From an optimization exercise on the open Yosys and OpenROAD flow, aimed at small area and a short achievable clock period; shortcuts taken in it are not production practice.
RTL that was checked went through simulation tests only; none was proved equivalent to the original.
Some runs may be left out. An edit can pass the tests and still lose a function that they never use.
Only the layout flow was run in run 7; the RTL was not checked for function there.

### flow/config.mk
export PLATFORM = sky130hd
export DESIGN_NAME = mips
export DESIGN_NICKNAME = mips
export VERILOG_FILES = /design/flow/design.v
export SDC_FILE = /design/flow/constraint.sdc
export NUM_CORES = 4
export LEC_CHECK = 0
export ABC_AREA = 1
export CAP_MARGIN = 35
export CORE_MARGIN = 2
export CORE_UTILIZATION = 50
export SLEW_MARGIN = 20
### flow/constraint.sdc
create_clock -name core_clock -period 17.0 [get_ports {clk}]
set_input_delay 3.4000 -clock core_clock [delete_from_list [all_inputs] [get_ports {clk}]]
set_output_delay 3.4000 -clock core_clock [all_outputs]
set_load 0.01 [all_outputs]
### flow/design.v
`timescale 1ns / 1ps
module mips_mul32s(input wire [31:0] a, input wire [31:0] b, output wire [63:0] p);
wire s1;
wire c2;
wire s3;
wire c4;
wire s5;
wire c6;
wire s7;
wire c8;
wire s9;
wire c10;
wire s11;
wire c12;
wire s13;
wire c14;
wire s15;
wire c16;
wire s17;
wire c18;
wire s19;
wire c20;
wire s21;
wire c22;
wire s23;
wire c24;
wire s25;
wire c26;
wire s27;
wire c28;
wire s29;
wire c30;
wire s31;
wire c32;
wire s33;
wire c34;
wire s35;
wire c36;
wire s37;
wire c38;
wire s39;
wire c40;
wire s41;
wire c42;
wire s43;
wire c44;
wire s45;
wire c46;
wire s47;
wire c48;
wire s49;
wire c50;
wire s51;
wire c52;
wire s53;
wire c54;
wire s55;
wire c56;
wire s57;
wire c58;
wire s59;
wire c60;
wire s61;
wire c62;
wire s63;
wire c64;
wire s65;
wire c66;
wire s67;
wire c68;
wire s69;
wire c70;
wire s71;
wire c72;
wire s73;
wire c74;
wire s75;
wire c76;
wire s77;
wire c78;
wire s79;
wire c80;
wire s81;
wire c82;
wire s83;
wire c84;
wire s85;
wire c86;
wire s87;
wire c88;
wire s89;
wire c90;
wire s91;
wire c92;
wire s93;
wire c94;
wire s95;
wire c96;
wire s97;
wire c98;
wire s99;
wire c100;
wire s101;
wire c102;
wire s103;
wire c104;
wire s105;
wire c106;
wire s107;
wire c108;
wire s109;
wire c110;
wire s111;
wire c112;
wire s113;
wire c114;
wire s115;
wire c116;
wire s117;
wire c118;
wire s119;
wire c120;
wire s121;
wire c122;
wire s123;
wire c124;
wire s125;
wire c126;
wire s127;
wire c128;
wire s129;
wire c130;
wire s131;
wire c132;
wire s133;
wire c134;
wire s135;
wire c136;
wire s137;
wire c138;
wire s139;
wire c140;
wire s141;
wire c142;
wire s143;
wire c144;
wire s145;
wire c146;
wire s147;
wire c148;
wire s149;
wire c150;
wire s151;
wire c152;
wire s153;
wire c154;
wire s155;
wire c156;
wire s157;
wire c158;
wire s159;
wire c160;
wire s161;
wire c162;
wire s163;
wire c164;
wire s165;
wire c166;
wire s167;
wire c168;
wire s169;
wire c170;
wire s171;
wire c172;
wire s173;
wire c174;
wire s175;
wire c176;
wire s177;
wire c178;
wire s179;
wire c180;
wire s181;
wire c182;
wire s183;
wire c184;
wire s185;
wire c186;
wire s187;
wire c188;
wire s189;
wire c190;
wire s191;
wire c192;
wire s193;
wire c194;
wire s195;
wire c196;
wire s197;
wire c198;
wire s199;
wire c200;
wire s201;
wire c202;
wire s203;
wire c204;
wire s205;
wire c206;
wire s207;
wire c208;
wire s209;
wire c210;
wire s211;
wire c212;
wire s213;
wire c214;
wire s215;
wire c216;
wire s217;
wire c218;
wire s219;
wire c220;
wire s221;
wire c222;
wire s223;
wire c224;
wire s225;
wire c226;
wire s227;
wire c228;
wire s229;
wire c230;
wire s231;
wire c232;
wire s233;
wire c234;
wire s235;
wire c236;
wire s237;
wire c238;
wire s239;
wire c240;
wire s241;
wire c242;
wire s243;
wire c244;
wire s245;
wire c246;
wire s247;
wire c248;
wire s249;
wire c250;
wire s251;
wire c252;
wire s253;
wire c254;
wire s255;
wire c256;
wire s257;
wire c258;
wire s259;
wire c260;
wire s261;
wire c262;
wire s263;
wire c264;
wire s265;
wire c266;
wire s267;
wire c268;
wire s269;
wire c270;
wire s271;
wire c272;
wire s273;
wire c274;
wire s275;
wire c276;
wire s277;
wire c278;
wire s279;
wire c280;
wire s281;
wire c282;
wire s283;
wire c284;
wire s285;
wire c286;
wire s287;
wire c288;
wire s289;
wire c290;
wire s291;
wire c292;
wire s293;
wire c294;
wire s295;
wire c296;
wire s297;
wire c298;
wire s299;
wire c300;
wire s301;
wire c302;
wire s303;
wire c304;
wire s305;
wire c306;
wire s307;
wire c308;
wire s309;
wire c310;
wire s311;
wire c312;
wire s313;
wire c314;
wire s315;
wire c316;
wire s317;
wire c318;
wire s319;
wire c320;
wire s321;
wire c322;
wire s323;
wire c324;
wire s325;
wire c326;
wire s327;
wire c328;
wire s329;
wire c330;
wire s331;
wire c332;
wire s333;
wire c334;
wire s335;
wire c336;
wire s337;
wire c338;
wire s339;
wire c340;
wire s341;
wire c342;
wire s343;
wire c344;
wire s345;
wire c346;
wire s347;
wire c348;
wire s349;
wire c350;
wire s351;
wire c352;
wire s353;
wire c354;
wire s355;
wire c356;
wire s357;
wire c358;
wire s359;
wire c360;
wire s361;
wire c362;
wire s363;
wire c364;
wire s365;
wire c366;
wire s367;
wire c368;
wire s369;
wire c370;
wire s371;
wire c372;
wire s373;
wire c374;
wire s375;
wire c376;
wire s377;
wire c378;
wire s379;
wire c380;
wire s381;
wire c382;
wire s383;
wire c384;
wire s385;
wire c386;
wire s387;
wire c388;
wire s389;
wire c390;
wire s391;
wire c392;
wire s393;
wire c394;
wire s395;
wire c396;
wire s397;
wire c398;
wire s399;
wire c400;
wire s401;
wire c402;
wire s403;
wire c404;
wire s405;
wire c406;
wire s407;
wire c408;
wire s409;
wire c410;
wire s411;
wire c412;
wire s413;
wire c414;
wire s415;
wire c416;
wire s417;
wire c418;
wire s419;
wire c420;
wire s421;
wire c422;
wire s423;
wire c424;
wire s425;
wire c426;
wire s427;
wire c428;
wire s429;
wire c430;
wire s431;
wire c432;
wire s433;
wire c434;
wire s435;
wire c436;
wire s437;
wire c438;
wire s439;
wire c440;
wire s441;
wire c442;
wire s443;
wire c444;
wire s445;
wire c446;
wire s447;
wire c448;
wire s449;
wire c450;
wire s451;
wire c452;
wire s453;
wire c454;
wire s455;
wire c456;
wire s457;
wire c458;
wire s459;
wire c460;
wire s461;
wire c462;
wire s463;
wire c464;
wire s465;
wire c466;
wire s467;
wire c468;
wire s469;
wire c470;
wire s471;
wire c472;
wire s473;
wire c474;
wire s475;
wire c476;
wire s477;
wire c478;
wire s479;
wire c480;
wire s481;
wire c482;
wire s483;
wire c484;
wire s485;
wire c486;
wire s487;
wire c488;
wire s489;
wire c490;
wire s491;
wire c492;
wire s493;
wire c494;
wire s495;
wire c496;
wire s497;
wire c498;
wire s499;
wire c500;
wire s501;
wire c502;
wire s503;
wire c504;
wire s505;
wire c506;
wire s507;
wire c508;
wire s509;
wire c510;
wire s511;
wire c512;
wire s513;
wire c514;
wire s515;
wire c516;
wire s517;
wire c518;
wire s519;
wire c520;
wire s521;
wire c522;
wire s523;
wire c524;
wire s525;
wire c526;
wire s527;
wire c528;
wire s529;
wire c530;
wire s531;
wire c532;
wire s533;
wire c534;
wire s535;
wire c536;
wire s537;
wire c538;
wire s539;
wire c540;
wire s541;
wire c542;
wire s543;
wire c544;
wire s545;
wire c546;
wire s547;
wire c548;
wire s549;
wire c550;
wire s551;
wire c552;
wire s553;
wire c554;
wire s555;
wire c556;
wire s557;
wire c558;
wire s559;
wire c560;
wire s561;
wire c562;
wire s563;
wire c564;
wire s565;
wire c566;
wire s567;
wire c568;
wire s569;
wire c570;
wire s571;
wire c572;
wire s573;
wire c574;
wire s575;
wire c576;
wire s577;
wire c578;
wire s579;
wire c580;
wire s581;
wire c582;
wire s583;
wire c584;
wire s585;
wire c586;
wire s587;
wire c588;
wire s589;
wire c590;
wire s591;
wire c592;
wire s593;
wire c594;
wire s595;
wire c596;
wire s597;
wire c598;
wire s599;
wire c600;
wire s601;
wire c602;
wire s603;
wire c604;
wire s605;
wire c606;
wire s607;
wire c608;
wire s609;
wire c610;
wire s611;
wire c612;
wire s613;
wire c614;
wire s615;
wire c616;
wire s617;
wire c618;
wire s619;
wire c620;
wire s621;
wire c622;
wire s623;
wire c624;
wire s625;
wire c626;
wire s627;
wire c628;
wire s629;
wire c630;
wire s631;
wire c632;
wire s633;
wire c634;
wire s635;
wire c636;
wire s637;
wire c638;
wire s639;
wire c640;
wire s641;
wire c642;
wire s643;
wire c644;
wire s645;
wire c646;
wire s647;
wire c648;
wire s649;
wire c650;
wire s651;
wire c652;
wire s653;
wire c654;
wire s655;
wire c656;
wire s657;
wire c658;
wire s659;
wire c660;
wire s661;
wire c662;
wire s663;
wire c664;
wire s665;
wire c666;
wire s667;
wire c668;
wire s669;
wire c670;
wire s671;
wire c672;
wire s673;
wire c674;
wire s675;
wire c676;
wire s677;
wire c678;
wire s679;
wire c680;
wire s681;
wire c682;
wire s683;
wire c684;
wire s685;
wire c686;
wire s687;
wire c688;
wire s689;
wire c690;
wire s691;
wire c692;
wire s693;
wire c694;
wire s695;
wire c696;
wire s697;
wire c698;
wire s699;
wire c700;
wire s701;
wire c702;
wire s703;
wire c704;
wire s705;
wire c706;
wire s707;
wire c708;
wire s709;
wire c710;
wire s711;
wire c712;
wire s713;
wire c714;
wire s715;
wire c716;
wire s717;
wire c718;
wire s719;
wire c720;
wire s721;
wire c722;
wire s723;
wire c724;
wire s725;
wire c726;
wire s727;
wire c728;
wire s729;
wire c730;
wire s731;
wire c732;
wire s733;
wire c734;
wire s735;
wire c736;
wire s737;
wire c738;
wire s739;
wire c740;
wire s741;
wire c742;
wire s743;
wire c744;
wire s745;
wire c746;
wire s747;
wire c748;
wire s749;
wire c750;
wire s751;
wire c752;
wire s753;
wire c754;
wire s755;
wire c756;
wire s757;
wire c758;
wire s759;
wire c760;
wire s761;
wire c762;
wire s763;
wire c764;
wire s765;
wire c766;
wire s767;
wire c768;
wire s769;
wire c770;
wire s771;
wire c772;
wire s773;
wire c774;
wire s775;
wire c776;
wire s777;
wire c778;
wire s779;
wire c780;
wire s781;
wire c782;
wire s783;
wire c784;
wire s785;
wire c786;
wire s787;
wire c788;
wire s789;
wire c790;
wire s791;
wire c792;
wire s793;
wire c794;
wire s795;
wire c796;
wire s797;
wire c798;
wire s799;
wire c800;
wire s801;
wire c802;
wire s803;
wire c804;
wire s805;
wire c806;
wire s807;
wire c808;
wire s809;
wire c810;
wire s811;
wire c812;
wire s813;
wire c814;
wire s815;
wire c816;
wire s817;
wire c818;
wire s819;
wire c820;
wire s821;
wire c822;
wire s823;
wire c824;
wire s825;
wire c826;
wire s827;
wire c828;
wire s829;
wire c830;
wire s831;
wire c832;
wire s833;
wire c834;
wire s835;
wire c836;
wire s837;
wire c838;
wire s839;
wire c840;
wire s841;
wire c842;
wire s843;
wire c844;
wire s845;
wire c846;
wire s847;
wire c848;
wire s849;
wire c850;
wire s851;
wire c852;
wire s853;
wire c854;
wire s855;
wire c856;
wire s857;
wire c858;
wire s859;
wire c860;
wire s861;
wire c862;
wire s863;
wire c864;
wire s865;
wire c866;
wire s867;
wire c868;
wire s869;
wire c870;
wire s871;
wire c872;
wire s873;
wire c874;
wire s875;
wire c876;
wire s877;
wire c878;
wire s879;
wire c880;
wire s881;
wire c882;
wire s883;
wire c884;
wire s885;
wire c886;
wire s887;
wire c888;
wire s889;
wire c890;
wire s891;
wire c892;
wire s893;
wire c894;
wire s895;
wire c896;
wire s897;
wire c898;
wire s899;
wire c900;
wire s901;
wire c902;
wire s903;
wire c904;
wire s905;
wire c906;
wire s907;
wire c908;
wire s909;
wire c910;
wire s911;
wire c912;
wire s913;
wire c914;
wire s915;
wire c916;
wire s917;
wire c918;
wire s919;
wire c920;
wire s921;
wire c922;
wire s923;
wire c924;
wire s925;
wire c926;
wire s927;
wire c928;
wire s929;
wire c930;
wire s931;
wire c932;
wire s933;
wire c934;
wire s935;
wire c936;
wire s937;
wire c938;
wire s939;
wire c940;
wire s941;
wire c942;
wire s943;
wire c944;
wire s945;
wire c946;
wire s947;
wire c948;
wire s949;
wire c950;
wire s951;
wire c952;
wire s953;
wire c954;
wire s955;
wire c956;
wire s957;
wire c958;
wire s959;
wire c960;
wire one0 = b[0] ^ 1'b0;
wire two0 = (b[1] ^ b[0]) & ~(b[0] ^ 1'b0);
wire neg0 = b[1];
wire pp0_0 = ((one0 & a[0]) | (two0 & 1'b0)) ^ neg0;
wire pp0_1 = ((one0 & a[1]) | (two0 & a[0])) ^ neg0;
wire pp0_2 = ((one0 & a[2]) | (two0 & a[1])) ^ neg0;
wire pp0_3 = ((one0 & a[3]) | (two0 & a[2])) ^ neg0;
wire pp0_4 = ((one0 & a[4]) | (two0 & a[3])) ^ neg0;
wire pp0_5 = ((one0 & a[5]) | (two0 & a[4])) ^ neg0;
wire pp0_6 = ((one0 & a[6]) | (two0 & a[5])) ^ neg0;
wire pp0_7 = ((one0 & a[7]) | (two0 & a[6])) ^ neg0;
wire pp0_8 = ((one0 & a[8]) | (two0 & a[7])) ^ neg0;
wire pp0_9 = ((one0 & a[9]) | (two0 & a[8])) ^ neg0;
wire pp0_10 = ((one0 & a[10]) | (two0 & a[9])) ^ neg0;
wire pp0_11 = ((one0 & a[11]) | (two0 & a[10])) ^ neg0;
wire pp0_12 = ((one0 & a[12]) | (two0 & a[11])) ^ neg0;
wire pp0_13 = ((one0 & a[13]) | (two0 & a[12])) ^ neg0;
wire pp0_14 = ((one0 & a[14]) | (two0 & a[13])) ^ neg0;
wire pp0_15 = ((one0 & a[15]) | (two0 & a[14])) ^ neg0;
wire pp0_16 = ((one0 & a[16]) | (two0 & a[15])) ^ neg0;
wire pp0_17 = ((one0 & a[17]) | (two0 & a[16])) ^ neg0;
wire pp0_18 = ((one0 & a[18]) | (two0 & a[17])) ^ neg0;
wire pp0_19 = ((one0 & a[19]) | (two0 & a[18])) ^ neg0;
wire pp0_20 = ((one0 & a[20]) | (two0 & a[19])) ^ neg0;
wire pp0_21 = ((one0 & a[21]) | (two0 & a[20])) ^ neg0;
wire pp0_22 = ((one0 & a[22]) | (two0 & a[21])) ^ neg0;
wire pp0_23 = ((one0 & a[23]) | (two0 & a[22])) ^ neg0;
wire pp0_24 = ((one0 & a[24]) | (two0 & a[23])) ^ neg0;
wire pp0_25 = ((one0 & a[25]) | (two0 & a[24])) ^ neg0;
wire pp0_26 = ((one0 & a[26]) | (two0 & a[25])) ^ neg0;
wire pp0_27 = ((one0 & a[27]) | (two0 & a[26])) ^ neg0;
wire pp0_28 = ((one0 & a[28]) | (two0 & a[27])) ^ neg0;
wire pp0_29 = ((one0 & a[29]) | (two0 & a[28])) ^ neg0;
wire pp0_30 = ((one0 & a[30]) | (two0 & a[29])) ^ neg0;
wire pp0_31 = ((one0 & a[31]) | (two0 & a[30])) ^ neg0;
wire pp0_32 = ~(((one0 | two0) & a[31]) ^ neg0);
wire one1 = b[2] ^ b[1];
wire two1 = (b[3] ^ b[2]) & ~(b[2] ^ b[1]);
wire neg1 = b[3];
wire pp1_0 = ((one1 & a[0]) | (two1 & 1'b0)) ^ neg1;
wire pp1_1 = ((one1 & a[1]) | (two1 & a[0])) ^ neg1;
wire pp1_2 = ((one1 & a[2]) | (two1 & a[1])) ^ neg1;
wire pp1_3 = ((one1 & a[3]) | (two1 & a[2])) ^ neg1;
wire pp1_4 = ((one1 & a[4]) | (two1 & a[3])) ^ neg1;
wire pp1_5 = ((one1 & a[5]) | (two1 & a[4])) ^ neg1;
wire pp1_6 = ((one1 & a[6]) | (two1 & a[5])) ^ neg1;
wire pp1_7 = ((one1 & a[7]) | (two1 & a[6])) ^ neg1;
wire pp1_8 = ((one1 & a[8]) | (two1 & a[7])) ^ neg1;
wire pp1_9 = ((one1 & a[9]) | (two1 & a[8])) ^ neg1;
wire pp1_10 = ((one1 & a[10]) | (two1 & a[9])) ^ neg1;
wire pp1_11 = ((one1 & a[11]) | (two1 & a[10])) ^ neg1;
wire pp1_12 = ((one1 & a[12]) | (two1 & a[11])) ^ neg1;
wire pp1_13 = ((one1 & a[13]) | (two1 & a[12])) ^ neg1;
wire pp1_14 = ((one1 & a[14]) | (two1 & a[13])) ^ neg1;
wire pp1_15 = ((one1 & a[15]) | (two1 & a[14])) ^ neg1;
wire pp1_16 = ((one1 & a[16]) | (two1 & a[15])) ^ neg1;
wire pp1_17 = ((one1 & a[17]) | (two1 & a[16])) ^ neg1;
wire pp1_18 = ((one1 & a[18]) | (two1 & a[17])) ^ neg1;
wire pp1_19 = ((one1 & a[19]) | (two1 & a[18])) ^ neg1;
wire pp1_20 = ((one1 & a[20]) | (two1 & a[19])) ^ neg1;
wire pp1_21 = ((one1 & a[21]) | (two1 & a[20])) ^ neg1;
wire pp1_22 = ((one1 & a[22]) | (two1 & a[21])) ^ neg1;
wire pp1_23 = ((one1 & a[23]) | (two1 & a[22])) ^ neg1;
wire pp1_24 = ((one1 & a[24]) | (two1 & a[23])) ^ neg1;
wire pp1_25 = ((one1 & a[25]) | (two1 & a[24])) ^ neg1;
wire pp1_26 = ((one1 & a[26]) | (two1 & a[25])) ^ neg1;
wire pp1_27 = ((one1 & a[27]) | (two1 & a[26])) ^ neg1;
wire pp1_28 = ((one1 & a[28]) | (two1 & a[27])) ^ neg1;
wire pp1_29 = ((one1 & a[29]) | (two1 & a[28])) ^ neg1;
wire pp1_30 = ((one1 & a[30]) | (two1 & a[29])) ^ neg1;
wire pp1_31 = ((one1 & a[31]) | (two1 & a[30])) ^ neg1;
wire pp1_32 = ~(((one1 | two1) & a[31]) ^ neg1);
wire one2 = b[4] ^ b[3];
wire two2 = (b[5] ^ b[4]) & ~(b[4] ^ b[3]);
wire neg2 = b[5];
wire pp2_0 = ((one2 & a[0]) | (two2 & 1'b0)) ^ neg2;
wire pp2_1 = ((one2 & a[1]) | (two2 & a[0])) ^ neg2;
wire pp2_2 = ((one2 & a[2]) | (two2 & a[1])) ^ neg2;
wire pp2_3 = ((one2 & a[3]) | (two2 & a[2])) ^ neg2;
wire pp2_4 = ((one2 & a[4]) | (two2 & a[3])) ^ neg2;
wire pp2_5 = ((one2 & a[5]) | (two2 & a[4])) ^ neg2;
wire pp2_6 = ((one2 & a[6]) | (two2 & a[5])) ^ neg2;
wire pp2_7 = ((one2 & a[7]) | (two2 & a[6])) ^ neg2;
wire pp2_8 = ((one2 & a[8]) | (two2 & a[7])) ^ neg2;
wire pp2_9 = ((one2 & a[9]) | (two2 & a[8])) ^ neg2;
wire pp2_10 = ((one2 & a[10]) | (two2 & a[9])) ^ neg2;
wire pp2_11 = ((one2 & a[11]) | (two2 & a[10])) ^ neg2;
wire pp2_12 = ((one2 & a[12]) | (two2 & a[11])) ^ neg2;
wire pp2_13 = ((one2 & a[13]) | (two2 & a[12])) ^ neg2;
wire pp2_14 = ((one2 & a[14]) | (two2 & a[13])) ^ neg2;
wire pp2_15 = ((one2 & a[15]) | (two2 & a[14])) ^ neg2;
wire pp2_16 = ((one2 & a[16]) | (two2 & a[15])) ^ neg2;
wire pp2_17 = ((one2 & a[17]) | (two2 & a[16])) ^ neg2;
wire pp2_18 = ((one2 & a[18]) | (two2 & a[17])) ^ neg2;
wire pp2_19 = ((one2 & a[19]) | (two2 & a[18])) ^ neg2;
wire pp2_20 = ((one2 & a[20]) | (two2 & a[19])) ^ neg2;
wire pp2_21 = ((one2 & a[21]) | (two2 & a[20])) ^ neg2;
wire pp2_22 = ((one2 & a[22]) | (two2 & a[21])) ^ neg2;
wire pp2_23 = ((one2 & a[23]) | (two2 & a[22])) ^ neg2;
wire pp2_24 = ((one2 & a[24]) | (two2 & a[23])) ^ neg2;
wire pp2_25 = ((one2 & a[25]) | (two2 & a[24])) ^ neg2;
wire pp2_26 = ((one2 & a[26]) | (two2 & a[25])) ^ neg2;
wire pp2_27 = ((one2 & a[27]) | (two2 & a[26])) ^ neg2;
wire pp2_28 = ((one2 & a[28]) | (two2 & a[27])) ^ neg2;
wire pp2_29 = ((one2 & a[29]) | (two2 & a[28])) ^ neg2;
wire pp2_30 = ((one2 & a[30]) | (two2 & a[29])) ^ neg2;
wire pp2_31 = ((one2 & a[31]) | (two2 & a[30])) ^ neg2;
wire pp2_32 = ~(((one2 | two2) & a[31]) ^ neg2);
wire one3 = b[6] ^ b[5];
wire two3 = (b[7] ^ b[6]) & ~(b[6] ^ b[5]);
wire neg3 = b[7];
wire pp3_0 = ((one3 & a[0]) | (two3 & 1'b0)) ^ neg3;
wire pp3_1 = ((one3 & a[1]) | (two3 & a[0])) ^ neg3;
wire pp3_2 = ((one3 & a[2]) | (two3 & a[1])) ^ neg3;
wire pp3_3 = ((one3 & a[3]) | (two3 & a[2])) ^ neg3;
wire pp3_4 = ((one3 & a[4]) | (two3 & a[3])) ^ neg3;
wire pp3_5 = ((one3 & a[5]) | (two3 & a[4])) ^ neg3;
wire pp3_6 = ((one3 & a[6]) | (two3 & a[5])) ^ neg3;
wire pp3_7 = ((one3 & a[7]) | (two3 & a[6])) ^ neg3;
wire pp3_8 = ((one3 & a[8]) | (two3 & a[7])) ^ neg3;
wire pp3_9 = ((one3 & a[9]) | (two3 & a[8])) ^ neg3;
wire pp3_10 = ((one3 & a[10]) | (two3 & a[9])) ^ neg3;
wire pp3_11 = ((one3 & a[11]) | (two3 & a[10])) ^ neg3;
wire pp3_12 = ((one3 & a[12]) | (two3 & a[11])) ^ neg3;
wire pp3_13 = ((one3 & a[13]) | (two3 & a[12])) ^ neg3;
wire pp3_14 = ((one3 & a[14]) | (two3 & a[13])) ^ neg3;
wire pp3_15 = ((one3 & a[15]) | (two3 & a[14])) ^ neg3;
wire pp3_16 = ((one3 & a[16]) | (two3 & a[15])) ^ neg3;
wire pp3_17 = ((one3 & a[17]) | (two3 & a[16])) ^ neg3;
wire pp3_18 = ((one3 & a[18]) | (two3 & a[17])) ^ neg3;
wire pp3_19 = ((one3 & a[19]) | (two3 & a[18])) ^ neg3;
wire pp3_20 = ((one3 & a[20]) | (two3 & a[19])) ^ neg3;
wire pp3_21 = ((one3 & a[21]) | (two3 & a[20])) ^ neg3;
wire pp3_22 = ((one3 & a[22]) | (two3 & a[21])) ^ neg3;
wire pp3_23 = ((one3 & a[23]) | (two3 & a[22])) ^ neg3;
wire pp3_24 = ((one3 & a[24]) | (two3 & a[23])) ^ neg3;
wire pp3_25 = ((one3 & a[25]) | (two3 & a[24])) ^ neg3;
wire pp3_26 = ((one3 & a[26]) | (two3 & a[25])) ^ neg3;
wire pp3_27 = ((one3 & a[27]) | (two3 & a[26])) ^ neg3;
wire pp3_28 = ((one3 & a[28]) | (two3 & a[27])) ^ neg3;
wire pp3_29 = ((one3 & a[29]) | (two3 & a[28])) ^ neg3;
wire pp3_30 = ((one3 & a[30]) | (two3 & a[29])) ^ neg3;
wire pp3_31 = ((one3 & a[31]) | (two3 & a[30])) ^ neg3;
wire pp3_32 = ~(((one3 | two3) & a[31]) ^ neg3);
wire one4 = b[8] ^ b[7];
wire two4 = (b[9] ^ b[8]) & ~(b[8] ^ b[7]);
wire neg4 = b[9];
wire pp4_0 = ((one4 & a[0]) | (two4 & 1'b0)) ^ neg4;
wire pp4_1 = ((one4 & a[1]) | (two4 & a[0])) ^ neg4;
wire pp4_2 = ((one4 & a[2]) | (two4 & a[1])) ^ neg4;
wire pp4_3 = ((one4 & a[3]) | (two4 & a[2])) ^ neg4;
wire pp4_4 = ((one4 & a[4]) | (two4 & a[3])) ^ neg4;
wire pp4_5 = ((one4 & a[5]) | (two4 & a[4])) ^ neg4;
wire pp4_6 = ((one4 & a[6]) | (two4 & a[5])) ^ neg4;
wire pp4_7 = ((one4 & a[7]) | (two4 & a[6])) ^ neg4;
wire pp4_8 = ((one4 & a[8]) | (two4 & a[7])) ^ neg4;
wire pp4_9 = ((one4 & a[9]) | (two4 & a[8])) ^ neg4;
wire pp4_10 = ((one4 & a[10]) | (two4 & a[9])) ^ neg4;
wire pp4_11 = ((one4 & a[11]) | (two4 & a[10])) ^ neg4;
wire pp4_12 = ((one4 & a[12]) | (two4 & a[11])) ^ neg4;
wire pp4_13 = ((one4 & a[13]) | (two4 & a[12])) ^ neg4;
wire pp4_14 = ((one4 & a[14]) | (two4 & a[13])) ^ neg4;
wire pp4_15 = ((one4 & a[15]) | (two4 & a[14])) ^ neg4;
wire pp4_16 = ((one4 & a[16]) | (two4 & a[15])) ^ neg4;
wire pp4_17 = ((one4 & a[17]) | (two4 & a[16])) ^ neg4;
wire pp4_18 = ((one4 & a[18]) | (two4 & a[17])) ^ neg4;
wire pp4_19 = ((one4 & a[19]) | (two4 & a[18])) ^ neg4;
wire pp4_20 = ((one4 & a[20]) | (two4 & a[19])) ^ neg4;
wire pp4_21 = ((one4 & a[21]) | (two4 & a[20])) ^ neg4;
wire pp4_22 = ((one4 & a[22]) | (two4 & a[21])) ^ neg4;
wire pp4_23 = ((one4 & a[23]) | (two4 & a[22])) ^ neg4;
wire pp4_24 = ((one4 & a[24]) | (two4 & a[23])) ^ neg4;
wire pp4_25 = ((one4 & a[25]) | (two4 & a[24])) ^ neg4;
wire pp4_26 = ((one4 & a[26]) | (two4 & a[25])) ^ neg4;
wire pp4_27 = ((one4 & a[27]) | (two4 & a[26])) ^ neg4;
wire pp4_28 = ((one4 & a[28]) | (two4 & a[27])) ^ neg4;
wire pp4_29 = ((one4 & a[29]) | (two4 & a[28])) ^ neg4;
wire pp4_30 = ((one4 & a[30]) | (two4 & a[29])) ^ neg4;
wire pp4_31 = ((one4 & a[31]) | (two4 & a[30])) ^ neg4;
wire pp4_32 = ~(((one4 | two4) & a[31]) ^ neg4);
wire one5 = b[10] ^ b[9];
wire two5 = (b[11] ^ b[10]) & ~(b[10] ^ b[9]);
wire neg5 = b[11];
wire pp5_0 = ((one5 & a[0]) | (two5 & 1'b0)) ^ neg5;
wire pp5_1 = ((one5 & a[1]) | (two5 & a[0])) ^ neg5;
wire pp5_2 = ((one5 & a[2]) | (two5 & a[1])) ^ neg5;
wire pp5_3 = ((one5 & a[3]) | (two5 & a[2])) ^ neg5;
wire pp5_4 = ((one5 & a[4]) | (two5 & a[3])) ^ neg5;
wire pp5_5 = ((one5 & a[5]) | (two5 & a[4])) ^ neg5;
wire pp5_6 = ((one5 & a[6]) | (two5 & a[5])) ^ neg5;
wire pp5_7 = ((one5 & a[7]) | (two5 & a[6])) ^ neg5;
wire pp5_8 = ((one5 & a[8]) | (two5 & a[7])) ^ neg5;
wire pp5_9 = ((one5 & a[9]) | (two5 & a[8])) ^ neg5;
wire pp5_10 = ((one5 & a[10]) | (two5 & a[9])) ^ neg5;
wire pp5_11 = ((one5 & a[11]) | (two5 & a[10])) ^ neg5;
wire pp5_12 = ((one5 & a[12]) | (two5 & a[11])) ^ neg5;
wire pp5_13 = ((one5 & a[13]) | (two5 & a[12])) ^ neg5;
wire pp5_14 = ((one5 & a[14]) | (two5 & a[13])) ^ neg5;
wire pp5_15 = ((one5 & a[15]) | (two5 & a[14])) ^ neg5;
wire pp5_16 = ((one5 & a[16]) | (two5 & a[15])) ^ neg5;
wire pp5_17 = ((one5 & a[17]) | (two5 & a[16])) ^ neg5;
wire pp5_18 = ((one5 & a[18]) | (two5 & a[17])) ^ neg5;
wire pp5_19 = ((one5 & a[19]) | (two5 & a[18])) ^ neg5;
wire pp5_20 = ((one5 & a[20]) | (two5 & a[19])) ^ neg5;
wire pp5_21 = ((one5 & a[21]) | (two5 & a[20])) ^ neg5;
wire pp5_22 = ((one5 & a[22]) | (two5 & a[21])) ^ neg5;
wire pp5_23 = ((one5 & a[23]) | (two5 & a[22])) ^ neg5;
wire pp5_24 = ((one5 & a[24]) | (two5 & a[23])) ^ neg5;
wire pp5_25 = ((one5 & a[25]) | (two5 & a[24])) ^ neg5;
wire pp5_26 = ((one5 & a[26]) | (two5 & a[25])) ^ neg5;
wire pp5_27 = ((one5 & a[27]) | (two5 & a[26])) ^ neg5;
wire pp5_28 = ((one5 & a[28]) | (two5 & a[27])) ^ neg5;
wire pp5_29 = ((one5 & a[29]) | (two5 & a[28])) ^ neg5;
wire pp5_30 = ((one5 & a[30]) | (two5 & a[29])) ^ neg5;
wire pp5_31 = ((one5 & a[31]) | (two5 & a[30])) ^ neg5;
wire pp5_32 = ~(((one5 | two5) & a[31]) ^ neg5);
wire one6 = b[12] ^ b[11];
wire two6 = (b[13] ^ b[12]) & ~(b[12] ^ b[11]);
wire neg6 = b[13];
wire pp6_0 = ((one6 & a[0]) | (two6 & 1'b0)) ^ neg6;
wire pp6_1 = ((one6 & a[1]) | (two6 & a[0])) ^ neg6;
wire pp6_2 = ((one6 & a[2]) | (two6 & a[1])) ^ neg6;
wire pp6_3 = ((one6 & a[3]) | (two6 & a[2])) ^ neg6;
wire pp6_4 = ((one6 & a[4]) | (two6 & a[3])) ^ neg6;
wire pp6_5 = ((one6 & a[5]) | (two6 & a[4])) ^ neg6;
wire pp6_6 = ((one6 & a[6]) | (two6 & a[5])) ^ neg6;
wire pp6_7 = ((one6 & a[7]) | (two6 & a[6])) ^ neg6;
wire pp6_8 = ((one6 & a[8]) | (two6 & a[7])) ^ neg6;
wire pp6_9 = ((one6 & a[9]) | (two6 & a[8])) ^ neg6;
wire pp6_10 = ((one6 & a[10]) | (two6 & a[9])) ^ neg6;
wire pp6_11 = ((one6 & a[11]) | (two6 & a[10])) ^ neg6;
wire pp6_12 = ((one6 & a[12]) | (two6 & a[11])) ^ neg6;
wire pp6_13 = ((one6 & a[13]) | (two6 & a[12])) ^ neg6;
wire pp6_14 = ((one6 & a[14]) | (two6 & a[13])) ^ neg6;
wire pp6_15 = ((one6 & a[15]) | (two6 & a[14])) ^ neg6;
wire pp6_16 = ((one6 & a[16]) | (two6 & a[15])) ^ neg6;
wire pp6_17 = ((one6 & a[17]) | (two6 & a[16])) ^ neg6;
wire pp6_18 = ((one6 & a[18]) | (two6 & a[17])) ^ neg6;
wire pp6_19 = ((one6 & a[19]) | (two6 & a[18])) ^ neg6;
wire pp6_20 = ((one6 & a[20]) | (two6 & a[19])) ^ neg6;
wire pp6_21 = ((one6 & a[21]) | (two6 & a[20])) ^ neg6;
wire pp6_22 = ((one6 & a[22]) | (two6 & a[21])) ^ neg6;
wire pp6_23 = ((one6 & a[23]) | (two6 & a[22])) ^ neg6;
wire pp6_24 = ((one6 & a[24]) | (two6 & a[23])) ^ neg6;
wire pp6_25 = ((one6 & a[25]) | (two6 & a[24])) ^ neg6;
wire pp6_26 = ((one6 & a[26]) | (two6 & a[25])) ^ neg6;
wire pp6_27 = ((one6 & a[27]) | (two6 & a[26])) ^ neg6;
wire pp6_28 = ((one6 & a[28]) | (two6 & a[27])) ^ neg6;
wire pp6_29 = ((one6 & a[29]) | (two6 & a[28])) ^ neg6;
wire pp6_30 = ((one6 & a[30]) | (two6 & a[29])) ^ neg6;
wire pp6_31 = ((one6 & a[31]) | (two6 & a[30])) ^ neg6;
wire pp6_32 = ~(((one6 | two6) & a[31]) ^ neg6);
wire one7 = b[14] ^ b[13];
wire two7 = (b[15] ^ b[14]) & ~(b[14] ^ b[13]);
wire neg7 = b[15];
wire pp7_0 = ((one7 & a[0]) | (two7 & 1'b0)) ^ neg7;
wire pp7_1 = ((one7 & a[1]) | (two7 & a[0])) ^ neg7;
wire pp7_2 = ((one7 & a[2]) | (two7 & a[1])) ^ neg7;
wire pp7_3 = ((one7 & a[3]) | (two7 & a[2])) ^ neg7;
wire pp7_4 = ((one7 & a[4]) | (two7 & a[3])) ^ neg7;
wire pp7_5 = ((one7 & a[5]) | (two7 & a[4])) ^ neg7;
wire pp7_6 = ((one7 & a[6]) | (two7 & a[5])) ^ neg7;
wire pp7_7 = ((one7 & a[7]) | (two7 & a[6])) ^ neg7;
wire pp7_8 = ((one7 & a[8]) | (two7 & a[7])) ^ neg7;
wire pp7_9 = ((one7 & a[9]) | (two7 & a[8])) ^ neg7;
wire pp7_10 = ((one7 & a[10]) | (two7 & a[9])) ^ neg7;
wire pp7_11 = ((one7 & a[11]) | (two7 & a[10])) ^ neg7;
wire pp7_12 = ((one7 & a[12]) | (two7 & a[11])) ^ neg7;
wire pp7_13 = ((one7 & a[13]) | (two7 & a[12])) ^ neg7;
wire pp7_14 = ((one7 & a[14]) | (two7 & a[13])) ^ neg7;
wire pp7_15 = ((one7 & a[15]) | (two7 & a[14])) ^ neg7;
wire pp7_16 = ((one7 & a[16]) | (two7 & a[15])) ^ neg7;
wire pp7_17 = ((one7 & a[17]) | (two7 & a[16])) ^ neg7;
wire pp7_18 = ((one7 & a[18]) | (two7 & a[17])) ^ neg7;
wire pp7_19 = ((one7 & a[19]) | (two7 & a[18])) ^ neg7;
wire pp7_20 = ((one7 & a[20]) | (two7 & a[19])) ^ neg7;
wire pp7_21 = ((one7 & a[21]) | (two7 & a[20])) ^ neg7;
wire pp7_22 = ((one7 & a[22]) | (two7 & a[21])) ^ neg7;
wire pp7_23 = ((one7 & a[23]) | (two7 & a[22])) ^ neg7;
wire pp7_24 = ((one7 & a[24]) | (two7 & a[23])) ^ neg7;
wire pp7_25 = ((one7 & a[25]) | (two7 & a[24])) ^ neg7;
wire pp7_26 = ((one7 & a[26]) | (two7 & a[25])) ^ neg7;
wire pp7_27 = ((one7 & a[27]) | (two7 & a[26])) ^ neg7;
wire pp7_28 = ((one7 & a[28]) | (two7 & a[27])) ^ neg7;
wire pp7_29 = ((one7 & a[29]) | (two7 & a[28])) ^ neg7;
wire pp7_30 = ((one7 & a[30]) | (two7 & a[29])) ^ neg7;
wire pp7_31 = ((one7 & a[31]) | (two7 & a[30])) ^ neg7;
wire pp7_32 = ~(((one7 | two7) & a[31]) ^ neg7);
wire one8 = b[16] ^ b[15];
wire two8 = (b[17] ^ b[16]) & ~(b[16] ^ b[15]);
wire neg8 = b[17];
wire pp8_0 = ((one8 & a[0]) | (two8 & 1'b0)) ^ neg8;
wire pp8_1 = ((one8 & a[1]) | (two8 & a[0])) ^ neg8;
wire pp8_2 = ((one8 & a[2]) | (two8 & a[1])) ^ neg8;
wire pp8_3 = ((one8 & a[3]) | (two8 & a[2])) ^ neg8;
wire pp8_4 = ((one8 & a[4]) | (two8 & a[3])) ^ neg8;
wire pp8_5 = ((one8 & a[5]) | (two8 & a[4])) ^ neg8;
wire pp8_6 = ((one8 & a[6]) | (two8 & a[5])) ^ neg8;
wire pp8_7 = ((one8 & a[7]) | (two8 & a[6])) ^ neg8;
wire pp8_8 = ((one8 & a[8]) | (two8 & a[7])) ^ neg8;
wire pp8_9 = ((one8 & a[9]) | (two8 & a[8])) ^ neg8;
wire pp8_10 = ((one8 & a[10]) | (two8 & a[9])) ^ neg8;
wire pp8_11 = ((one8 & a[11]) | (two8 & a[10])) ^ neg8;
wire pp8_12 = ((one8 & a[12]) | (two8 & a[11])) ^ neg8;
wire pp8_13 = ((one8 & a[13]) | (two8 & a[12])) ^ neg8;
wire pp8_14 = ((one8 & a[14]) | (two8 & a[13])) ^ neg8;
wire pp8_15 = ((one8 & a[15]) | (two8 & a[14])) ^ neg8;
wire pp8_16 = ((one8 & a[16]) | (two8 & a[15])) ^ neg8;
wire pp8_17 = ((one8 & a[17]) | (two8 & a[16])) ^ neg8;
wire pp8_18 = ((one8 & a[18]) | (two8 & a[17])) ^ neg8;
wire pp8_19 = ((one8 & a[19]) | (two8 & a[18])) ^ neg8;
wire pp8_20 = ((one8 & a[20]) | (two8 & a[19])) ^ neg8;
wire pp8_21 = ((one8 & a[21]) | (two8 & a[20])) ^ neg8;
wire pp8_22 = ((one8 & a[22]) | (two8 & a[21])) ^ neg8;
wire pp8_23 = ((one8 & a[23]) | (two8 & a[22])) ^ neg8;
wire pp8_24 = ((one8 & a[24]) | (two8 & a[23])) ^ neg8;
wire pp8_25 = ((one8 & a[25]) | (two8 & a[24])) ^ neg8;
wire pp8_26 = ((one8 & a[26]) | (two8 & a[25])) ^ neg8;
wire pp8_27 = ((one8 & a[27]) | (two8 & a[26])) ^ neg8;
wire pp8_28 = ((one8 & a[28]) | (two8 & a[27])) ^ neg8;
wire pp8_29 = ((one8 & a[29]) | (two8 & a[28])) ^ neg8;
wire pp8_30 = ((one8 & a[30]) | (two8 & a[29])) ^ neg8;
wire pp8_31 = ((one8 & a[31]) | (two8 & a[30])) ^ neg8;
wire pp8_32 = ~(((one8 | two8) & a[31]) ^ neg8);
wire one9 = b[18] ^ b[17];
wire two9 = (b[19] ^ b[18]) & ~(b[18] ^ b[17]);
wire neg9 = b[19];
wire pp9_0 = ((one9 & a[0]) | (two9 & 1'b0)) ^ neg9;
wire pp9_1 = ((one9 & a[1]) | (two9 & a[0])) ^ neg9;
wire pp9_2 = ((one9 & a[2]) | (two9 & a[1])) ^ neg9;
wire pp9_3 = ((one9 & a[3]) | (two9 & a[2])) ^ neg9;
wire pp9_4 = ((one9 & a[4]) | (two9 & a[3])) ^ neg9;
wire pp9_5 = ((one9 & a[5]) | (two9 & a[4])) ^ neg9;
wire pp9_6 = ((one9 & a[6]) | (two9 & a[5])) ^ neg9;
wire pp9_7 = ((one9 & a[7]) | (two9 & a[6])) ^ neg9;
wire pp9_8 = ((one9 & a[8]) | (two9 & a[7])) ^ neg9;
wire pp9_9 = ((one9 & a[9]) | (two9 & a[8])) ^ neg9;
wire pp9_10 = ((one9 & a[10]) | (two9 & a[9])) ^ neg9;
wire pp9_11 = ((one9 & a[11]) | (two9 & a[10])) ^ neg9;
wire pp9_12 = ((one9 & a[12]) | (two9 & a[11])) ^ neg9;
wire pp9_13 = ((one9 & a[13]) | (two9 & a[12])) ^ neg9;
wire pp9_14 = ((one9 & a[14]) | (two9 & a[13])) ^ neg9;
wire pp9_15 = ((one9 & a[15]) | (two9 & a[14])) ^ neg9;
wire pp9_16 = ((one9 & a[16]) | (two9 & a[15])) ^ neg9;
wire pp9_17 = ((one9 & a[17]) | (two9 & a[16])) ^ neg9;
wire pp9_18 = ((one9 & a[18]) | (two9 & a[17])) ^ neg9;
wire pp9_19 = ((one9 & a[19]) | (two9 & a[18])) ^ neg9;
wire pp9_20 = ((one9 & a[20]) | (two9 & a[19])) ^ neg9;
wire pp9_21 = ((one9 & a[21]) | (two9 & a[20])) ^ neg9;
wire pp9_22 = ((one9 & a[22]) | (two9 & a[21])) ^ neg9;
wire pp9_23 = ((one9 & a[23]) | (two9 & a[22])) ^ neg9;
wire pp9_24 = ((one9 & a[24]) | (two9 & a[23])) ^ neg9;
wire pp9_25 = ((one9 & a[25]) | (two9 & a[24])) ^ neg9;
wire pp9_26 = ((one9 & a[26]) | (two9 & a[25])) ^ neg9;
wire pp9_27 = ((one9 & a[27]) | (two9 & a[26])) ^ neg9;
wire pp9_28 = ((one9 & a[28]) | (two9 & a[27])) ^ neg9;
wire pp9_29 = ((one9 & a[29]) | (two9 & a[28])) ^ neg9;
wire pp9_30 = ((one9 & a[30]) | (two9 & a[29])) ^ neg9;
wire pp9_31 = ((one9 & a[31]) | (two9 & a[30])) ^ neg9;
wire pp9_32 = ~(((one9 | two9) & a[31]) ^ neg9);
wire one10 = b[20] ^ b[19];
wire two10 = (b[21] ^ b[20]) & ~(b[20] ^ b[19]);
wire neg10 = b[21];
wire pp10_0 = ((one10 & a[0]) | (two10 & 1'b0)) ^ neg10;
wire pp10_1 = ((one10 & a[1]) | (two10 & a[0])) ^ neg10;
wire pp10_2 = ((one10 & a[2]) | (two10 & a[1])) ^ neg10;
wire pp10_3 = ((one10 & a[3]) | (two10 & a[2])) ^ neg10;
wire pp10_4 = ((one10 & a[4]) | (two10 & a[3])) ^ neg10;
wire pp10_5 = ((one10 & a[5]) | (two10 & a[4])) ^ neg10;
wire pp10_6 = ((one10 & a[6]) | (two10 & a[5])) ^ neg10;
wire pp10_7 = ((one10 & a[7]) | (two10 & a[6])) ^ neg10;
wire pp10_8 = ((one10 & a[8]) | (two10 & a[7])) ^ neg10;
wire pp10_9 = ((one10 & a[9]) | (two10 & a[8])) ^ neg10;
wire pp10_10 = ((one10 & a[10]) | (two10 & a[9])) ^ neg10;
wire pp10_11 = ((one10 & a[11]) | (two10 & a[10])) ^ neg10;
wire pp10_12 = ((one10 & a[12]) | (two10 & a[11])) ^ neg10;
wire pp10_13 = ((one10 & a[13]) | (two10 & a[12])) ^ neg10;
wire pp10_14 = ((one10 & a[14]) | (two10 & a[13])) ^ neg10;
wire pp10_15 = ((one10 & a[15]) | (two10 & a[14])) ^ neg10;
wire pp10_16 = ((one10 & a[16]) | (two10 & a[15])) ^ neg10;
wire pp10_17 = ((one10 & a[17]) | (two10 & a[16])) ^ neg10;
wire pp10_18 = ((one10 & a[18]) | (two10 & a[17])) ^ neg10;
wire pp10_19 = ((one10 & a[19]) | (two10 & a[18])) ^ neg10;
wire pp10_20 = ((one10 & a[20]) | (two10 & a[19])) ^ neg10;
wire pp10_21 = ((one10 & a[21]) | (two10 & a[20])) ^ neg10;
wire pp10_22 = ((one10 & a[22]) | (two10 & a[21])) ^ neg10;
wire pp10_23 = ((one10 & a[23]) | (two10 & a[22])) ^ neg10;
wire pp10_24 = ((one10 & a[24]) | (two10 & a[23])) ^ neg10;
wire pp10_25 = ((one10 & a[25]) | (two10 & a[24])) ^ neg10;
wire pp10_26 = ((one10 & a[26]) | (two10 & a[25])) ^ neg10;
wire pp10_27 = ((one10 & a[27]) | (two10 & a[26])) ^ neg10;
wire pp10_28 = ((one10 & a[28]) | (two10 & a[27])) ^ neg10;
wire pp10_29 = ((one10 & a[29]) | (two10 & a[28])) ^ neg10;
wire pp10_30 = ((one10 & a[30]) | (two10 & a[29])) ^ neg10;
wire pp10_31 = ((one10 & a[31]) | (two10 & a[30])) ^ neg10;
wire pp10_32 = ~(((one10 | two10) & a[31]) ^ neg10);
wire one11 = b[22] ^ b[21];
wire two11 = (b[23] ^ b[22]) & ~(b[22] ^ b[21]);
wire neg11 = b[23];
wire pp11_0 = ((one11 & a[0]) | (two11 & 1'b0)) ^ neg11;
wire pp11_1 = ((one11 & a[1]) | (two11 & a[0])) ^ neg11;
wire pp11_2 = ((one11 & a[2]) | (two11 & a[1])) ^ neg11;
wire pp11_3 = ((one11 & a[3]) | (two11 & a[2])) ^ neg11;
wire pp11_4 = ((one11 & a[4]) | (two11 & a[3])) ^ neg11;
wire pp11_5 = ((one11 & a[5]) | (two11 & a[4])) ^ neg11;
wire pp11_6 = ((one11 & a[6]) | (two11 & a[5])) ^ neg11;
wire pp11_7 = ((one11 & a[7]) | (two11 & a[6])) ^ neg11;
wire pp11_8 = ((one11 & a[8]) | (two11 & a[7])) ^ neg11;
wire pp11_9 = ((one11 & a[9]) | (two11 & a[8])) ^ neg11;
wire pp11_10 = ((one11 & a[10]) | (two11 & a[9])) ^ neg11;
wire pp11_11 = ((one11 & a[11]) | (two11 & a[10])) ^ neg11;
wire pp11_12 = ((one11 & a[12]) | (two11 & a[11])) ^ neg11;
wire pp11_13 = ((one11 & a[13]) | (two11 & a[12])) ^ neg11;
wire pp11_14 = ((one11 & a[14]) | (two11 & a[13])) ^ neg11;
wire pp11_15 = ((one11 & a[15]) | (two11 & a[14])) ^ neg11;
wire pp11_16 = ((one11 & a[16]) | (two11 & a[15])) ^ neg11;
wire pp11_17 = ((one11 & a[17]) | (two11 & a[16])) ^ neg11;
wire pp11_18 = ((one11 & a[18]) | (two11 & a[17])) ^ neg11;
wire pp11_19 = ((one11 & a[19]) | (two11 & a[18])) ^ neg11;
wire pp11_20 = ((one11 & a[20]) | (two11 & a[19])) ^ neg11;
wire pp11_21 = ((one11 & a[21]) | (two11 & a[20])) ^ neg11;
wire pp11_22 = ((one11 & a[22]) | (two11 & a[21])) ^ neg11;
wire pp11_23 = ((one11 & a[23]) | (two11 & a[22])) ^ neg11;
wire pp11_24 = ((one11 & a[24]) | (two11 & a[23])) ^ neg11;
wire pp11_25 = ((one11 & a[25]) | (two11 & a[24])) ^ neg11;
wire pp11_26 = ((one11 & a[26]) | (two11 & a[25])) ^ neg11;
wire pp11_27 = ((one11 & a[27]) | (two11 & a[26])) ^ neg11;
wire pp11_28 = ((one11 & a[28]) | (two11 & a[27])) ^ neg11;
wire pp11_29 = ((one11 & a[29]) | (two11 & a[28])) ^ neg11;
wire pp11_30 = ((one11 & a[30]) | (two11 & a[29])) ^ neg11;
wire pp11_31 = ((one11 & a[31]) | (two11 & a[30])) ^ neg11;
wire pp11_32 = ~(((one11 | two11) & a[31]) ^ neg11);
wire one12 = b[24] ^ b[23];
wire two12 = (b[25] ^ b[24]) & ~(b[24] ^ b[23]);
wire neg12 = b[25];
wire pp12_0 = ((one12 & a[0]) | (two12 & 1'b0)) ^ neg12;
wire pp12_1 = ((one12 & a[1]) | (two12 & a[0])) ^ neg12;
wire pp12_2 = ((one12 & a[2]) | (two12 & a[1])) ^ neg12;
wire pp12_3 = ((one12 & a[3]) | (two12 & a[2])) ^ neg12;
wire pp12_4 = ((one12 & a[4]) | (two12 & a[3])) ^ neg12;
wire pp12_5 = ((one12 & a[5]) | (two12 & a[4])) ^ neg12;
wire pp12_6 = ((one12 & a[6]) | (two12 & a[5])) ^ neg12;
wire pp12_7 = ((one12 & a[7]) | (two12 & a[6])) ^ neg12;
wire pp12_8 = ((one12 & a[8]) | (two12 & a[7])) ^ neg12;
wire pp12_9 = ((one12 & a[9]) | (two12 & a[8])) ^ neg12;
wire pp12_10 = ((one12 & a[10]) | (two12 & a[9])) ^ neg12;
wire pp12_11 = ((one12 & a[11]) | (two12 & a[10])) ^ neg12;
wire pp12_12 = ((one12 & a[12]) | (two12 & a[11])) ^ neg12;
wire pp12_13 = ((one12 & a[13]) | (two12 & a[12])) ^ neg12;
wire pp12_14 = ((one12 & a[14]) | (two12 & a[13])) ^ neg12;
wire pp12_15 = ((one12 & a[15]) | (two12 & a[14])) ^ neg12;
wire pp12_16 = ((one12 & a[16]) | (two12 & a[15])) ^ neg12;
wire pp12_17 = ((one12 & a[17]) | (two12 & a[16])) ^ neg12;
wire pp12_18 = ((one12 & a[18]) | (two12 & a[17])) ^ neg12;
wire pp12_19 = ((one12 & a[19]) | (two12 & a[18])) ^ neg12;
wire pp12_20 = ((one12 & a[20]) | (two12 & a[19])) ^ neg12;
wire pp12_21 = ((one12 & a[21]) | (two12 & a[20])) ^ neg12;
wire pp12_22 = ((one12 & a[22]) | (two12 & a[21])) ^ neg12;
wire pp12_23 = ((one12 & a[23]) | (two12 & a[22])) ^ neg12;
wire pp12_24 = ((one12 & a[24]) | (two12 & a[23])) ^ neg12;
wire pp12_25 = ((one12 & a[25]) | (two12 & a[24])) ^ neg12;
wire pp12_26 = ((one12 & a[26]) | (two12 & a[25])) ^ neg12;
wire pp12_27 = ((one12 & a[27]) | (two12 & a[26])) ^ neg12;
wire pp12_28 = ((one12 & a[28]) | (two12 & a[27])) ^ neg12;
wire pp12_29 = ((one12 & a[29]) | (two12 & a[28])) ^ neg12;
wire pp12_30 = ((one12 & a[30]) | (two12 & a[29])) ^ neg12;
wire pp12_31 = ((one12 & a[31]) | (two12 & a[30])) ^ neg12;
wire pp12_32 = ~(((one12 | two12) & a[31]) ^ neg12);
wire one13 = b[26] ^ b[25];
wire two13 = (b[27] ^ b[26]) & ~(b[26] ^ b[25]);
wire neg13 = b[27];
wire pp13_0 = ((one13 & a[0]) | (two13 & 1'b0)) ^ neg13;
wire pp13_1 = ((one13 & a[1]) | (two13 & a[0])) ^ neg13;
wire pp13_2 = ((one13 & a[2]) | (two13 & a[1])) ^ neg13;
wire pp13_3 = ((one13 & a[3]) | (two13 & a[2])) ^ neg13;
wire pp13_4 = ((one13 & a[4]) | (two13 & a[3])) ^ neg13;
wire pp13_5 = ((one13 & a[5]) | (two13 & a[4])) ^ neg13;
wire pp13_6 = ((one13 & a[6]) | (two13 & a[5])) ^ neg13;
wire pp13_7 = ((one13 & a[7]) | (two13 & a[6])) ^ neg13;
wire pp13_8 = ((one13 & a[8]) | (two13 & a[7])) ^ neg13;
wire pp13_9 = ((one13 & a[9]) | (two13 & a[8])) ^ neg13;
wire pp13_10 = ((one13 & a[10]) | (two13 & a[9])) ^ neg13;
wire pp13_11 = ((one13 & a[11]) | (two13 & a[10])) ^ neg13;
wire pp13_12 = ((one13 & a[12]) | (two13 & a[11])) ^ neg13;
wire pp13_13 = ((one13 & a[13]) | (two13 & a[12])) ^ neg13;
wire pp13_14 = ((one13 & a[14]) | (two13 & a[13])) ^ neg13;
wire pp13_15 = ((one13 & a[15]) | (two13 & a[14])) ^ neg13;
wire pp13_16 = ((one13 & a[16]) | (two13 & a[15])) ^ neg13;
wire pp13_17 = ((one13 & a[17]) | (two13 & a[16])) ^ neg13;
wire pp13_18 = ((one13 & a[18]) | (two13 & a[17])) ^ neg13;
wire pp13_19 = ((one13 & a[19]) | (two13 & a[18])) ^ neg13;
wire pp13_20 = ((one13 & a[20]) | (two13 & a[19])) ^ neg13;
wire pp13_21 = ((one13 & a[21]) | (two13 & a[20])) ^ neg13;
wire pp13_22 = ((one13 & a[22]) | (two13 & a[21])) ^ neg13;
wire pp13_23 = ((one13 & a[23]) | (two13 & a[22])) ^ neg13;
wire pp13_24 = ((one13 & a[24]) | (two13 & a[23])) ^ neg13;
wire pp13_25 = ((one13 & a[25]) | (two13 & a[24])) ^ neg13;
wire pp13_26 = ((one13 & a[26]) | (two13 & a[25])) ^ neg13;
wire pp13_27 = ((one13 & a[27]) | (two13 & a[26])) ^ neg13;
wire pp13_28 = ((one13 & a[28]) | (two13 & a[27])) ^ neg13;
wire pp13_29 = ((one13 & a[29]) | (two13 & a[28])) ^ neg13;
wire pp13_30 = ((one13 & a[30]) | (two13 & a[29])) ^ neg13;
wire pp13_31 = ((one13 & a[31]) | (two13 & a[30])) ^ neg13;
wire pp13_32 = ~(((one13 | two13) & a[31]) ^ neg13);
wire one14 = b[28] ^ b[27];
wire two14 = (b[29] ^ b[28]) & ~(b[28] ^ b[27]);
wire neg14 = b[29];
wire pp14_0 = ((one14 & a[0]) | (two14 & 1'b0)) ^ neg14;
wire pp14_1 = ((one14 & a[1]) | (two14 & a[0])) ^ neg14;
wire pp14_2 = ((one14 & a[2]) | (two14 & a[1])) ^ neg14;
wire pp14_3 = ((one14 & a[3]) | (two14 & a[2])) ^ neg14;
wire pp14_4 = ((one14 & a[4]) | (two14 & a[3])) ^ neg14;
wire pp14_5 = ((one14 & a[5]) | (two14 & a[4])) ^ neg14;
wire pp14_6 = ((one14 & a[6]) | (two14 & a[5])) ^ neg14;
wire pp14_7 = ((one14 & a[7]) | (two14 & a[6])) ^ neg14;
wire pp14_8 = ((one14 & a[8]) | (two14 & a[7])) ^ neg14;
wire pp14_9 = ((one14 & a[9]) | (two14 & a[8])) ^ neg14;
wire pp14_10 = ((one14 & a[10]) | (two14 & a[9])) ^ neg14;
wire pp14_11 = ((one14 & a[11]) | (two14 & a[10])) ^ neg14;
wire pp14_12 = ((one14 & a[12]) | (two14 & a[11])) ^ neg14;
wire pp14_13 = ((one14 & a[13]) | (two14 & a[12])) ^ neg14;
wire pp14_14 = ((one14 & a[14]) | (two14 & a[13])) ^ neg14;
wire pp14_15 = ((one14 & a[15]) | (two14 & a[14])) ^ neg14;
wire pp14_16 = ((one14 & a[16]) | (two14 & a[15])) ^ neg14;
wire pp14_17 = ((one14 & a[17]) | (two14 & a[16])) ^ neg14;
wire pp14_18 = ((one14 & a[18]) | (two14 & a[17])) ^ neg14;
wire pp14_19 = ((one14 & a[19]) | (two14 & a[18])) ^ neg14;
wire pp14_20 = ((one14 & a[20]) | (two14 & a[19])) ^ neg14;
wire pp14_21 = ((one14 & a[21]) | (two14 & a[20])) ^ neg14;
wire pp14_22 = ((one14 & a[22]) | (two14 & a[21])) ^ neg14;
wire pp14_23 = ((one14 & a[23]) | (two14 & a[22])) ^ neg14;
wire pp14_24 = ((one14 & a[24]) | (two14 & a[23])) ^ neg14;
wire pp14_25 = ((one14 & a[25]) | (two14 & a[24])) ^ neg14;
wire pp14_26 = ((one14 & a[26]) | (two14 & a[25])) ^ neg14;
wire pp14_27 = ((one14 & a[27]) | (two14 & a[26])) ^ neg14;
wire pp14_28 = ((one14 & a[28]) | (two14 & a[27])) ^ neg14;
wire pp14_29 = ((one14 & a[29]) | (two14 & a[28])) ^ neg14;
wire pp14_30 = ((one14 & a[30]) | (two14 & a[29])) ^ neg14;
wire pp14_31 = ((one14 & a[31]) | (two14 & a[30])) ^ neg14;
wire pp14_32 = ~(((one14 | two14) & a[31]) ^ neg14);
wire one15 = b[30] ^ b[29];
wire two15 = (b[31] ^ b[30]) & ~(b[30] ^ b[29]);
wire neg15 = b[31];
wire pp15_0 = ((one15 & a[0]) | (two15 & 1'b0)) ^ neg15;
wire pp15_1 = ((one15 & a[1]) | (two15 & a[0])) ^ neg15;
wire pp15_2 = ((one15 & a[2]) | (two15 & a[1])) ^ neg15;
wire pp15_3 = ((one15 & a[3]) | (two15 & a[2])) ^ neg15;
wire pp15_4 = ((one15 & a[4]) | (two15 & a[3])) ^ neg15;
wire pp15_5 = ((one15 & a[5]) | (two15 & a[4])) ^ neg15;
wire pp15_6 = ((one15 & a[6]) | (two15 & a[5])) ^ neg15;
wire pp15_7 = ((one15 & a[7]) | (two15 & a[6])) ^ neg15;
wire pp15_8 = ((one15 & a[8]) | (two15 & a[7])) ^ neg15;
wire pp15_9 = ((one15 & a[9]) | (two15 & a[8])) ^ neg15;
wire pp15_10 = ((one15 & a[10]) | (two15 & a[9])) ^ neg15;
wire pp15_11 = ((one15 & a[11]) | (two15 & a[10])) ^ neg15;
wire pp15_12 = ((one15 & a[12]) | (two15 & a[11])) ^ neg15;
wire pp15_13 = ((one15 & a[13]) | (two15 & a[12])) ^ neg15;
wire pp15_14 = ((one15 & a[14]) | (two15 & a[13])) ^ neg15;
wire pp15_15 = ((one15 & a[15]) | (two15 & a[14])) ^ neg15;
wire pp15_16 = ((one15 & a[16]) | (two15 & a[15])) ^ neg15;
wire pp15_17 = ((one15 & a[17]) | (two15 & a[16])) ^ neg15;
wire pp15_18 = ((one15 & a[18]) | (two15 & a[17])) ^ neg15;
wire pp15_19 = ((one15 & a[19]) | (two15 & a[18])) ^ neg15;
wire pp15_20 = ((one15 & a[20]) | (two15 & a[19])) ^ neg15;
wire pp15_21 = ((one15 & a[21]) | (two15 & a[20])) ^ neg15;
wire pp15_22 = ((one15 & a[22]) | (two15 & a[21])) ^ neg15;
wire pp15_23 = ((one15 & a[23]) | (two15 & a[22])) ^ neg15;
wire pp15_24 = ((one15 & a[24]) | (two15 & a[23])) ^ neg15;
wire pp15_25 = ((one15 & a[25]) | (two15 & a[24])) ^ neg15;
wire pp15_26 = ((one15 & a[26]) | (two15 & a[25])) ^ neg15;
wire pp15_27 = ((one15 & a[27]) | (two15 & a[26])) ^ neg15;
wire pp15_28 = ((one15 & a[28]) | (two15 & a[27])) ^ neg15;
wire pp15_29 = ((one15 & a[29]) | (two15 & a[28])) ^ neg15;
wire pp15_30 = ((one15 & a[30]) | (two15 & a[29])) ^ neg15;
wire pp15_31 = ((one15 & a[31]) | (two15 & a[30])) ^ neg15;
wire pp15_32 = ~(((one15 | two15) & a[31]) ^ neg15);
assign s1 = neg12 ^ pp0_24;
assign c2 = neg12 & pp0_24;
assign s3 = pp0_25 ^ pp1_23;
assign c4 = pp0_25 & pp1_23;
assign s5 = neg13 ^ pp0_26 ^ pp1_24;
assign c6 = (neg13 & pp0_26) | (neg13 & pp1_24) | (pp0_26 & pp1_24);
assign s7 = pp2_22 ^ pp3_20;
assign c8 = pp2_22 & pp3_20;
assign s9 = pp0_27 ^ pp1_25 ^ pp2_23;
assign c10 = (pp0_27 & pp1_25) | (pp0_27 & pp2_23) | (pp1_25 & pp2_23);
assign s11 = pp3_21 ^ pp4_19;
assign c12 = pp3_21 & pp4_19;
assign s13 = neg14 ^ pp0_28 ^ pp1_26;
assign c14 = (neg14 & pp0_28) | (neg14 & pp1_26) | (pp0_28 & pp1_26);
assign s15 = pp2_24 ^ pp3_22 ^ pp4_20;
assign c16 = (pp2_24 & pp3_22) | (pp2_24 & pp4_20) | (pp3_22 & pp4_20);
assign s17 = pp5_18 ^ pp6_16;
assign c18 = pp5_18 & pp6_16;
assign s19 = pp0_29 ^ pp1_27 ^ pp2_25;
assign c20 = (pp0_29 & pp1_27) | (pp0_29 & pp2_25) | (pp1_27 & pp2_25);
assign s21 = pp3_23 ^ pp4_21 ^ pp5_19;
assign c22 = (pp3_23 & pp4_21) | (pp3_23 & pp5_19) | (pp4_21 & pp5_19);
assign s23 = pp6_17 ^ pp7_15;
assign c24 = pp6_17 & pp7_15;
assign s25 = neg15 ^ pp0_30 ^ pp1_28;
assign c26 = (neg15 & pp0_30) | (neg15 & pp1_28) | (pp0_30 & pp1_28);
assign s27 = pp2_26 ^ pp3_24 ^ pp4_22;
assign c28 = (pp2_26 & pp3_24) | (pp2_26 & pp4_22) | (pp3_24 & pp4_22);
assign s29 = pp5_20 ^ pp6_18 ^ pp7_16;
assign c30 = (pp5_20 & pp6_18) | (pp5_20 & pp7_16) | (pp6_18 & pp7_16);
assign s31 = pp8_14 ^ pp9_12;
assign c32 = pp8_14 & pp9_12;
assign s33 = pp0_31 ^ pp1_29 ^ pp2_27;
assign c34 = (pp0_31 & pp1_29) | (pp0_31 & pp2_27) | (pp1_29 & pp2_27);
assign s35 = pp3_25 ^ pp4_23 ^ pp5_21;
assign c36 = (pp3_25 & pp4_23) | (pp3_25 & pp5_21) | (pp4_23 & pp5_21);
assign s37 = pp6_19 ^ pp7_17 ^ pp8_15;
assign c38 = (pp6_19 & pp7_17) | (pp6_19 & pp8_15) | (pp7_17 & pp8_15);
assign s39 = pp9_13 ^ pp10_11;
assign c40 = pp9_13 & pp10_11;
assign s41 = 1'b1 ^ pp0_32 ^ pp1_30;
assign c42 = (1'b1 & pp0_32) | (1'b1 & pp1_30) | (pp0_32 & pp1_30);
assign s43 = pp2_28 ^ pp3_26 ^ pp4_24;
assign c44 = (pp2_28 & pp3_26) | (pp2_28 & pp4_24) | (pp3_26 & pp4_24);
assign s45 = pp5_22 ^ pp6_20 ^ pp7_18;
assign c46 = (pp5_22 & pp6_20) | (pp5_22 & pp7_18) | (pp6_20 & pp7_18);
assign s47 = pp8_16 ^ pp9_14 ^ pp10_12;
assign c48 = (pp8_16 & pp9_14) | (pp8_16 & pp10_12) | (pp9_14 & pp10_12);
assign s49 = 1'b1 ^ pp1_31 ^ pp2_29;
assign c50 = (1'b1 & pp1_31) | (1'b1 & pp2_29) | (pp1_31 & pp2_29);
assign s51 = pp3_27 ^ pp4_25 ^ pp5_23;
assign c52 = (pp3_27 & pp4_25) | (pp3_27 & pp5_23) | (pp4_25 & pp5_23);
assign s53 = pp6_21 ^ pp7_19 ^ pp8_17;
assign c54 = (pp6_21 & pp7_19) | (pp6_21 & pp8_17) | (pp7_19 & pp8_17);
assign s55 = pp9_15 ^ pp10_13;
assign c56 = pp9_15 & pp10_13;
assign s57 = pp1_32 ^ pp2_30 ^ pp3_28;
assign c58 = (pp1_32 & pp2_30) | (pp1_32 & pp3_28) | (pp2_30 & pp3_28);
assign s59 = pp4_26 ^ pp5_24 ^ pp6_22;
assign c60 = (pp4_26 & pp5_24) | (pp4_26 & pp6_22) | (pp5_24 & pp6_22);
assign s61 = pp7_20 ^ pp8_18 ^ pp9_16;
assign c62 = (pp7_20 & pp8_18) | (pp7_20 & pp9_16) | (pp8_18 & pp9_16);
assign s63 = 1'b1 ^ pp2_31 ^ pp3_29;
assign c64 = (1'b1 & pp2_31) | (1'b1 & pp3_29) | (pp2_31 & pp3_29);
assign s65 = pp4_27 ^ pp5_25 ^ pp6_23;
assign c66 = (pp4_27 & pp5_25) | (pp4_27 & pp6_23) | (pp5_25 & pp6_23);
assign s67 = pp7_21 ^ pp8_19;
assign c68 = pp7_21 & pp8_19;
assign s69 = pp2_32 ^ pp3_30 ^ pp4_28;
assign c70 = (pp2_32 & pp3_30) | (pp2_32 & pp4_28) | (pp3_30 & pp4_28);
assign s71 = pp5_26 ^ pp6_24 ^ pp7_22;
assign c72 = (pp5_26 & pp6_24) | (pp5_26 & pp7_22) | (pp6_24 & pp7_22);
assign s73 = 1'b1 ^ pp3_31 ^ pp4_29;
assign c74 = (1'b1 & pp3_31) | (1'b1 & pp4_29) | (pp3_31 & pp4_29);
assign s75 = pp5_27 ^ pp6_25;
assign c76 = pp5_27 & pp6_25;
assign s77 = pp3_32 ^ pp4_30 ^ pp5_28;
assign c78 = (pp3_32 & pp4_30) | (pp3_32 & pp5_28) | (pp4_30 & pp5_28);
assign s79 = 1'b1 ^ pp4_31;
assign c80 = 1'b1 & pp4_31;
assign s81 = neg8 ^ pp0_16;
assign c82 = neg8 & pp0_16;
assign s83 = pp0_17 ^ pp1_15;
assign c84 = pp0_17 & pp1_15;
assign s85 = neg9 ^ pp0_18 ^ pp1_16;
assign c86 = (neg9 & pp0_18) | (neg9 & pp1_16) | (pp0_18 & pp1_16);
assign s87 = pp2_14 ^ pp3_12;
assign c88 = pp2_14 & pp3_12;
assign s89 = pp0_19 ^ pp1_17 ^ pp2_15;
assign c90 = (pp0_19 & pp1_17) | (pp0_19 & pp2_15) | (pp1_17 & pp2_15);
assign s91 = pp3_13 ^ pp4_11;
assign c92 = pp3_13 & pp4_11;
assign s93 = neg10 ^ pp0_20 ^ pp1_18;
assign c94 = (neg10 & pp0_20) | (neg10 & pp1_18) | (pp0_20 & pp1_18);
assign s95 = pp2_16 ^ pp3_14 ^ pp4_12;
assign c96 = (pp2_16 & pp3_14) | (pp2_16 & pp4_12) | (pp3_14 & pp4_12);
assign s97 = pp5_10 ^ pp6_8;
assign c98 = pp5_10 & pp6_8;
assign s99 = pp0_21 ^ pp1_19 ^ pp2_17;
assign c100 = (pp0_21 & pp1_19) | (pp0_21 & pp2_17) | (pp1_19 & pp2_17);
assign s101 = pp3_15 ^ pp4_13 ^ pp5_11;
assign c102 = (pp3_15 & pp4_13) | (pp3_15 & pp5_11) | (pp4_13 & pp5_11);
assign s103 = pp6_9 ^ pp7_7;
assign c104 = pp6_9 & pp7_7;
assign s105 = neg11 ^ pp0_22 ^ pp1_20;
assign c106 = (neg11 & pp0_22) | (neg11 & pp1_20) | (pp0_22 & pp1_20);
assign s107 = pp2_18 ^ pp3_16 ^ pp4_14;
assign c108 = (pp2_18 & pp3_16) | (pp2_18 & pp4_14) | (pp3_16 & pp4_14);
assign s109 = pp5_12 ^ pp6_10 ^ pp7_8;
assign c110 = (pp5_12 & pp6_10) | (pp5_12 & pp7_8) | (pp6_10 & pp7_8);
assign s111 = pp8_6 ^ pp9_4;
assign c112 = pp8_6 & pp9_4;
assign s113 = pp0_23 ^ pp1_21 ^ pp2_19;
assign c114 = (pp0_23 & pp1_21) | (pp0_23 & pp2_19) | (pp1_21 & pp2_19);
assign s115 = pp3_17 ^ pp4_15 ^ pp5_13;
assign c116 = (pp3_17 & pp4_15) | (pp3_17 & pp5_13) | (pp4_15 & pp5_13);
assign s117 = pp6_11 ^ pp7_9 ^ pp8_7;
assign c118 = (pp6_11 & pp7_9) | (pp6_11 & pp8_7) | (pp7_9 & pp8_7);
assign s119 = pp9_5 ^ pp10_3;
assign c120 = pp9_5 & pp10_3;
assign s121 = pp1_22 ^ pp2_20 ^ pp3_18;
assign c122 = (pp1_22 & pp2_20) | (pp1_22 & pp3_18) | (pp2_20 & pp3_18);
assign s123 = pp4_16 ^ pp5_14 ^ pp6_12;
assign c124 = (pp4_16 & pp5_14) | (pp4_16 & pp6_12) | (pp5_14 & pp6_12);
assign s125 = pp7_10 ^ pp8_8 ^ pp9_6;
assign c126 = (pp7_10 & pp8_8) | (pp7_10 & pp9_6) | (pp8_8 & pp9_6);
assign s127 = pp10_4 ^ pp11_2 ^ pp12_0;
assign c128 = (pp10_4 & pp11_2) | (pp10_4 & pp12_0) | (pp11_2 & pp12_0);
assign s129 = pp2_21 ^ pp3_19 ^ pp4_17;
assign c130 = (pp2_21 & pp3_19) | (pp2_21 & pp4_17) | (pp3_19 & pp4_17);
assign s131 = pp5_15 ^ pp6_13 ^ pp7_11;
assign c132 = (pp5_15 & pp6_13) | (pp5_15 & pp7_11) | (pp6_13 & pp7_11);
assign s133 = pp8_9 ^ pp9_7 ^ pp10_5;
assign c134 = (pp8_9 & pp9_7) | (pp8_9 & pp10_5) | (pp9_7 & pp10_5);
assign s135 = pp11_3 ^ pp12_1 ^ s3;
assign c136 = (pp11_3 & pp12_1) | (pp11_3 & s3) | (pp12_1 & s3);
assign s137 = pp4_18 ^ pp5_16 ^ pp6_14;
assign c138 = (pp4_18 & pp5_16) | (pp4_18 & pp6_14) | (pp5_16 & pp6_14);
assign s139 = pp7_12 ^ pp8_10 ^ pp9_8;
assign c140 = (pp7_12 & pp8_10) | (pp7_12 & pp9_8) | (pp8_10 & pp9_8);
assign s141 = pp10_6 ^ pp11_4 ^ pp12_2;
assign c142 = (pp10_6 & pp11_4) | (pp10_6 & pp12_2) | (pp11_4 & pp12_2);
assign s143 = pp13_0 ^ s7 ^ c4;
assign c144 = (pp13_0 & s7) | (pp13_0 & c4) | (s7 & c4);
assign s145 = pp5_17 ^ pp6_15 ^ pp7_13;
assign c146 = (pp5_17 & pp6_15) | (pp5_17 & pp7_13) | (pp6_15 & pp7_13);
assign s147 = pp8_11 ^ pp9_9 ^ pp10_7;
assign c148 = (pp8_11 & pp9_9) | (pp8_11 & pp10_7) | (pp9_9 & pp10_7);
assign s149 = pp11_5 ^ pp12_3 ^ pp13_1;
assign c150 = (pp11_5 & pp12_3) | (pp11_5 & pp13_1) | (pp12_3 & pp13_1);
assign s151 = s11 ^ c8 ^ s9;
assign c152 = (s11 & c8) | (s11 & s9) | (c8 & s9);
assign s153 = pp7_14 ^ pp8_12 ^ pp9_10;
assign c154 = (pp7_14 & pp8_12) | (pp7_14 & pp9_10) | (pp8_12 & pp9_10);
assign s155 = pp10_8 ^ pp11_6 ^ pp12_4;
assign c156 = (pp10_8 & pp11_6) | (pp10_8 & pp12_4) | (pp11_6 & pp12_4);
assign s157 = pp13_2 ^ pp14_0 ^ s17;
assign c158 = (pp13_2 & pp14_0) | (pp13_2 & s17) | (pp14_0 & s17);
assign s159 = c12 ^ s13 ^ s15;
assign c160 = (c12 & s13) | (c12 & s15) | (s13 & s15);
assign s161 = pp8_13 ^ pp9_11 ^ pp10_9;
assign c162 = (pp8_13 & pp9_11) | (pp8_13 & pp10_9) | (pp9_11 & pp10_9);
assign s163 = pp11_7 ^ pp12_5 ^ pp13_3;
assign c164 = (pp11_7 & pp12_5) | (pp11_7 & pp13_3) | (pp12_5 & pp13_3);
assign s165 = pp14_1 ^ s23 ^ c18;
assign c166 = (pp14_1 & s23) | (pp14_1 & c18) | (s23 & c18);
assign s167 = s19 ^ s21 ^ c14;
assign c168 = (s19 & s21) | (s19 & c14) | (s21 & c14);
assign s169 = pp10_10 ^ pp11_8 ^ pp12_6;
assign c170 = (pp10_10 & pp11_8) | (pp10_10 & pp12_6) | (pp11_8 & pp12_6);
assign s171 = pp13_4 ^ pp14_2 ^ pp15_0;
assign c172 = (pp13_4 & pp14_2) | (pp13_4 & pp15_0) | (pp14_2 & pp15_0);
assign s173 = s31 ^ c24 ^ s25;
assign c174 = (s31 & c24) | (s31 & s25) | (c24 & s25);
assign s175 = s27 ^ s29 ^ c20;
assign c176 = (s27 & s29) | (s27 & c20) | (s29 & c20);
assign s177 = pp11_9 ^ pp12_7 ^ pp13_5;
assign c178 = (pp11_9 & pp12_7) | (pp11_9 & pp13_5) | (pp12_7 & pp13_5);
assign s179 = pp14_3 ^ pp15_1 ^ s39;
assign c180 = (pp14_3 & pp15_1) | (pp14_3 & s39) | (pp15_1 & s39);
assign s181 = c32 ^ s33 ^ s35;
assign c182 = (c32 & s33) | (c32 & s35) | (s33 & s35);
assign s183 = s37 ^ c26 ^ c28;
assign c184 = (s37 & c26) | (s37 & c28) | (c26 & c28);
assign s185 = pp11_10 ^ pp12_8 ^ pp13_6;
assign c186 = (pp11_10 & pp12_8) | (pp11_10 & pp13_6) | (pp12_8 & pp13_6);
assign s187 = pp14_4 ^ pp15_2 ^ c40;
assign c188 = (pp14_4 & pp15_2) | (pp14_4 & c40) | (pp15_2 & c40);
assign s189 = s41 ^ s43 ^ s45;
assign c190 = (s41 & s43) | (s41 & s45) | (s43 & s45);
assign s191 = s47 ^ c34 ^ c36;
assign c192 = (s47 & c34) | (s47 & c36) | (c34 & c36);
assign s193 = pp11_11 ^ pp12_9 ^ pp13_7;
assign c194 = (pp11_11 & pp12_9) | (pp11_11 & pp13_7) | (pp12_9 & pp13_7);
assign s195 = pp14_5 ^ pp15_3 ^ s55;
assign c196 = (pp14_5 & pp15_3) | (pp14_5 & s55) | (pp15_3 & s55);
assign s197 = s49 ^ s51 ^ s53;
assign c198 = (s49 & s51) | (s49 & s53) | (s51 & s53);
assign s199 = c42 ^ c44 ^ c46;
assign c200 = (c42 & c44) | (c42 & c46) | (c44 & c46);
assign s201 = pp10_14 ^ pp11_12 ^ pp12_10;
assign c202 = (pp10_14 & pp11_12) | (pp10_14 & pp12_10) | (pp11_12 & pp12_10);
assign s203 = pp13_8 ^ pp14_6 ^ pp15_4;
assign c204 = (pp13_8 & pp14_6) | (pp13_8 & pp15_4) | (pp14_6 & pp15_4);
assign s205 = c56 ^ s57 ^ s59;
assign c206 = (c56 & s57) | (c56 & s59) | (s57 & s59);
assign s207 = s61 ^ c50 ^ c52;
assign c208 = (s61 & c50) | (s61 & c52) | (c50 & c52);
assign s209 = pp9_17 ^ pp10_15 ^ pp11_13;
assign c210 = (pp9_17 & pp10_15) | (pp9_17 & pp11_13) | (pp10_15 & pp11_13);
assign s211 = pp12_11 ^ pp13_9 ^ pp14_7;
assign c212 = (pp12_11 & pp13_9) | (pp12_11 & pp14_7) | (pp13_9 & pp14_7);
assign s213 = pp15_5 ^ s67 ^ s63;
assign c214 = (pp15_5 & s67) | (pp15_5 & s63) | (s67 & s63);
assign s215 = s65 ^ c58 ^ c60;
assign c216 = (s65 & c58) | (s65 & c60) | (c58 & c60);
assign s217 = pp8_20 ^ pp9_18 ^ pp10_16;
assign c218 = (pp8_20 & pp9_18) | (pp8_20 & pp10_16) | (pp9_18 & pp10_16);
assign s219 = pp11_14 ^ pp12_12 ^ pp13_10;
assign c220 = (pp11_14 & pp12_12) | (pp11_14 & pp13_10) | (pp12_12 & pp13_10);
assign s221 = pp14_8 ^ pp15_6 ^ c68;
assign c222 = (pp14_8 & pp15_6) | (pp14_8 & c68) | (pp15_6 & c68);
assign s223 = s69 ^ s71 ^ c64;
assign c224 = (s69 & s71) | (s69 & c64) | (s71 & c64);
assign s225 = pp7_23 ^ pp8_21 ^ pp9_19;
assign c226 = (pp7_23 & pp8_21) | (pp7_23 & pp9_19) | (pp8_21 & pp9_19);
assign s227 = pp10_17 ^ pp11_15 ^ pp12_13;
assign c228 = (pp10_17 & pp11_15) | (pp10_17 & pp12_13) | (pp11_15 & pp12_13);
assign s229 = pp13_11 ^ pp14_9 ^ pp15_7;
assign c230 = (pp13_11 & pp14_9) | (pp13_11 & pp15_7) | (pp14_9 & pp15_7);
assign s231 = s75 ^ s73 ^ c70;
assign c232 = (s75 & s73) | (s75 & c70) | (s73 & c70);
assign s233 = pp6_26 ^ pp7_24 ^ pp8_22;
assign c234 = (pp6_26 & pp7_24) | (pp6_26 & pp8_22) | (pp7_24 & pp8_22);
assign s235 = pp9_20 ^ pp10_18 ^ pp11_16;
assign c236 = (pp9_20 & pp10_18) | (pp9_20 & pp11_16) | (pp10_18 & pp11_16);
assign s237 = pp12_14 ^ pp13_12 ^ pp14_10;
assign c238 = (pp12_14 & pp13_12) | (pp12_14 & pp14_10) | (pp13_12 & pp14_10);
assign s239 = pp15_8 ^ c76 ^ s77;
assign c240 = (pp15_8 & c76) | (pp15_8 & s77) | (c76 & s77);
assign s241 = pp5_29 ^ pp6_27 ^ pp7_25;
assign c242 = (pp5_29 & pp6_27) | (pp5_29 & pp7_25) | (pp6_27 & pp7_25);
assign s243 = pp8_23 ^ pp9_21 ^ pp10_19;
assign c244 = (pp8_23 & pp9_21) | (pp8_23 & pp10_19) | (pp9_21 & pp10_19);
assign s245 = pp11_17 ^ pp12_15 ^ pp13_13;
assign c246 = (pp11_17 & pp12_15) | (pp11_17 & pp13_13) | (pp12_15 & pp13_13);
assign s247 = pp14_11 ^ pp15_9 ^ s79;
assign c248 = (pp14_11 & pp15_9) | (pp14_11 & s79) | (pp15_9 & s79);
assign s249 = pp4_32 ^ pp5_30 ^ pp6_28;
assign c250 = (pp4_32 & pp5_30) | (pp4_32 & pp6_28) | (pp5_30 & pp6_28);
assign s251 = pp7_26 ^ pp8_24 ^ pp9_22;
assign c252 = (pp7_26 & pp8_24) | (pp7_26 & pp9_22) | (pp8_24 & pp9_22);
assign s253 = pp10_20 ^ pp11_18 ^ pp12_16;
assign c254 = (pp10_20 & pp11_18) | (pp10_20 & pp12_16) | (pp11_18 & pp12_16);
assign s255 = pp13_14 ^ pp14_12 ^ pp15_10;
assign c256 = (pp13_14 & pp14_12) | (pp13_14 & pp15_10) | (pp14_12 & pp15_10);
assign s257 = 1'b1 ^ pp5_31 ^ pp6_29;
assign c258 = (1'b1 & pp5_31) | (1'b1 & pp6_29) | (pp5_31 & pp6_29);
assign s259 = pp7_27 ^ pp8_25 ^ pp9_23;
assign c260 = (pp7_27 & pp8_25) | (pp7_27 & pp9_23) | (pp8_25 & pp9_23);
assign s261 = pp10_21 ^ pp11_19 ^ pp12_17;
assign c262 = (pp10_21 & pp11_19) | (pp10_21 & pp12_17) | (pp11_19 & pp12_17);
assign s263 = pp13_15 ^ pp14_13;
assign c264 = pp13_15 & pp14_13;
assign s265 = pp5_32 ^ pp6_30 ^ pp7_28;
assign c266 = (pp5_32 & pp6_30) | (pp5_32 & pp7_28) | (pp6_30 & pp7_28);
assign s267 = pp8_26 ^ pp9_24 ^ pp10_22;
assign c268 = (pp8_26 & pp9_24) | (pp8_26 & pp10_22) | (pp9_24 & pp10_22);
assign s269 = pp11_20 ^ pp12_18 ^ pp13_16;
assign c270 = (pp11_20 & pp12_18) | (pp11_20 & pp13_16) | (pp12_18 & pp13_16);
assign s271 = 1'b1 ^ pp6_31 ^ pp7_29;
assign c272 = (1'b1 & pp6_31) | (1'b1 & pp7_29) | (pp6_31 & pp7_29);
assign s273 = pp8_27 ^ pp9_25 ^ pp10_23;
assign c274 = (pp8_27 & pp9_25) | (pp8_27 & pp10_23) | (pp9_25 & pp10_23);
assign s275 = pp11_21 ^ pp12_19;
assign c276 = pp11_21 & pp12_19;
assign s277 = pp6_32 ^ pp7_30 ^ pp8_28;
assign c278 = (pp6_32 & pp7_30) | (pp6_32 & pp8_28) | (pp7_30 & pp8_28);
assign s279 = pp9_26 ^ pp10_24 ^ pp11_22;
assign c280 = (pp9_26 & pp10_24) | (pp9_26 & pp11_22) | (pp10_24 & pp11_22);
assign s281 = 1'b1 ^ pp7_31 ^ pp8_29;
assign c282 = (1'b1 & pp7_31) | (1'b1 & pp8_29) | (pp7_31 & pp8_29);
assign s283 = pp9_27 ^ pp10_25;
assign c284 = pp9_27 & pp10_25;
assign s285 = pp7_32 ^ pp8_30 ^ pp9_28;
assign c286 = (pp7_32 & pp8_30) | (pp7_32 & pp9_28) | (pp8_30 & pp9_28);
assign s287 = 1'b1 ^ pp8_31;
assign c288 = 1'b1 & pp8_31;
assign s289 = neg5 ^ pp0_10;
assign c290 = neg5 & pp0_10;
assign s291 = pp0_11 ^ pp1_9;
assign c292 = pp0_11 & pp1_9;
assign s293 = neg6 ^ pp0_12 ^ pp1_10;
assign c294 = (neg6 & pp0_12) | (neg6 & pp1_10) | (pp0_12 & pp1_10);
assign s295 = pp2_8 ^ pp3_6;
assign c296 = pp2_8 & pp3_6;
assign s297 = pp0_13 ^ pp1_11 ^ pp2_9;
assign c298 = (pp0_13 & pp1_11) | (pp0_13 & pp2_9) | (pp1_11 & pp2_9);
assign s299 = pp3_7 ^ pp4_5;
assign c300 = pp3_7 & pp4_5;
assign s301 = neg7 ^ pp0_14 ^ pp1_12;
assign c302 = (neg7 & pp0_14) | (neg7 & pp1_12) | (pp0_14 & pp1_12);
assign s303 = pp2_10 ^ pp3_8 ^ pp4_6;
assign c304 = (pp2_10 & pp3_8) | (pp2_10 & pp4_6) | (pp3_8 & pp4_6);
assign s305 = pp5_4 ^ pp6_2;
assign c306 = pp5_4 & pp6_2;
assign s307 = pp0_15 ^ pp1_13 ^ pp2_11;
assign c308 = (pp0_15 & pp1_13) | (pp0_15 & pp2_11) | (pp1_13 & pp2_11);
assign s309 = pp3_9 ^ pp4_7 ^ pp5_5;
assign c310 = (pp3_9 & pp4_7) | (pp3_9 & pp5_5) | (pp4_7 & pp5_5);
assign s311 = pp6_3 ^ pp7_1;
assign c312 = pp6_3 & pp7_1;
assign s313 = pp1_14 ^ pp2_12 ^ pp3_10;
assign c314 = (pp1_14 & pp2_12) | (pp1_14 & pp3_10) | (pp2_12 & pp3_10);
assign s315 = pp4_8 ^ pp5_6 ^ pp6_4;
assign c316 = (pp4_8 & pp5_6) | (pp4_8 & pp6_4) | (pp5_6 & pp6_4);
assign s317 = pp7_2 ^ pp8_0 ^ s81;
assign c318 = (pp7_2 & pp8_0) | (pp7_2 & s81) | (pp8_0 & s81);
assign s319 = pp2_13 ^ pp3_11 ^ pp4_9;
assign c320 = (pp2_13 & pp3_11) | (pp2_13 & pp4_9) | (pp3_11 & pp4_9);
assign s321 = pp5_7 ^ pp6_5 ^ pp7_3;
assign c322 = (pp5_7 & pp6_5) | (pp5_7 & pp7_3) | (pp6_5 & pp7_3);
assign s323 = pp8_1 ^ s83 ^ c82;
assign c324 = (pp8_1 & s83) | (pp8_1 & c82) | (s83 & c82);
assign s325 = pp4_10 ^ pp5_8 ^ pp6_6;
assign c326 = (pp4_10 & pp5_8) | (pp4_10 & pp6_6) | (pp5_8 & pp6_6);
assign s327 = pp7_4 ^ pp8_2 ^ pp9_0;
assign c328 = (pp7_4 & pp8_2) | (pp7_4 & pp9_0) | (pp8_2 & pp9_0);
assign s329 = s87 ^ c84 ^ s85;
assign c330 = (s87 & c84) | (s87 & s85) | (c84 & s85);
assign s331 = pp5_9 ^ pp6_7 ^ pp7_5;
assign c332 = (pp5_9 & pp6_7) | (pp5_9 & pp7_5) | (pp6_7 & pp7_5);
assign s333 = pp8_3 ^ pp9_1 ^ s91;
assign c334 = (pp8_3 & pp9_1) | (pp8_3 & s91) | (pp9_1 & s91);
assign s335 = c88 ^ s89 ^ c86;
assign c336 = (c88 & s89) | (c88 & c86) | (s89 & c86);
assign s337 = pp7_6 ^ pp8_4 ^ pp9_2;
assign c338 = (pp7_6 & pp8_4) | (pp7_6 & pp9_2) | (pp8_4 & pp9_2);
assign s339 = pp10_0 ^ s97 ^ c92;
assign c340 = (pp10_0 & s97) | (pp10_0 & c92) | (s97 & c92);
assign s341 = s93 ^ s95 ^ c90;
assign c342 = (s93 & s95) | (s93 & c90) | (s95 & c90);
assign s343 = pp8_5 ^ pp9_3 ^ pp10_1;
assign c344 = (pp8_5 & pp9_3) | (pp8_5 & pp10_1) | (pp9_3 & pp10_1);
assign s345 = s103 ^ c98 ^ s99;
assign c346 = (s103 & c98) | (s103 & s99) | (c98 & s99);
assign s347 = s101 ^ c94 ^ c96;
assign c348 = (s101 & c94) | (s101 & c96) | (c94 & c96);
assign s349 = pp10_2 ^ pp11_0 ^ s111;
assign c350 = (pp10_2 & pp11_0) | (pp10_2 & s111) | (pp11_0 & s111);
assign s351 = c104 ^ s105 ^ s107;
assign c352 = (c104 & s105) | (c104 & s107) | (s105 & s107);
assign s353 = s109 ^ c100 ^ c102;
assign c354 = (s109 & c100) | (s109 & c102) | (c100 & c102);
assign s355 = pp11_1 ^ s119 ^ c112;
assign c356 = (pp11_1 & s119) | (pp11_1 & c112) | (s119 & c112);
assign s357 = s113 ^ s115 ^ s117;
assign c358 = (s113 & s115) | (s113 & s117) | (s115 & s117);
assign s359 = c106 ^ c108 ^ c110;
assign c360 = (c106 & c108) | (c106 & c110) | (c108 & c110);
assign s361 = s1 ^ c120 ^ s121;
assign c362 = (s1 & c120) | (s1 & s121) | (c120 & s121);
assign s363 = s123 ^ s125 ^ s127;
assign c364 = (s123 & s125) | (s123 & s127) | (s125 & s127);
assign s365 = c114 ^ c116 ^ c118;
assign c366 = (c114 & c116) | (c114 & c118) | (c116 & c118);
assign s367 = c2 ^ s129 ^ s131;
assign c368 = (c2 & s129) | (c2 & s131) | (s129 & s131);
assign s369 = s133 ^ c122 ^ c124;
assign c370 = (s133 & c122) | (s133 & c124) | (c122 & c124);
assign s371 = c126 ^ c128 ^ s135;
assign c372 = (c126 & c128) | (c126 & s135) | (c128 & s135);
assign s373 = s5 ^ s137 ^ s139;
assign c374 = (s5 & s137) | (s5 & s139) | (s137 & s139);
assign s375 = s141 ^ c130 ^ c132;
assign c376 = (s141 & c130) | (s141 & c132) | (c130 & c132);
assign s377 = c134 ^ s143 ^ c136;
assign c378 = (c134 & s143) | (c134 & c136) | (s143 & c136);
assign s379 = c6 ^ s145 ^ s147;
assign c380 = (c6 & s145) | (c6 & s147) | (s145 & s147);
assign s381 = s149 ^ c138 ^ c140;
assign c382 = (s149 & c138) | (s149 & c140) | (c138 & c140);
assign s383 = c142 ^ c144 ^ s151;
assign c384 = (c142 & c144) | (c142 & s151) | (c144 & s151);
assign s385 = c10 ^ s153 ^ s155;
assign c386 = (c10 & s153) | (c10 & s155) | (s153 & s155);
assign s387 = c146 ^ c148 ^ c150;
assign c388 = (c146 & c148) | (c146 & c150) | (c148 & c150);
assign s389 = s157 ^ s159 ^ c152;
assign c390 = (s157 & s159) | (s157 & c152) | (s159 & c152);
assign s391 = c16 ^ s161 ^ s163;
assign c392 = (c16 & s161) | (c16 & s163) | (s161 & s163);
assign s393 = c154 ^ c156 ^ s165;
assign c394 = (c154 & c156) | (c154 & s165) | (c156 & s165);
assign s395 = c158 ^ s167 ^ c160;
assign c396 = (c158 & s167) | (c158 & c160) | (s167 & c160);
assign s397 = c22 ^ s169 ^ s171;
assign c398 = (c22 & s169) | (c22 & s171) | (s169 & s171);
assign s399 = c162 ^ c164 ^ c166;
assign c400 = (c162 & c164) | (c162 & c166) | (c164 & c166);
assign s401 = s173 ^ s175 ^ c168;
assign c402 = (s173 & s175) | (s173 & c168) | (s175 & c168);
assign s403 = c30 ^ s177 ^ c170;
assign c404 = (c30 & s177) | (c30 & c170) | (s177 & c170);
assign s405 = c172 ^ s179 ^ s181;
assign c406 = (c172 & s179) | (c172 & s181) | (s179 & s181);
assign s407 = s183 ^ c174 ^ c176;
assign c408 = (s183 & c174) | (s183 & c176) | (c174 & c176);
assign s409 = c38 ^ s185 ^ c178;
assign c410 = (c38 & s185) | (c38 & c178) | (s185 & c178);
assign s411 = s187 ^ c180 ^ s189;
assign c412 = (s187 & c180) | (s187 & s189) | (c180 & s189);
assign s413 = s191 ^ c182 ^ c184;
assign c414 = (s191 & c182) | (s191 & c184) | (c182 & c184);
assign s415 = c48 ^ s193 ^ c186;
assign c416 = (c48 & s193) | (c48 & c186) | (s193 & c186);
assign s417 = s195 ^ c188 ^ s197;
assign c418 = (s195 & c188) | (s195 & s197) | (c188 & s197);
assign s419 = s199 ^ c190 ^ c192;
assign c420 = (s199 & c190) | (s199 & c192) | (c190 & c192);
assign s421 = c54 ^ s201 ^ s203;
assign c422 = (c54 & s201) | (c54 & s203) | (s201 & s203);
assign s423 = c194 ^ c196 ^ s205;
assign c424 = (c194 & c196) | (c194 & s205) | (c196 & s205);
assign s425 = s207 ^ c198 ^ c200;
assign c426 = (s207 & c198) | (s207 & c200) | (c198 & c200);
assign s427 = c62 ^ s209 ^ s211;
assign c428 = (c62 & s209) | (c62 & s211) | (s209 & s211);
assign s429 = c202 ^ c204 ^ s213;
assign c430 = (c202 & c204) | (c202 & s213) | (c204 & s213);
assign s431 = s215 ^ c206 ^ c208;
assign c432 = (s215 & c206) | (s215 & c208) | (c206 & c208);
assign s433 = c66 ^ s217 ^ s219;
assign c434 = (c66 & s217) | (c66 & s219) | (s217 & s219);
assign s435 = c210 ^ c212 ^ s221;
assign c436 = (c210 & c212) | (c210 & s221) | (c212 & s221);
assign s437 = s223 ^ c214 ^ c216;
assign c438 = (s223 & c214) | (s223 & c216) | (c214 & c216);
assign s439 = c72 ^ s225 ^ s227;
assign c440 = (c72 & s225) | (c72 & s227) | (s225 & s227);
assign s441 = s229 ^ c218 ^ c220;
assign c442 = (s229 & c218) | (s229 & c220) | (c218 & c220);
assign s443 = c222 ^ s231 ^ c224;
assign c444 = (c222 & s231) | (c222 & c224) | (s231 & c224);
assign s445 = c74 ^ s233 ^ s235;
assign c446 = (c74 & s233) | (c74 & s235) | (s233 & s235);
assign s447 = s237 ^ c226 ^ c228;
assign c448 = (s237 & c226) | (s237 & c228) | (c226 & c228);
assign s449 = c230 ^ s239 ^ c232;
assign c450 = (c230 & s239) | (c230 & c232) | (s239 & c232);
assign s451 = c78 ^ s241 ^ s243;
assign c452 = (c78 & s241) | (c78 & s243) | (s241 & s243);
assign s453 = s245 ^ c234 ^ c236;
assign c454 = (s245 & c234) | (s245 & c236) | (c234 & c236);
assign s455 = c238 ^ s247 ^ c240;
assign c456 = (c238 & s247) | (c238 & c240) | (s247 & c240);
assign s457 = c80 ^ s249 ^ s251;
assign c458 = (c80 & s249) | (c80 & s251) | (s249 & s251);
assign s459 = s253 ^ s255 ^ c242;
assign c460 = (s253 & s255) | (s253 & c242) | (s255 & c242);
assign s461 = c244 ^ c246 ^ c248;
assign c462 = (c244 & c246) | (c244 & c248) | (c246 & c248);
assign s463 = pp15_11 ^ s263 ^ s257;
assign c464 = (pp15_11 & s263) | (pp15_11 & s257) | (s263 & s257);
assign s465 = s259 ^ s261 ^ c250;
assign c466 = (s259 & s261) | (s259 & c250) | (s261 & c250);
assign s467 = c252 ^ c254 ^ c256;
assign c468 = (c252 & c254) | (c252 & c256) | (c254 & c256);
assign s469 = pp14_14 ^ pp15_12 ^ c264;
assign c470 = (pp14_14 & pp15_12) | (pp14_14 & c264) | (pp15_12 & c264);
assign s471 = s265 ^ s267 ^ s269;
assign c472 = (s265 & s267) | (s265 & s269) | (s267 & s269);
assign s473 = c258 ^ c260 ^ c262;
assign c474 = (c258 & c260) | (c258 & c262) | (c260 & c262);
assign s475 = pp13_17 ^ pp14_15 ^ pp15_13;
assign c476 = (pp13_17 & pp14_15) | (pp13_17 & pp15_13) | (pp14_15 & pp15_13);
assign s477 = s275 ^ s271 ^ s273;
assign c478 = (s275 & s271) | (s275 & s273) | (s271 & s273);
assign s479 = c266 ^ c268 ^ c270;
assign c480 = (c266 & c268) | (c266 & c270) | (c268 & c270);
assign s481 = pp12_20 ^ pp13_18 ^ pp14_16;
assign c482 = (pp12_20 & pp13_18) | (pp12_20 & pp14_16) | (pp13_18 & pp14_16);
assign s483 = pp15_14 ^ c276 ^ s277;
assign c484 = (pp15_14 & c276) | (pp15_14 & s277) | (c276 & s277);
assign s485 = s279 ^ c272 ^ c274;
assign c486 = (s279 & c272) | (s279 & c274) | (c272 & c274);
assign s487 = pp11_23 ^ pp12_21 ^ pp13_19;
assign c488 = (pp11_23 & pp12_21) | (pp11_23 & pp13_19) | (pp12_21 & pp13_19);
assign s489 = pp14_17 ^ pp15_15 ^ s283;
assign c490 = (pp14_17 & pp15_15) | (pp14_17 & s283) | (pp15_15 & s283);
assign s491 = s281 ^ c278 ^ c280;
assign c492 = (s281 & c278) | (s281 & c280) | (c278 & c280);
assign s493 = pp10_26 ^ pp11_24 ^ pp12_22;
assign c494 = (pp10_26 & pp11_24) | (pp10_26 & pp12_22) | (pp11_24 & pp12_22);
assign s495 = pp13_20 ^ pp14_18 ^ pp15_16;
assign c496 = (pp13_20 & pp14_18) | (pp13_20 & pp15_16) | (pp14_18 & pp15_16);
assign s497 = c284 ^ s285 ^ c282;
assign c498 = (c284 & s285) | (c284 & c282) | (s285 & c282);
assign s499 = pp9_29 ^ pp10_27 ^ pp11_25;
assign c500 = (pp9_29 & pp10_27) | (pp9_29 & pp11_25) | (pp10_27 & pp11_25);
assign s501 = pp12_23 ^ pp13_21 ^ pp14_19;
assign c502 = (pp12_23 & pp13_21) | (pp12_23 & pp14_19) | (pp13_21 & pp14_19);
assign s503 = pp15_17 ^ s287 ^ c286;
assign c504 = (pp15_17 & s287) | (pp15_17 & c286) | (s287 & c286);
assign s505 = pp8_32 ^ pp9_30 ^ pp10_28;
assign c506 = (pp8_32 & pp9_30) | (pp8_32 & pp10_28) | (pp9_30 & pp10_28);
assign s507 = pp11_26 ^ pp12_24 ^ pp13_22;
assign c508 = (pp11_26 & pp12_24) | (pp11_26 & pp13_22) | (pp12_24 & pp13_22);
assign s509 = pp14_20 ^ pp15_18 ^ c288;
assign c510 = (pp14_20 & pp15_18) | (pp14_20 & c288) | (pp15_18 & c288);
assign s511 = 1'b1 ^ pp9_31 ^ pp10_29;
assign c512 = (1'b1 & pp9_31) | (1'b1 & pp10_29) | (pp9_31 & pp10_29);
assign s513 = pp11_27 ^ pp12_25 ^ pp13_23;
assign c514 = (pp11_27 & pp12_25) | (pp11_27 & pp13_23) | (pp12_25 & pp13_23);
assign s515 = pp14_21 ^ pp15_19;
assign c516 = pp14_21 & pp15_19;
assign s517 = pp9_32 ^ pp10_30 ^ pp11_28;
assign c518 = (pp9_32 & pp10_30) | (pp9_32 & pp11_28) | (pp10_30 & pp11_28);
assign s519 = pp12_26 ^ pp13_24 ^ pp14_22;
assign c520 = (pp12_26 & pp13_24) | (pp12_26 & pp14_22) | (pp13_24 & pp14_22);
assign s521 = 1'b1 ^ pp10_31 ^ pp11_29;
assign c522 = (1'b1 & pp10_31) | (1'b1 & pp11_29) | (pp10_31 & pp11_29);
assign s523 = pp12_27 ^ pp13_25;
assign c524 = pp12_27 & pp13_25;
assign s525 = pp10_32 ^ pp11_30 ^ pp12_28;
assign c526 = (pp10_32 & pp11_30) | (pp10_32 & pp12_28) | (pp11_30 & pp12_28);
assign s527 = 1'b1 ^ pp11_31;
assign c528 = 1'b1 & pp11_31;
assign s529 = neg3 ^ pp0_6;
assign c530 = neg3 & pp0_6;
assign s531 = pp0_7 ^ pp1_5;
assign c532 = pp0_7 & pp1_5;
assign s533 = neg4 ^ pp0_8 ^ pp1_6;
assign c534 = (neg4 & pp0_8) | (neg4 & pp1_6) | (pp0_8 & pp1_6);
assign s535 = pp2_4 ^ pp3_2;
assign c536 = pp2_4 & pp3_2;
assign s537 = pp0_9 ^ pp1_7 ^ pp2_5;
assign c538 = (pp0_9 & pp1_7) | (pp0_9 & pp2_5) | (pp1_7 & pp2_5);
assign s539 = pp3_3 ^ pp4_1;
assign c540 = pp3_3 & pp4_1;
assign s541 = pp1_8 ^ pp2_6 ^ pp3_4;
assign c542 = (pp1_8 & pp2_6) | (pp1_8 & pp3_4) | (pp2_6 & pp3_4);
assign s543 = pp4_2 ^ pp5_0 ^ s289;
assign c544 = (pp4_2 & pp5_0) | (pp4_2 & s289) | (pp5_0 & s289);
assign s545 = pp2_7 ^ pp3_5 ^ pp4_3;
assign c546 = (pp2_7 & pp3_5) | (pp2_7 & pp4_3) | (pp3_5 & pp4_3);
assign s547 = pp5_1 ^ s291 ^ c290;
assign c548 = (pp5_1 & s291) | (pp5_1 & c290) | (s291 & c290);
assign s549 = pp4_4 ^ pp5_2 ^ pp6_0;
assign c550 = (pp4_4 & pp5_2) | (pp4_4 & pp6_0) | (pp5_2 & pp6_0);
assign s551 = s295 ^ c292 ^ s293;
assign c552 = (s295 & c292) | (s295 & s293) | (c292 & s293);
assign s553 = pp5_3 ^ pp6_1 ^ s299;
assign c554 = (pp5_3 & pp6_1) | (pp5_3 & s299) | (pp6_1 & s299);
assign s555 = c296 ^ s297 ^ c294;
assign c556 = (c296 & s297) | (c296 & c294) | (s297 & c294);
assign s557 = pp7_0 ^ s305 ^ c300;
assign c558 = (pp7_0 & s305) | (pp7_0 & c300) | (s305 & c300);
assign s559 = s301 ^ s303 ^ c298;
assign c560 = (s301 & s303) | (s301 & c298) | (s303 & c298);
assign s561 = s311 ^ c306 ^ s307;
assign c562 = (s311 & c306) | (s311 & s307) | (c306 & s307);
assign s563 = s309 ^ c302 ^ c304;
assign c564 = (s309 & c302) | (s309 & c304) | (c302 & c304);
assign s565 = c312 ^ s313 ^ s315;
assign c566 = (c312 & s313) | (c312 & s315) | (s313 & s315);
assign s567 = c308 ^ c310 ^ s317;
assign c568 = (c308 & c310) | (c308 & s317) | (c310 & s317);
assign s569 = s319 ^ s321 ^ c314;
assign c570 = (s319 & s321) | (s319 & c314) | (s321 & c314);
assign s571 = c316 ^ s323 ^ c318;
assign c572 = (c316 & s323) | (c316 & c318) | (s323 & c318);
assign s573 = s325 ^ s327 ^ c320;
assign c574 = (s325 & s327) | (s325 & c320) | (s327 & c320);
assign s575 = c322 ^ c324 ^ s329;
assign c576 = (c322 & c324) | (c322 & s329) | (c324 & s329);
assign s577 = s331 ^ c326 ^ c328;
assign c578 = (s331 & c326) | (s331 & c328) | (c326 & c328);
assign s579 = s333 ^ s335 ^ c330;
assign c580 = (s333 & s335) | (s333 & c330) | (s335 & c330);
assign s581 = s337 ^ c332 ^ s339;
assign c582 = (s337 & c332) | (s337 & s339) | (c332 & s339);
assign s583 = c334 ^ s341 ^ c336;
assign c584 = (c334 & s341) | (c334 & c336) | (s341 & c336);
assign s585 = s343 ^ c338 ^ c340;
assign c586 = (s343 & c338) | (s343 & c340) | (c338 & c340);
assign s587 = s345 ^ s347 ^ c342;
assign c588 = (s345 & s347) | (s345 & c342) | (s347 & c342);
assign s589 = c344 ^ s349 ^ s351;
assign c590 = (c344 & s349) | (c344 & s351) | (s349 & s351);
assign s591 = s353 ^ c346 ^ c348;
assign c592 = (s353 & c346) | (s353 & c348) | (c346 & c348);
assign s593 = s355 ^ c350 ^ s357;
assign c594 = (s355 & c350) | (s355 & s357) | (c350 & s357);
assign s595 = s359 ^ c352 ^ c354;
assign c596 = (s359 & c352) | (s359 & c354) | (c352 & c354);
assign s597 = c356 ^ s361 ^ s363;
assign c598 = (c356 & s361) | (c356 & s363) | (s361 & s363);
assign s599 = s365 ^ c358 ^ c360;
assign c600 = (s365 & c358) | (s365 & c360) | (c358 & c360);
assign s601 = s367 ^ s369 ^ c362;
assign c602 = (s367 & s369) | (s367 & c362) | (s369 & c362);
assign s603 = c364 ^ c366 ^ s371;
assign c604 = (c364 & c366) | (c364 & s371) | (c366 & s371);
assign s605 = s373 ^ s375 ^ c368;
assign c606 = (s373 & s375) | (s373 & c368) | (s375 & c368);
assign s607 = c370 ^ s377 ^ c372;
assign c608 = (c370 & s377) | (c370 & c372) | (s377 & c372);
assign s609 = s379 ^ s381 ^ c374;
assign c610 = (s379 & s381) | (s379 & c374) | (s381 & c374);
assign s611 = c376 ^ c378 ^ s383;
assign c612 = (c376 & c378) | (c376 & s383) | (c378 & s383);
assign s613 = s385 ^ s387 ^ c380;
assign c614 = (s385 & s387) | (s385 & c380) | (s387 & c380);
assign s615 = c382 ^ s389 ^ c384;
assign c616 = (c382 & s389) | (c382 & c384) | (s389 & c384);
assign s617 = s391 ^ c386 ^ c388;
assign c618 = (s391 & c386) | (s391 & c388) | (c386 & c388);
assign s619 = s393 ^ s395 ^ c390;
assign c620 = (s393 & s395) | (s393 & c390) | (s395 & c390);
assign s621 = s397 ^ c392 ^ s399;
assign c622 = (s397 & c392) | (s397 & s399) | (c392 & s399);
assign s623 = c394 ^ s401 ^ c396;
assign c624 = (c394 & s401) | (c394 & c396) | (s401 & c396);
assign s625 = s403 ^ c398 ^ c400;
assign c626 = (s403 & c398) | (s403 & c400) | (c398 & c400);
assign s627 = s405 ^ s407 ^ c402;
assign c628 = (s405 & s407) | (s405 & c402) | (s407 & c402);
assign s629 = s409 ^ c404 ^ s411;
assign c630 = (s409 & c404) | (s409 & s411) | (c404 & s411);
assign s631 = s413 ^ c406 ^ c408;
assign c632 = (s413 & c406) | (s413 & c408) | (c406 & c408);
assign s633 = s415 ^ c410 ^ s417;
assign c634 = (s415 & c410) | (s415 & s417) | (c410 & s417);
assign s635 = s419 ^ c412 ^ c414;
assign c636 = (s419 & c412) | (s419 & c414) | (c412 & c414);
assign s637 = s421 ^ c416 ^ s423;
assign c638 = (s421 & c416) | (s421 & s423) | (c416 & s423);
assign s639 = s425 ^ c418 ^ c420;
assign c640 = (s425 & c418) | (s425 & c420) | (c418 & c420);
assign s641 = s427 ^ c422 ^ s429;
assign c642 = (s427 & c422) | (s427 & s429) | (c422 & s429);
assign s643 = s431 ^ c424 ^ c426;
assign c644 = (s431 & c424) | (s431 & c426) | (c424 & c426);
assign s645 = s433 ^ c428 ^ s435;
assign c646 = (s433 & c428) | (s433 & s435) | (c428 & s435);
assign s647 = s437 ^ c430 ^ c432;
assign c648 = (s437 & c430) | (s437 & c432) | (c430 & c432);
assign s649 = s439 ^ s441 ^ c434;
assign c650 = (s439 & s441) | (s439 & c434) | (s441 & c434);
assign s651 = c436 ^ s443 ^ c438;
assign c652 = (c436 & s443) | (c436 & c438) | (s443 & c438);
assign s653 = s445 ^ s447 ^ c440;
assign c654 = (s445 & s447) | (s445 & c440) | (s447 & c440);
assign s655 = c442 ^ s449 ^ c444;
assign c656 = (c442 & s449) | (c442 & c444) | (s449 & c444);
assign s657 = s451 ^ s453 ^ c446;
assign c658 = (s451 & s453) | (s451 & c446) | (s453 & c446);
assign s659 = c448 ^ s455 ^ c450;
assign c660 = (c448 & s455) | (c448 & c450) | (s455 & c450);
assign s661 = s457 ^ s459 ^ c452;
assign c662 = (s457 & s459) | (s457 & c452) | (s459 & c452);
assign s663 = c454 ^ s461 ^ c456;
assign c664 = (c454 & s461) | (c454 & c456) | (s461 & c456);
assign s665 = s463 ^ s465 ^ s467;
assign c666 = (s463 & s465) | (s463 & s467) | (s465 & s467);
assign s667 = c458 ^ c460 ^ c462;
assign c668 = (c458 & c460) | (c458 & c462) | (c460 & c462);
assign s669 = s469 ^ s471 ^ s473;
assign c670 = (s469 & s471) | (s469 & s473) | (s471 & s473);
assign s671 = c464 ^ c466 ^ c468;
assign c672 = (c464 & c466) | (c464 & c468) | (c466 & c468);
assign s673 = s475 ^ c470 ^ s477;
assign c674 = (s475 & c470) | (s475 & s477) | (c470 & s477);
assign s675 = s479 ^ c472 ^ c474;
assign c676 = (s479 & c472) | (s479 & c474) | (c472 & c474);
assign s677 = s481 ^ c476 ^ s483;
assign c678 = (s481 & c476) | (s481 & s483) | (c476 & s483);
assign s679 = s485 ^ c478 ^ c480;
assign c680 = (s485 & c478) | (s485 & c480) | (c478 & c480);
assign s681 = s487 ^ c482 ^ s489;
assign c682 = (s487 & c482) | (s487 & s489) | (c482 & s489);
assign s683 = s491 ^ c484 ^ c486;
assign c684 = (s491 & c484) | (s491 & c486) | (c484 & c486);
assign s685 = s493 ^ s495 ^ c488;
assign c686 = (s493 & s495) | (s493 & c488) | (s495 & c488);
assign s687 = c490 ^ s497 ^ c492;
assign c688 = (c490 & s497) | (c490 & c492) | (s497 & c492);
assign s689 = s499 ^ s501 ^ c494;
assign c690 = (s499 & s501) | (s499 & c494) | (s501 & c494);
assign s691 = c496 ^ s503 ^ c498;
assign c692 = (c496 & s503) | (c496 & c498) | (s503 & c498);
assign s693 = s505 ^ s507 ^ c500;
assign c694 = (s505 & s507) | (s505 & c500) | (s507 & c500);
assign s695 = c502 ^ s509 ^ c504;
assign c696 = (c502 & s509) | (c502 & c504) | (s509 & c504);
assign s697 = s515 ^ s511 ^ s513;
assign c698 = (s515 & s511) | (s515 & s513) | (s511 & s513);
assign s699 = c506 ^ c508 ^ c510;
assign c700 = (c506 & c508) | (c506 & c510) | (c508 & c510);
assign s701 = pp15_20 ^ c516 ^ s517;
assign c702 = (pp15_20 & c516) | (pp15_20 & s517) | (c516 & s517);
assign s703 = s519 ^ c512 ^ c514;
assign c704 = (s519 & c512) | (s519 & c514) | (c512 & c514);
assign s705 = pp14_23 ^ pp15_21 ^ s523;
assign c706 = (pp14_23 & pp15_21) | (pp14_23 & s523) | (pp15_21 & s523);
assign s707 = s521 ^ c518 ^ c520;
assign c708 = (s521 & c518) | (s521 & c520) | (c518 & c520);
assign s709 = pp13_26 ^ pp14_24 ^ pp15_22;
assign c710 = (pp13_26 & pp14_24) | (pp13_26 & pp15_22) | (pp14_24 & pp15_22);
assign s711 = c524 ^ s525 ^ c522;
assign c712 = (c524 & s525) | (c524 & c522) | (s525 & c522);
assign s713 = pp12_29 ^ pp13_27 ^ pp14_25;
assign c714 = (pp12_29 & pp13_27) | (pp12_29 & pp14_25) | (pp13_27 & pp14_25);
assign s715 = pp15_23 ^ s527 ^ c526;
assign c716 = (pp15_23 & s527) | (pp15_23 & c526) | (s527 & c526);
assign s717 = pp11_32 ^ pp12_30 ^ pp13_28;
assign c718 = (pp11_32 & pp12_30) | (pp11_32 & pp13_28) | (pp12_30 & pp13_28);
assign s719 = pp14_26 ^ pp15_24 ^ c528;
assign c720 = (pp14_26 & pp15_24) | (pp14_26 & c528) | (pp15_24 & c528);
assign s721 = 1'b1 ^ pp12_31 ^ pp13_29;
assign c722 = (1'b1 & pp12_31) | (1'b1 & pp13_29) | (pp12_31 & pp13_29);
assign s723 = pp14_27 ^ pp15_25;
assign c724 = pp14_27 & pp15_25;
assign s725 = pp12_32 ^ pp13_30 ^ pp14_28;
assign c726 = (pp12_32 & pp13_30) | (pp12_32 & pp14_28) | (pp13_30 & pp14_28);
assign s727 = 1'b1 ^ pp13_31;
assign c728 = 1'b1 & pp13_31;
assign s729 = neg2 ^ pp0_4;
assign c730 = neg2 & pp0_4;
assign s731 = pp0_5 ^ pp1_3;
assign c732 = pp0_5 & pp1_3;
assign s733 = pp1_4 ^ pp2_2 ^ pp3_0;
assign c734 = (pp1_4 & pp2_2) | (pp1_4 & pp3_0) | (pp2_2 & pp3_0);
assign s735 = pp2_3 ^ pp3_1 ^ s531;
assign c736 = (pp2_3 & pp3_1) | (pp2_3 & s531) | (pp3_1 & s531);
assign s737 = pp4_0 ^ s535 ^ c532;
assign c738 = (pp4_0 & s535) | (pp4_0 & c532) | (s535 & c532);
assign s739 = s539 ^ c536 ^ s537;
assign c740 = (s539 & c536) | (s539 & s537) | (c536 & s537);
assign s741 = c540 ^ s541 ^ c538;
assign c742 = (c540 & s541) | (c540 & c538) | (s541 & c538);
assign s743 = s545 ^ c542 ^ s547;
assign c744 = (s545 & c542) | (s545 & s547) | (c542 & s547);
assign s745 = s549 ^ c546 ^ c548;
assign c746 = (s549 & c546) | (s549 & c548) | (c546 & c548);
assign s747 = c550 ^ s553 ^ s555;
assign c748 = (c550 & s553) | (c550 & s555) | (s553 & s555);
assign s749 = s557 ^ c554 ^ s559;
assign c750 = (s557 & c554) | (s557 & s559) | (c554 & s559);
assign s751 = c558 ^ s561 ^ s563;
assign c752 = (c558 & s561) | (c558 & s563) | (s561 & s563);
assign s753 = s565 ^ c562 ^ c564;
assign c754 = (s565 & c562) | (s565 & c564) | (c562 & c564);
assign s755 = s569 ^ c566 ^ s571;
assign c756 = (s569 & c566) | (s569 & s571) | (c566 & s571);
assign s757 = s573 ^ c570 ^ c572;
assign c758 = (s573 & c570) | (s573 & c572) | (c570 & c572);
assign s759 = s577 ^ c574 ^ s579;
assign c760 = (s577 & c574) | (s577 & s579) | (c574 & s579);
assign s761 = c578 ^ s581 ^ s583;
assign c762 = (c578 & s581) | (c578 & s583) | (s581 & s583);
assign s763 = s585 ^ c582 ^ s587;
assign c764 = (s585 & c582) | (s585 & s587) | (c582 & s587);
assign s765 = c586 ^ s589 ^ s591;
assign c766 = (c586 & s589) | (c586 & s591) | (s589 & s591);
assign s767 = s593 ^ s595 ^ c590;
assign c768 = (s593 & s595) | (s593 & c590) | (s595 & c590);
assign s769 = s597 ^ s599 ^ c594;
assign c770 = (s597 & s599) | (s597 & c594) | (s599 & c594);
assign s771 = s601 ^ c598 ^ c600;
assign c772 = (s601 & c598) | (s601 & c600) | (c598 & c600);
assign s773 = s605 ^ c602 ^ s607;
assign c774 = (s605 & c602) | (s605 & s607) | (c602 & s607);
assign s775 = s609 ^ c606 ^ c608;
assign c776 = (s609 & c606) | (s609 & c608) | (c606 & c608);
assign s777 = s613 ^ c610 ^ s615;
assign c778 = (s613 & c610) | (s613 & s615) | (c610 & s615);
assign s779 = s617 ^ c614 ^ s619;
assign c780 = (s617 & c614) | (s617 & s619) | (c614 & s619);
assign s781 = c618 ^ s621 ^ s623;
assign c782 = (c618 & s621) | (c618 & s623) | (s621 & s623);
assign s783 = s625 ^ c622 ^ s627;
assign c784 = (s625 & c622) | (s625 & s627) | (c622 & s627);
assign s785 = c626 ^ s629 ^ s631;
assign c786 = (c626 & s629) | (c626 & s631) | (s629 & s631);
assign s787 = s633 ^ s635 ^ c630;
assign c788 = (s633 & s635) | (s633 & c630) | (s635 & c630);
assign s789 = s637 ^ s639 ^ c634;
assign c790 = (s637 & s639) | (s637 & c634) | (s639 & c634);
assign s791 = s641 ^ s643 ^ c638;
assign c792 = (s641 & s643) | (s641 & c638) | (s643 & c638);
assign s793 = s645 ^ s647 ^ c642;
assign c794 = (s645 & s647) | (s645 & c642) | (s647 & c642);
assign s795 = s649 ^ c646 ^ s651;
assign c796 = (s649 & c646) | (s649 & s651) | (c646 & s651);
assign s797 = s653 ^ c650 ^ s655;
assign c798 = (s653 & c650) | (s653 & s655) | (c650 & s655);
assign s799 = s657 ^ c654 ^ s659;
assign c800 = (s657 & c654) | (s657 & s659) | (c654 & s659);
assign s801 = s661 ^ c658 ^ s663;
assign c802 = (s661 & c658) | (s661 & s663) | (c658 & s663);
assign s803 = s665 ^ c662 ^ s667;
assign c804 = (s665 & c662) | (s665 & s667) | (c662 & s667);
assign s805 = s669 ^ s671 ^ c666;
assign c806 = (s669 & s671) | (s669 & c666) | (s671 & c666);
assign s807 = s673 ^ s675 ^ c670;
assign c808 = (s673 & s675) | (s673 & c670) | (s675 & c670);
assign s809 = s677 ^ s679 ^ c674;
assign c810 = (s677 & s679) | (s677 & c674) | (s679 & c674);
assign s811 = s681 ^ s683 ^ c678;
assign c812 = (s681 & s683) | (s681 & c678) | (s683 & c678);
assign s813 = s685 ^ c682 ^ s687;
assign c814 = (s685 & c682) | (s685 & s687) | (c682 & s687);
assign s815 = s689 ^ c686 ^ s691;
assign c816 = (s689 & c686) | (s689 & s691) | (c686 & s691);
assign s817 = s693 ^ c690 ^ s695;
assign c818 = (s693 & c690) | (s693 & s695) | (c690 & s695);
assign s819 = s697 ^ c694 ^ s699;
assign c820 = (s697 & c694) | (s697 & s699) | (c694 & s699);
assign s821 = s701 ^ s703 ^ c698;
assign c822 = (s701 & s703) | (s701 & c698) | (s703 & c698);
assign s823 = s705 ^ s707 ^ c702;
assign c824 = (s705 & s707) | (s705 & c702) | (s707 & c702);
assign s825 = s709 ^ c706 ^ s711;
assign c826 = (s709 & c706) | (s709 & s711) | (c706 & s711);
assign s827 = s713 ^ c710 ^ s715;
assign c828 = (s713 & c710) | (s713 & s715) | (c710 & s715);
assign s829 = s717 ^ c714 ^ s719;
assign c830 = (s717 & c714) | (s717 & s719) | (c714 & s719);
assign s831 = s723 ^ s721 ^ c718;
assign c832 = (s723 & s721) | (s723 & c718) | (s721 & c718);
assign s833 = pp15_26 ^ c724 ^ s725;
assign c834 = (pp15_26 & c724) | (pp15_26 & s725) | (c724 & s725);
assign s835 = pp14_29 ^ pp15_27 ^ s727;
assign c836 = (pp14_29 & pp15_27) | (pp14_29 & s727) | (pp15_27 & s727);
assign s837 = pp13_32 ^ pp14_30 ^ pp15_28;
assign c838 = (pp13_32 & pp14_30) | (pp13_32 & pp15_28) | (pp14_30 & pp15_28);
assign s839 = 1'b1 ^ pp14_31;
assign c840 = 1'b1 & pp14_31;
assign s841 = neg1 ^ pp0_2;
assign c842 = neg1 & pp0_2;
assign s843 = pp0_3 ^ pp1_1;
assign c844 = pp0_3 & pp1_1;
assign s845 = pp1_2 ^ pp2_0 ^ s729;
assign c846 = (pp1_2 & pp2_0) | (pp1_2 & s729) | (pp2_0 & s729);
assign s847 = pp2_1 ^ s731 ^ c730;
assign c848 = (pp2_1 & s731) | (pp2_1 & c730) | (s731 & c730);
assign s849 = s529 ^ c732 ^ s733;
assign c850 = (s529 & c732) | (s529 & s733) | (c732 & s733);
assign s851 = c530 ^ c734 ^ s735;
assign c852 = (c530 & c734) | (c530 & s735) | (c734 & s735);
assign s853 = s533 ^ s737 ^ c736;
assign c854 = (s533 & s737) | (s533 & c736) | (s737 & c736);
assign s855 = c534 ^ c738 ^ s739;
assign c856 = (c534 & c738) | (c534 & s739) | (c738 & s739);
assign s857 = s543 ^ s741 ^ c740;
assign c858 = (s543 & s741) | (s543 & c740) | (s741 & c740);
assign s859 = c544 ^ c742 ^ s743;
assign c860 = (c544 & c742) | (c544 & s743) | (c742 & s743);
assign s861 = s551 ^ s745 ^ c744;
assign c862 = (s551 & s745) | (s551 & c744) | (s745 & c744);
assign s863 = c552 ^ c746 ^ s747;
assign c864 = (c552 & c746) | (c552 & s747) | (c746 & s747);
assign s865 = c556 ^ s749 ^ c748;
assign c866 = (c556 & s749) | (c556 & c748) | (s749 & c748);
assign s867 = c560 ^ s751 ^ c750;
assign c868 = (c560 & s751) | (c560 & c750) | (s751 & c750);
assign s869 = s567 ^ s753 ^ c752;
assign c870 = (s567 & s753) | (s567 & c752) | (s753 & c752);
assign s871 = c568 ^ c754 ^ s755;
assign c872 = (c568 & c754) | (c568 & s755) | (c754 & s755);
assign s873 = s575 ^ s757 ^ c756;
assign c874 = (s575 & s757) | (s575 & c756) | (s757 & c756);
assign s875 = c576 ^ c758 ^ s759;
assign c876 = (c576 & c758) | (c576 & s759) | (c758 & s759);
assign s877 = c580 ^ s761 ^ c760;
assign c878 = (c580 & s761) | (c580 & c760) | (s761 & c760);
assign s879 = c584 ^ s763 ^ c762;
assign c880 = (c584 & s763) | (c584 & c762) | (s763 & c762);
assign s881 = c588 ^ s765 ^ c764;
assign c882 = (c588 & s765) | (c588 & c764) | (s765 & c764);
assign s883 = c592 ^ s767 ^ c766;
assign c884 = (c592 & s767) | (c592 & c766) | (s767 & c766);
assign s885 = c596 ^ s769 ^ c768;
assign c886 = (c596 & s769) | (c596 & c768) | (s769 & c768);
assign s887 = s603 ^ s771 ^ c770;
assign c888 = (s603 & s771) | (s603 & c770) | (s771 & c770);
assign s889 = c604 ^ c772 ^ s773;
assign c890 = (c604 & c772) | (c604 & s773) | (c772 & s773);
assign s891 = s611 ^ s775 ^ c774;
assign c892 = (s611 & s775) | (s611 & c774) | (s775 & c774);
assign s893 = c612 ^ c776 ^ s777;
assign c894 = (c612 & c776) | (c612 & s777) | (c776 & s777);
assign s895 = c616 ^ s779 ^ c778;
assign c896 = (c616 & s779) | (c616 & c778) | (s779 & c778);
assign s897 = c620 ^ s781 ^ c780;
assign c898 = (c620 & s781) | (c620 & c780) | (s781 & c780);
assign s899 = c624 ^ s783 ^ c782;
assign c900 = (c624 & s783) | (c624 & c782) | (s783 & c782);
assign s901 = c628 ^ s785 ^ c784;
assign c902 = (c628 & s785) | (c628 & c784) | (s785 & c784);
assign s903 = c632 ^ s787 ^ c786;
assign c904 = (c632 & s787) | (c632 & c786) | (s787 & c786);
assign s905 = c636 ^ s789 ^ c788;
assign c906 = (c636 & s789) | (c636 & c788) | (s789 & c788);
assign s907 = c640 ^ s791 ^ c790;
assign c908 = (c640 & s791) | (c640 & c790) | (s791 & c790);
assign s909 = c644 ^ s793 ^ c792;
assign c910 = (c644 & s793) | (c644 & c792) | (s793 & c792);
assign s911 = c648 ^ s795 ^ c794;
assign c912 = (c648 & s795) | (c648 & c794) | (s795 & c794);
assign s913 = c652 ^ s797 ^ c796;
assign c914 = (c652 & s797) | (c652 & c796) | (s797 & c796);
assign s915 = c656 ^ s799 ^ c798;
assign c916 = (c656 & s799) | (c656 & c798) | (s799 & c798);
assign s917 = c660 ^ s801 ^ c800;
assign c918 = (c660 & s801) | (c660 & c800) | (s801 & c800);
assign s919 = c664 ^ s803 ^ c802;
assign c920 = (c664 & s803) | (c664 & c802) | (s803 & c802);
assign s921 = c668 ^ s805 ^ c804;
assign c922 = (c668 & s805) | (c668 & c804) | (s805 & c804);
assign s923 = c672 ^ s807 ^ c806;
assign c924 = (c672 & s807) | (c672 & c806) | (s807 & c806);
assign s925 = c676 ^ s809 ^ c808;
assign c926 = (c676 & s809) | (c676 & c808) | (s809 & c808);
assign s927 = c680 ^ s811 ^ c810;
assign c928 = (c680 & s811) | (c680 & c810) | (s811 & c810);
assign s929 = c684 ^ s813 ^ c812;
assign c930 = (c684 & s813) | (c684 & c812) | (s813 & c812);
assign s931 = c688 ^ s815 ^ c814;
assign c932 = (c688 & s815) | (c688 & c814) | (s815 & c814);
assign s933 = c692 ^ s817 ^ c816;
assign c934 = (c692 & s817) | (c692 & c816) | (s817 & c816);
assign s935 = c696 ^ s819 ^ c818;
assign c936 = (c696 & s819) | (c696 & c818) | (s819 & c818);
assign s937 = c700 ^ s821 ^ c820;
assign c938 = (c700 & s821) | (c700 & c820) | (s821 & c820);
assign s939 = c704 ^ s823 ^ c822;
assign c940 = (c704 & s823) | (c704 & c822) | (s823 & c822);
assign s941 = c708 ^ s825 ^ c824;
assign c942 = (c708 & s825) | (c708 & c824) | (s825 & c824);
assign s943 = c712 ^ s827 ^ c826;
assign c944 = (c712 & s827) | (c712 & c826) | (s827 & c826);
assign s945 = c716 ^ s829 ^ c828;
assign c946 = (c716 & s829) | (c716 & c828) | (s829 & c828);
assign s947 = c720 ^ s831 ^ c830;
assign c948 = (c720 & s831) | (c720 & c830) | (s831 & c830);
assign s949 = c722 ^ s833 ^ c832;
assign c950 = (c722 & s833) | (c722 & c832) | (s833 & c832);
assign s951 = c726 ^ s835 ^ c834;
assign c952 = (c726 & s835) | (c726 & c834) | (s835 & c834);
assign s953 = c728 ^ s837 ^ c836;
assign c954 = (c728 & s837) | (c728 & c836) | (s837 & c836);
assign s955 = pp15_29 ^ s839 ^ c838;
assign c956 = (pp15_29 & s839) | (pp15_29 & c838) | (s839 & c838);
assign s957 = pp14_32 ^ pp15_30 ^ c840;
assign c958 = (pp14_32 & pp15_30) | (pp14_32 & c840) | (pp15_30 & c840);
assign s959 = 1'b1 ^ pp15_31;
assign c960 = 1'b1 & pp15_31;
wire [63:0] ra = {1'b1, pp15_32, s959, s957, s955, s953, s951, s949, s947, s945, s943, s941, s939, s937, s935, s933, s931, s929, s927, s925, s923, s921, s919, s917, s915, s913, s911, s909, s907, s905, s903, s901, s899, s897, s895, s893, s891, s889, s887, s885, s883, s881, s879, s877, s875, s873, s871, s869, s867, s865, s863, s861, s859, s857, s855, s853, s851, s849, s847, s845, s843, pp1_0, pp0_1, neg0};
wire [63:0] rb = {1'b0, c960, c958, c956, c954, c952, c950, c948, c946, c944, c942, c940, c938, c936, c934, c932, c930, c928, c926, c924, c922, c920, c918, c916, c914, c912, c910, c908, c906, c904, c902, c900, c898, c896, c894, c892, c890, c888, c886, c884, c882, c880, c878, c876, c874, c872, c870, c868, c866, c864, c862, c860, c858, c856, c854, c852, c850, c848, c846, c844, c842, s841, 1'b0, pp0_0};
assign p = ra + rb;
endmodule
`timescale 1ns / 1ps
module mips(
    input rst,
    input clk,
    input wire[31:0] ins_input,
    output wire[31:0] addr_output,
    input wire[31:0] ram_data,
    output wire[31:0] ram_addr_output,
    output wire ram_write_enabler_output,
    output wire[3:0] ram_select_output,
    output wire[31:0] ram_data_output,
    output wire ram_enabler
    );
    localparam [3:0] M_NONE = 4'b0000,
                     M_LB   = 4'b0001, M_LBU = 4'b0010, M_LH  = 4'b0011,
                     M_LHU  = 4'b0100, M_LW  = 4'b0101, M_LWL = 4'b0110,
                     M_LWR  = 4'b0111,
                     M_SB   = 4'b1001, M_SH  = 4'b1010, M_SW  = 4'b1011,
                     M_SWL  = 4'b1110, M_SWR = 4'b1111;
    reg         ce;
    reg         ce_d;
    reg  [31:0] pc;
    wire [31:0] pc_plus4 = {pc[31:2] + 30'd1, pc[1:0]};
    wire        br_taken;
    wire [31:0] br_target;
    always @(posedge clk) begin
        ce   <= ~rst;
        ce_d <= ce;
        if (!ce)
            pc <= 32'd0;
        else if (br_taken)
            pc <= br_target;
        else
            pc <= pc_plus4;
    end
    assign addr_output = pc;
    reg [31:0] id_ins;
    always @(posedge clk) id_ins <= ins_input;
    reg [31:0] x_a, x_b;
    reg [15:0] x_off;
    reg [4:0]  x_dest;
    reg        x_wr, x_delay, x_ovf, x_sub, x_mem;
    reg [3:0]  x_memop;
    reg        x_and, x_or, x_xor, x_nor, x_passa, x_passb, x_sum, x_slt, x_sltu;
    reg        x_cl, x_clinv, x_mul, x_hi, x_lo, x_sh, x_shl, x_sha;
    reg        x_mult, x_mthi, x_mtlo;
    reg [31:0] m_data, m_st;
    reg [3:0]  m_memop;
    reg [4:0]  m_dest;
    reg        m_wr;
    reg [31:0] w_data;
    reg [4:0]  w_dest;
    reg        w_wr;
    reg [31:0] hi, lo;
    wire [31:0] ex_res;
    wire        ex_wr_f;
    wire [31:0] mem_w;
    wire [31:0] rfv [0:31];
    assign rfv[0] = 32'd0;
    genvar gi;
    generate
        for (gi = 1; gi < 32; gi = gi + 1) begin : R
            reg [31:0] q;
            always @(posedge clk)
                if (rst | (w_wr & (w_dest == gi)))
                    q <= w_data;
            assign rfv[gi] = q;
        end
    endgenerate
    wire kill = rst | ~ce | x_delay;
    wire live = ~kill;
    wire [5:0] op = id_ins[31:26];
    wire [4:0] rs = id_ins[25:21];
    wire [4:0] rt = id_ins[20:16];
    wire [4:0] rd = id_ins[15:11];
    wire [4:0] sa = id_ins[10:6];
    wire [5:0] fn = id_ins[5:0];
    wire [15:0] imm16 = id_ins[15:0];
    wire sp  = live & (op == 6'b000000);
    wire sp2 = live & (op == 6'b011100);
    wire ri  = live & (op == 6'b000001);
    wire i_ori   = live & (op == 6'b001101);
    wire i_andi  = live & (op == 6'b001100);
    wire i_xori  = live & (op == 6'b001110);
    wire i_lui   = live & (op == 6'b001111);
    wire i_addi  = live & (op == 6'b001000);
    wire i_addiu = live & (op == 6'b001001);
    wire i_slti  = live & (op == 6'b001010);
    wire i_sltiu = live & (op == 6'b001011);
    wire i_j     = live & (op == 6'b000010);
    wire i_jal   = live & (op == 6'b000011);
    wire i_beq   = live & (op == 6'b000100);
    wire i_bgtz  = live & (op == 6'b000111);
    wire i_blez  = live & (op == 6'b000110);
    wire i_bne   = live & (op == 6'b000101);
    wire i_lb    = live & (op == 6'b100000);
    wire i_lbu   = live & (op == 6'b100100);
    wire i_lh    = live & (op == 6'b100001);
    wire i_lhu   = live & (op == 6'b100101);
    wire i_lw    = live & (op == 6'b100011);
    wire i_lwl   = live & (op == 6'b100010);
    wire i_lwr   = live & (op == 6'b100110);
    wire i_sb    = live & (op == 6'b101000);
    wire i_sh    = live & (op == 6'b101001);
    wire i_sw    = live & (op == 6'b101011);
    wire i_swl   = live & (op == 6'b101010);
    wire i_swr   = live & (op == 6'b101110);
    wire i_bltz   = ri & (rt == 5'b00000);
    wire i_bltzal = ri & (rt == 5'b10000);
    wire i_bgez   = ri & (rt == 5'b00001);
    wire i_bgezal = ri & (rt == 5'b10001);
    wire i_and   = sp & (fn == 6'b100100);
    wire i_or    = sp & (fn == 6'b100101);
    wire i_xor   = sp & (fn == 6'b100110);
    wire i_nor   = sp & (fn == 6'b100111);
    wire i_srl   = sp & (fn == 6'b000010);
    wire i_sra   = sp & (fn == 6'b000011);
    wire i_sllv  = sp & (fn == 6'b000100);
    wire i_srlv  = sp & (fn == 6'b000110);
    wire i_srav  = sp & (fn == 6'b000111);
    wire i_sync  = sp & (fn == 6'b001111);
    wire i_movn  = sp & (fn == 6'b001011);
    wire i_movz  = sp & (fn == 6'b001010);
    wire i_mfhi  = sp & (fn == 6'b010000);
    wire i_mflo  = sp & (fn == 6'b010010);
    wire i_mthi  = sp & (fn == 6'b010001);
    wire i_mtlo  = sp & (fn == 6'b010011);
    wire i_add   = sp & (fn == 6'b100000);
    wire i_addu  = sp & (fn == 6'b100001);
    wire i_sub   = sp & (fn == 6'b100010);
    wire i_subu  = sp & (fn == 6'b100011);
    wire i_slt   = sp & (fn == 6'b101010);
    wire i_sltu  = sp & (fn == 6'b101011);
    wire i_mult  = sp & (fn == 6'b011000);
    wire i_multu = sp & (fn == 6'b011001);
    wire i_jr    = sp & (fn == 6'b001000);
    wire i_jalr  = sp & (fn == 6'b001001);
    wire i_sll   = sp & (fn == 6'b000000) & (sa != 5'd0);
    wire i_clz   = sp2 & (fn == 6'b100000);
    wire i_clo   = sp2 & (fn == 6'b100001);
    wire i_mul   = sp2 & (fn == 6'b000010);
    wire i_load  = i_lb | i_lbu | i_lh | i_lhu | i_lw | i_lwl | i_lwr;
    wire i_store = i_sb | i_sh | i_sw | i_swl | i_swr;
    wire re1 = i_ori | i_andi | i_xori | i_lui | i_addi | i_addiu | i_slti | i_sltiu |
               i_beq | i_bgtz | i_blez | i_bne | i_load | i_store |
               i_bgez | i_bgezal | i_bltz | i_bltzal |
               i_and | i_or | i_xor | i_nor | i_sllv | i_srlv | i_srav |
               i_movn | i_movz | i_mthi | i_mtlo |
               i_add | i_addu | i_sub | i_subu | i_slt | i_sltu |
               i_mult | i_multu | i_jr | i_jalr | i_clz | i_clo | i_mul;
    wire re2 = i_beq | i_bne | i_lwl | i_lwr | i_store |
               i_and | i_or | i_xor | i_nor | i_srl | i_sra | i_sllv | i_srlv | i_srav |
               i_sync | i_movn | i_movz |
               i_add | i_addu | i_sub | i_subu | i_slt | i_sltu |
               i_mult | i_multu | i_sll | i_mul;
    wire first = ~ce_d;
    wire [31:0] pc4 = {pc[31:3], pc[2] | first, pc[1:0]};
    wire [31:0] pc8 = {pc_plus4[31:4], pc_plus4[3] | first, pc_plus4[2] & ~first, pc_plus4[1:0]};
    wire [31:0] imm1 = {27'd0, sa & {5{i_sll | i_srl | i_sra}}};
    wire [31:0] imm2 = ({32{i_ori | i_andi | i_xori}} & {16'd0, imm16}) |
                       ({32{i_addi | i_addiu | i_slti | i_sltiu}} & {{16{imm16[15]}}, imm16}) |
                       ({32{i_lui}} & {imm16, 16'd0}) |
                       ({32{i_jal | i_jalr}} & pc4) |
                       ({32{i_bgezal | i_bltzal}} & pc8);
    wire ex_load = x_mem & ~x_memop[3];
    wire ex_m1  = ex_wr_f & (x_dest == rs);
    wire ex_m2  = ex_wr_f & (x_dest == rt);
    wire mem_m1 = m_wr & (m_dest == rs);
    wire mem_m2 = m_wr & (m_dest == rt);
    wire wb_m1  = w_wr & (w_dest == rs) & (rs != 5'd0);
    wire wb_m2  = w_wr & (w_dest == rt) & (rt != 5'd0) & re1;
    wire [31:0] base1 = mem_m1 ? mem_w : wb_m1 ? w_data : rfv[rs];
    wire [31:0] base2 = mem_m2 ? mem_w : wb_m2 ? w_data : rfv[rt];
    wire [31:0] fwd1  = ex_m1 ? (ex_load ? 32'd0 : ex_res) : base1;
    wire [31:0] fwd2  = ex_m2 ? (ex_load ? 32'd0 : ex_res) : base2;
    wire [31:0] op1   = re1 ? fwd1 : imm1;
    wire [31:0] op2   = re2 ? fwd2 : imm2;
    wire op_eq  = (op1 == op2);
    wire op1_z  = (op1 == 32'd0);
    assign br_taken = i_j | i_jal | i_jr | i_jalr |
                      (i_beq & op_eq) | (i_bne & ~op_eq) |
                      (i_bgtz & ~op1[31] & ~op1_z) |
                      ((i_bgez | i_bgezal) & ~op1[31]) |
                      ((i_bltz | i_bltzal) & op1[31]);
    wire [31:0] br_off = pc4 + {{14{imm16[15]}}, imm16, 2'b00};
    assign br_target = (i_j | i_jal) ? {pc4[31:28], id_ins[25:0], 2'b00} :
                       (i_jr | i_jalr) ? op1 : br_off;
    wire op2_z = (op2 == 32'd0);
    wire d_wr = i_ori | i_andi | i_xori | i_lui | i_addi | i_addiu | i_slti | i_sltiu |
                i_jal | i_load | i_bgezal | i_bltzal |
                i_and | i_or | i_xor | i_nor | i_srl | i_sra | i_sllv | i_srlv | i_srav |
                i_sync | i_mfhi | i_mflo | i_add | i_addu | i_sub | i_subu | i_slt | i_sltu |
                i_jalr | i_sll | i_clz | i_clo | i_mul |
                (i_movn & ~op2_z) | (i_movz & op2_z);
    wire [4:0] d_dest = (i_ori | i_andi | i_xori | i_lui | i_addi | i_addiu | i_slti | i_sltiu | i_load) ? rt :
                        (i_jal | i_bgezal | i_bltzal) ? 5'd31 : rd;
    wire [3:0] d_memop = i_lb  ? M_LB  : i_lbu ? M_LBU : i_lh  ? M_LH  : i_lhu ? M_LHU :
                         i_lw  ? M_LW  : i_lwl ? M_LWL : i_lwr ? M_LWR :
                         i_sb  ? M_SB  : i_sh  ? M_SH  : i_sw  ? M_SW  :
                         i_swl ? M_SWL : i_swr ? M_SWR : M_NONE;
    always @(posedge clk) begin
        x_a     <= op1;
        x_b     <= op2;
        x_off   <= imm16;
        x_dest  <= d_dest;
        x_wr    <= d_wr;
        x_delay <= br_taken;
        x_ovf   <= i_add | i_addi | i_sub;
        x_sub   <= i_sub | i_subu | i_slt | i_slti | i_sltu | i_sltiu;
        x_mem   <= i_load | i_store;
        x_memop <= d_memop;
        x_and   <= i_and | i_andi;
        x_or    <= i_or | i_ori;
        x_xor   <= i_xor | i_xori;
        x_nor   <= i_nor;
        x_passa <= i_movn | i_movz;
        x_passb <= i_lui | i_jal | i_jalr | i_bgezal | i_bltzal;
        x_sum   <= i_add | i_addu | i_addi | i_addiu | i_sub | i_subu;
        x_slt   <= i_slt | i_slti;
        x_sltu  <= i_sltu | i_sltiu;
        x_cl    <= i_clz | i_clo;
        x_clinv <= i_clo;
        x_mul   <= i_mul;
        x_hi    <= i_mfhi;
        x_lo    <= i_mflo;
        x_sh    <= i_sll | i_srl | i_sra | i_sllv | i_srlv | i_srav;
        x_shl   <= i_sll | i_sllv;
        x_sha   <= i_sra | i_srav;
        x_mult  <= i_mult | i_multu;
        x_mthi  <= i_mthi;
        x_mtlo  <= i_mtlo;
    end
    wire [31:0] a = x_a;
    wire [31:0] b = x_b;
    wire [31:0] add_b = x_mem ? {{16{x_off[15]}}, x_off} : (b ^ {32{x_sub}});
    wire [32:0] add_r = {1'b0, a} + {1'b0, add_b} + {32'd0, x_sub};
    wire [31:0] sum   = add_r[31:0];
    wire ovf   = (~a[31] & ~b[31] & sum[31]) | (a[31] & b[31] & ~sum[31]);
    wire lt_s  = (a[31] & ~b[31]) | (~(a[31] ^ b[31]) & sum[31]);
    wire lt_u  = ~add_r[32];
    function [31:0] rev32(input [31:0] v);
        integer k;
        begin
            for (k = 0; k < 32; k = k + 1) rev32[k] = v[31 - k];
        end
    endfunction
    wire        sh_big  = |a[31:5];
    wire        sh_fill = x_sha & b[31];
    wire [31:0] sh_in   = x_shl ? rev32(b) : b;
    wire [63:0] sh_ext  = {{32{sh_fill}}, sh_in};
    wire [31:0] sh_r    = sh_ext >> a[4:0];
    wire [31:0] sh_res  = sh_big ? {32{sh_fill}} : (x_shl ? rev32(sh_r) : sh_r);
    wire [31:0] cl_in = a ^ {32{x_clinv}};
    reg  [5:0]  cl_res;
    integer ci;
    always @* begin
        cl_res = 6'd32;
        for (ci = 0; ci < 32; ci = ci + 1)
            if (cl_in[ci]) cl_res = 6'd31 - ci;
    end
    wire [63:0] prod;
    mips_mul32s mul0(.a(a), .b(b), .p(prod));
    assign ex_res = ({32{x_and}}   & (a & b)) |
                    ({32{x_or}}    & (a | b)) |
                    ({32{x_xor}}   & (a ^ b)) |
                    ({32{x_nor}}   & ~(a | b)) |
                    ({32{x_passa}} & a) |
                    ({32{x_passb}} & b) |
                    ({32{x_sum | x_mem}} & sum) |
                    {31'd0, (x_slt & lt_s) | (x_sltu & lt_u)} |
                    ({32{x_cl}}    & {26'd0, cl_res}) |
                    ({32{x_mul}}   & prod[31:0]) |
                    ({32{x_hi}}    & hi) |
                    ({32{x_lo}}    & lo) |
                    ({32{x_sh}}    & sh_res);
    assign ex_wr_f = x_wr & ~(x_ovf & ovf);
    always @(posedge clk) begin
        if (rst | x_mult | x_mthi)
            hi <= x_mult ? prod[63:32] : a;
        if (rst | x_mult | x_mtlo)
            lo <= x_mult ? prod[31:0] : a;
    end
    always @(posedge clk) begin
        m_data  <= ex_res;
        m_st    <= b;
        m_memop <= x_memop;
        m_dest  <= x_dest;
        m_wr    <= ex_wr_f;
    end
    wire [1:0] ma = m_data[1:0];
    wire m_store = m_memop[3];
    wire m_load  = ~m_memop[3] & (m_memop != 4'd0);
    wire m_lr    = m_memop[2] & m_memop[1];
    assign ram_enabler = (m_memop != 4'd0);
    assign ram_write_enabler_output = m_store;
    assign ram_addr_output = {m_data[31:2], ma & {2{~m_lr}}};
    wire [31:0] rdw = ram_data;
    reg  [31:0] ld_val;
    reg  [7:0]  ld_byte;
    reg  [15:0] ld_half;
    always @* begin
        case (ma)
            2'd0: ld_byte = rdw[31:24];
            2'd1: ld_byte = rdw[23:16];
            2'd2: ld_byte = rdw[15:8];
            default: ld_byte = rdw[7:0];
        endcase
        ld_half = ma[1] ? rdw[15:0] : rdw[31:16];
        case (m_memop)
            M_LB:  ld_val = {{24{ld_byte[7]}}, ld_byte};
            M_LBU: ld_val = {24'd0, ld_byte};
            M_LH:  ld_val = ma[0] ? 32'd0 : {{16{ld_half[15]}}, ld_half};
            M_LHU: ld_val = ma[0] ? 32'd0 : {16'd0, ld_half};
            M_LWL: case (ma)
                       2'd0: ld_val = rdw;
                       2'd1: ld_val = {rdw[23:0], m_st[7:0]};
                       2'd2: ld_val = {rdw[15:0], m_st[15:0]};
                       default: ld_val = {rdw[7:0], m_st[23:0]};
                   endcase
            M_LWR: case (ma)
                       2'd0: ld_val = {m_st[31:8], rdw[31:24]};
                       2'd1: ld_val = {m_st[31:16], rdw[31:16]};
                       2'd2: ld_val = {m_st[31:24], rdw[31:8]};
                       default: ld_val = rdw;
                   endcase
            default: ld_val = rdw;    
        endcase
    end
    assign mem_w = m_load ? ld_val : m_data;
    reg [3:0]  st_sel;
    reg [31:0] st_data;
    always @* begin
        st_sel = 4'b1111;
        st_data = m_st;
        case (m_memop)
            M_SB: begin
                st_sel = 4'b1000 >> ma;
                st_data = {4{m_st[7:0]}};
            end
            M_SH: begin
                st_sel = ma[0] ? 4'b0000 : (ma[1] ? 4'b0011 : 4'b1100);
                st_data = {2{m_st[15:0]}};
            end
            M_SWL: begin
                st_sel = 4'b1111 >> ma;
                st_data = m_st >> {ma, 3'b000};
            end
            M_SWR: begin
                st_sel = 4'b1111 << (2'd3 - ma);
                st_data = m_st << {2'd3 - ma, 3'b000};
            end
            default: ;
        endcase
    end
    assign ram_select_output = st_sel;
    assign ram_data_output = st_data;
    always @(posedge clk) begin
        w_data <= mem_w;
        w_dest <= m_dest;
        w_wr   <= m_wr;
    end
endmodule
### flow/run.sh
#!/bin/bash
# synth_recipe.tcl (not shown) runs the flow's synth.tcl, then flattens the netlist and writes it again
# the make line also repeats each setting of config.mk as NAME=value (left out here)
make -C /OpenROAD-flow-scripts/flow DESIGN_CONFIG=/design/flow/config.mk WORK_HOME=/design/flow/orfs CLKGATE_MAP_FILE= SYNTH_SCRIPT=/design/flow/synth_recipe.tcl finish
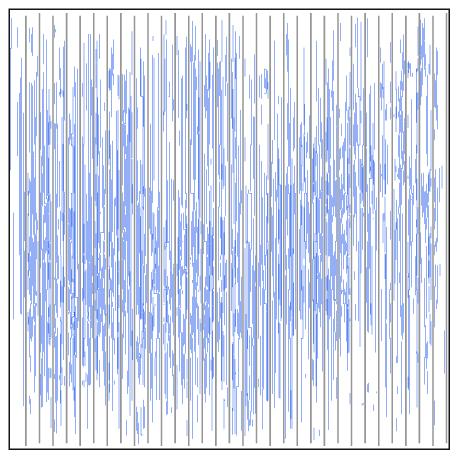
Fig. 1. Signal wires on met4 (run 1).
Scale: 1 px per um. Supply wires on this layer in gray.
longest straight run: 313 um
main direction: vertical
wire length on this layer: 59.8 mm

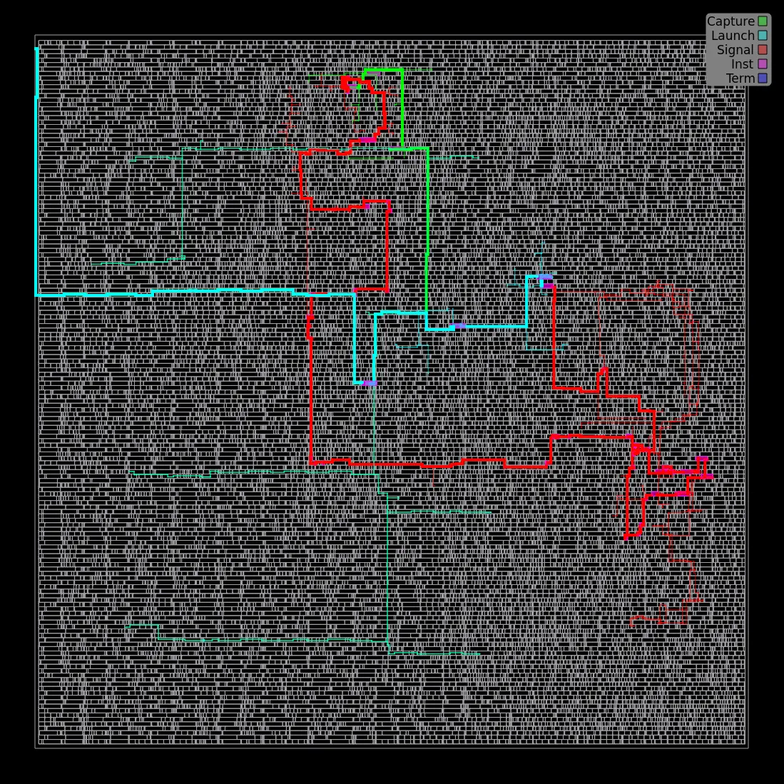
Fig. 2. The worst timing path (run 1).
final setup margin: 6.310 ns
setup TNS: 0 ns
Util after Layout: 56.50%
fin crit period: 10.69 ns
post-route insts no fill: 13,571

==> out/results.ini, run 1 <==
[finish]
fillers = 16773
num-nonclk-buffers = 624
register_area_um2 = 37570
clock_buffers = 211
area_share_nonclk_buffers_pct = 4.937
clock_area_share_pct = 4.883
seq_share_pct = 35.41
n_antenna_cell = 52
multi_input_area_share_pct = 46.64
multi_input_cells = 7339
layout_commonest_cell = nand2_1
seq_cells = 1348
largestClassByArea = multi-input combinational cells
final_cell_mix = 2,001 x nand2_1, 1,316 x inv_1, 1,056 x edfxtp_1, 810 x o22ai_1, 609 x o21ai_0
multi_input_area_um2 = 49490
syn2layout_area_growth_pct = 12.39

[hold_path]
hold_path_startpoint = x_memop[2]$_SDFF_PP0_
hold_path_class = reg2reg
hold_depth = 0

[timing]
finClkSkew_ns = 0.06836
final_max_slew_viol_count = 0
max_slew.worst_pin.slew_ns = 1.246
fin_crit_sh_pct = 62.88
fmax_mhz = 93.55
hold_viol = 0
grt_setup_unrepaired = false
slew_headroom_pct = 16.95

[synthesis]
synth-compound-area-share_pct = 18.82
async_flop_share_pct = 0
yosys-top-cells-count = 2,001 x nand2_1, 1,319 x inv_1, 1,056 x edfxtp_1
synthAdderAreaFrac_pct = 12.23
yosysWarnings = 1
syn_area_um2 = 94410
syn_area_per_cell_um2 = 8.742
synth-simple-area-share_pct = 14.09
synth.top_cell.area_share_pct = 33.59
synthesis.nets = 11532
muxShareOfSynthArea_pct = 0.2862
yosys-top-cells-area = edfxtp_1 34%, fa_1 9.1%, nand2_1 8.0%, dfxtp_1 6.2%, xor2_1 5.5%
synth_edf_count = 1056
yosysSeqAreaShare_pct = 39.78
synthCells = 10800
synth-seq-cells = 1348

[floorplanning]
dieArea_um2 = 192300
die_w_um = 438.5
die_h_um = 438.5
ios = 168
initial_utilization_pct = 50.27
std_cell_rows = 159
taps = 2495
core-area_um2 = 187800

[routing]
drt_iter0_markers = 14378
drt-total-wl_um = 492800
vias = 93282
drt-pass1-iter-count = 26
wl_per_cell_um = 36.31
vias_per_cell = 6.874

[critical_path]
critPathRequiredTime_ns = 17.69
startpoint = x_b[1]$_DFF_P_
r2r_end = pc[10]$_SDFF_PN0_
cp_common_cell = nand2_1
path_class = reg2reg
worstSetupPathDepth = 44
timing.rr.start = x_b[1]$_DFF_P_
cp_top_family = simple AND/OR/NAND/NOR gates
crit_end = pc[10]$_SDFF_PN0_
slowest_stage = dfxtp_2
r2r_slack_ns = 6.31

[clock_network]
cts_buffers = 152
path_clk_slew_ns = 0.06
ctsResizeCount = 0
cts-htree-levels = 4
root_buffer = clkbuf_16
cts.sinks = 1348
cts_tree = built
clk_latency_ns = 0.87

[outcome]
status = complete, no violations

[global_routing]
grt_pass1_vias = 87777
grt_antenna_before_repair = 62
grt_max_degree = 96

[run]
maxCapViolations = 0

[placed_design]
globalplace.congestion = 1.107

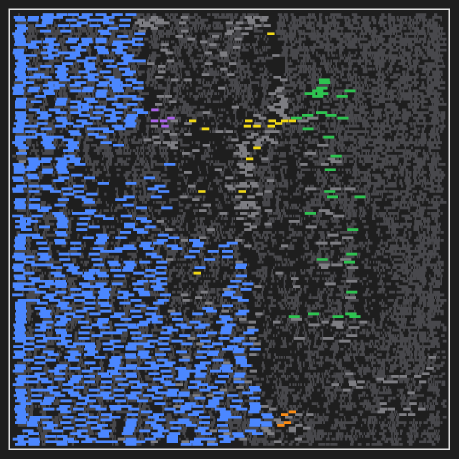
Fig. 3. Sequential cells grouped by signal name (run 1).
Scale: 1 px per um.
legend:
  x_off:
    color: yellow
    flops: 16
    where: north
  x_dest:
    color: purple
    flops: 5
  R.q:
    color: blue
    flops: 992
  m_memop:
    color: orange
    flops: 4
  hi:
    color: green
    flops: 32
not colored: 299

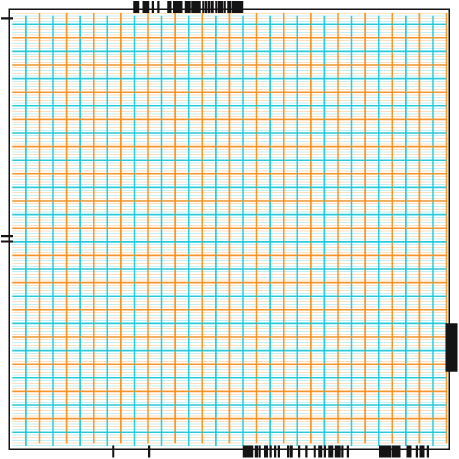
Fig. 4. Floorplan with the power grid (run 1).
Scale: 1 px per um. Pins as bars on the die edge.
legend:
  VDD:
    color: orange
  VSS:
    color: cyan
met5 straps: 31
rows: 159
met4 straps: 32

[run 1: sequential cells by signal, summed over array words and instances, names as in the netlist, 4 cells and up]
name / count
pc: 32
x_b: 32
m_memop: 4
lo: 32
x_dest: 5
x_a: 32
x_memop: 4
m_dest: 5
m_st: 32
hi: 32
w_data: 32
x_off: 16
id_ins: 32
w_dest: 5
R.q: 992
m_data: 32
[run 1: metrics by stage]
step	hold slack (ns)	cell area [um^2]	instances	setup WS (ns)
after CTS	0.3361	105700	13495	6.631
final	0.3325	106100	13571	6.310
after global routing	0.3464	106000	13532	5.953
after detailed placement	0.3211	100500	13212	6.700
after floorplan	0.3096	94410	10800	9.043
after global placement	0.3154	100000	13172	6.314
[run 1: per-layer routing]
metal	wire length [um]	GRT usage (%)
met1	157200	56.55
met2	210200	74.31
met3	65450	16.96
met4	59770	48.75
met5	234	0
==> run 2, diff against run 1 <==
--- a/flow/design.v
+++ b/flow/design.v
@@ -1,5 +1,6 @@
 `timescale 1ns / 1ps
-module mips_mul32s(input wire [31:0] a, input wire [31:0] b, output wire [63:0] p);
+module mips_mul32s(input wire [31:0] a, input wire [15:0] bone, input wire [15:0] btwo,
+               input wire [15:0] bneg, output wire [63:0] ra, output wire [63:0] rb);
 wire s1;
 wire c2;
 wire s3;
@@ -960,9 +961,9 @@
 wire c958;
 wire s959;
 wire c960;
-wire one0 = b[0] ^ 1'b0;
-wire two0 = (b[1] ^ b[0]) & ~(b[0] ^ 1'b0);
-wire neg0 = b[1];
+wire one0 = bone[0];
+wire two0 = btwo[0];
+wire neg0 = bneg[0];
 wire pp0_0 = ((one0 & a[0]) | (two0 & 1'b0)) ^ neg0;
 wire pp0_1 = ((one0 & a[1]) | (two0 & a[0])) ^ neg0;
 wire pp0_2 = ((one0 & a[2]) | (two0 & a[1])) ^ neg0;
@@ -996,9 +997,9 @@
 wire pp0_30 = ((one0 & a[30]) | (two0 & a[29])) ^ neg0;
 wire pp0_31 = ((one0 & a[31]) | (two0 & a[30])) ^ neg0;
 wire pp0_32 = ~(((one0 | two0) & a[31]) ^ neg0);
-wire one1 = b[2] ^ b[1];
-wire two1 = (b[3] ^ b[2]) & ~(b[2] ^ b[1]);
-wire neg1 = b[3];
+wire one1 = bone[1];
+wire two1 = btwo[1];
+wire neg1 = bneg[1];
 wire pp1_0 = ((one1 & a[0]) | (two1 & 1'b0)) ^ neg1;
 wire pp1_1 = ((one1 & a[1]) | (two1 & a[0])) ^ neg1;
 wire pp1_2 = ((one1 & a[2]) | (two1 & a[1])) ^ neg1;
@@ -1032,9 +1033,9 @@
 wire pp1_30 = ((one1 & a[30]) | (two1 & a[29])) ^ neg1;
 wire pp1_31 = ((one1 & a[31]) | (two1 & a[30])) ^ neg1;
 wire pp1_32 = ~(((one1 | two1) & a[31]) ^ neg1);
-wire one2 = b[4] ^ b[3];
-wire two2 = (b[5] ^ b[4]) & ~(b[4] ^ b[3]);
-wire neg2 = b[5];
+wire one2 = bone[2];
+wire two2 = btwo[2];
+wire neg2 = bneg[2];
 wire pp2_0 = ((one2 & a[0]) | (two2 & 1'b0)) ^ neg2;
 wire pp2_1 = ((one2 & a[1]) | (two2 & a[0])) ^ neg2;
 wire pp2_2 = ((one2 & a[2]) | (two2 & a[1])) ^ neg2;
@@ -1068,9 +1069,9 @@
 wire pp2_30 = ((one2 & a[30]) | (two2 & a[29])) ^ neg2;
 wire pp2_31 = ((one2 & a[31]) | (two2 & a[30])) ^ neg2;
 wire pp2_32 = ~(((one2 | two2) & a[31]) ^ neg2);
-wire one3 = b[6] ^ b[5];
-wire two3 = (b[7] ^ b[6]) & ~(b[6] ^ b[5]);
-wire neg3 = b[7];
+wire one3 = bone[3];
+wire two3 = btwo[3];
+wire neg3 = bneg[3];
 wire pp3_0 = ((one3 & a[0]) | (two3 & 1'b0)) ^ neg3;
 wire pp3_1 = ((one3 & a[1]) | (two3 & a[0])) ^ neg3;
 wire pp3_2 = ((one3 & a[2]) | (two3 & a[1])) ^ neg3;
@@ -1104,9 +1105,9 @@
 wire pp3_30 = ((one3 & a[30]) | (two3 & a[29])) ^ neg3;
 wire pp3_31 = ((one3 & a[31]) | (two3 & a[30])) ^ neg3;
 wire pp3_32 = ~(((one3 | two3) & a[31]) ^ neg3);
-wire one4 = b[8] ^ b[7];
-wire two4 = (b[9] ^ b[8]) & ~(b[8] ^ b[7]);
-wire neg4 = b[9];
+wire one4 = bone[4];
+wire two4 = btwo[4];
+wire neg4 = bneg[4];
 wire pp4_0 = ((one4 & a[0]) | (two4 & 1'b0)) ^ neg4;
 wire pp4_1 = ((one4 & a[1]) | (two4 & a[0])) ^ neg4;
 wire pp4_2 = ((one4 & a[2]) | (two4 & a[1])) ^ neg4;
@@ -1140,9 +1141,9 @@
 wire pp4_30 = ((one4 & a[30]) | (two4 & a[29])) ^ neg4;
 wire pp4_31 = ((one4 & a[31]) | (two4 & a[30])) ^ neg4;
 wire pp4_32 = ~(((one4 | two4) & a[31]) ^ neg4);
-wire one5 = b[10] ^ b[9];
-wire two5 = (b[11] ^ b[10]) & ~(b[10] ^ b[9]);
-wire neg5 = b[11];
+wire one5 = bone[5];
+wire two5 = btwo[5];
+wire neg5 = bneg[5];
 wire pp5_0 = ((one5 & a[0]) | (two5 & 1'b0)) ^ neg5;
 wire pp5_1 = ((one5 & a[1]) | (two5 & a[0])) ^ neg5;
 wire pp5_2 = ((one5 & a[2]) | (two5 & a[1])) ^ neg5;
@@ -1176,9 +1177,9 @@
 wire pp5_30 = ((one5 & a[30]) | (two5 & a[29])) ^ neg5;
 wire pp5_31 = ((one5 & a[31]) | (two5 & a[30])) ^ neg5;
 wire pp5_32 = ~(((one5 | two5) & a[31]) ^ neg5);
-wire one6 = b[12] ^ b[11];
-wire two6 = (b[13] ^ b[12]) & ~(b[12] ^ b[11]);
-wire neg6 = b[13];
+wire one6 = bone[6];
+wire two6 = btwo[6];
+wire neg6 = bneg[6];
 wire pp6_0 = ((one6 & a[0]) | (two6 & 1'b0)) ^ neg6;
 wire pp6_1 = ((one6 & a[1]) | (two6 & a[0])) ^ neg6;
 wire pp6_2 = ((one6 & a[2]) | (two6 & a[1])) ^ neg6;
@@ -1212,9 +1213,9 @@
 wire pp6_30 = ((one6 & a[30]) | (two6 & a[29])) ^ neg6;
 wire pp6_31 = ((one6 & a[31]) | (two6 & a[30])) ^ neg6;
 wire pp6_32 = ~(((one6 | two6) & a[31]) ^ neg6);
-wire one7 = b[14] ^ b[13];
-wire two7 = (b[15] ^ b[14]) & ~(b[14] ^ b[13]);
-wire neg7 = b[15];
+wire one7 = bone[7];
+wire two7 = btwo[7];
+wire neg7 = bneg[7];
 wire pp7_0 = ((one7 & a[0]) | (two7 & 1'b0)) ^ neg7;
 wire pp7_1 = ((one7 & a[1]) | (two7 & a[0])) ^ neg7;
 wire pp7_2 = ((one7 & a[2]) | (two7 & a[1])) ^ neg7;
@@ -1248,9 +1249,9 @@
 wire pp7_30 = ((one7 & a[30]) | (two7 & a[29])) ^ neg7;
 wire pp7_31 = ((one7 & a[31]) | (two7 & a[30])) ^ neg7;
 wire pp7_32 = ~(((one7 | two7) & a[31]) ^ neg7);
-wire one8 = b[16] ^ b[15];
-wire two8 = (b[17] ^ b[16]) & ~(b[16] ^ b[15]);
-wire neg8 = b[17];
+wire one8 = bone[8];
+wire two8 = btwo[8];
+wire neg8 = bneg[8];
 wire pp8_0 = ((one8 & a[0]) | (two8 & 1'b0)) ^ neg8;
 wire pp8_1 = ((one8 & a[1]) | (two8 & a[0])) ^ neg8;
 wire pp8_2 = ((one8 & a[2]) | (two8 & a[1])) ^ neg8;
@@ -1284,9 +1285,9 @@
 wire pp8_30 = ((one8 & a[30]) | (two8 & a[29])) ^ neg8;
 wire pp8_31 = ((one8 & a[31]) | (two8 & a[30])) ^ neg8;
 wire pp8_32 = ~(((one8 | two8) & a[31]) ^ neg8);
-wire one9 = b[18] ^ b[17];
-wire two9 = (b[19] ^ b[18]) & ~(b[18] ^ b[17]);
-wire neg9 = b[19];
+wire one9 = bone[9];
+wire two9 = btwo[9];
+wire neg9 = bneg[9];
 wire pp9_0 = ((one9 & a[0]) | (two9 & 1'b0)) ^ neg9;
 wire pp9_1 = ((one9 & a[1]) | (two9 & a[0])) ^ neg9;
 wire pp9_2 = ((one9 & a[2]) | (two9 & a[1])) ^ neg9;
@@ -1320,9 +1321,9 @@
 wire pp9_30 = ((one9 & a[30]) | (two9 & a[29])) ^ neg9;
 wire pp9_31 = ((one9 & a[31]) | (two9 & a[30])) ^ neg9;
 wire pp9_32 = ~(((one9 | two9) & a[31]) ^ neg9);
-wire one10 = b[20] ^ b[19];
-wire two10 = (b[21] ^ b[20]) & ~(b[20] ^ b[19]);
-wire neg10 = b[21];
+wire one10 = bone[10];
+wire two10 = btwo[10];
+wire neg10 = bneg[10];
 wire pp10_0 = ((one10 & a[0]) | (two10 & 1'b0)) ^ neg10;
 wire pp10_1 = ((one10 & a[1]) | (two10 & a[0])) ^ neg10;
 wire pp10_2 = ((one10 & a[2]) | (two10 & a[1])) ^ neg10;
@@ -1356,9 +1357,9 @@
 wire pp10_30 = ((one10 & a[30]) | (two10 & a[29])) ^ neg10;
 wire pp10_31 = ((one10 & a[31]) | (two10 & a[30])) ^ neg10;
 wire pp10_32 = ~(((one10 | two10) & a[31]) ^ neg10);
-wire one11 = b[22] ^ b[21];
-wire two11 = (b[23] ^ b[22]) & ~(b[22] ^ b[21]);
-wire neg11 = b[23];
+wire one11 = bone[11];
+wire two11 = btwo[11];
+wire neg11 = bneg[11];
 wire pp11_0 = ((one11 & a[0]) | (two11 & 1'b0)) ^ neg11;
 wire pp11_1 = ((one11 & a[1]) | (two11 & a[0])) ^ neg11;
 wire pp11_2 = ((one11 & a[2]) | (two11 & a[1])) ^ neg11;
@@ -1392,9 +1393,9 @@
 wire pp11_30 = ((one11 & a[30]) | (two11 & a[29])) ^ neg11;
 wire pp11_31 = ((one11 & a[31]) | (two11 & a[30])) ^ neg11;
 wire pp11_32 = ~(((one11 | two11) & a[31]) ^ neg11);
-wire one12 = b[24] ^ b[23];
-wire two12 = (b[25] ^ b[24]) & ~(b[24] ^ b[23]);
-wire neg12 = b[25];
+wire one12 = bone[12];
+wire two12 = btwo[12];
+wire neg12 = bneg[12];
 wire pp12_0 = ((one12 & a[0]) | (two12 & 1'b0)) ^ neg12;
 wire pp12_1 = ((one12 & a[1]) | (two12 & a[0])) ^ neg12;
 wire pp12_2 = ((one12 & a[2]) | (two12 & a[1])) ^ neg12;
@@ -1428,9 +1429,9 @@
 wire pp12_30 = ((one12 & a[30]) | (two12 & a[29])) ^ neg12;
 wire pp12_31 = ((one12 & a[31]) | (two12 & a[30])) ^ neg12;
 wire pp12_32 = ~(((one12 | two12) & a[31]) ^ neg12);
-wire one13 = b[26] ^ b[25];
-wire two13 = (b[27] ^ b[26]) & ~(b[26] ^ b[25]);
-wire neg13 = b[27];
+wire one13 = bone[13];
+wire two13 = btwo[13];
+wire neg13 = bneg[13];
 wire pp13_0 = ((one13 & a[0]) | (two13 & 1'b0)) ^ neg13;
 wire pp13_1 = ((one13 & a[1]) | (two13 & a[0])) ^ neg13;
 wire pp13_2 = ((one13 & a[2]) | (two13 & a[1])) ^ neg13;
@@ -1464,9 +1465,9 @@
 wire pp13_30 = ((one13 & a[30]) | (two13 & a[29])) ^ neg13;
 wire pp13_31 = ((one13 & a[31]) | (two13 & a[30])) ^ neg13;
 wire pp13_32 = ~(((one13 | two13) & a[31]) ^ neg13);
-wire one14 = b[28] ^ b[27];
-wire two14 = (b[29] ^ b[28]) & ~(b[28] ^ b[27]);
-wire neg14 = b[29];
+wire one14 = bone[14];
+wire two14 = btwo[14];
+wire neg14 = bneg[14];
 wire pp14_0 = ((one14 & a[0]) | (two14 & 1'b0)) ^ neg14;
 wire pp14_1 = ((one14 & a[1]) | (two14 & a[0])) ^ neg14;
 wire pp14_2 = ((one14 & a[2]) | (two14 & a[1])) ^ neg14;
@@ -1500,9 +1501,9 @@
 wire pp14_30 = ((one14 & a[30]) | (two14 & a[29])) ^ neg14;
 wire pp14_31 = ((one14 & a[31]) | (two14 & a[30])) ^ neg14;
 wire pp14_32 = ~(((one14 | two14) & a[31]) ^ neg14);
-wire one15 = b[30] ^ b[29];
-wire two15 = (b[31] ^ b[30]) & ~(b[30] ^ b[29]);
-wire neg15 = b[31];
+wire one15 = bone[15];
+wire two15 = btwo[15];
+wire neg15 = bneg[15];
 wire pp15_0 = ((one15 & a[0]) | (two15 & 1'b0)) ^ neg15;
 wire pp15_1 = ((one15 & a[1]) | (two15 & a[0])) ^ neg15;
 wire pp15_2 = ((one15 & a[2]) | (two15 & a[1])) ^ neg15;
@@ -2496,9 +2497,8 @@
 assign c958 = (pp14_32 & pp15_30) | (pp14_32 & c840) | (pp15_30 & c840);
 assign s959 = 1'b1 ^ pp15_31;
 assign c960 = 1'b1 & pp15_31;
-wire [63:0] ra = {1'b1, pp15_32, s959, s957, s955, s953, s951, s949, s947, s945, s943, s941, s939, s937, s935, s933, s931, s929, s927, s925, s923, s921, s919, s917, s915, s913, s911, s909, s907, s905, s903, s901, s899, s897, s895, s893, s891, s889, s887, s885, s883, s881, s879, s877, s875, s873, s871, s869, s867, s865, s863, s861, s859, s857, s855, s853, s851, s849, s847, s845, s843, pp1_0, pp0_1, neg0};
-wire [63:0] rb = {1'b0, c960, c958, c956, c954, c952, c950, c948, c946, c944, c942, c940, c938, c936, c934, c932, c930, c928, c926, c924, c922, c920, c918, c916, c914, c912, c910, c908, c906, c904, c902, c900, c898, c896, c894, c892, c890, c888, c886, c884, c882, c880, c878, c876, c874, c872, c870, c868, c866, c864, c862, c860, c858, c856, c854, c852, c850, c848, c846, c844, c842, s841, 1'b0, pp0_0};
-assign p = ra + rb;
+assign ra = {1'b1, pp15_32, s959, s957, s955, s953, s951, s949, s947, s945, s943, s941, s939, s937, s935, s933, s931, s929, s927, s925, s923, s921, s919, s917, s915, s913, s911, s909, s907, s905, s903, s901, s899, s897, s895, s893, s891, s889, s887, s885, s883, s881, s879, s877, s875, s873, s871, s869, s867, s865, s863, s861, s859, s857, s855, s853, s851, s849, s847, s845, s843, pp1_0, pp0_1, neg0};
+assign rb = {1'b0, c960, c958, c956, c954, c952, c950, c948, c946, c944, c942, c940, c938, c936, c934, c932, c930, c928, c926, c924, c922, c920, c918, c916, c914, c912, c910, c908, c906, c904, c902, c900, c898, c896, c894, c892, c890, c888, c886, c884, c882, c880, c878, c876, c874, c872, c870, c868, c866, c864, c862, c860, c858, c856, c854, c852, c850, c848, c846, c844, c842, s841, 1'b0, pp0_0};
 endmodule
 `timescale 1ns / 1ps
 module mips(
@@ -2546,6 +2546,7 @@
     reg        x_and, x_or, x_xor, x_nor, x_passa, x_passb, x_sum, x_slt, x_sltu;
     reg        x_cl, x_clinv, x_mul, x_hi, x_lo, x_sh, x_shl, x_sha;
     reg        x_mult, x_mthi, x_mtlo;
+    reg [15:0] x_bone, x_btwo;
     reg [31:0] m_data, m_st;
     reg [3:0]  m_memop;
     reg [4:0]  m_dest;
@@ -2555,6 +2556,8 @@
     reg        w_wr;
     reg [31:0] hi, lo;
     wire [31:0] ex_res;
+    wire [31:0] ex_nm;
+    wire [63:0] mul_ra, mul_rb;
     wire        ex_wr_f;
     wire [31:0] mem_w;
     wire [31:0] rfv [0:31];
@@ -2569,7 +2572,7 @@
             assign rfv[gi] = q;
         end
     endgenerate
-    wire kill = rst | ~ce | x_delay;
+    wire kill = ~ce | x_delay;
     wire live = ~kill;
     wire [5:0] op = id_ins[31:26];
     wire [4:0] rs = id_ins[25:21];
@@ -2665,19 +2668,30 @@
                        ({32{i_jal | i_jalr}} & pc4) |
                        ({32{i_bgezal | i_bltzal}} & pc8);
     wire ex_load = x_mem & ~x_memop[3];
-    wire ex_m1  = ex_wr_f & (x_dest == rs);
-    wire ex_m2  = ex_wr_f & (x_dest == rt);
+    wire ex_eq1 = (x_dest == rs);
+    wire ex_eq2 = (x_dest == rt);
+    wire f1_ex  = ex_wr_f & ~ex_load & ex_eq1;
+    wire f2_ex  = ex_wr_f & ~ex_load & ex_eq2;
+    wire f1_z   = ex_wr_f & ex_load & ex_eq1;
+    wire f2_z   = ex_wr_f & ex_load & ex_eq2;
     wire mem_m1 = m_wr & (m_dest == rs);
     wire mem_m2 = m_wr & (m_dest == rt);
     wire wb_m1  = w_wr & (w_dest == rs) & (rs != 5'd0);
     wire wb_m2  = w_wr & (w_dest == rt) & (rt != 5'd0) & re1;
-    wire [31:0] base1 = mem_m1 ? mem_w : wb_m1 ? w_data : rfv[rs];
-    wire [31:0] base2 = mem_m2 ? mem_w : wb_m2 ? w_data : rfv[rt];
-    wire [31:0] fwd1  = ex_m1 ? (ex_load ? 32'd0 : ex_res) : base1;
-    wire [31:0] fwd2  = ex_m2 ? (ex_load ? 32'd0 : ex_res) : base2;
+    wire [31:0] e1 = f1_z ? 32'd0 : mem_m1 ? mem_w : wb_m1 ? w_data : rfv[rs];
+    wire [31:0] e2 = f2_z ? 32'd0 : mem_m2 ? mem_w : wb_m2 ? w_data : rfv[rt];
+    wire [31:0] fwd1  = f1_ex ? ex_res : e1;
+    wire [31:0] fwd2  = f2_ex ? ex_res : e2;
     wire [31:0] op1   = re1 ? fwd1 : imm1;
     wire [31:0] op2   = re2 ? fwd2 : imm2;
-    wire op_eq  = (op1 == op2);
+    wire [31:0] cmp_y = f1_ex ? e2 : e1;
+    wire [31:0] cs_a  = mul_ra[31:0];
+    wire [31:0] cs_b  = mul_rb[31:0];
+    wire [31:0] cs_c  = {(cs_a[30:0] & cs_b[30:0]) | ((cs_a[30:0] | cs_b[30:0]) & ~cmp_y[30:0]), 1'b0};
+    wire cs_eq  = ~|(cs_a ^ cs_b ^ cmp_y ^ cs_c);
+    wire nm_eq  = (ex_nm == cmp_y);
+    wire ex_eq  = x_mul ? cs_eq : nm_eq;
+    wire op_eq  = (f1_ex & f2_ex) ? 1'b1 : (f1_ex | f2_ex) ? ex_eq : (e1 == e2);
     wire op1_z  = (op1 == 32'd0);
     assign br_taken = i_j | i_jal | i_jr | i_jalr |
                       (i_beq & op_eq) | (i_bne & ~op_eq) |
@@ -2700,6 +2714,15 @@
                          i_lw  ? M_LW  : i_lwl ? M_LWL : i_lwr ? M_LWR :
                          i_sb  ? M_SB  : i_sh  ? M_SH  : i_sw  ? M_SW  :
                          i_swl ? M_SWL : i_swr ? M_SWR : M_NONE;
+    wire [32:0] bx = {op2, 1'b0};
+    wire [15:0] b_one, b_two;
+    genvar bi;
+    generate
+        for (bi = 0; bi < 16; bi = bi + 1) begin : BE
+            assign b_one[bi] = bx[2*bi+1] ^ bx[2*bi];
+            assign b_two[bi] = (bx[2*bi+2] ^ bx[2*bi+1]) & ~(bx[2*bi+1] ^ bx[2*bi]);
+        end
+    endgenerate
     always @(posedge clk) begin
         x_a     <= op1;
         x_b     <= op2;
@@ -2731,6 +2754,8 @@
         x_mult  <= i_mult | i_multu;
         x_mthi  <= i_mthi;
         x_mtlo  <= i_mtlo;
+        x_bone  <= b_one;
+        x_btwo  <= b_two;
     end
     wire [31:0] a = x_a;
     wire [31:0] b = x_b;
@@ -2760,9 +2785,15 @@
         for (ci = 0; ci < 32; ci = ci + 1)
             if (cl_in[ci]) cl_res = 6'd31 - ci;
     end
-    wire [63:0] prod;
-    mips_mul32s mul0(.a(a), .b(b), .p(prod));
-    assign ex_res = ({32{x_and}}   & (a & b)) |
+    wire [15:0] b_neg;
+    generate
+        for (bi = 0; bi < 16; bi = bi + 1) begin : BN
+            assign b_neg[bi] = b[2*bi+1];
+        end
+    endgenerate
+    wire [63:0] prod = mul_ra + mul_rb;
+    mips_mul32s mul0(.a(a), .bone(x_bone), .btwo(x_btwo), .bneg(b_neg), .ra(mul_ra), .rb(mul_rb));
+    assign ex_nm = ({32{x_and}}   & (a & b)) |
                     ({32{x_or}}    & (a | b)) |
                     ({32{x_xor}}   & (a ^ b)) |
                     ({32{x_nor}}   & ~(a | b)) |
@@ -2771,10 +2802,10 @@
                     ({32{x_sum | x_mem}} & sum) |
                     {31'd0, (x_slt & lt_s) | (x_sltu & lt_u)} |
                     ({32{x_cl}}    & {26'd0, cl_res}) |
-                    ({32{x_mul}}   & prod[31:0]) |
                     ({32{x_hi}}    & hi) |
                     ({32{x_lo}}    & lo) |
                     ({32{x_sh}}    & sh_res);
+    assign ex_res = ex_nm | ({32{x_mul}} & prod[31:0]);
     assign ex_wr_f = x_wr & ~(x_ovf & ovf);
     always @(posedge clk) begin
         if (rst | x_mult | x_mthi)
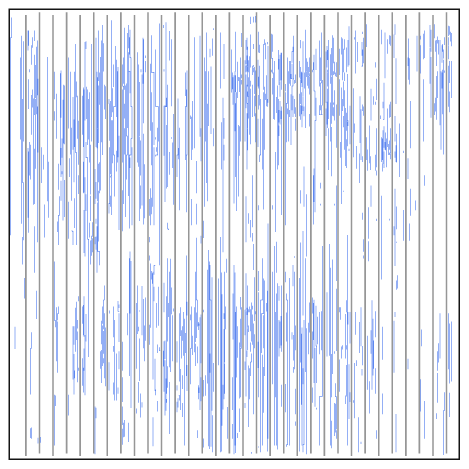
Fig. 5. Signal wires on met4 (run 2).
Scale: 1 px per um. Supply wires on this layer in gray.
wire length on this layer: 36.1 mm
longest straight run: 241 um
main direction: vertical
share of all routed wire: 7.0%
via count: 99,635
Detailed Route WL: 519,500 um

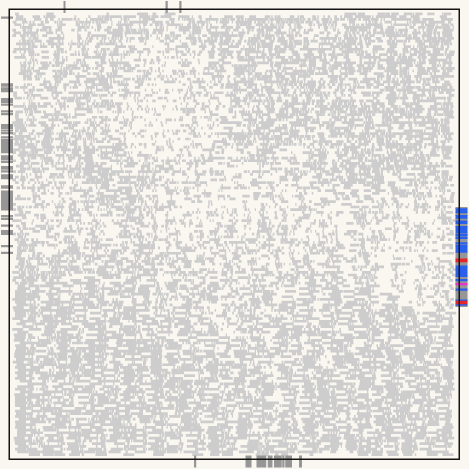
Fig. 6. Pin map (run 2).
Scale: 1 px per um. Pins as bars across the die edge, other pins in gray.
legend:
  ram_select_output:
    color: red
    pins: 4
    direction: output
    edge: east
  ram_data_output:
    color: blue
    pins: 32
    direction: output
    edge: east
  ram_write_enabler_output:
    color: magenta
    pins: 1
    direction: output
    edge: east
all pins by edge: 73 east, 62 west, 30 south, 3 north
DIE HEIGHT: 448.6 um
Die X-Extent: 448.6 um

==> out/results.ini, run 2 <==
[global_routing]
met3_usage_pct = 26.61
grt.busiest_layer = met1
use_met2_pct = 64.17
grt_util_met1_pct = 66.19
grt_max_degree = 60
grt_pass1_vias = 92162

[clock_network]
cts.sinks = 1379
cts_tree = built
ctsResizeCount = 0
root_buffer = clkbuf_16
cts-htree-levels = 4
path_clk_slew_ns = 0.07
clk_latency_ns = 0.87

[timing]
finalSetupTns_ns = 0
setup_slack_ns = 6.617
fmax_mhz = 96.32
slew_headroom_pct = 17.12
fin_crit_sh_pct = 61.07
hold_viol = 0
final_max_slew_viol_count = 0
grt_setup_unrepaired = false
finClkSkew_ns = 0.1149
finalCriticalPeriod_ns = 10.38
max_slew.worst_pin.slew_ns = 1.241

[routing]
vias_per_cell = 6.858
wl_met1_um = 189600
drt-pass1-iter-count = 9
drt_iter0_markers = 18597
met2WireLength_um = 193500
wl_per_cell_um = 35.76
wl_met3_um = 99750

[synthesis]
synth-seq-cells = 1379
synth_edf_count = 1056
yosys-top-cells-count = 2,330 x nand2_1, 1,566 x inv_1, 1,056 x edfxtp_1
yosys-top-cells-area = edfxtp_1 32%, fa_1 9.3%, nand2_1 8.8%, dfxtp_1 6.5%, inv_1 5.9%
synthesis.nets = 12418
async_flop_share_pct = 0
syn_area_um2 = 98830
syn_area_per_cell_um2 = 8.490
synth.top_cell.area_share_pct = 32.09
yosysWarnings = 1
yosysSeqAreaShare_pct = 38.63

[placed_design]
placed_area_um2 = 104700
dp_cells = 14178
globalplace.congestion = 1.082
dp_slack_ns = 6.583

[critical_path]
timing.rr.start = x_b[17]$_DFF_P_
critPathRequiredTime_ns = 17.69
r2r_end = pc[24]$_SDFF_PN0_
crit_end = pc[24]$_SDFF_PN0_
r2r_slack_ns = 6.62
startpoint = x_b[17]$_DFF_P_
cp_top_family = simple AND/OR/NAND/NOR gates
slowest_stage = nand3_2
worstSetupPathDepth = 37
path_class = reg2reg

[finish]
fin_area_um2 = 110200
syn2layout_area_growth_pct = 11.54
layout_commonest_cell = nand2_1
regMostFlops = R.q
fin_cells = 14528
largest_reg_flops = 992
fin_util_pct = 56.01

[outcome]
status = complete, no violations

[hold_path]
hold_depth = 0
hold_path_startpoint = m_dest[3]$_DFF_P_
hold_path_class = reg2reg

[floorplanning]
core-area_um2 = 196800
initial_utilization_pct = 50.22
ios = 168
std_cell_rows = 163
dieArea_um2 = 201200

[run]
maxCapViolations = 0

==> run 2: cell count changes after synthesis, sizes merged, moves of 84 or more <==
cell and change:
nand2 +327, inv +255, nand3 +170, nand4 +103, a221oi -97, buf +85
nor3 +85, o22ai +84
==> run 2: final cells by class <==
| class | count | area [um^2] |
|---|---|---|
| Fill cell | 17898 | 86570 |
| Multi-Input combinational cell | 7885 | 51910 |
| Sequential cell | 1379 | 38200 |
| Inverter | 1670 | 6272 |
| Timing Repair Buffer | 642 | 5384 |
| Clock buffer | 202 | 4169 |
| Tap cell | 2640 | 3303 |
| Clock inverter | 77 | 914.6 |
| Antenna cell | 33 | 82.58 |
==> run 2: cells by family after synthesis <==
logic type                 count (synthesis)  synth area share, %
xor gates and xnor gates                 707                6.265
and+or+nand+nor                         3871                16.71
adders and majority gates                711                12.47
AOI/OAI and AO/OA                       2573                16.27
buffers and inverters                   2377                9.420
DFF                                     1379                38.63
muxes                                     23               0.2329
==> run 3, diff against run 2 <==
--- a/flow/design.v
+++ b/flow/design.v
@@ -2500,6 +2500,209 @@
 assign ra = {1'b1, pp15_32, s959, s957, s955, s953, s951, s949, s947, s945, s943, s941, s939, s937, s935, s933, s931, s929, s927, s925, s923, s921, s919, s917, s915, s913, s911, s909, s907, s905, s903, s901, s899, s897, s895, s893, s891, s889, s887, s885, s883, s881, s879, s877, s875, s873, s871, s869, s867, s865, s863, s861, s859, s857, s855, s853, s851, s849, s847, s845, s843, pp1_0, pp0_1, neg0};
 assign rb = {1'b0, c960, c958, c956, c954, c952, c950, c948, c946, c944, c942, c940, c938, c936, c934, c932, c930, c928, c926, c924, c922, c920, c918, c916, c914, c912, c910, c908, c906, c904, c902, c900, c898, c896, c894, c892, c890, c888, c886, c884, c882, c880, c878, c876, c874, c872, c870, c868, c866, c864, c862, c860, c858, c856, c854, c852, c850, c848, c846, c844, c842, s841, 1'b0, pp0_0};
 endmodule
+module mips_bk30(input wire [29:0] a, input wire [29:0] b, input wire ci,
+        output wire [29:0] s, output wire co);
+wire [29:0] p0 = a ^ b;
+wire [29:0] g0 = a & b;
+wire gg1 = g0[1] | (p0[1] & (g0[0] | (p0[0] & ci)));
+wire gg2 = g0[3] | (p0[3] & g0[2]);
+wire pp2 = p0[3] & p0[2];
+wire gg3 = g0[5] | (p0[5] & g0[4]);
+wire pp3 = p0[5] & p0[4];
+wire gg4 = g0[7] | (p0[7] & g0[6]);
+wire pp4 = p0[7] & p0[6];
+wire gg5 = g0[9] | (p0[9] & g0[8]);
+wire pp5 = p0[9] & p0[8];
+wire gg6 = g0[11] | (p0[11] & g0[10]);
+wire pp6 = p0[11] & p0[10];
+wire gg7 = g0[13] | (p0[13] & g0[12]);
+wire pp7 = p0[13] & p0[12];
+wire gg8 = g0[15] | (p0[15] & g0[14]);
+wire pp8 = p0[15] & p0[14];
+wire gg9 = g0[17] | (p0[17] & g0[16]);
+wire pp9 = p0[17] & p0[16];
+wire gg10 = g0[19] | (p0[19] & g0[18]);
+wire pp10 = p0[19] & p0[18];
+wire gg11 = g0[21] | (p0[21] & g0[20]);
+wire pp11 = p0[21] & p0[20];
+wire gg12 = g0[23] | (p0[23] & g0[22]);
+wire pp12 = p0[23] & p0[22];
+wire gg13 = g0[25] | (p0[25] & g0[24]);
+wire pp13 = p0[25] & p0[24];
+wire gg14 = g0[27] | (p0[27] & g0[26]);
+wire pp14 = p0[27] & p0[26];
+wire gg15 = g0[29] | (p0[29] & g0[28]);
+wire pp15 = p0[29] & p0[28];
+wire gg16 = gg2 | (pp2 & gg1);
+wire gg17 = gg4 | (pp4 & gg3);
+wire pp17 = pp4 & pp3;
+wire gg18 = gg6 | (pp6 & gg5);
+wire pp18 = pp6 & pp5;
+wire gg19 = gg8 | (pp8 & gg7);
+wire pp19 = pp8 & pp7;
+wire gg20 = gg10 | (pp10 & gg9);
+wire pp20 = pp10 & pp9;
+wire gg21 = gg12 | (pp12 & gg11);
+wire pp21 = pp12 & pp11;
+wire gg22 = gg14 | (pp14 & gg13);
+wire pp22 = pp14 & pp13;
+wire gg23 = gg17 | (pp17 & gg16);
+wire gg24 = gg19 | (pp19 & gg18);
+wire pp24 = pp19 & pp18;
+wire gg25 = gg21 | (pp21 & gg20);
+wire pp25 = pp21 & pp20;
+wire gg26 = gg24 | (pp24 & gg23);
+wire gg27 = gg25 | (pp25 & gg26);
+wire gg28 = gg18 | (pp18 & gg23);
+wire gg29 = gg20 | (pp20 & gg26);
+wire gg30 = gg22 | (pp22 & gg27);
+wire gg31 = gg3 | (pp3 & gg16);
+wire gg32 = gg5 | (pp5 & gg23);
+wire gg33 = gg7 | (pp7 & gg28);
+wire gg34 = gg9 | (pp9 & gg26);
+wire gg35 = gg11 | (pp11 & gg29);
+wire gg36 = gg13 | (pp13 & gg27);
+wire gg37 = gg15 | (pp15 & gg30);
+wire gg38 = g0[2] | (p0[2] & gg1);
+wire gg39 = g0[4] | (p0[4] & gg16);
+wire gg40 = g0[6] | (p0[6] & gg31);
+wire gg41 = g0[8] | (p0[8] & gg23);
+wire gg42 = g0[10] | (p0[10] & gg32);
+wire gg43 = g0[12] | (p0[12] & gg28);
+wire gg44 = g0[14] | (p0[14] & gg33);
+wire gg45 = g0[16] | (p0[16] & gg26);
+wire gg46 = g0[18] | (p0[18] & gg34);
+wire gg47 = g0[20] | (p0[20] & gg29);
+wire gg48 = g0[22] | (p0[22] & gg35);
+wire gg49 = g0[24] | (p0[24] & gg27);
+wire gg50 = g0[26] | (p0[26] & gg36);
+wire gg51 = g0[28] | (p0[28] & gg30);
+wire [29:0] cc = {gg51, gg30, gg50, gg36, gg49, gg27, gg48, gg35, gg47, gg29, gg46, gg34, gg45, gg26, gg44, gg33, gg43, gg28, gg42, gg32, gg41, gg23, gg40, gg31, gg39, gg16, gg38, gg1, (g0[0] | (p0[0] & ci)), ci};
+assign s = p0 ^ cc;
+assign co = gg37;
+endmodule
+module mips_bk32l(input wire [31:0] a, input wire [31:0] b, input wire ci,
+        output wire [31:0] s, output wire co);
+wire [31:0] p0 = a ^ b;
+wire [31:0] g0 = a & b;
+wire gg1 = g0[1] | (p0[1] & g0[0]);
+wire pp1 = p0[1] & p0[0];
+wire gg2 = g0[3] | (p0[3] & g0[2]);
+wire pp2 = p0[3] & p0[2];
+wire gg3 = g0[5] | (p0[5] & g0[4]);
+wire pp3 = p0[5] & p0[4];
+wire gg4 = g0[7] | (p0[7] & g0[6]);
+wire pp4 = p0[7] & p0[6];
+wire gg5 = g0[9] | (p0[9] & g0[8]);
+wire pp5 = p0[9] & p0[8];
+wire gg6 = g0[11] | (p0[11] & g0[10]);
+wire pp6 = p0[11] & p0[10];
+wire gg7 = g0[13] | (p0[13] & g0[12]);
+wire pp7 = p0[13] & p0[12];
+wire gg8 = g0[15] | (p0[15] & g0[14]);
+wire pp8 = p0[15] & p0[14];
+wire gg9 = g0[17] | (p0[17] & g0[16]);
+wire pp9 = p0[17] & p0[16];
+wire gg10 = g0[19] | (p0[19] & g0[18]);
+wire pp10 = p0[19] & p0[18];
+wire gg11 = g0[21] | (p0[21] & g0[20]);
+wire pp11 = p0[21] & p0[20];
+wire gg12 = g0[23] | (p0[23] & g0[22]);
+wire pp12 = p0[23] & p0[22];
+wire gg13 = g0[25] | (p0[25] & g0[24]);
+wire pp13 = p0[25] & p0[24];
+wire gg14 = g0[27] | (p0[27] & g0[26]);
+wire pp14 = p0[27] & p0[26];
+wire gg15 = g0[29] | (p0[29] & g0[28]);
+wire pp15 = p0[29] & p0[28];
+wire gg16 = g0[31] | (p0[31] & g0[30]);
+wire pp16 = p0[31] & p0[30];
+wire gg17 = gg2 | (pp2 & gg1);
+wire pp17 = pp2 & pp1;
+wire gg18 = gg4 | (pp4 & gg3);
+wire pp18 = pp4 & pp3;
+wire gg19 = gg6 | (pp6 & gg5);
+wire pp19 = pp6 & pp5;
+wire gg20 = gg8 | (pp8 & gg7);
+wire pp20 = pp8 & pp7;
+wire gg21 = gg10 | (pp10 & gg9);
+wire pp21 = pp10 & pp9;
+wire gg22 = gg12 | (pp12 & gg11);
+wire pp22 = pp12 & pp11;
+wire gg23 = gg14 | (pp14 & gg13);
+wire pp23 = pp14 & pp13;
+wire gg24 = gg16 | (pp16 & gg15);
+wire pp24 = pp16 & pp15;
+wire gg25 = gg18 | (pp18 & gg17);
+wire pp25 = pp18 & pp17;
+wire gg26 = gg20 | (pp20 & gg19);
+wire pp26 = pp20 & pp19;
+wire gg27 = gg22 | (pp22 & gg21);
+wire pp27 = pp22 & pp21;
+wire gg28 = gg24 | (pp24 & gg23);
+wire pp28 = pp24 & pp23;
+wire gg29 = gg26 | (pp26 & gg25);
+wire pp29 = pp26 & pp25;
+wire gg30 = gg28 | (pp28 & gg27);
+wire pp30 = pp28 & pp27;
+wire gg31 = gg30 | (pp30 & gg29);
+wire pp31 = pp30 & pp29;
+wire gg32 = gg27 | (pp27 & gg29);
+wire pp32 = pp27 & pp29;
+wire gg33 = gg19 | (pp19 & gg25);
+wire pp33 = pp19 & pp25;
+wire gg34 = gg21 | (pp21 & gg29);
+wire pp34 = pp21 & pp29;
+wire gg35 = gg23 | (pp23 & gg32);
+wire pp35 = pp23 & pp32;
+wire gg36 = gg3 | (pp3 & gg17);
+wire pp36 = pp3 & pp17;
+wire gg37 = gg5 | (pp5 & gg25);
+wire pp37 = pp5 & pp25;
+wire gg38 = gg7 | (pp7 & gg33);
+wire pp38 = pp7 & pp33;
+wire gg39 = gg9 | (pp9 & gg29);
+wire pp39 = pp9 & pp29;
+wire gg40 = gg11 | (pp11 & gg34);
+wire pp40 = pp11 & pp34;
+wire gg41 = gg13 | (pp13 & gg32);
+wire pp41 = pp13 & pp32;
+wire gg42 = gg15 | (pp15 & gg35);
+wire pp42 = pp15 & pp35;
+wire gg43 = g0[2] | (p0[2] & gg1);
+wire pp43 = p0[2] & pp1;
+wire gg44 = g0[4] | (p0[4] & gg17);
+wire pp44 = p0[4] & pp17;
+wire gg45 = g0[6] | (p0[6] & gg36);
+wire pp45 = p0[6] & pp36;
+wire gg46 = g0[8] | (p0[8] & gg25);
+wire pp46 = p0[8] & pp25;
+wire gg47 = g0[10] | (p0[10] & gg37);
+wire pp47 = p0[10] & pp37;
+wire gg48 = g0[12] | (p0[12] & gg33);
+wire pp48 = p0[12] & pp33;
+wire gg49 = g0[14] | (p0[14] & gg38);
+wire pp49 = p0[14] & pp38;
+wire gg50 = g0[16] | (p0[16] & gg29);
+wire pp50 = p0[16] & pp29;
+wire gg51 = g0[18] | (p0[18] & gg39);
+wire pp51 = p0[18] & pp39;
+wire gg52 = g0[20] | (p0[20] & gg34);
+wire pp52 = p0[20] & pp34;
+wire gg53 = g0[22] | (p0[22] & gg40);
+wire pp53 = p0[22] & pp40;
+wire gg54 = g0[24] | (p0[24] & gg32);
+wire pp54 = p0[24] & pp32;
+wire gg55 = g0[26] | (p0[26] & gg41);
+wire pp55 = p0[26] & pp41;
+wire gg56 = g0[28] | (p0[28] & gg35);
+wire pp56 = p0[28] & pp35;
+wire gg57 = g0[30] | (p0[30] & gg42);
+wire pp57 = p0[30] & pp42;
+wire [31:0] cc = {(gg57 | (pp57 & ci)), (gg42 | (pp42 & ci)), (gg56 | (pp56 & ci)), (gg35 | (pp35 & ci)), (gg55 | (pp55 & ci)), (gg41 | (pp41 & ci)), (gg54 | (pp54 & ci)), (gg32 | (pp32 & ci)), (gg53 | (pp53 & ci)), (gg40 | (pp40 & ci)), (gg52 | (pp52 & ci)), (gg34 | (pp34 & ci)), (gg51 | (pp51 & ci)), (gg39 | (pp39 & ci)), (gg50 | (pp50 & ci)), (gg29 | (pp29 & ci)), (gg49 | (pp49 & ci)), (gg38 | (pp38 & ci)), (gg48 | (pp48 & ci)), (gg33 | (pp33 & ci)), (gg47 | (pp47 & ci)), (gg37 | (pp37 & ci)), (gg46 | (pp46 & ci)), (gg25 | (pp25 & ci)), (gg45 | (pp45 & ci)), (gg36 | (pp36 & ci)), (gg44 | (pp44 & ci)), (gg17 | (pp17 & ci)), (gg43 | (pp43 & ci)), (gg1 | (pp1 & ci)), (g0[0] | (p0[0] & ci)), ci};
+assign s = p0 ^ cc;
+assign co = (gg31 | (pp31 & ci));
+endmodule
 `timescale 1ns / 1ps
 module mips(
     input rst,
@@ -2522,7 +2725,10 @@
     reg         ce;
     reg         ce_d;
     reg  [31:0] pc;
-    wire [31:0] pc_plus4 = {pc[31:2] + 30'd1, pc[1:0]};
+    wire [29:0] pc_inc;
+    wire        pc_inc_co;
+    mips_bk30 pcinc0(.a(pc[31:2]), .b(30'd0), .ci(1'b1), .s(pc_inc), .co(pc_inc_co));
+    wire [31:0] pc_plus4 = {pc_inc, pc[1:0]};
     wire        br_taken;
     wire [31:0] br_target;
     always @(posedge clk) begin
@@ -2565,11 +2771,11 @@
     genvar gi;
     generate
         for (gi = 1; gi < 32; gi = gi + 1) begin : R
-            reg [31:0] q;
+            reg [31:0] qn;    
             always @(posedge clk)
                 if (rst | (w_wr & (w_dest == gi)))
-                    q <= w_data;
-            assign rfv[gi] = q;
+                    qn <= ~w_data;
+            assign rfv[gi] = ~qn;
         end
     endgenerate
     wire kill = ~ce | x_delay;
@@ -2698,7 +2904,10 @@
                       (i_bgtz & ~op1[31] & ~op1_z) |
                       ((i_bgez | i_bgezal) & ~op1[31]) |
                       ((i_bltz | i_bltzal) & op1[31]);
-    wire [31:0] br_off = pc4 + {{14{imm16[15]}}, imm16, 2'b00};
+    wire [29:0] br_sum;
+    wire        br_co;
+    mips_bk30 bradd0(.a(pc4[31:2]), .b({{14{imm16[15]}}, imm16}), .ci(1'b0), .s(br_sum), .co(br_co));
+    wire [31:0] br_off = {br_sum, pc4[1:0]};
     assign br_target = (i_j | i_jal) ? {pc4[31:28], id_ins[25:0], 2'b00} :
                        (i_jr | i_jalr) ? op1 : br_off;
     wire op2_z = (op2 == 32'd0);
@@ -2762,9 +2971,10 @@
     wire [31:0] add_b = x_mem ? {{16{x_off[15]}}, x_off} : (b ^ {32{x_sub}});
     wire [32:0] add_r = {1'b0, a} + {1'b0, add_b} + {32'd0, x_sub};
     wire [31:0] sum   = add_r[31:0];
+    wire        add_co = add_r[32];
     wire ovf   = (~a[31] & ~b[31] & sum[31]) | (a[31] & b[31] & ~sum[31]);
     wire lt_s  = (a[31] & ~b[31]) | (~(a[31] ^ b[31]) & sum[31]);
-    wire lt_u  = ~add_r[32];
+    wire lt_u  = ~add_co;
     function [31:0] rev32(input [31:0] v);
         integer k;
         begin
@@ -2791,7 +3001,11 @@
             assign b_neg[bi] = b[2*bi+1];
         end
     endgenerate
-    wire [63:0] prod = mul_ra + mul_rb;
+    wire [32:0] prod_lo = {1'b0, mul_ra[31:0]} + {1'b0, mul_rb[31:0]};
+    wire [31:0] prod_hi;
+    wire        prod_co;
+    mips_bk32l mulhi0(.a(mul_ra[63:32]), .b(mul_rb[63:32]), .ci(prod_lo[32]), .s(prod_hi), .co(prod_co));
+    wire [63:0] prod = {prod_hi, prod_lo[31:0]};
     mips_mul32s mul0(.a(a), .bone(x_bone), .btwo(x_btwo), .bneg(b_neg), .ra(mul_ra), .rb(mul_rb));
     assign ex_nm = ({32{x_and}}   & (a & b)) |
                     ({32{x_or}}    & (a | b)) |
--- a/flow/config.mk
+++ b/flow/config.mk
@@ -8,5 +8,7 @@
 export ABC_AREA = 1
 export CAP_MARGIN = 35
 export CORE_MARGIN = 2
-export CORE_UTILIZATION = 50
+export CORE_UTILIZATION = 45
+export CTS_CLUSTER_DIAMETER = 60
+export CTS_CLUSTER_SIZE = 20
 export SLEW_MARGIN = 20
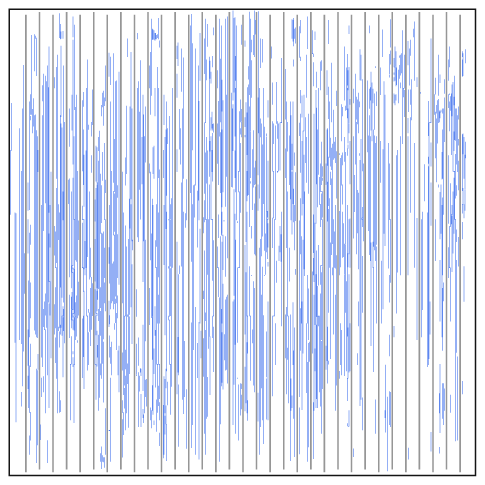
Fig. 7. Signal wires on met4 (run 3).
Scale: 1 px per um. Supply wires on this layer in gray.
longest straight run: 358 um
wire length on this layer: 57.2 mm
share of all routed wire: 11%
nets with wire on the layer: 599
main direction: vertical
via count: 92,126
Detailed Route WL: 537,500 um

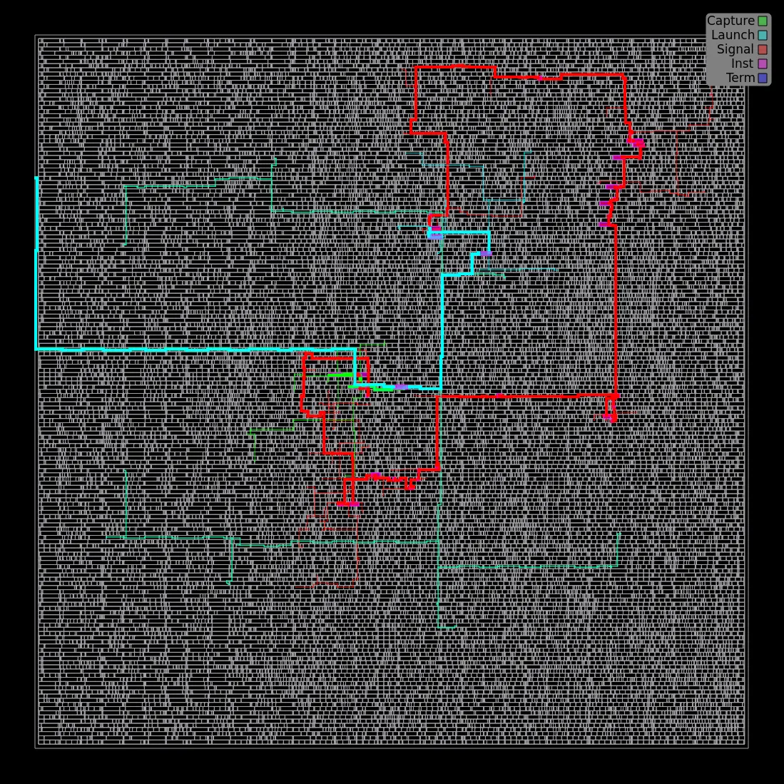
Fig. 8. The worst timing path (run 3).
final setup margin: 6.898 ns
post-route insts no fill: 13,510

==> out/results.ini, run 3 <==
[outcome]
status = complete, no violations

[timing]
final_max_slew_viol_count = 0
grt_setup_unrepaired = false
finClkSkew_ns = 0.07945
hold_viol = 0
setup_viol = 0
max_slew.worst_pin.slew_ns = 1.260
fin_crit_sh_pct = 59.42
holdWs_ns = 0.3352
slew_headroom_pct = 15.99
fmax_mhz = 98.99
finalCriticalPeriod_ns = 10.10
finalSetupTns_ns = 0

[critical_path]
max_stage_delay_ns = 0.72
arrival_ns = 10.82
crit_fanout = 30
reg2reg_depth = 38
critPathRequiredTime_ns = 17.72
cp_top_family = adder cells
crit_path_start_kind = register
path_class = reg2reg
r2r_end = pc[31]$_SDFFE_PN0P_
critPathCaptureType = register
crit_end = pc[31]$_SDFFE_PN0P_
cp_num_buf_inv = 9
worstSetupPathDepth = 38
r2r_slack_ns = 6.90
startpoint = x_a[20]$_DFF_P_
timing.rr.start = x_a[20]$_DFF_P_
slowest_stage = clkinv_1

[routing]
wl_per_cell_um = 39.79
drt.antenna.violating_nets = 0
drc_errors = 0
drt-pass1-iter-count = 9
drt_iter0_markers = 15419
vias_per_cell = 6.819

[synthesis]
yosysTopAreaCell = edfxtp_1
yosysMostFrequentCell = nand2_1
syn_area_um2 = 95530
synth_edf_count = 1056
yosysWarnings = 1
synth-compound-area-share_pct = 17.98
synth_top_family_by_area = compound AO/OA/AOI/OAI gates
yosys-top-cells-area = edfxtp_1 33%, fa_1 9.9%, o22ai_1 8.6%, dfxtp_1 6.8%, nand2_1 5.8%
synth_xor_xnor_area_share_pct = 6.473
synth-seq-cells = 1379
yosys-top-cells-count = 1,486 x nand2_1, 1,316 x o22ai_1, 1,212 x inv_1
synthAdderAreaFrac_pct = 13.40
synth_cell_type_count = 80
yosysSeqAreaShare_pct = 39.96
syn_area_per_cell_um2 = 9.048
synth-simple-area-share_pct = 13.56
synth.top_cell.area_share_pct = 33.19
muxShareOfSynthArea_pct = 0.2620
synthesis.nets = 11364
async_flop_share_pct = 0
ys.flop_type = edfxtp_1
synthCells = 10558

[placed_design]
io_buffers = 167
dp_cells = 13242
placed_area_um2 = 102000
dp_slack_ns = 6.469
globalplace.congestion = 1.115
hpwl_um = 380700

[global_routing]
grt_antenna_before_repair = 31
grt_first_pass_wirelength_um = 724600
track_usage_pct = 48.38
grt-ovfl-total = 0
grt_pass1_vias = 86980
grt_max_degree = 61

[hold_path]
min_to = m_memop[2]$_DFF_P_
hold_path_startpoint = x_memop[2]$_SDFF_PP0_
hold_path_class = reg2reg
hold_depth = 0

[clock_network]
cts.sinks = 1379
cts-htree-levels = 4
root_buffer = clkbuf_16
hold_buffers = 0
ctsResizeCount = 0
path_clk_slew_ns = 0.06
cts_buffers = 135
cts_tree = built
clk_path_buf_depth = 3
clk_latency_ns = 0.87
post-cts-setup-buffer-count = 0

[floorplanning]
die_w_um = 464.7
std_cell_rows = 169
core-area_um2 = 211500
dieArea_um2 = 216000
die_h_um = 464.7
initial_utilization_pct = 45.18
ios = 168

[finish]
fin_util_pct = 50.57
fin_area_um2 = 106900
largest_reg_flops = 992
syn2layout_area_growth_pct = 11.94
final_cell_mix = 1,486 x nand2_1, 1,316 x o22ai_1, 1,194 x inv_1, 1,056 x edfxtp_1, 620 x xor2_1
layout_commonest_cell = nand2_1
fillers = 19794
regMostFlops = R.qn
nNetsFinal = 11382
drive_above_1_share_pct = 9.667

[run]
maxCapViolations = 0

run 3: layout make-up:
cell class | instances | area [um^2] | share of cell area, %
multi-input combinational | 7149 | 50220 | 46.97
sequential | 1379 | 38190 | 35.71
timing repair buffer | 619 | 5374 | 5.026
inverter | 1292 | 4852 | 4.538
tap | 2821 | 3530 | 3.301
clock buffer | 145 | 3468 | 3.244
clock inverter | 91 | 1257 | 1.176
antenna | 14 | 35.03 | 0.03276
run 3: worst reg2reg max path: cells and delay by family, from the launching register on:
kind / cells / cell delay, ns
buffers and inverters: 9 / 1.94
adder cells (fa/ha/maj): 7 / 3.64
AO/OA/AOI/OAI: 7 / 1.71
flip-flops: 1 / 0.44
XOR/XNOR: 2 / 0.66
AND/OR/NAND/NOR: 13 / 1.63
run 3: layer usage:
layer,up-vias,track usage (%),part of all wire [%]
met5,-,0,0.023
met4,18,40.37,11
met3,1993,12.84,12
met2,7761,71.60,42
met1,45091,58.93,35
li1,37263,-,-
==> run 4, diff against run 3 <==
--- a/flow/design.v
+++ b/flow/design.v
@@ -2730,16 +2730,11 @@
     mips_bk30 pcinc0(.a(pc[31:2]), .b(30'd0), .ci(1'b1), .s(pc_inc), .co(pc_inc_co));
     wire [31:0] pc_plus4 = {pc_inc, pc[1:0]};
     wire        br_taken;
-    wire [31:0] br_target;
+    wire [31:0] pc_next;
     always @(posedge clk) begin
         ce   <= ~rst;
         ce_d <= ce;
-        if (!ce)
-            pc <= 32'd0;
-        else if (br_taken)
-            pc <= br_target;
-        else
-            pc <= pc_plus4;
+        pc <= pc_next;
     end
     assign addr_output = pc;
     reg [31:0] id_ins;
@@ -2890,26 +2885,38 @@
     wire [31:0] fwd2  = f2_ex ? ex_res : e2;
     wire [31:0] op1   = re1 ? fwd1 : imm1;
     wire [31:0] op2   = re2 ? fwd2 : imm2;
-    wire [31:0] cmp_y = f1_ex ? e2 : e1;
+    wire br_ex_cmp = (i_beq | i_bne) & (f1_ex ^ f2_ex);
+    wire br_ex_sgn = (i_bgtz | i_bgez | i_bgezal | i_bltz | i_bltzal) & f1_ex;
+    wire br_ex     = br_ex_cmp | br_ex_sgn;
+    wire [31:0] cmp_y = f1_ex ? (e2 & {32{~i_bgtz}}) : e1;
     wire [31:0] cs_a  = mul_ra[31:0];
     wire [31:0] cs_b  = mul_rb[31:0];
     wire [31:0] cs_c  = {(cs_a[30:0] & cs_b[30:0]) | ((cs_a[30:0] | cs_b[30:0]) & ~cmp_y[30:0]), 1'b0};
     wire cs_eq  = ~|(cs_a ^ cs_b ^ cmp_y ^ cs_c);
     wire nm_eq  = (ex_nm == cmp_y);
     wire ex_eq  = x_mul ? cs_eq : nm_eq;
-    wire op_eq  = (f1_ex & f2_ex) ? 1'b1 : (f1_ex | f2_ex) ? ex_eq : (e1 == e2);
-    wire op1_z  = (op1 == 32'd0);
-    assign br_taken = i_j | i_jal | i_jr | i_jalr |
-                      (i_beq & op_eq) | (i_bne & ~op_eq) |
-                      (i_bgtz & ~op1[31] & ~op1_z) |
-                      ((i_bgez | i_bgezal) & ~op1[31]) |
-                      ((i_bltz | i_bltzal) & op1[31]);
+    wire ex_s   = ex_res[31];
+    wire ex_tk  = (br_ex_cmp & (ex_eq ^ i_bne)) |
+                  (br_ex_sgn & (((i_bgez | i_bgezal) & ~ex_s) | ((i_bltz | i_bltzal) & ex_s) |
+                                (i_bgtz & ~ex_s & ~ex_eq)));
+    wire eq_e   = (f1_ex & f2_ex) | (e1 == e2);
+    wire e1_s   = e1[31];
+    wire e1_z   = (e1 == 32'd0);
+    wire tk_e   = i_j | i_jal | i_jr | i_jalr |
+                  (i_beq & eq_e) | (i_bne & ~eq_e) |
+                  (i_bgtz & ~e1_s & ~e1_z) |
+                  ((i_bgez | i_bgezal) & ~e1_s) |
+                  ((i_bltz | i_bltzal) & e1_s);
+    assign br_taken = br_ex ? ex_tk : tk_e;
     wire [29:0] br_sum;
     wire        br_co;
     mips_bk30 bradd0(.a(pc4[31:2]), .b({{14{imm16[15]}}, imm16}), .ci(1'b0), .s(br_sum), .co(br_co));
     wire [31:0] br_off = {br_sum, pc4[1:0]};
-    assign br_target = (i_j | i_jal) ? {pc4[31:28], id_ins[25:0], 2'b00} :
-                       (i_jr | i_jalr) ? op1 : br_off;
+    wire [31:0] br_target = (i_j | i_jal) ? {pc4[31:28], id_ins[25:0], 2'b00} :
+                            (i_jr | i_jalr) ? op1 : br_off;
+    wire [31:0] nxt_e  = tk_e ? br_target : pc_plus4;
+    wire [31:0] nxt_x  = ex_tk ? br_off : pc_plus4;
+    assign pc_next = {32{ce}} & (br_ex ? nxt_x : nxt_e);
     wire op2_z = (op2 == 32'd0);
     wire d_wr = i_ori | i_andi | i_xori | i_lui | i_addi | i_addiu | i_slti | i_sltiu |
                 i_jal | i_load | i_bgezal | i_bltzal |
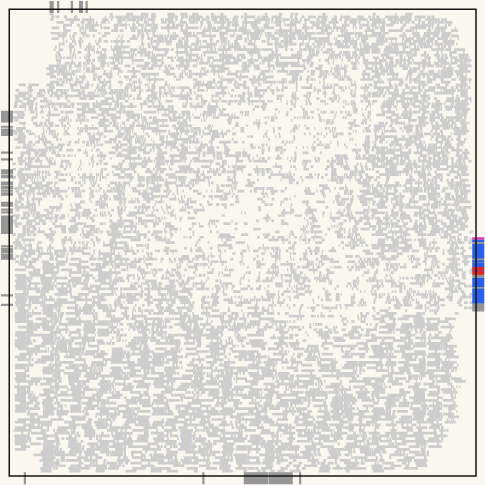
Fig. 9. Pin map (run 4).
Scale: 1 px per um. Pins as bars across the die edge, other pins in gray.
legend:
  ram_write_enabler_output:
    color: magenta
    pins: 1
    direction: output
    edge: east
  ram_data_output:
    color: blue
    pins: 32
    direction: output
    edge: east
  ram_select_output:
    color: red
    pins: 4
    direction: output
    edge: east
all pins by edge: 56 west, 54 east, 50 south, 8 north
Port Buffers: 167
Die X-Extent: 465.3 um
DIE HEIGHT: 465.3 um

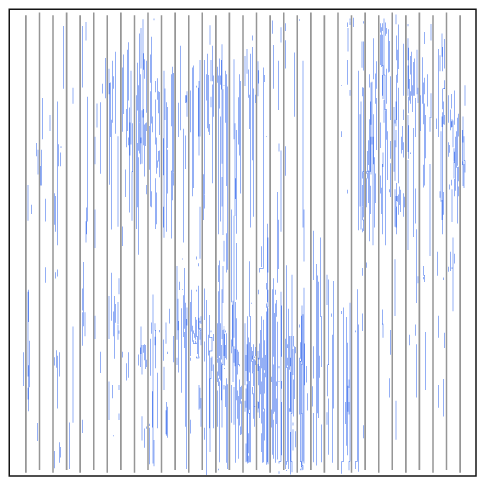
Fig. 10. Signal wires on met4 (run 4).
Scale: 1 px per um. Supply wires on this layer in gray.
main direction: vertical
wire length on this layer: 28.5 mm
nets with wire on the layer: 436
share of all routed wire: 5.6%
longest straight run: 201 um
Detailed Route WL: 509,700 um
via count: 93,705

==> out/results.ini, run 4 <==
[routing]
wl_per_cell_um = 37.10
vias_per_cell = 6.820
drc_errors = 0
drt.antenna.violating_nets = 0
drt_iter0_markers = 17354
drt-pass1-iter-count = 11

[clock_network]
ctsResizeCount = 0
clk_latency_ns = 0.87
root_buffer = clkbuf_16
cts.sinks = 1379
post-cts-setup-buffer-count = 0
cts_buffers = 120
hold_buffers = 0
cts_tree = built
path_clk_slew_ns = 0.08
clk_path_buf_depth = 3

[synthesis]
syn_area_um2 = 95740
yosysTopAreaCell = edfxtp_1
synthCells = 10741
synth-compound-area-share_pct = 17.76
synth-seq-cells = 1379
synth_edf_count = 1056
yosysMostFrequentCell = nand2_1
yosys-top-cells-area = edfxtp_1 33%, fa_1 9.9%, o22ai_1 8.8%, dfxtp_1 6.8%, nand2_1 6.3%
synthesis.nets = 11548
muxShareOfSynthArea_pct = 0.2091
yosysWarnings = 1
async_flop_share_pct = 0
syn_area_per_cell_um2 = 8.914
synth-simple-area-share_pct = 14.11
synth.top_cell.area_share_pct = 33.12
yosys-top-cells-count = 1,609 x nand2_1, 1,343 x o22ai_1, 1,204 x inv_1
synth_cell_type_count = 65
synth_xor_xnor_area_share_pct = 6.522

[placed_design]
hpwl_um = 363300
globalplace.congestion = 1.100
dp_cells = 13445

[critical_path]
critPathCaptureType = register
critPathRequiredTime_ns = 17.80
max_stage_delay_ns = 0.81
crit_fanout = 31
path_class = reg2reg
worstSetupPathDepth = 31
crit_path_start_kind = register
arrival_ns = 10.36
cp_top_family = adder cells
cp_common_cell = fa_1
slowest_stage = clkinv_1
cp_num_buf_inv = 9
crit_end = pc[27]$_DFF_P_
timing.rr.start = x_a[17]$_DFF_P_
startpoint = x_a[17]$_DFF_P_
r2r_slack_ns = 7.44

[timing]
finalCriticalPeriod_ns = 9.564
hold_viol = 0
setup_viol = 0
fin_crit_sh_pct = 56.26
slew_headroom_pct = 19.59
grt_setup_unrepaired = false
finClkSkew_ns = 0.1013
max_slew.worst_pin.slew_ns = 1.195

[floorplanning]
initial_utilization_pct = 45.19
dieArea_um2 = 216500
ios = 168
core-area_um2 = 211900
std_cell_rows = 169

[global_routing]
track_usage_pct = 45.56
grt-ovfl-total = 0
grt_antenna_before_repair = 70
grt_first_pass_wirelength_um = 692100
grt_pass1_vias = 85656
grt_max_degree = 81

[hold_path]
hold_depth = 0
min_to = w_dest[0]$_DFF_P_
hold_path_class = reg2reg
hold_path_startpoint = m_dest[0]$_DFF_P_

[run]
maxCapViolations = 0

[finish]
fin_util_pct = 50.53
fillers = 19629
nNetsFinal = 11593
fin_cells = 13739
final_cell_mix = 1,608 x nand2_1, 1,343 x o22ai_1, 1,197 x inv_1, 1,056 x edfxtp_1, 615 x xor2_1
layout_commonest_cell = nand2_1
drive_above_1_share_pct = 8.781
largest_reg_flops = 992
regMostFlops = R.qn

[outcome]
status = complete, no violations

## run 4: final cells by class
| type | instances | area (um^2) | share of cell area (%) |
|---|---|---|---|
| tap | 2821 | 3530 | 3.297 |
| clock inverter | 84 | 1159 | 1.082 |
| timing repair buffer | 675 | 5773 | 5.392 |
| sequential | 1379 | 38190 | 35.67 |
| antenna | 31 | 77.57 | 0.07246 |
| clock buffer | 139 | 3136 | 2.929 |
| multi-input combinational | 7344 | 50440 | 47.12 |
| inverter | 1266 | 4753 | 4.440 |
## run 4: stage by stage
step	hold WS (ns)	cell area [um^2]	setup WS (ns)
after global placement	0.3418	101500	7.220
after global routing	0.3602	107000	7.394
final	0.3537	107100	7.436
after CTS	0.3591	106600	7.865
after floorplan	0.3096	95740	9.790
after detailed placement	0.3442	102300	7.135
## run 4: routing by layer
metal | vias to the layer above | share of wire [%] | global-route usage, %
li1 | 37982 | - | -
met1 | 45555 | 38 | 62.12
met2 | 8622 | 38 | 58.96
met3 | 1480 | 19 | 23.90
met4 | 66 | 5.6 | 20.01
met5 | - | 0.17 | 1.142
==> run 5, diff against run 4 <==
--- a/flow/design.v
+++ b/flow/design.v
@@ -2722,19 +2722,28 @@
                      M_LWR  = 4'b0111,
                      M_SB   = 4'b1001, M_SH  = 4'b1010, M_SW  = 4'b1011,
                      M_SWL  = 4'b1110, M_SWR = 4'b1111;
+    reg [31:0] m_data;    
     reg         ce;
     reg         ce_d;
-    reg  [31:0] pc;
+    reg  [31:0] pc_a, pc_b;
+    reg         pc_sel;
+    reg         pc_msel;    
+    wire [31:0] pc = pc_msel ? m_data : pc_sel ? pc_a : pc_b;
     wire [29:0] pc_inc;
     wire        pc_inc_co;
     mips_bk30 pcinc0(.a(pc[31:2]), .b(30'd0), .ci(1'b1), .s(pc_inc), .co(pc_inc_co));
     wire [31:0] pc_plus4 = {pc_inc, pc[1:0]};
     wire        br_taken;
-    wire [31:0] pc_next;
+    wire [31:0] pc_next_a, pc_next_b;
+    wire        pc_next_sel;
+    wire        pc_next_msel;
     always @(posedge clk) begin
         ce   <= ~rst;
         ce_d <= ce;
-        pc <= pc_next;
+        pc_a   <= pc_next_a;
+        pc_b   <= pc_next_b;
+        pc_sel <= pc_next_sel;
+        pc_msel <= pc_next_msel;
     end
     assign addr_output = pc;
     reg [31:0] id_ins;
@@ -2742,21 +2751,24 @@
     reg [31:0] x_a, x_b;
     reg [15:0] x_off;
     reg [4:0]  x_dest;
-    reg        x_wr, x_delay, x_ovf, x_sub, x_mem;
+    reg        x_wr, x_delay, x_ovf, x_sub, x_mem, x_movn, x_movz;
     reg [3:0]  x_memop;
     reg        x_and, x_or, x_xor, x_nor, x_passa, x_passb, x_sum, x_slt, x_sltu;
     reg        x_cl, x_clinv, x_mul, x_hi, x_lo, x_sh, x_shl, x_sha;
     reg        x_mult, x_mthi, x_mtlo;
     reg [15:0] x_bone, x_btwo;
-    reg [31:0] m_data, m_st;
+    reg [31:0] m_st;
     reg [3:0]  m_memop;
     reg [4:0]  m_dest;
     reg        m_wr;
     reg [31:0] w_data;
     reg [4:0]  w_dest;
     reg        w_wr;
-    reg [31:0] hi, lo;
+    reg [31:0] hi_a, hi_b, lo;    
+    reg        hi_c;
     wire [31:0] ex_res;
+    wire b_z = (x_b == 32'd0);
+    wire x_wr_e = x_wr | (x_movn & ~b_z) | (x_movz & b_z);
     wire [31:0] ex_nm;
     wire [63:0] mul_ra, mul_rb;
     wire        ex_wr_f;
@@ -2879,16 +2891,20 @@
     wire mem_m2 = m_wr & (m_dest == rt);
     wire wb_m1  = w_wr & (w_dest == rs) & (rs != 5'd0);
     wire wb_m2  = w_wr & (w_dest == rt) & (rt != 5'd0) & re1;
-    wire [31:0] e1 = f1_z ? 32'd0 : mem_m1 ? mem_w : wb_m1 ? w_data : rfv[rs];
-    wire [31:0] e2 = f2_z ? 32'd0 : mem_m2 ? mem_w : wb_m2 ? w_data : rfv[rt];
+    wire [31:0] e1 = (mem_m1 & ~f1_z) ? mem_w : f1_z ? 32'd0 : wb_m1 ? w_data : rfv[rs];
+    wire [31:0] e2 = (mem_m2 & ~f2_z) ? mem_w : f2_z ? 32'd0 : wb_m2 ? w_data : rfv[rt];
     wire [31:0] fwd1  = f1_ex ? ex_res : e1;
     wire [31:0] fwd2  = f2_ex ? ex_res : e2;
     wire [31:0] op1   = re1 ? fwd1 : imm1;
     wire [31:0] op2   = re2 ? fwd2 : imm2;
+    wire f1_exn = x_wr_e & ~ex_load & ex_eq1;
+    wire f2_exn = x_wr_e & ~ex_load & ex_eq2;
     wire br_ex_cmp = (i_beq | i_bne) & (f1_ex ^ f2_ex);
     wire br_ex_sgn = (i_bgtz | i_bgez | i_bgezal | i_bltz | i_bltzal) & f1_ex;
     wire br_ex     = br_ex_cmp | br_ex_sgn;
-    wire [31:0] cmp_y = f1_ex ? (e2 & {32{~i_bgtz}}) : e1;
+    wire br_ex_cmpn = (i_beq | i_bne) & (f1_exn ^ f2_exn);
+    wire br_ex_sgnn = (i_bgtz | i_bgez | i_bgezal | i_bltz | i_bltzal) & f1_exn;
+    wire [31:0] cmp_y = f1_exn ? (e2 & {32{~i_bgtz}}) : e1;
     wire [31:0] cs_a  = mul_ra[31:0];
     wire [31:0] cs_b  = mul_rb[31:0];
     wire [31:0] cs_c  = {(cs_a[30:0] & cs_b[30:0]) | ((cs_a[30:0] | cs_b[30:0]) & ~cmp_y[30:0]), 1'b0};
@@ -2896,8 +2912,8 @@
     wire nm_eq  = (ex_nm == cmp_y);
     wire ex_eq  = x_mul ? cs_eq : nm_eq;
     wire ex_s   = ex_res[31];
-    wire ex_tk  = (br_ex_cmp & (ex_eq ^ i_bne)) |
-                  (br_ex_sgn & (((i_bgez | i_bgezal) & ~ex_s) | ((i_bltz | i_bltzal) & ex_s) |
+    wire ex_tk  = (br_ex_cmpn & (ex_eq ^ i_bne)) |
+                  (br_ex_sgnn & (((i_bgez | i_bgezal) & ~ex_s) | ((i_bltz | i_bltzal) & ex_s) |
                                 (i_bgtz & ~ex_s & ~ex_eq)));
     wire eq_e   = (f1_ex & f2_ex) | (e1 == e2);
     wire e1_s   = e1[31];
@@ -2913,17 +2929,16 @@
     mips_bk30 bradd0(.a(pc4[31:2]), .b({{14{imm16[15]}}, imm16}), .ci(1'b0), .s(br_sum), .co(br_co));
     wire [31:0] br_off = {br_sum, pc4[1:0]};
     wire [31:0] br_target = (i_j | i_jal) ? {pc4[31:28], id_ins[25:0], 2'b00} :
-                            (i_jr | i_jalr) ? op1 : br_off;
-    wire [31:0] nxt_e  = tk_e ? br_target : pc_plus4;
-    wire [31:0] nxt_x  = ex_tk ? br_off : pc_plus4;
-    assign pc_next = {32{ce}} & (br_ex ? nxt_x : nxt_e);
-    wire op2_z = (op2 == 32'd0);
+                            (i_jr | i_jalr) ? e1 : br_off;
+    assign pc_next_a   = {32{ce}} & br_target;
+    assign pc_next_b   = {32{ce}} & pc_plus4;
+    assign pc_next_sel = br_taken;
+    assign pc_next_msel = (i_jr | i_jalr) & f1_ex;
     wire d_wr = i_ori | i_andi | i_xori | i_lui | i_addi | i_addiu | i_slti | i_sltiu |
                 i_jal | i_load | i_bgezal | i_bltzal |
                 i_and | i_or | i_xor | i_nor | i_srl | i_sra | i_sllv | i_srlv | i_srav |
                 i_sync | i_mfhi | i_mflo | i_add | i_addu | i_sub | i_subu | i_slt | i_sltu |
-                i_jalr | i_sll | i_clz | i_clo | i_mul |
-                (i_movn & ~op2_z) | (i_movz & op2_z);
+                i_jalr | i_sll | i_clz | i_clo | i_mul;
     wire [4:0] d_dest = (i_ori | i_andi | i_xori | i_lui | i_addi | i_addiu | i_slti | i_sltiu | i_load) ? rt :
                         (i_jal | i_bgezal | i_bltzal) ? 5'd31 : rd;
     wire [3:0] d_memop = i_lb  ? M_LB  : i_lbu ? M_LBU : i_lh  ? M_LH  : i_lhu ? M_LHU :
@@ -2945,6 +2960,8 @@
         x_off   <= imm16;
         x_dest  <= d_dest;
         x_wr    <= d_wr;
+        x_movn  <= i_movn;
+        x_movz  <= i_movz;
         x_delay <= br_taken;
         x_ovf   <= i_add | i_addi | i_sub;
         x_sub   <= i_sub | i_subu | i_slt | i_slti | i_sltu | i_sltiu;
@@ -3009,10 +3026,9 @@
         end
     endgenerate
     wire [32:0] prod_lo = {1'b0, mul_ra[31:0]} + {1'b0, mul_rb[31:0]};
-    wire [31:0] prod_hi;
-    wire        prod_co;
-    mips_bk32l mulhi0(.a(mul_ra[63:32]), .b(mul_rb[63:32]), .ci(prod_lo[32]), .s(prod_hi), .co(prod_co));
-    wire [63:0] prod = {prod_hi, prod_lo[31:0]};
+    wire [31:0] hi;
+    wire        hi_co;
+    mips_bk32l hiadd0(.a(hi_a), .b(hi_b), .ci(hi_c), .s(hi), .co(hi_co));
     mips_mul32s mul0(.a(a), .bone(x_bone), .btwo(x_btwo), .bneg(b_neg), .ra(mul_ra), .rb(mul_rb));
     assign ex_nm = ({32{x_and}}   & (a & b)) |
                     ({32{x_or}}    & (a | b)) |
@@ -3026,13 +3042,16 @@
                     ({32{x_hi}}    & hi) |
                     ({32{x_lo}}    & lo) |
                     ({32{x_sh}}    & sh_res);
-    assign ex_res = ex_nm | ({32{x_mul}} & prod[31:0]);
-    assign ex_wr_f = x_wr & ~(x_ovf & ovf);
+    assign ex_res = ex_nm | ({32{x_mul}} & prod_lo[31:0]);
+    assign ex_wr_f = x_wr_e & ~(x_ovf & ovf);
     always @(posedge clk) begin
-        if (rst | x_mult | x_mthi)
-            hi <= x_mult ? prod[63:32] : a;
+        if (rst | x_mult | x_mthi) begin
+            hi_a <= x_mult ? mul_ra[63:32] : a;
+            hi_b <= {32{x_mult}} & mul_rb[63:32];
+            hi_c <= x_mult & prod_lo[32];
+        end
         if (rst | x_mult | x_mtlo)
-            lo <= x_mult ? prod[31:0] : a;
+            lo <= x_mult ? prod_lo[31:0] : a;
     end
     always @(posedge clk) begin
         m_data  <= ex_res;
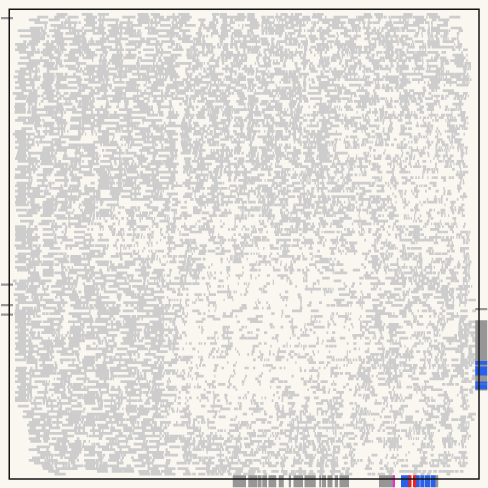
Fig. 11. Pin map (run 5).
Scale: 1 px per um. Pins as bars across the die edge, other pins in gray.
legend:
  ram_data_output:
    color: blue
    pins: 32
    direction: output
    edge: 20 south, 12 east
  ram_write_enabler_output:
    color: magenta
    pins: 1
    direction: output
    edge: south
  ram_select_output:
    color: red
    pins: 4
    direction: output
    edge: south
all pins by edge: 112 south, 52 east, 4 west

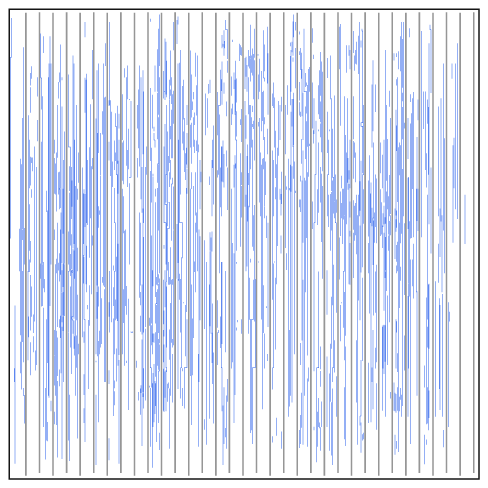
Fig. 12. Signal wires on met4 (run 5).
Scale: 1 px per um. Supply wires on this layer in gray.
nets with wire on the layer: 577
longest straight run: 334 um
main direction: vertical
wire length on this layer: 52.5 mm
share of all routed wire: 10%

==> out/results.ini, run 5 <==
[synthesis]
synth.top_cell.area_share_pct = 33.70
synth_xor_xnor_area_share_pct = 6.270
syn_area_um2 = 96950
ys.flop_type = edfxtp_1
yosys-top-cells-count = 1,358 x o22ai_1, 1,356 x nand2_1, 1,133 x inv_1
muxShareOfSynthArea_pct = 0.2788
syn_area_per_cell_um2 = 9.199
synth_edf_count = 1088
synth-seq-cells = 1446
async_flop_share_pct = 0
yosys-top-cells-area = edfxtp_1 34%, fa_1 9.7%, o22ai_1 8.8%, dfxtp_1 7.4%, xor2_1 5.4%
yosysSeqAreaShare_pct = 41.09
yosysWarnings = 1
synthesis.nets = 11331
synth_cell_type_count = 83
synthAdderAreaFrac_pct = 13.02

[clock_network]
hold_buffers = 0
path_clk_slew_ns = 0.08
post-cts-setup-buffer-count = 0
clk_latency_ns = 0.88
clk_path_buf_depth = 3
cts_buffers = 136
cts-htree-levels = 4

[placed_design]
dp_slack_ns = 8.586
placed_area_um2 = 103500
hpwl_um = 366000
io_buffers = 167
dp_cells = 13266

[finish]
nNetsFinal = 11372
regMostFlops = R.qn
fin_area_um2 = 108600
final_cell_mix = 1,358 x o22ai_1, 1,355 x nand2_1, 1,126 x inv_1, 1,088 x edfxtp_1, 636 x o21ai_0
layout_commonest_cell = o22ai_1
fin_cells = 13551

[floorplanning]
die_h_um = 468.2
initial_utilization_pct = 45.22
die_w_um = 468.2
ios = 168
std_cell_rows = 170

[timing]
setup_slack_ns = 8.800
finalCriticalPeriod_ns = 8.200
finClkSkew_ns = 0.06887
final_max_slew_viol_count = 0
setup_viol = 0
grt_setup_unrepaired = false
hold_viol = 0
max_slew.worst_pin.slew_ns = 1.098
fmax_mhz = 122.0

[critical_path]
critPathCaptureType = register
crit_path_start_kind = register
path_class = reg2reg
crit_fanout = 19
slowest_stage = clkinv_1
max_stage_delay_ns = 0.81

[run]
maxCapViolations = 0

[routing]
vias = 92043
wl_per_cell_um = 38.31
vias_per_cell = 6.792
wl_met1_um = 184100
met2WireLength_um = 219000
drc_errors = 0
drt-pass1-iter-count = 9
wl_met3_um = 63430
drt.antenna.violating_nets = 0

[global_routing]
use_met2_pct = 68.04
grt-ovfl-total = 0
grt_max_degree = 65
track_usage_pct = 46.37
met3_usage_pct = 12.96
grt_first_pass_wirelength_um = 705000

[outcome]
status = complete, no violations

[hold_path]
hold_path_class = reg2reg

## run 5: cell types whose count changed after synthesis, moves of 30 or more
cell,before,now
nand3_1,417,290
o211ai_1,32,87
edfxtp_1,1056,1088
inv_1,1204,1133
o21ai_0,566,669
clkbuf_1,558,406
nand2_1,1609,1356
nand4_1,126,96
buf_1,106,160
dfxtp_1,323,358
buf_2,50,136
## run 5: final timing paths
path / start / endpoint / depth (start not counted) / slack [ns]
setup / recovery: x_a[19]$_SDFF_PP0_ / x_btwo[15]$_DFF_P_ / 25 / 8.80
hold / removal: x_memop[0]$_SDFF_PP1_ / m_memop[0]$_DFF_P_ / 0 / 0.33
setup reg to reg: x_a[19]$_SDFF_PP0_ / x_btwo[15]$_DFF_P_ / 25 / 8.80
hold reg to reg: x_memop[0]$_SDFF_PP1_ / m_memop[0]$_DFF_P_ / 0 / 0.33
## run 5: cell type report
cell class                      instances  area, um^2
Inverter                             1202        4514
Antenna cell                           27       67.56
Clock inverter                         97        1334
Fill cell                           19881      105800
Clock buffer                          147        3497
Timing Repair Buffer                  654        5555
Multi-Input combinational cell       7140       50250
Tap cell                             2838        3551
Sequential cell                      1446       39850
==> run 6, diff against run 5 <==
==> flow/flow/run.sh (new file) <==
#!/bin/bash
# Own flow: the standard layout (standard.sh, unchanged synthesis and steps), with one
# change to clock tree synthesis: no dummy loads are inserted to balance the leaf buffers
# (they only add cell area here). Sink clustering and repair are as in the standard flow,
# with the cluster size/diameter of config.mk. All tool output goes to flow.log here;
# ORFS's per-step logs stay under orfs/logs.
set -euo pipefail
export CTS_ARGS="-sink_clustering_enable -repair_clock_nets -sink_clustering_size 28 -sink_clustering_max_diameter 70 -dont_use_dummy_load"
bash standard.sh finish > flow.log 2>&1
==> flow/standard.sh (new file) <==
#!/bin/bash
# synth_recipe.tcl (not shown) runs the flow's synth.tcl, then flattens the netlist and writes it again
# the make line also repeats each setting of config.mk as NAME=value (left out here)
make -C /OpenROAD-flow-scripts/flow DESIGN_CONFIG=/design/flow/config.mk WORK_HOME=/design/flow/orfs CLKGATE_MAP_FILE= SYNTH_SCRIPT=/design/flow/synth_recipe.tcl "${@:-finish}"
--- a/flow/config.mk
+++ b/flow/config.mk
@@ -9,6 +9,6 @@
 export CAP_MARGIN = 35
 export CORE_MARGIN = 2
 export CORE_UTILIZATION = 45
-export CTS_CLUSTER_DIAMETER = 60
-export CTS_CLUSTER_SIZE = 20
+export CTS_CLUSTER_DIAMETER = 70
+export CTS_CLUSTER_SIZE = 28
 export SLEW_MARGIN = 20
removed: flow/run.sh
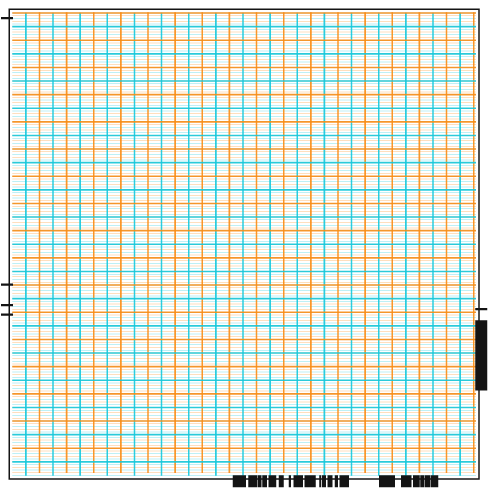
Fig. 13. Floorplan with the power grid (run 6).
Scale: 1 px per um. Pins as bars on the die edge.
legend:
  VSS:
    color: cyan
  VDD:
    color: orange
met4 straps: 34
rows: 170
core area: 214,400 um^2
DIE HEIGHT: 468.2 um
Die X-Extent: 468.2 um

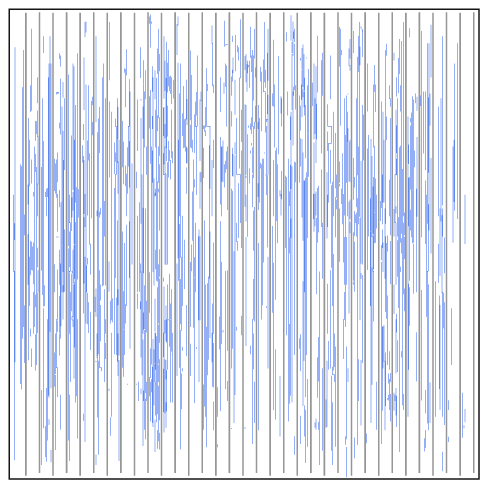
Fig. 14. Signal wires on met4 (run 6).
Scale: 1 px per um. Supply wires on this layer in gray.
main direction: vertical
wire length on this layer: 52.1 mm
nets with wire on the layer: 560
longest straight run: 334 um
share of all routed wire: 10%
Detailed Route WL: 517,600 um
via count: 91,604

==> out/results.ini, run 6 <==
[synthesis]
synth_edf_count = 1088
synth-seq-cells = 1446
syn_area_um2 = 96950
synthesis.nets = 11331
syn_area_per_cell_um2 = 9.199
synth.top_cell.area_share_pct = 33.70
synth_cell_type_count = 83
yosysTopAreaCell = edfxtp_1
yosysSeqAreaShare_pct = 41.09
synthCells = 10539
yosysMostFrequentCell = o22ai_1
ys.flop_type = edfxtp_1

[clock_network]
hold_buffers = 0
cts-htree-levels = 3
clk_latency_ns = 0.87
cts_buffers = 103

[critical_path]
slowest_stage = fa_1
startpoint = x_a[19]$_SDFF_PP0_
timing.rr.start = x_a[19]$_SDFF_PP0_
crit_fanout = 19
cp_top_family = adder cells
worstSetupPathDepth = 25
cp_common_cell = fa_1
crit_end = x_btwo[15]$_DFF_P_

[finish]
regMostFlops = R.qn
drive_above_1_share_pct = 8.856
fin_cells = 13418
fin_area_um2 = 106400
final_cell_mix = 1,358 x o22ai_1, 1,355 x nand2_1, 1,126 x inv_1, 1,088 x edfxtp_1, 636 x o21ai_0
fin_util_pct = 49.63
largest_reg_flops = 992

[timing]
finalCriticalPeriod_ns = 8.260
grt_setup_unrepaired = false
setup_slack_ns = 8.740
holdWs_ns = 0.3345
hold_viol = 0

[global_routing]
grt_first_pass_wirelength_um = 702700
grt-ovfl-total = 0
track_usage_pct = 46.21

[floorplanning]
initial_utilization_pct = 45.22
ios = 168
dieArea_um2 = 219200

[routing]
drt_iter0_markers = 14652
drt.antenna.violating_nets = 0
drc_errors = 0
wl_per_cell_um = 38.57

[outcome]
status = complete, no violations

[hold_path]
hold_path_startpoint = x_memop[0]$_SDFF_PP1_
hold_depth = 0

[placed_design]
dp_cells = 13266
globalplace.congestion = 1.062
dp_slack_ns = 8.586
io_buffers = 167

[run]
maxCapViolations = 0

## run 6: cell counts after synthesis
No cell type changed its count.
## run 6: routing by layer
metal	part of all wire [%]	vias up	global-route usage, %	wire length, um
met4	10	28	36.26	52140
met5	0.037	-	0	192
met3	12	1831	12.68	63320
li1	-	37453	-	-
met1	35	44828	57.33	183400
met2	42	7464	67.92	218500
## run 6: final cells by class
class,instances,area (um^2)
sequential,1446,39850
timing repair buffer,656,5588
antenna,33,82.58
multi-input combinational,7140,50240
clock buffer,103,2577
tap,2838,3551
inverter,1202,4514
fill,20074,108000
## run 6: logic make-up (layout without fill, tap and decap cells)
logic type | Yosys count | after routing | share of synthesized area (%)
other cells | 0 | 33 | 0
flops | 1446 | 1446 | 41.09
compound gates | 2978 | 2978 | 18.87
fa+ha+maj | 726 | 726 | 13.02
xor+xnor | 694 | 694 | 6.270
mux | 27 | 27 | 0.2788
buf+inv | 1953 | 1961 | 7.959
simple gates | 2715 | 2715 | 12.50
==> run 7: too many edits to list; what changed since run 6 <==
flow/design.v: 3135 -> 1741 lines; modules unchanged: 0
  pc_module: new, 24 lines
  insFetch2insDecode: new, 20 lines
  insDecode: new, 683 lines
  insDecode2execute: new, 51 lines
  execute: new, 243 lines
  execute2memory: new, 47 lines
  memory: new, 294 lines
  memory2writeback: new, 35 lines
  regfile: new, 47 lines
  hilo: new, 21 lines
  control: new, 17 lines
  mips: edited, 429 -> 243 lines
  removed: mips_mul32s, mips_bk30, mips_bk32l
==> module regfile as of run 7 <==
module regfile(
    input clk,
    input rst,
    input we,
    input wire[4:0] waddr,
    input wire[31:0] wdata,
    input re1,
    input wire[4:0] raddr1,
    output reg[31:0] rdata1,
    input re2,
    input wire[4:0] raddr2,
    output reg[31:0] rdata2
    );
    reg[31:0] regs[0:31];
    integer i;
    always @ (posedge clk) begin
        if(rst == 0 && we == 1 && waddr != 0)
            regs[waddr] <= wdata;
        else if (rst == 1) 
            for(i = 0; i < 32; i = i + 1)
                regs[i] <= wdata;
    end
    always @ (*) begin
        if(rst == 1)
            rdata1 <= 0;
        else if (raddr1 == 0)
            rdata1 <= 0;
        else if (raddr1 == waddr && we == 1 && re1 == 1)
            rdata1 <= wdata;
        else if (re1 == 1)
            rdata1 <= regs[raddr1];
        else
            rdata1 <= 0;
    end
    always @ (*) begin
        if(rst == 1)
            rdata2 <= 0;
        else if (raddr2 == 0)
            rdata2 <= 0;
        else if (raddr2 == waddr && we == 1 && re1 == 1)
            rdata2 <= wdata;
        else if (re2 == 1)
            rdata2 <= regs[raddr2];
        else
            rdata2 <= 0;
    end
endmodule
==> module hilo as of run 7 <==
module hilo(
    input clk,
    input rst,
    input enabler,
    input wire[31:0] memory2writeback_HI,
    input wire[31:0] memory2writeback_LO,
    output reg[31:0] hilo_hi,
    output reg[31:0] hilo_lo
    );
    always @ (posedge clk) begin
        if(rst == 1) begin
            hilo_hi <= 0;
            hilo_lo <= 0;
        end else begin
            if (enabler == 1) begin
                hilo_hi <= memory2writeback_HI;
                hilo_lo <= memory2writeback_LO;
            end
        end
    end
endmodule
==> module control as of run 7 <==
module control(
    input rst,
    input insDecode_pause,
    input execute_pause,
    output reg[5:0] control_output
    );
    always @ (*) begin
        if(rst == 1) begin
            control_output <= 0;
        end else if(execute_pause == 1)
            control_output <= 6'b001111;
        else if(insDecode_pause == 1)
            control_output <= 6'b000111;
        else
            control_output <= 0;
    end
endmodule
==> module insDecode2execute as of run 7 <==
module insDecode2execute(
    input clk,
    input rst,
    input wire[7:0] aluop_input,
    input wire[2:0] alusel_input,
    input wire[31:0] regOp1,
    input wire[31:0] regOp2,
    input wire[4:0] dest_addr,
    input write_or_not,
    output reg[7:0] aluop_output,
    output reg[2:0] alusel_output,
    output reg[31:0] regOp1_output,
    output reg[31:0] regOp2_output,
    output reg[4:0] dest_addr_output,
    output reg write_or_not_output,
    input in_delayslot,
    input wire[31:0] ret_addr,
    input next_delay,
    output reg execute_in_delayslot,
    output reg[31:0] ret_addr_output,
    output reg insDecode_in_delayslot,
    input wire[31:0] insDecode_ins,
    output reg[31:0] insDecode2execute_ins,
    input wire[5:0] control
    );
    always @ (posedge clk) begin
        if(rst == 1) begin
            aluop_output <= 0;
            alusel_output <= 0;
            regOp1_output <= 0;
            regOp2_output <= 0;
            dest_addr_output <= 0;
            write_or_not_output <= 0;
            ret_addr_output <= 0;
            execute_in_delayslot <= 0;
            insDecode_in_delayslot <= 0;
            insDecode2execute_ins <= 0;
        end else if(control[2] == 0) begin
            aluop_output <= aluop_input;
            alusel_output <= alusel_input;
            regOp1_output <= regOp1;
            regOp2_output <= regOp2;
            dest_addr_output <= dest_addr;
            write_or_not_output <= write_or_not;
            ret_addr_output <= ret_addr;
            execute_in_delayslot <= in_delayslot;
            insDecode_in_delayslot <= next_delay;
            insDecode2execute_ins <= insDecode_ins;
        end
    end
endmodule
==> module memory2writeback as of run 7 <==
module memory2writeback(
    input rst,
    input clk,
    input wire[4:0] dest_addr,
    input write_or_not,
    input wire[31:0] wdata,
    input memory_HILO_enabler,
    input wire[31:0] memory_HILO_HI,
    input wire[31:0] memory_HILO_LO,
    output reg[4:0] dest_addr_output,
    output reg write_or_not_output,
    output reg[31:0] wdata_output,
    output reg memory2writeback_HILO_enabler,
    output reg[31:0] memory2writeback_HILO_HI,
    output reg[31:0] memory2writeback_HILO_LO,
    input wire[5:0] control
    );
    always @ (posedge clk) begin
        if (rst == 1 || (control[4] == 1 && control[5] == 0)) begin
            dest_addr_output <= 0;
            write_or_not_output <= 0;
            wdata_output <= 0;
            memory2writeback_HILO_enabler <= 0; 
            memory2writeback_HILO_HI <= 0; 
            memory2writeback_HILO_LO <= 0;
        end else if(control[4] == 0)begin
            dest_addr_output <= dest_addr;
            write_or_not_output <= write_or_not;
            wdata_output <= wdata;
            memory2writeback_HILO_enabler <= memory_HILO_enabler;
            memory2writeback_HILO_HI <= memory_HILO_HI;
            memory2writeback_HILO_LO <= memory_HILO_LO;
        end
    end
endmodule
==> module execute2memory as of run 7 <==
module execute2memory(
    input rst,
    input clk,
    input wire[4:0] dest_addr,
    input write_or_not,
    input wire[31:0] wdata,
    input execute_HILO_enabler,
    input wire[31:0] execute_HILO_HI,
    input wire[31:0] execute_HILO_LO,
    output reg[4:0] dest_addr_output,
    output reg write_or_not_output,
    output reg[31:0] wdata_output,
    output reg execute2memory_HILO_enabler,
    output reg[31:0] execute2memory_HILO_HI,
    output reg[31:0] execute2memory_HILO_LO,
    input wire[7:0] aluop,
    input wire[31:0] mem_addr,
    input wire[31:0] regOp2,
    output reg[7:0] aluop_output,
    output reg[31:0] mem_addr_output,
    output reg[31:0] regOp2_output,
    input wire[5:0] control
    );
    always @ (posedge clk) begin
        if (rst == 1) begin
            dest_addr_output <= 0;
            write_or_not_output <= 0;
            wdata_output <= 0;
            execute2memory_HILO_enabler <= 0;
            execute2memory_HILO_HI <= 0;
            execute2memory_HILO_LO <= 0;
            aluop_output <= 0;
            mem_addr_output <= 0;
            regOp2_output <= 0;
        end else if(control[3] == 0) begin
            dest_addr_output <= dest_addr;
            write_or_not_output <= write_or_not;
            wdata_output <= wdata;
            execute2memory_HILO_enabler <= execute_HILO_enabler;
            execute2memory_HILO_HI <= execute_HILO_HI;
            execute2memory_HILO_LO <= execute_HILO_LO;
            aluop_output <= aluop;
            mem_addr_output <= mem_addr;
            regOp2_output <= regOp2;
        end
    end
endmodule
==> module pc_module as of run 7 <==
module pc_module(
	input clk,  
	input rst,
    input wire[5:0] control,
    input branch_flag,
    input wire[31:0] branch_target,
	output reg[31:0] pc,
	output reg ce
    );
    always @ (posedge clk) begin
        if (rst == 1)
            ce <= 0;
        else
            ce <= 1;
    end
    always @ (posedge clk) begin
        if (ce == 0)
            pc <= 0;
        else if (branch_flag == 1)
            pc <= branch_target;
        else if (control[0] == 0)
            pc <= pc + 4;
    end
endmodule
==> module insFetch2insDecode as of run 7 <==
module insFetch2insDecode(
    input clk,
    input rst,
    input wire[31:0] insFetchPC,
    input wire[31:0] insFetchInst,
    output reg[31:0] insDecodePC,
    output reg[31:0] insDecodeInst,
    input wire[5:0] control
    );
    always @ (posedge clk) begin
        if (rst == 1) begin
            insDecodePC <= 0;
            insDecodeInst <= 0;
        end
        else if(control[1] == 0) begin
            insDecodePC <= insFetchPC;
            insDecodeInst <= insFetchInst;
        end
    end
endmodule
==> flow/run.sh (new file) <==
#!/bin/bash
# synth_recipe.tcl (not shown) runs the flow's synth.tcl, then flattens the netlist and writes it again
# the make line also repeats each setting of config.mk as NAME=value (left out here)
make -C /OpenROAD-flow-scripts/flow DESIGN_CONFIG=/design/flow/config.mk WORK_HOME=/design/flow/orfs CLKGATE_MAP_FILE= SYNTH_SCRIPT=/design/flow/synth_recipe.tcl finish
==> flow/config.mk (replaced) <==
export PLATFORM = sky130hd
export DESIGN_NAME = mips
export DESIGN_NICKNAME = mips
export VERILOG_FILES = /design/flow/design.v
export SDC_FILE = /design/flow/constraint.sdc
export NUM_CORES = 4
export LEC_CHECK = 0
export CAP_MARGIN = 35
export CORE_MARGIN = 2
export CORE_UTILIZATION = 35
export SLEW_MARGIN = 20
removed: flow/flow/run.sh
removed: flow/standard.sh
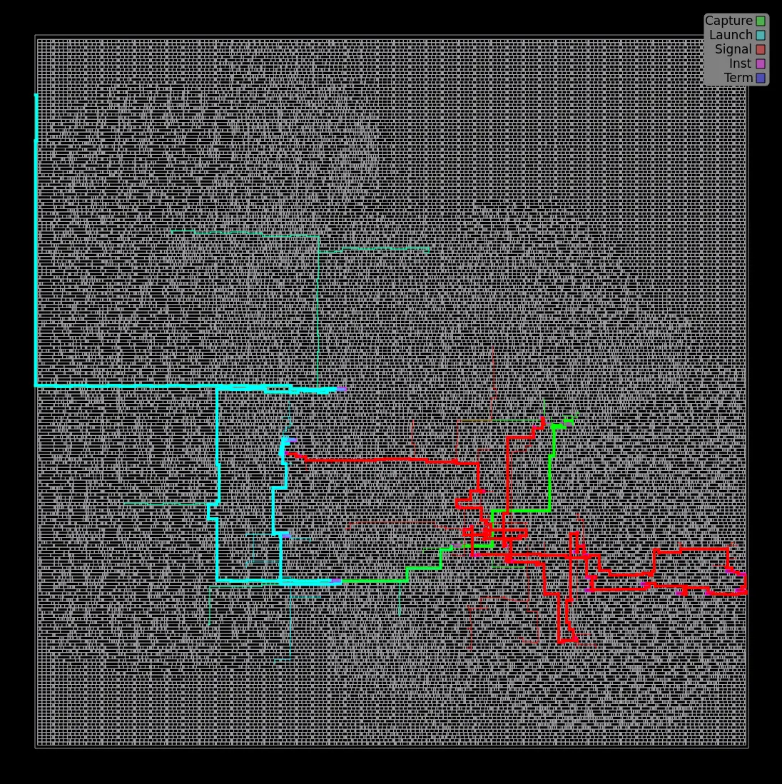
Fig. 15. The worst timing path (run 7).
fin crit period: 15.60 ns
post-route insts no fill: 18,671
Util after Layout: 39.68%

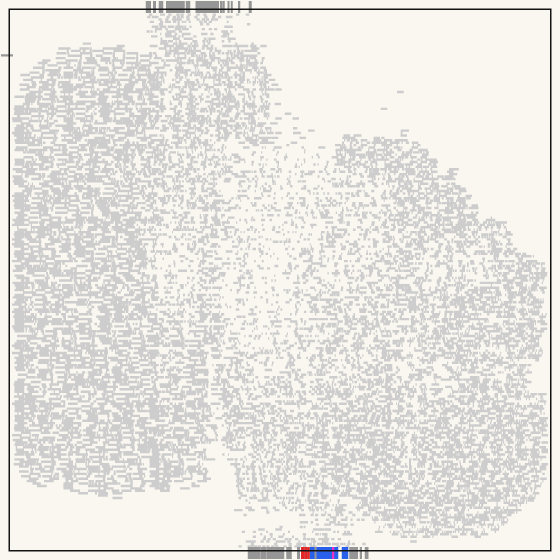
Fig. 16. Pin map (run 7).
Pins as bars across the die edge, other pins in gray.
legend:
  ram_data_output:
    color: blue
    pins: 32
    direction: output
    edge: south
  ram_select_output:
    color: red
    pins: 4
    direction: output
    edge: south
  ram_write_enabler_output:
    color: magenta
    pins: 1
    direction: output
    edge: south

==> out/results.ini, run 7 <==
[outcome]
status = complete, no violations

[routing]
drt_iter0_markers = 16498
wl_met1_um = 227700
drt-total-wl_um = 642700
maxUsedRoutingLayer = met5
drc_errors = 0
drt.antenna.violating_nets = 0
wl_met3_um = 72650
vias_per_cell = 6.280

[placed_design]
io_buffers = 167
globalplace.congestion = 1.100
dp_slack_ns = 1.962

[hold_path]
hold_path_class = reg2reg
min_to = memory2writeback0.memory2writeback_HILO_HI[5]$_SDFF_PP0_
hold_depth = 1
hold_path_startpoint = execute2memory0.execute2memory_HILO_HI[5]$_SDFF_PP0_

[finish]
num-nonclk-buffers = 773
n_antenna_cell = 34
register_area_um2 = 42180
seq_cells = 1593
layout_commonest_cell = nand2_1
nNetsFinal = 15122
seq_share_pct = 29.33
multi_input_cells = 10116
area_share_nonclk_buffers_pct = 4.739
clock_area_share_pct = 4.238

[critical_path]
reg2reg_depth = 45
crit_fanout = 32
max_stage_delay_ns = 0.75
critPathCaptureType = register
r2r_end = execute2memory0.execute2memory_HILO_HI[31]$_SDFF_PP0_
timing.rr.start = insDecode2execute0.regOp2_output[1]$_SDFF_PP0_
r2r_slack_ns = 1.40

[synthesis]
synth_edf_count = 1024
yosys-top-cells-count = 1,982 x nand2_1, 1,295 x nor2_1, 1,026 x inv_1
ys.flop_type = edfxtp_1
synthesis.nets = 15160
synth-seq-cells = 1593
yosysWarnings = 12

[run]
maxCapViolations = 0

[global_routing]
grt_max_degree = 130
grt.busiest_layer = met2
grt_antenna_before_repair = 55
grt_pass1_vias = 112629
track_usage_pct = 33.84
met3_usage_pct = 9.714
use_met2_pct = 50.64

[clock_network]
path_clk_slew_ns = 0.06
cts.sinks = 1593
clk_latency_ns = 0.95
hold_buffers = 0
ctsResizeCount = 0
cts-htree-levels = 4
cts_buffers = 182

[floorplanning]
die_h_um = 607.7
dieArea_um2 = 369300
taps = 4794

[timing]
fin_crit_sh_pct = 91.77
grt_setup_unrepaired = false
final_max_slew_viol_count = 0
slew_headroom_pct = 12.98
finalSetupTns_ns = 0
setup_slack_ns = 1.399

==> run 7: cell count changes in the layout (fill, tap and decap cells not counted), moves of 167 or more <==
cell / delta
a31oi_1: +259
dfxtp_1: +200
a211oi_1: +309
o22ai_1: -1262
a21oi_1: +178
nor2_1: +799
xor2_1: -488
ha_1: +207
o21ai_0: -167
mux4_2: +171
nor2b_1: +397
fa_1: +427
nand2_1: +609
mux2i_1: +343
==> run 7: cell families after synthesis <==
group	share of synthesized area, %
muxes	6.696
DFF	33.04
xor gates and xnor gates	3.002
buffers and inverters	6.050
adders and majority gates	18.63
and+or+nand+nor	16.75
AOI/OAI and AO/OA	15.82
==> run 7: metrics by stage <==
step                      cells  utilization [%]  hold WS, ns  area (um^2)
after global placement    18196            37.61       0.4136       136300
after floorplan           13734                -       0.4034       127500
after CTS                 18603            39.55       0.4226       143400
after global routing      18645            39.66       0.4468       143800
after detailed placement  18272            37.87       0.4170       137300
final                     18671            39.68       0.4242       143800

## Gallery

Sequential cells grouped by signal name.
Scale: 1 px per um.
Plate I
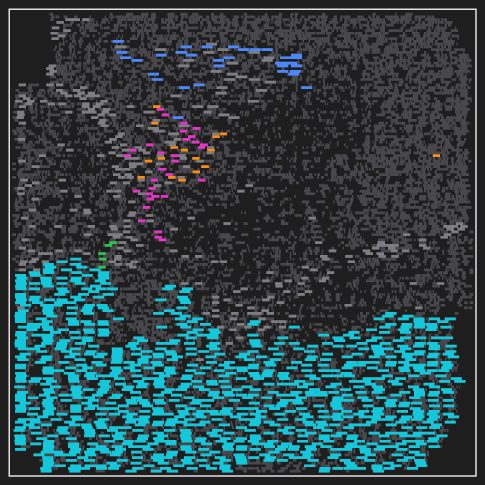
Plate II
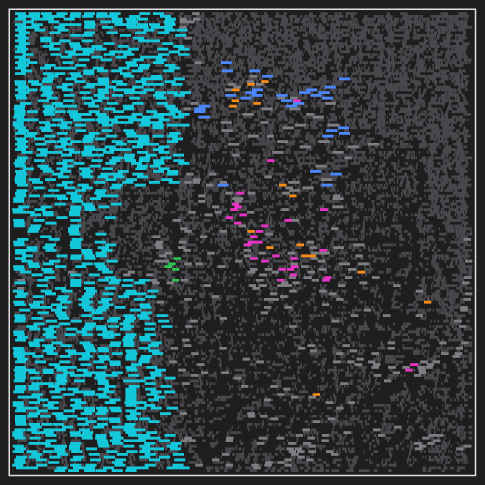
Plate III
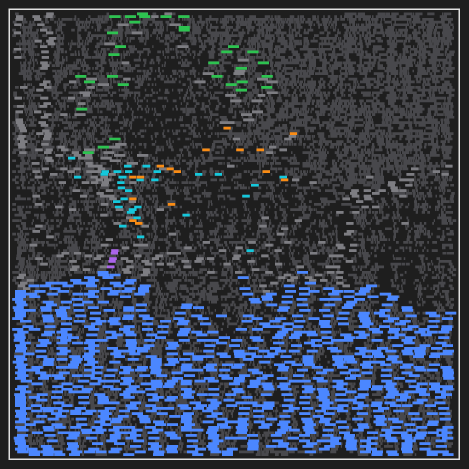
Plate IV
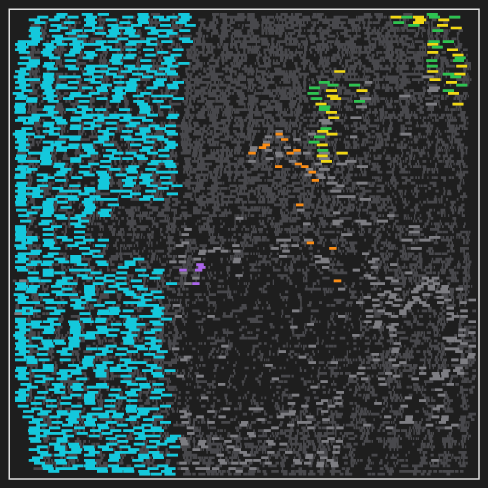
Plate V
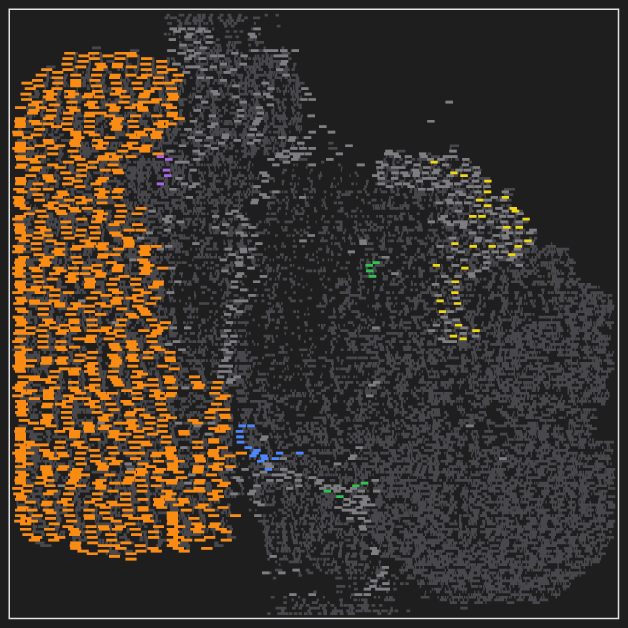
Plate III -> run 2
Plate V -> run 7
Plate II -> run 3
Plate I -> run 4
Plate IV -> run 6
The one with the largest die is Plate V.

Key to Plate I:
legend:
  R.qn:
    color: cyan
    flops: 992
  x_dest:
    color: green
    flops: 5
    where: west
  x_b:
    color: magenta
    flops: 31
  hi:
    color: blue
    flops: 32
    where: north
  x_bone:
    color: orange
    flops: 16
not colored: 303

port drivers added, routing unchanged:
No port has a modelled driver above. Below, the same layouts with a new extraction and two added sets of constraints.
Step 1: set_driving_cell puts a clkbuf_16 on clk and a buf_2 on each other input, an assumption about the parent block.
Step 2 also shifts input and output timing later by t, the mid clock arrival at the registers, as if the neighbouring blocks saw the same clock.
a / b / c = ideal / step 1 / step 2; a / b = the first two.
run | shift t [ns] | setup WS [ns] | worst hold slack (ns)
run 1 | 0.931 | 6.310 / 6.310 / 6.310 | 0.333 / 0.333 / 0.333
run 2 | 0.911 | 6.617 / 6.617 / 6.152 | 0.360 / 0.360 / 0.360
run 3 | 0.927 | 6.898 / 6.898 / 6.041 | 0.335 / 0.335 / 0.335
run 4 | 0.920 | 7.436 / 7.436 / 6.690 | 0.354 / 0.354 / 0.354
run 5 | 0.945 | 8.800 / 8.800 / 8.282 | 0.333 / 0.333 / 0.333
run 6 | 0.899 | 8.740 / 8.740 / 8.223 | 0.335 / 0.335 / 0.335
run 7 | 1.008 | 1.399 / 1.399 / 1.399 | 0.424 / 0.424 / 0.424
After both steps every run listed still meets setup and hold. The setup slack of run 3, which loses most, moves by 0.000 ns with the drivers and by -0.857 ns with both steps.
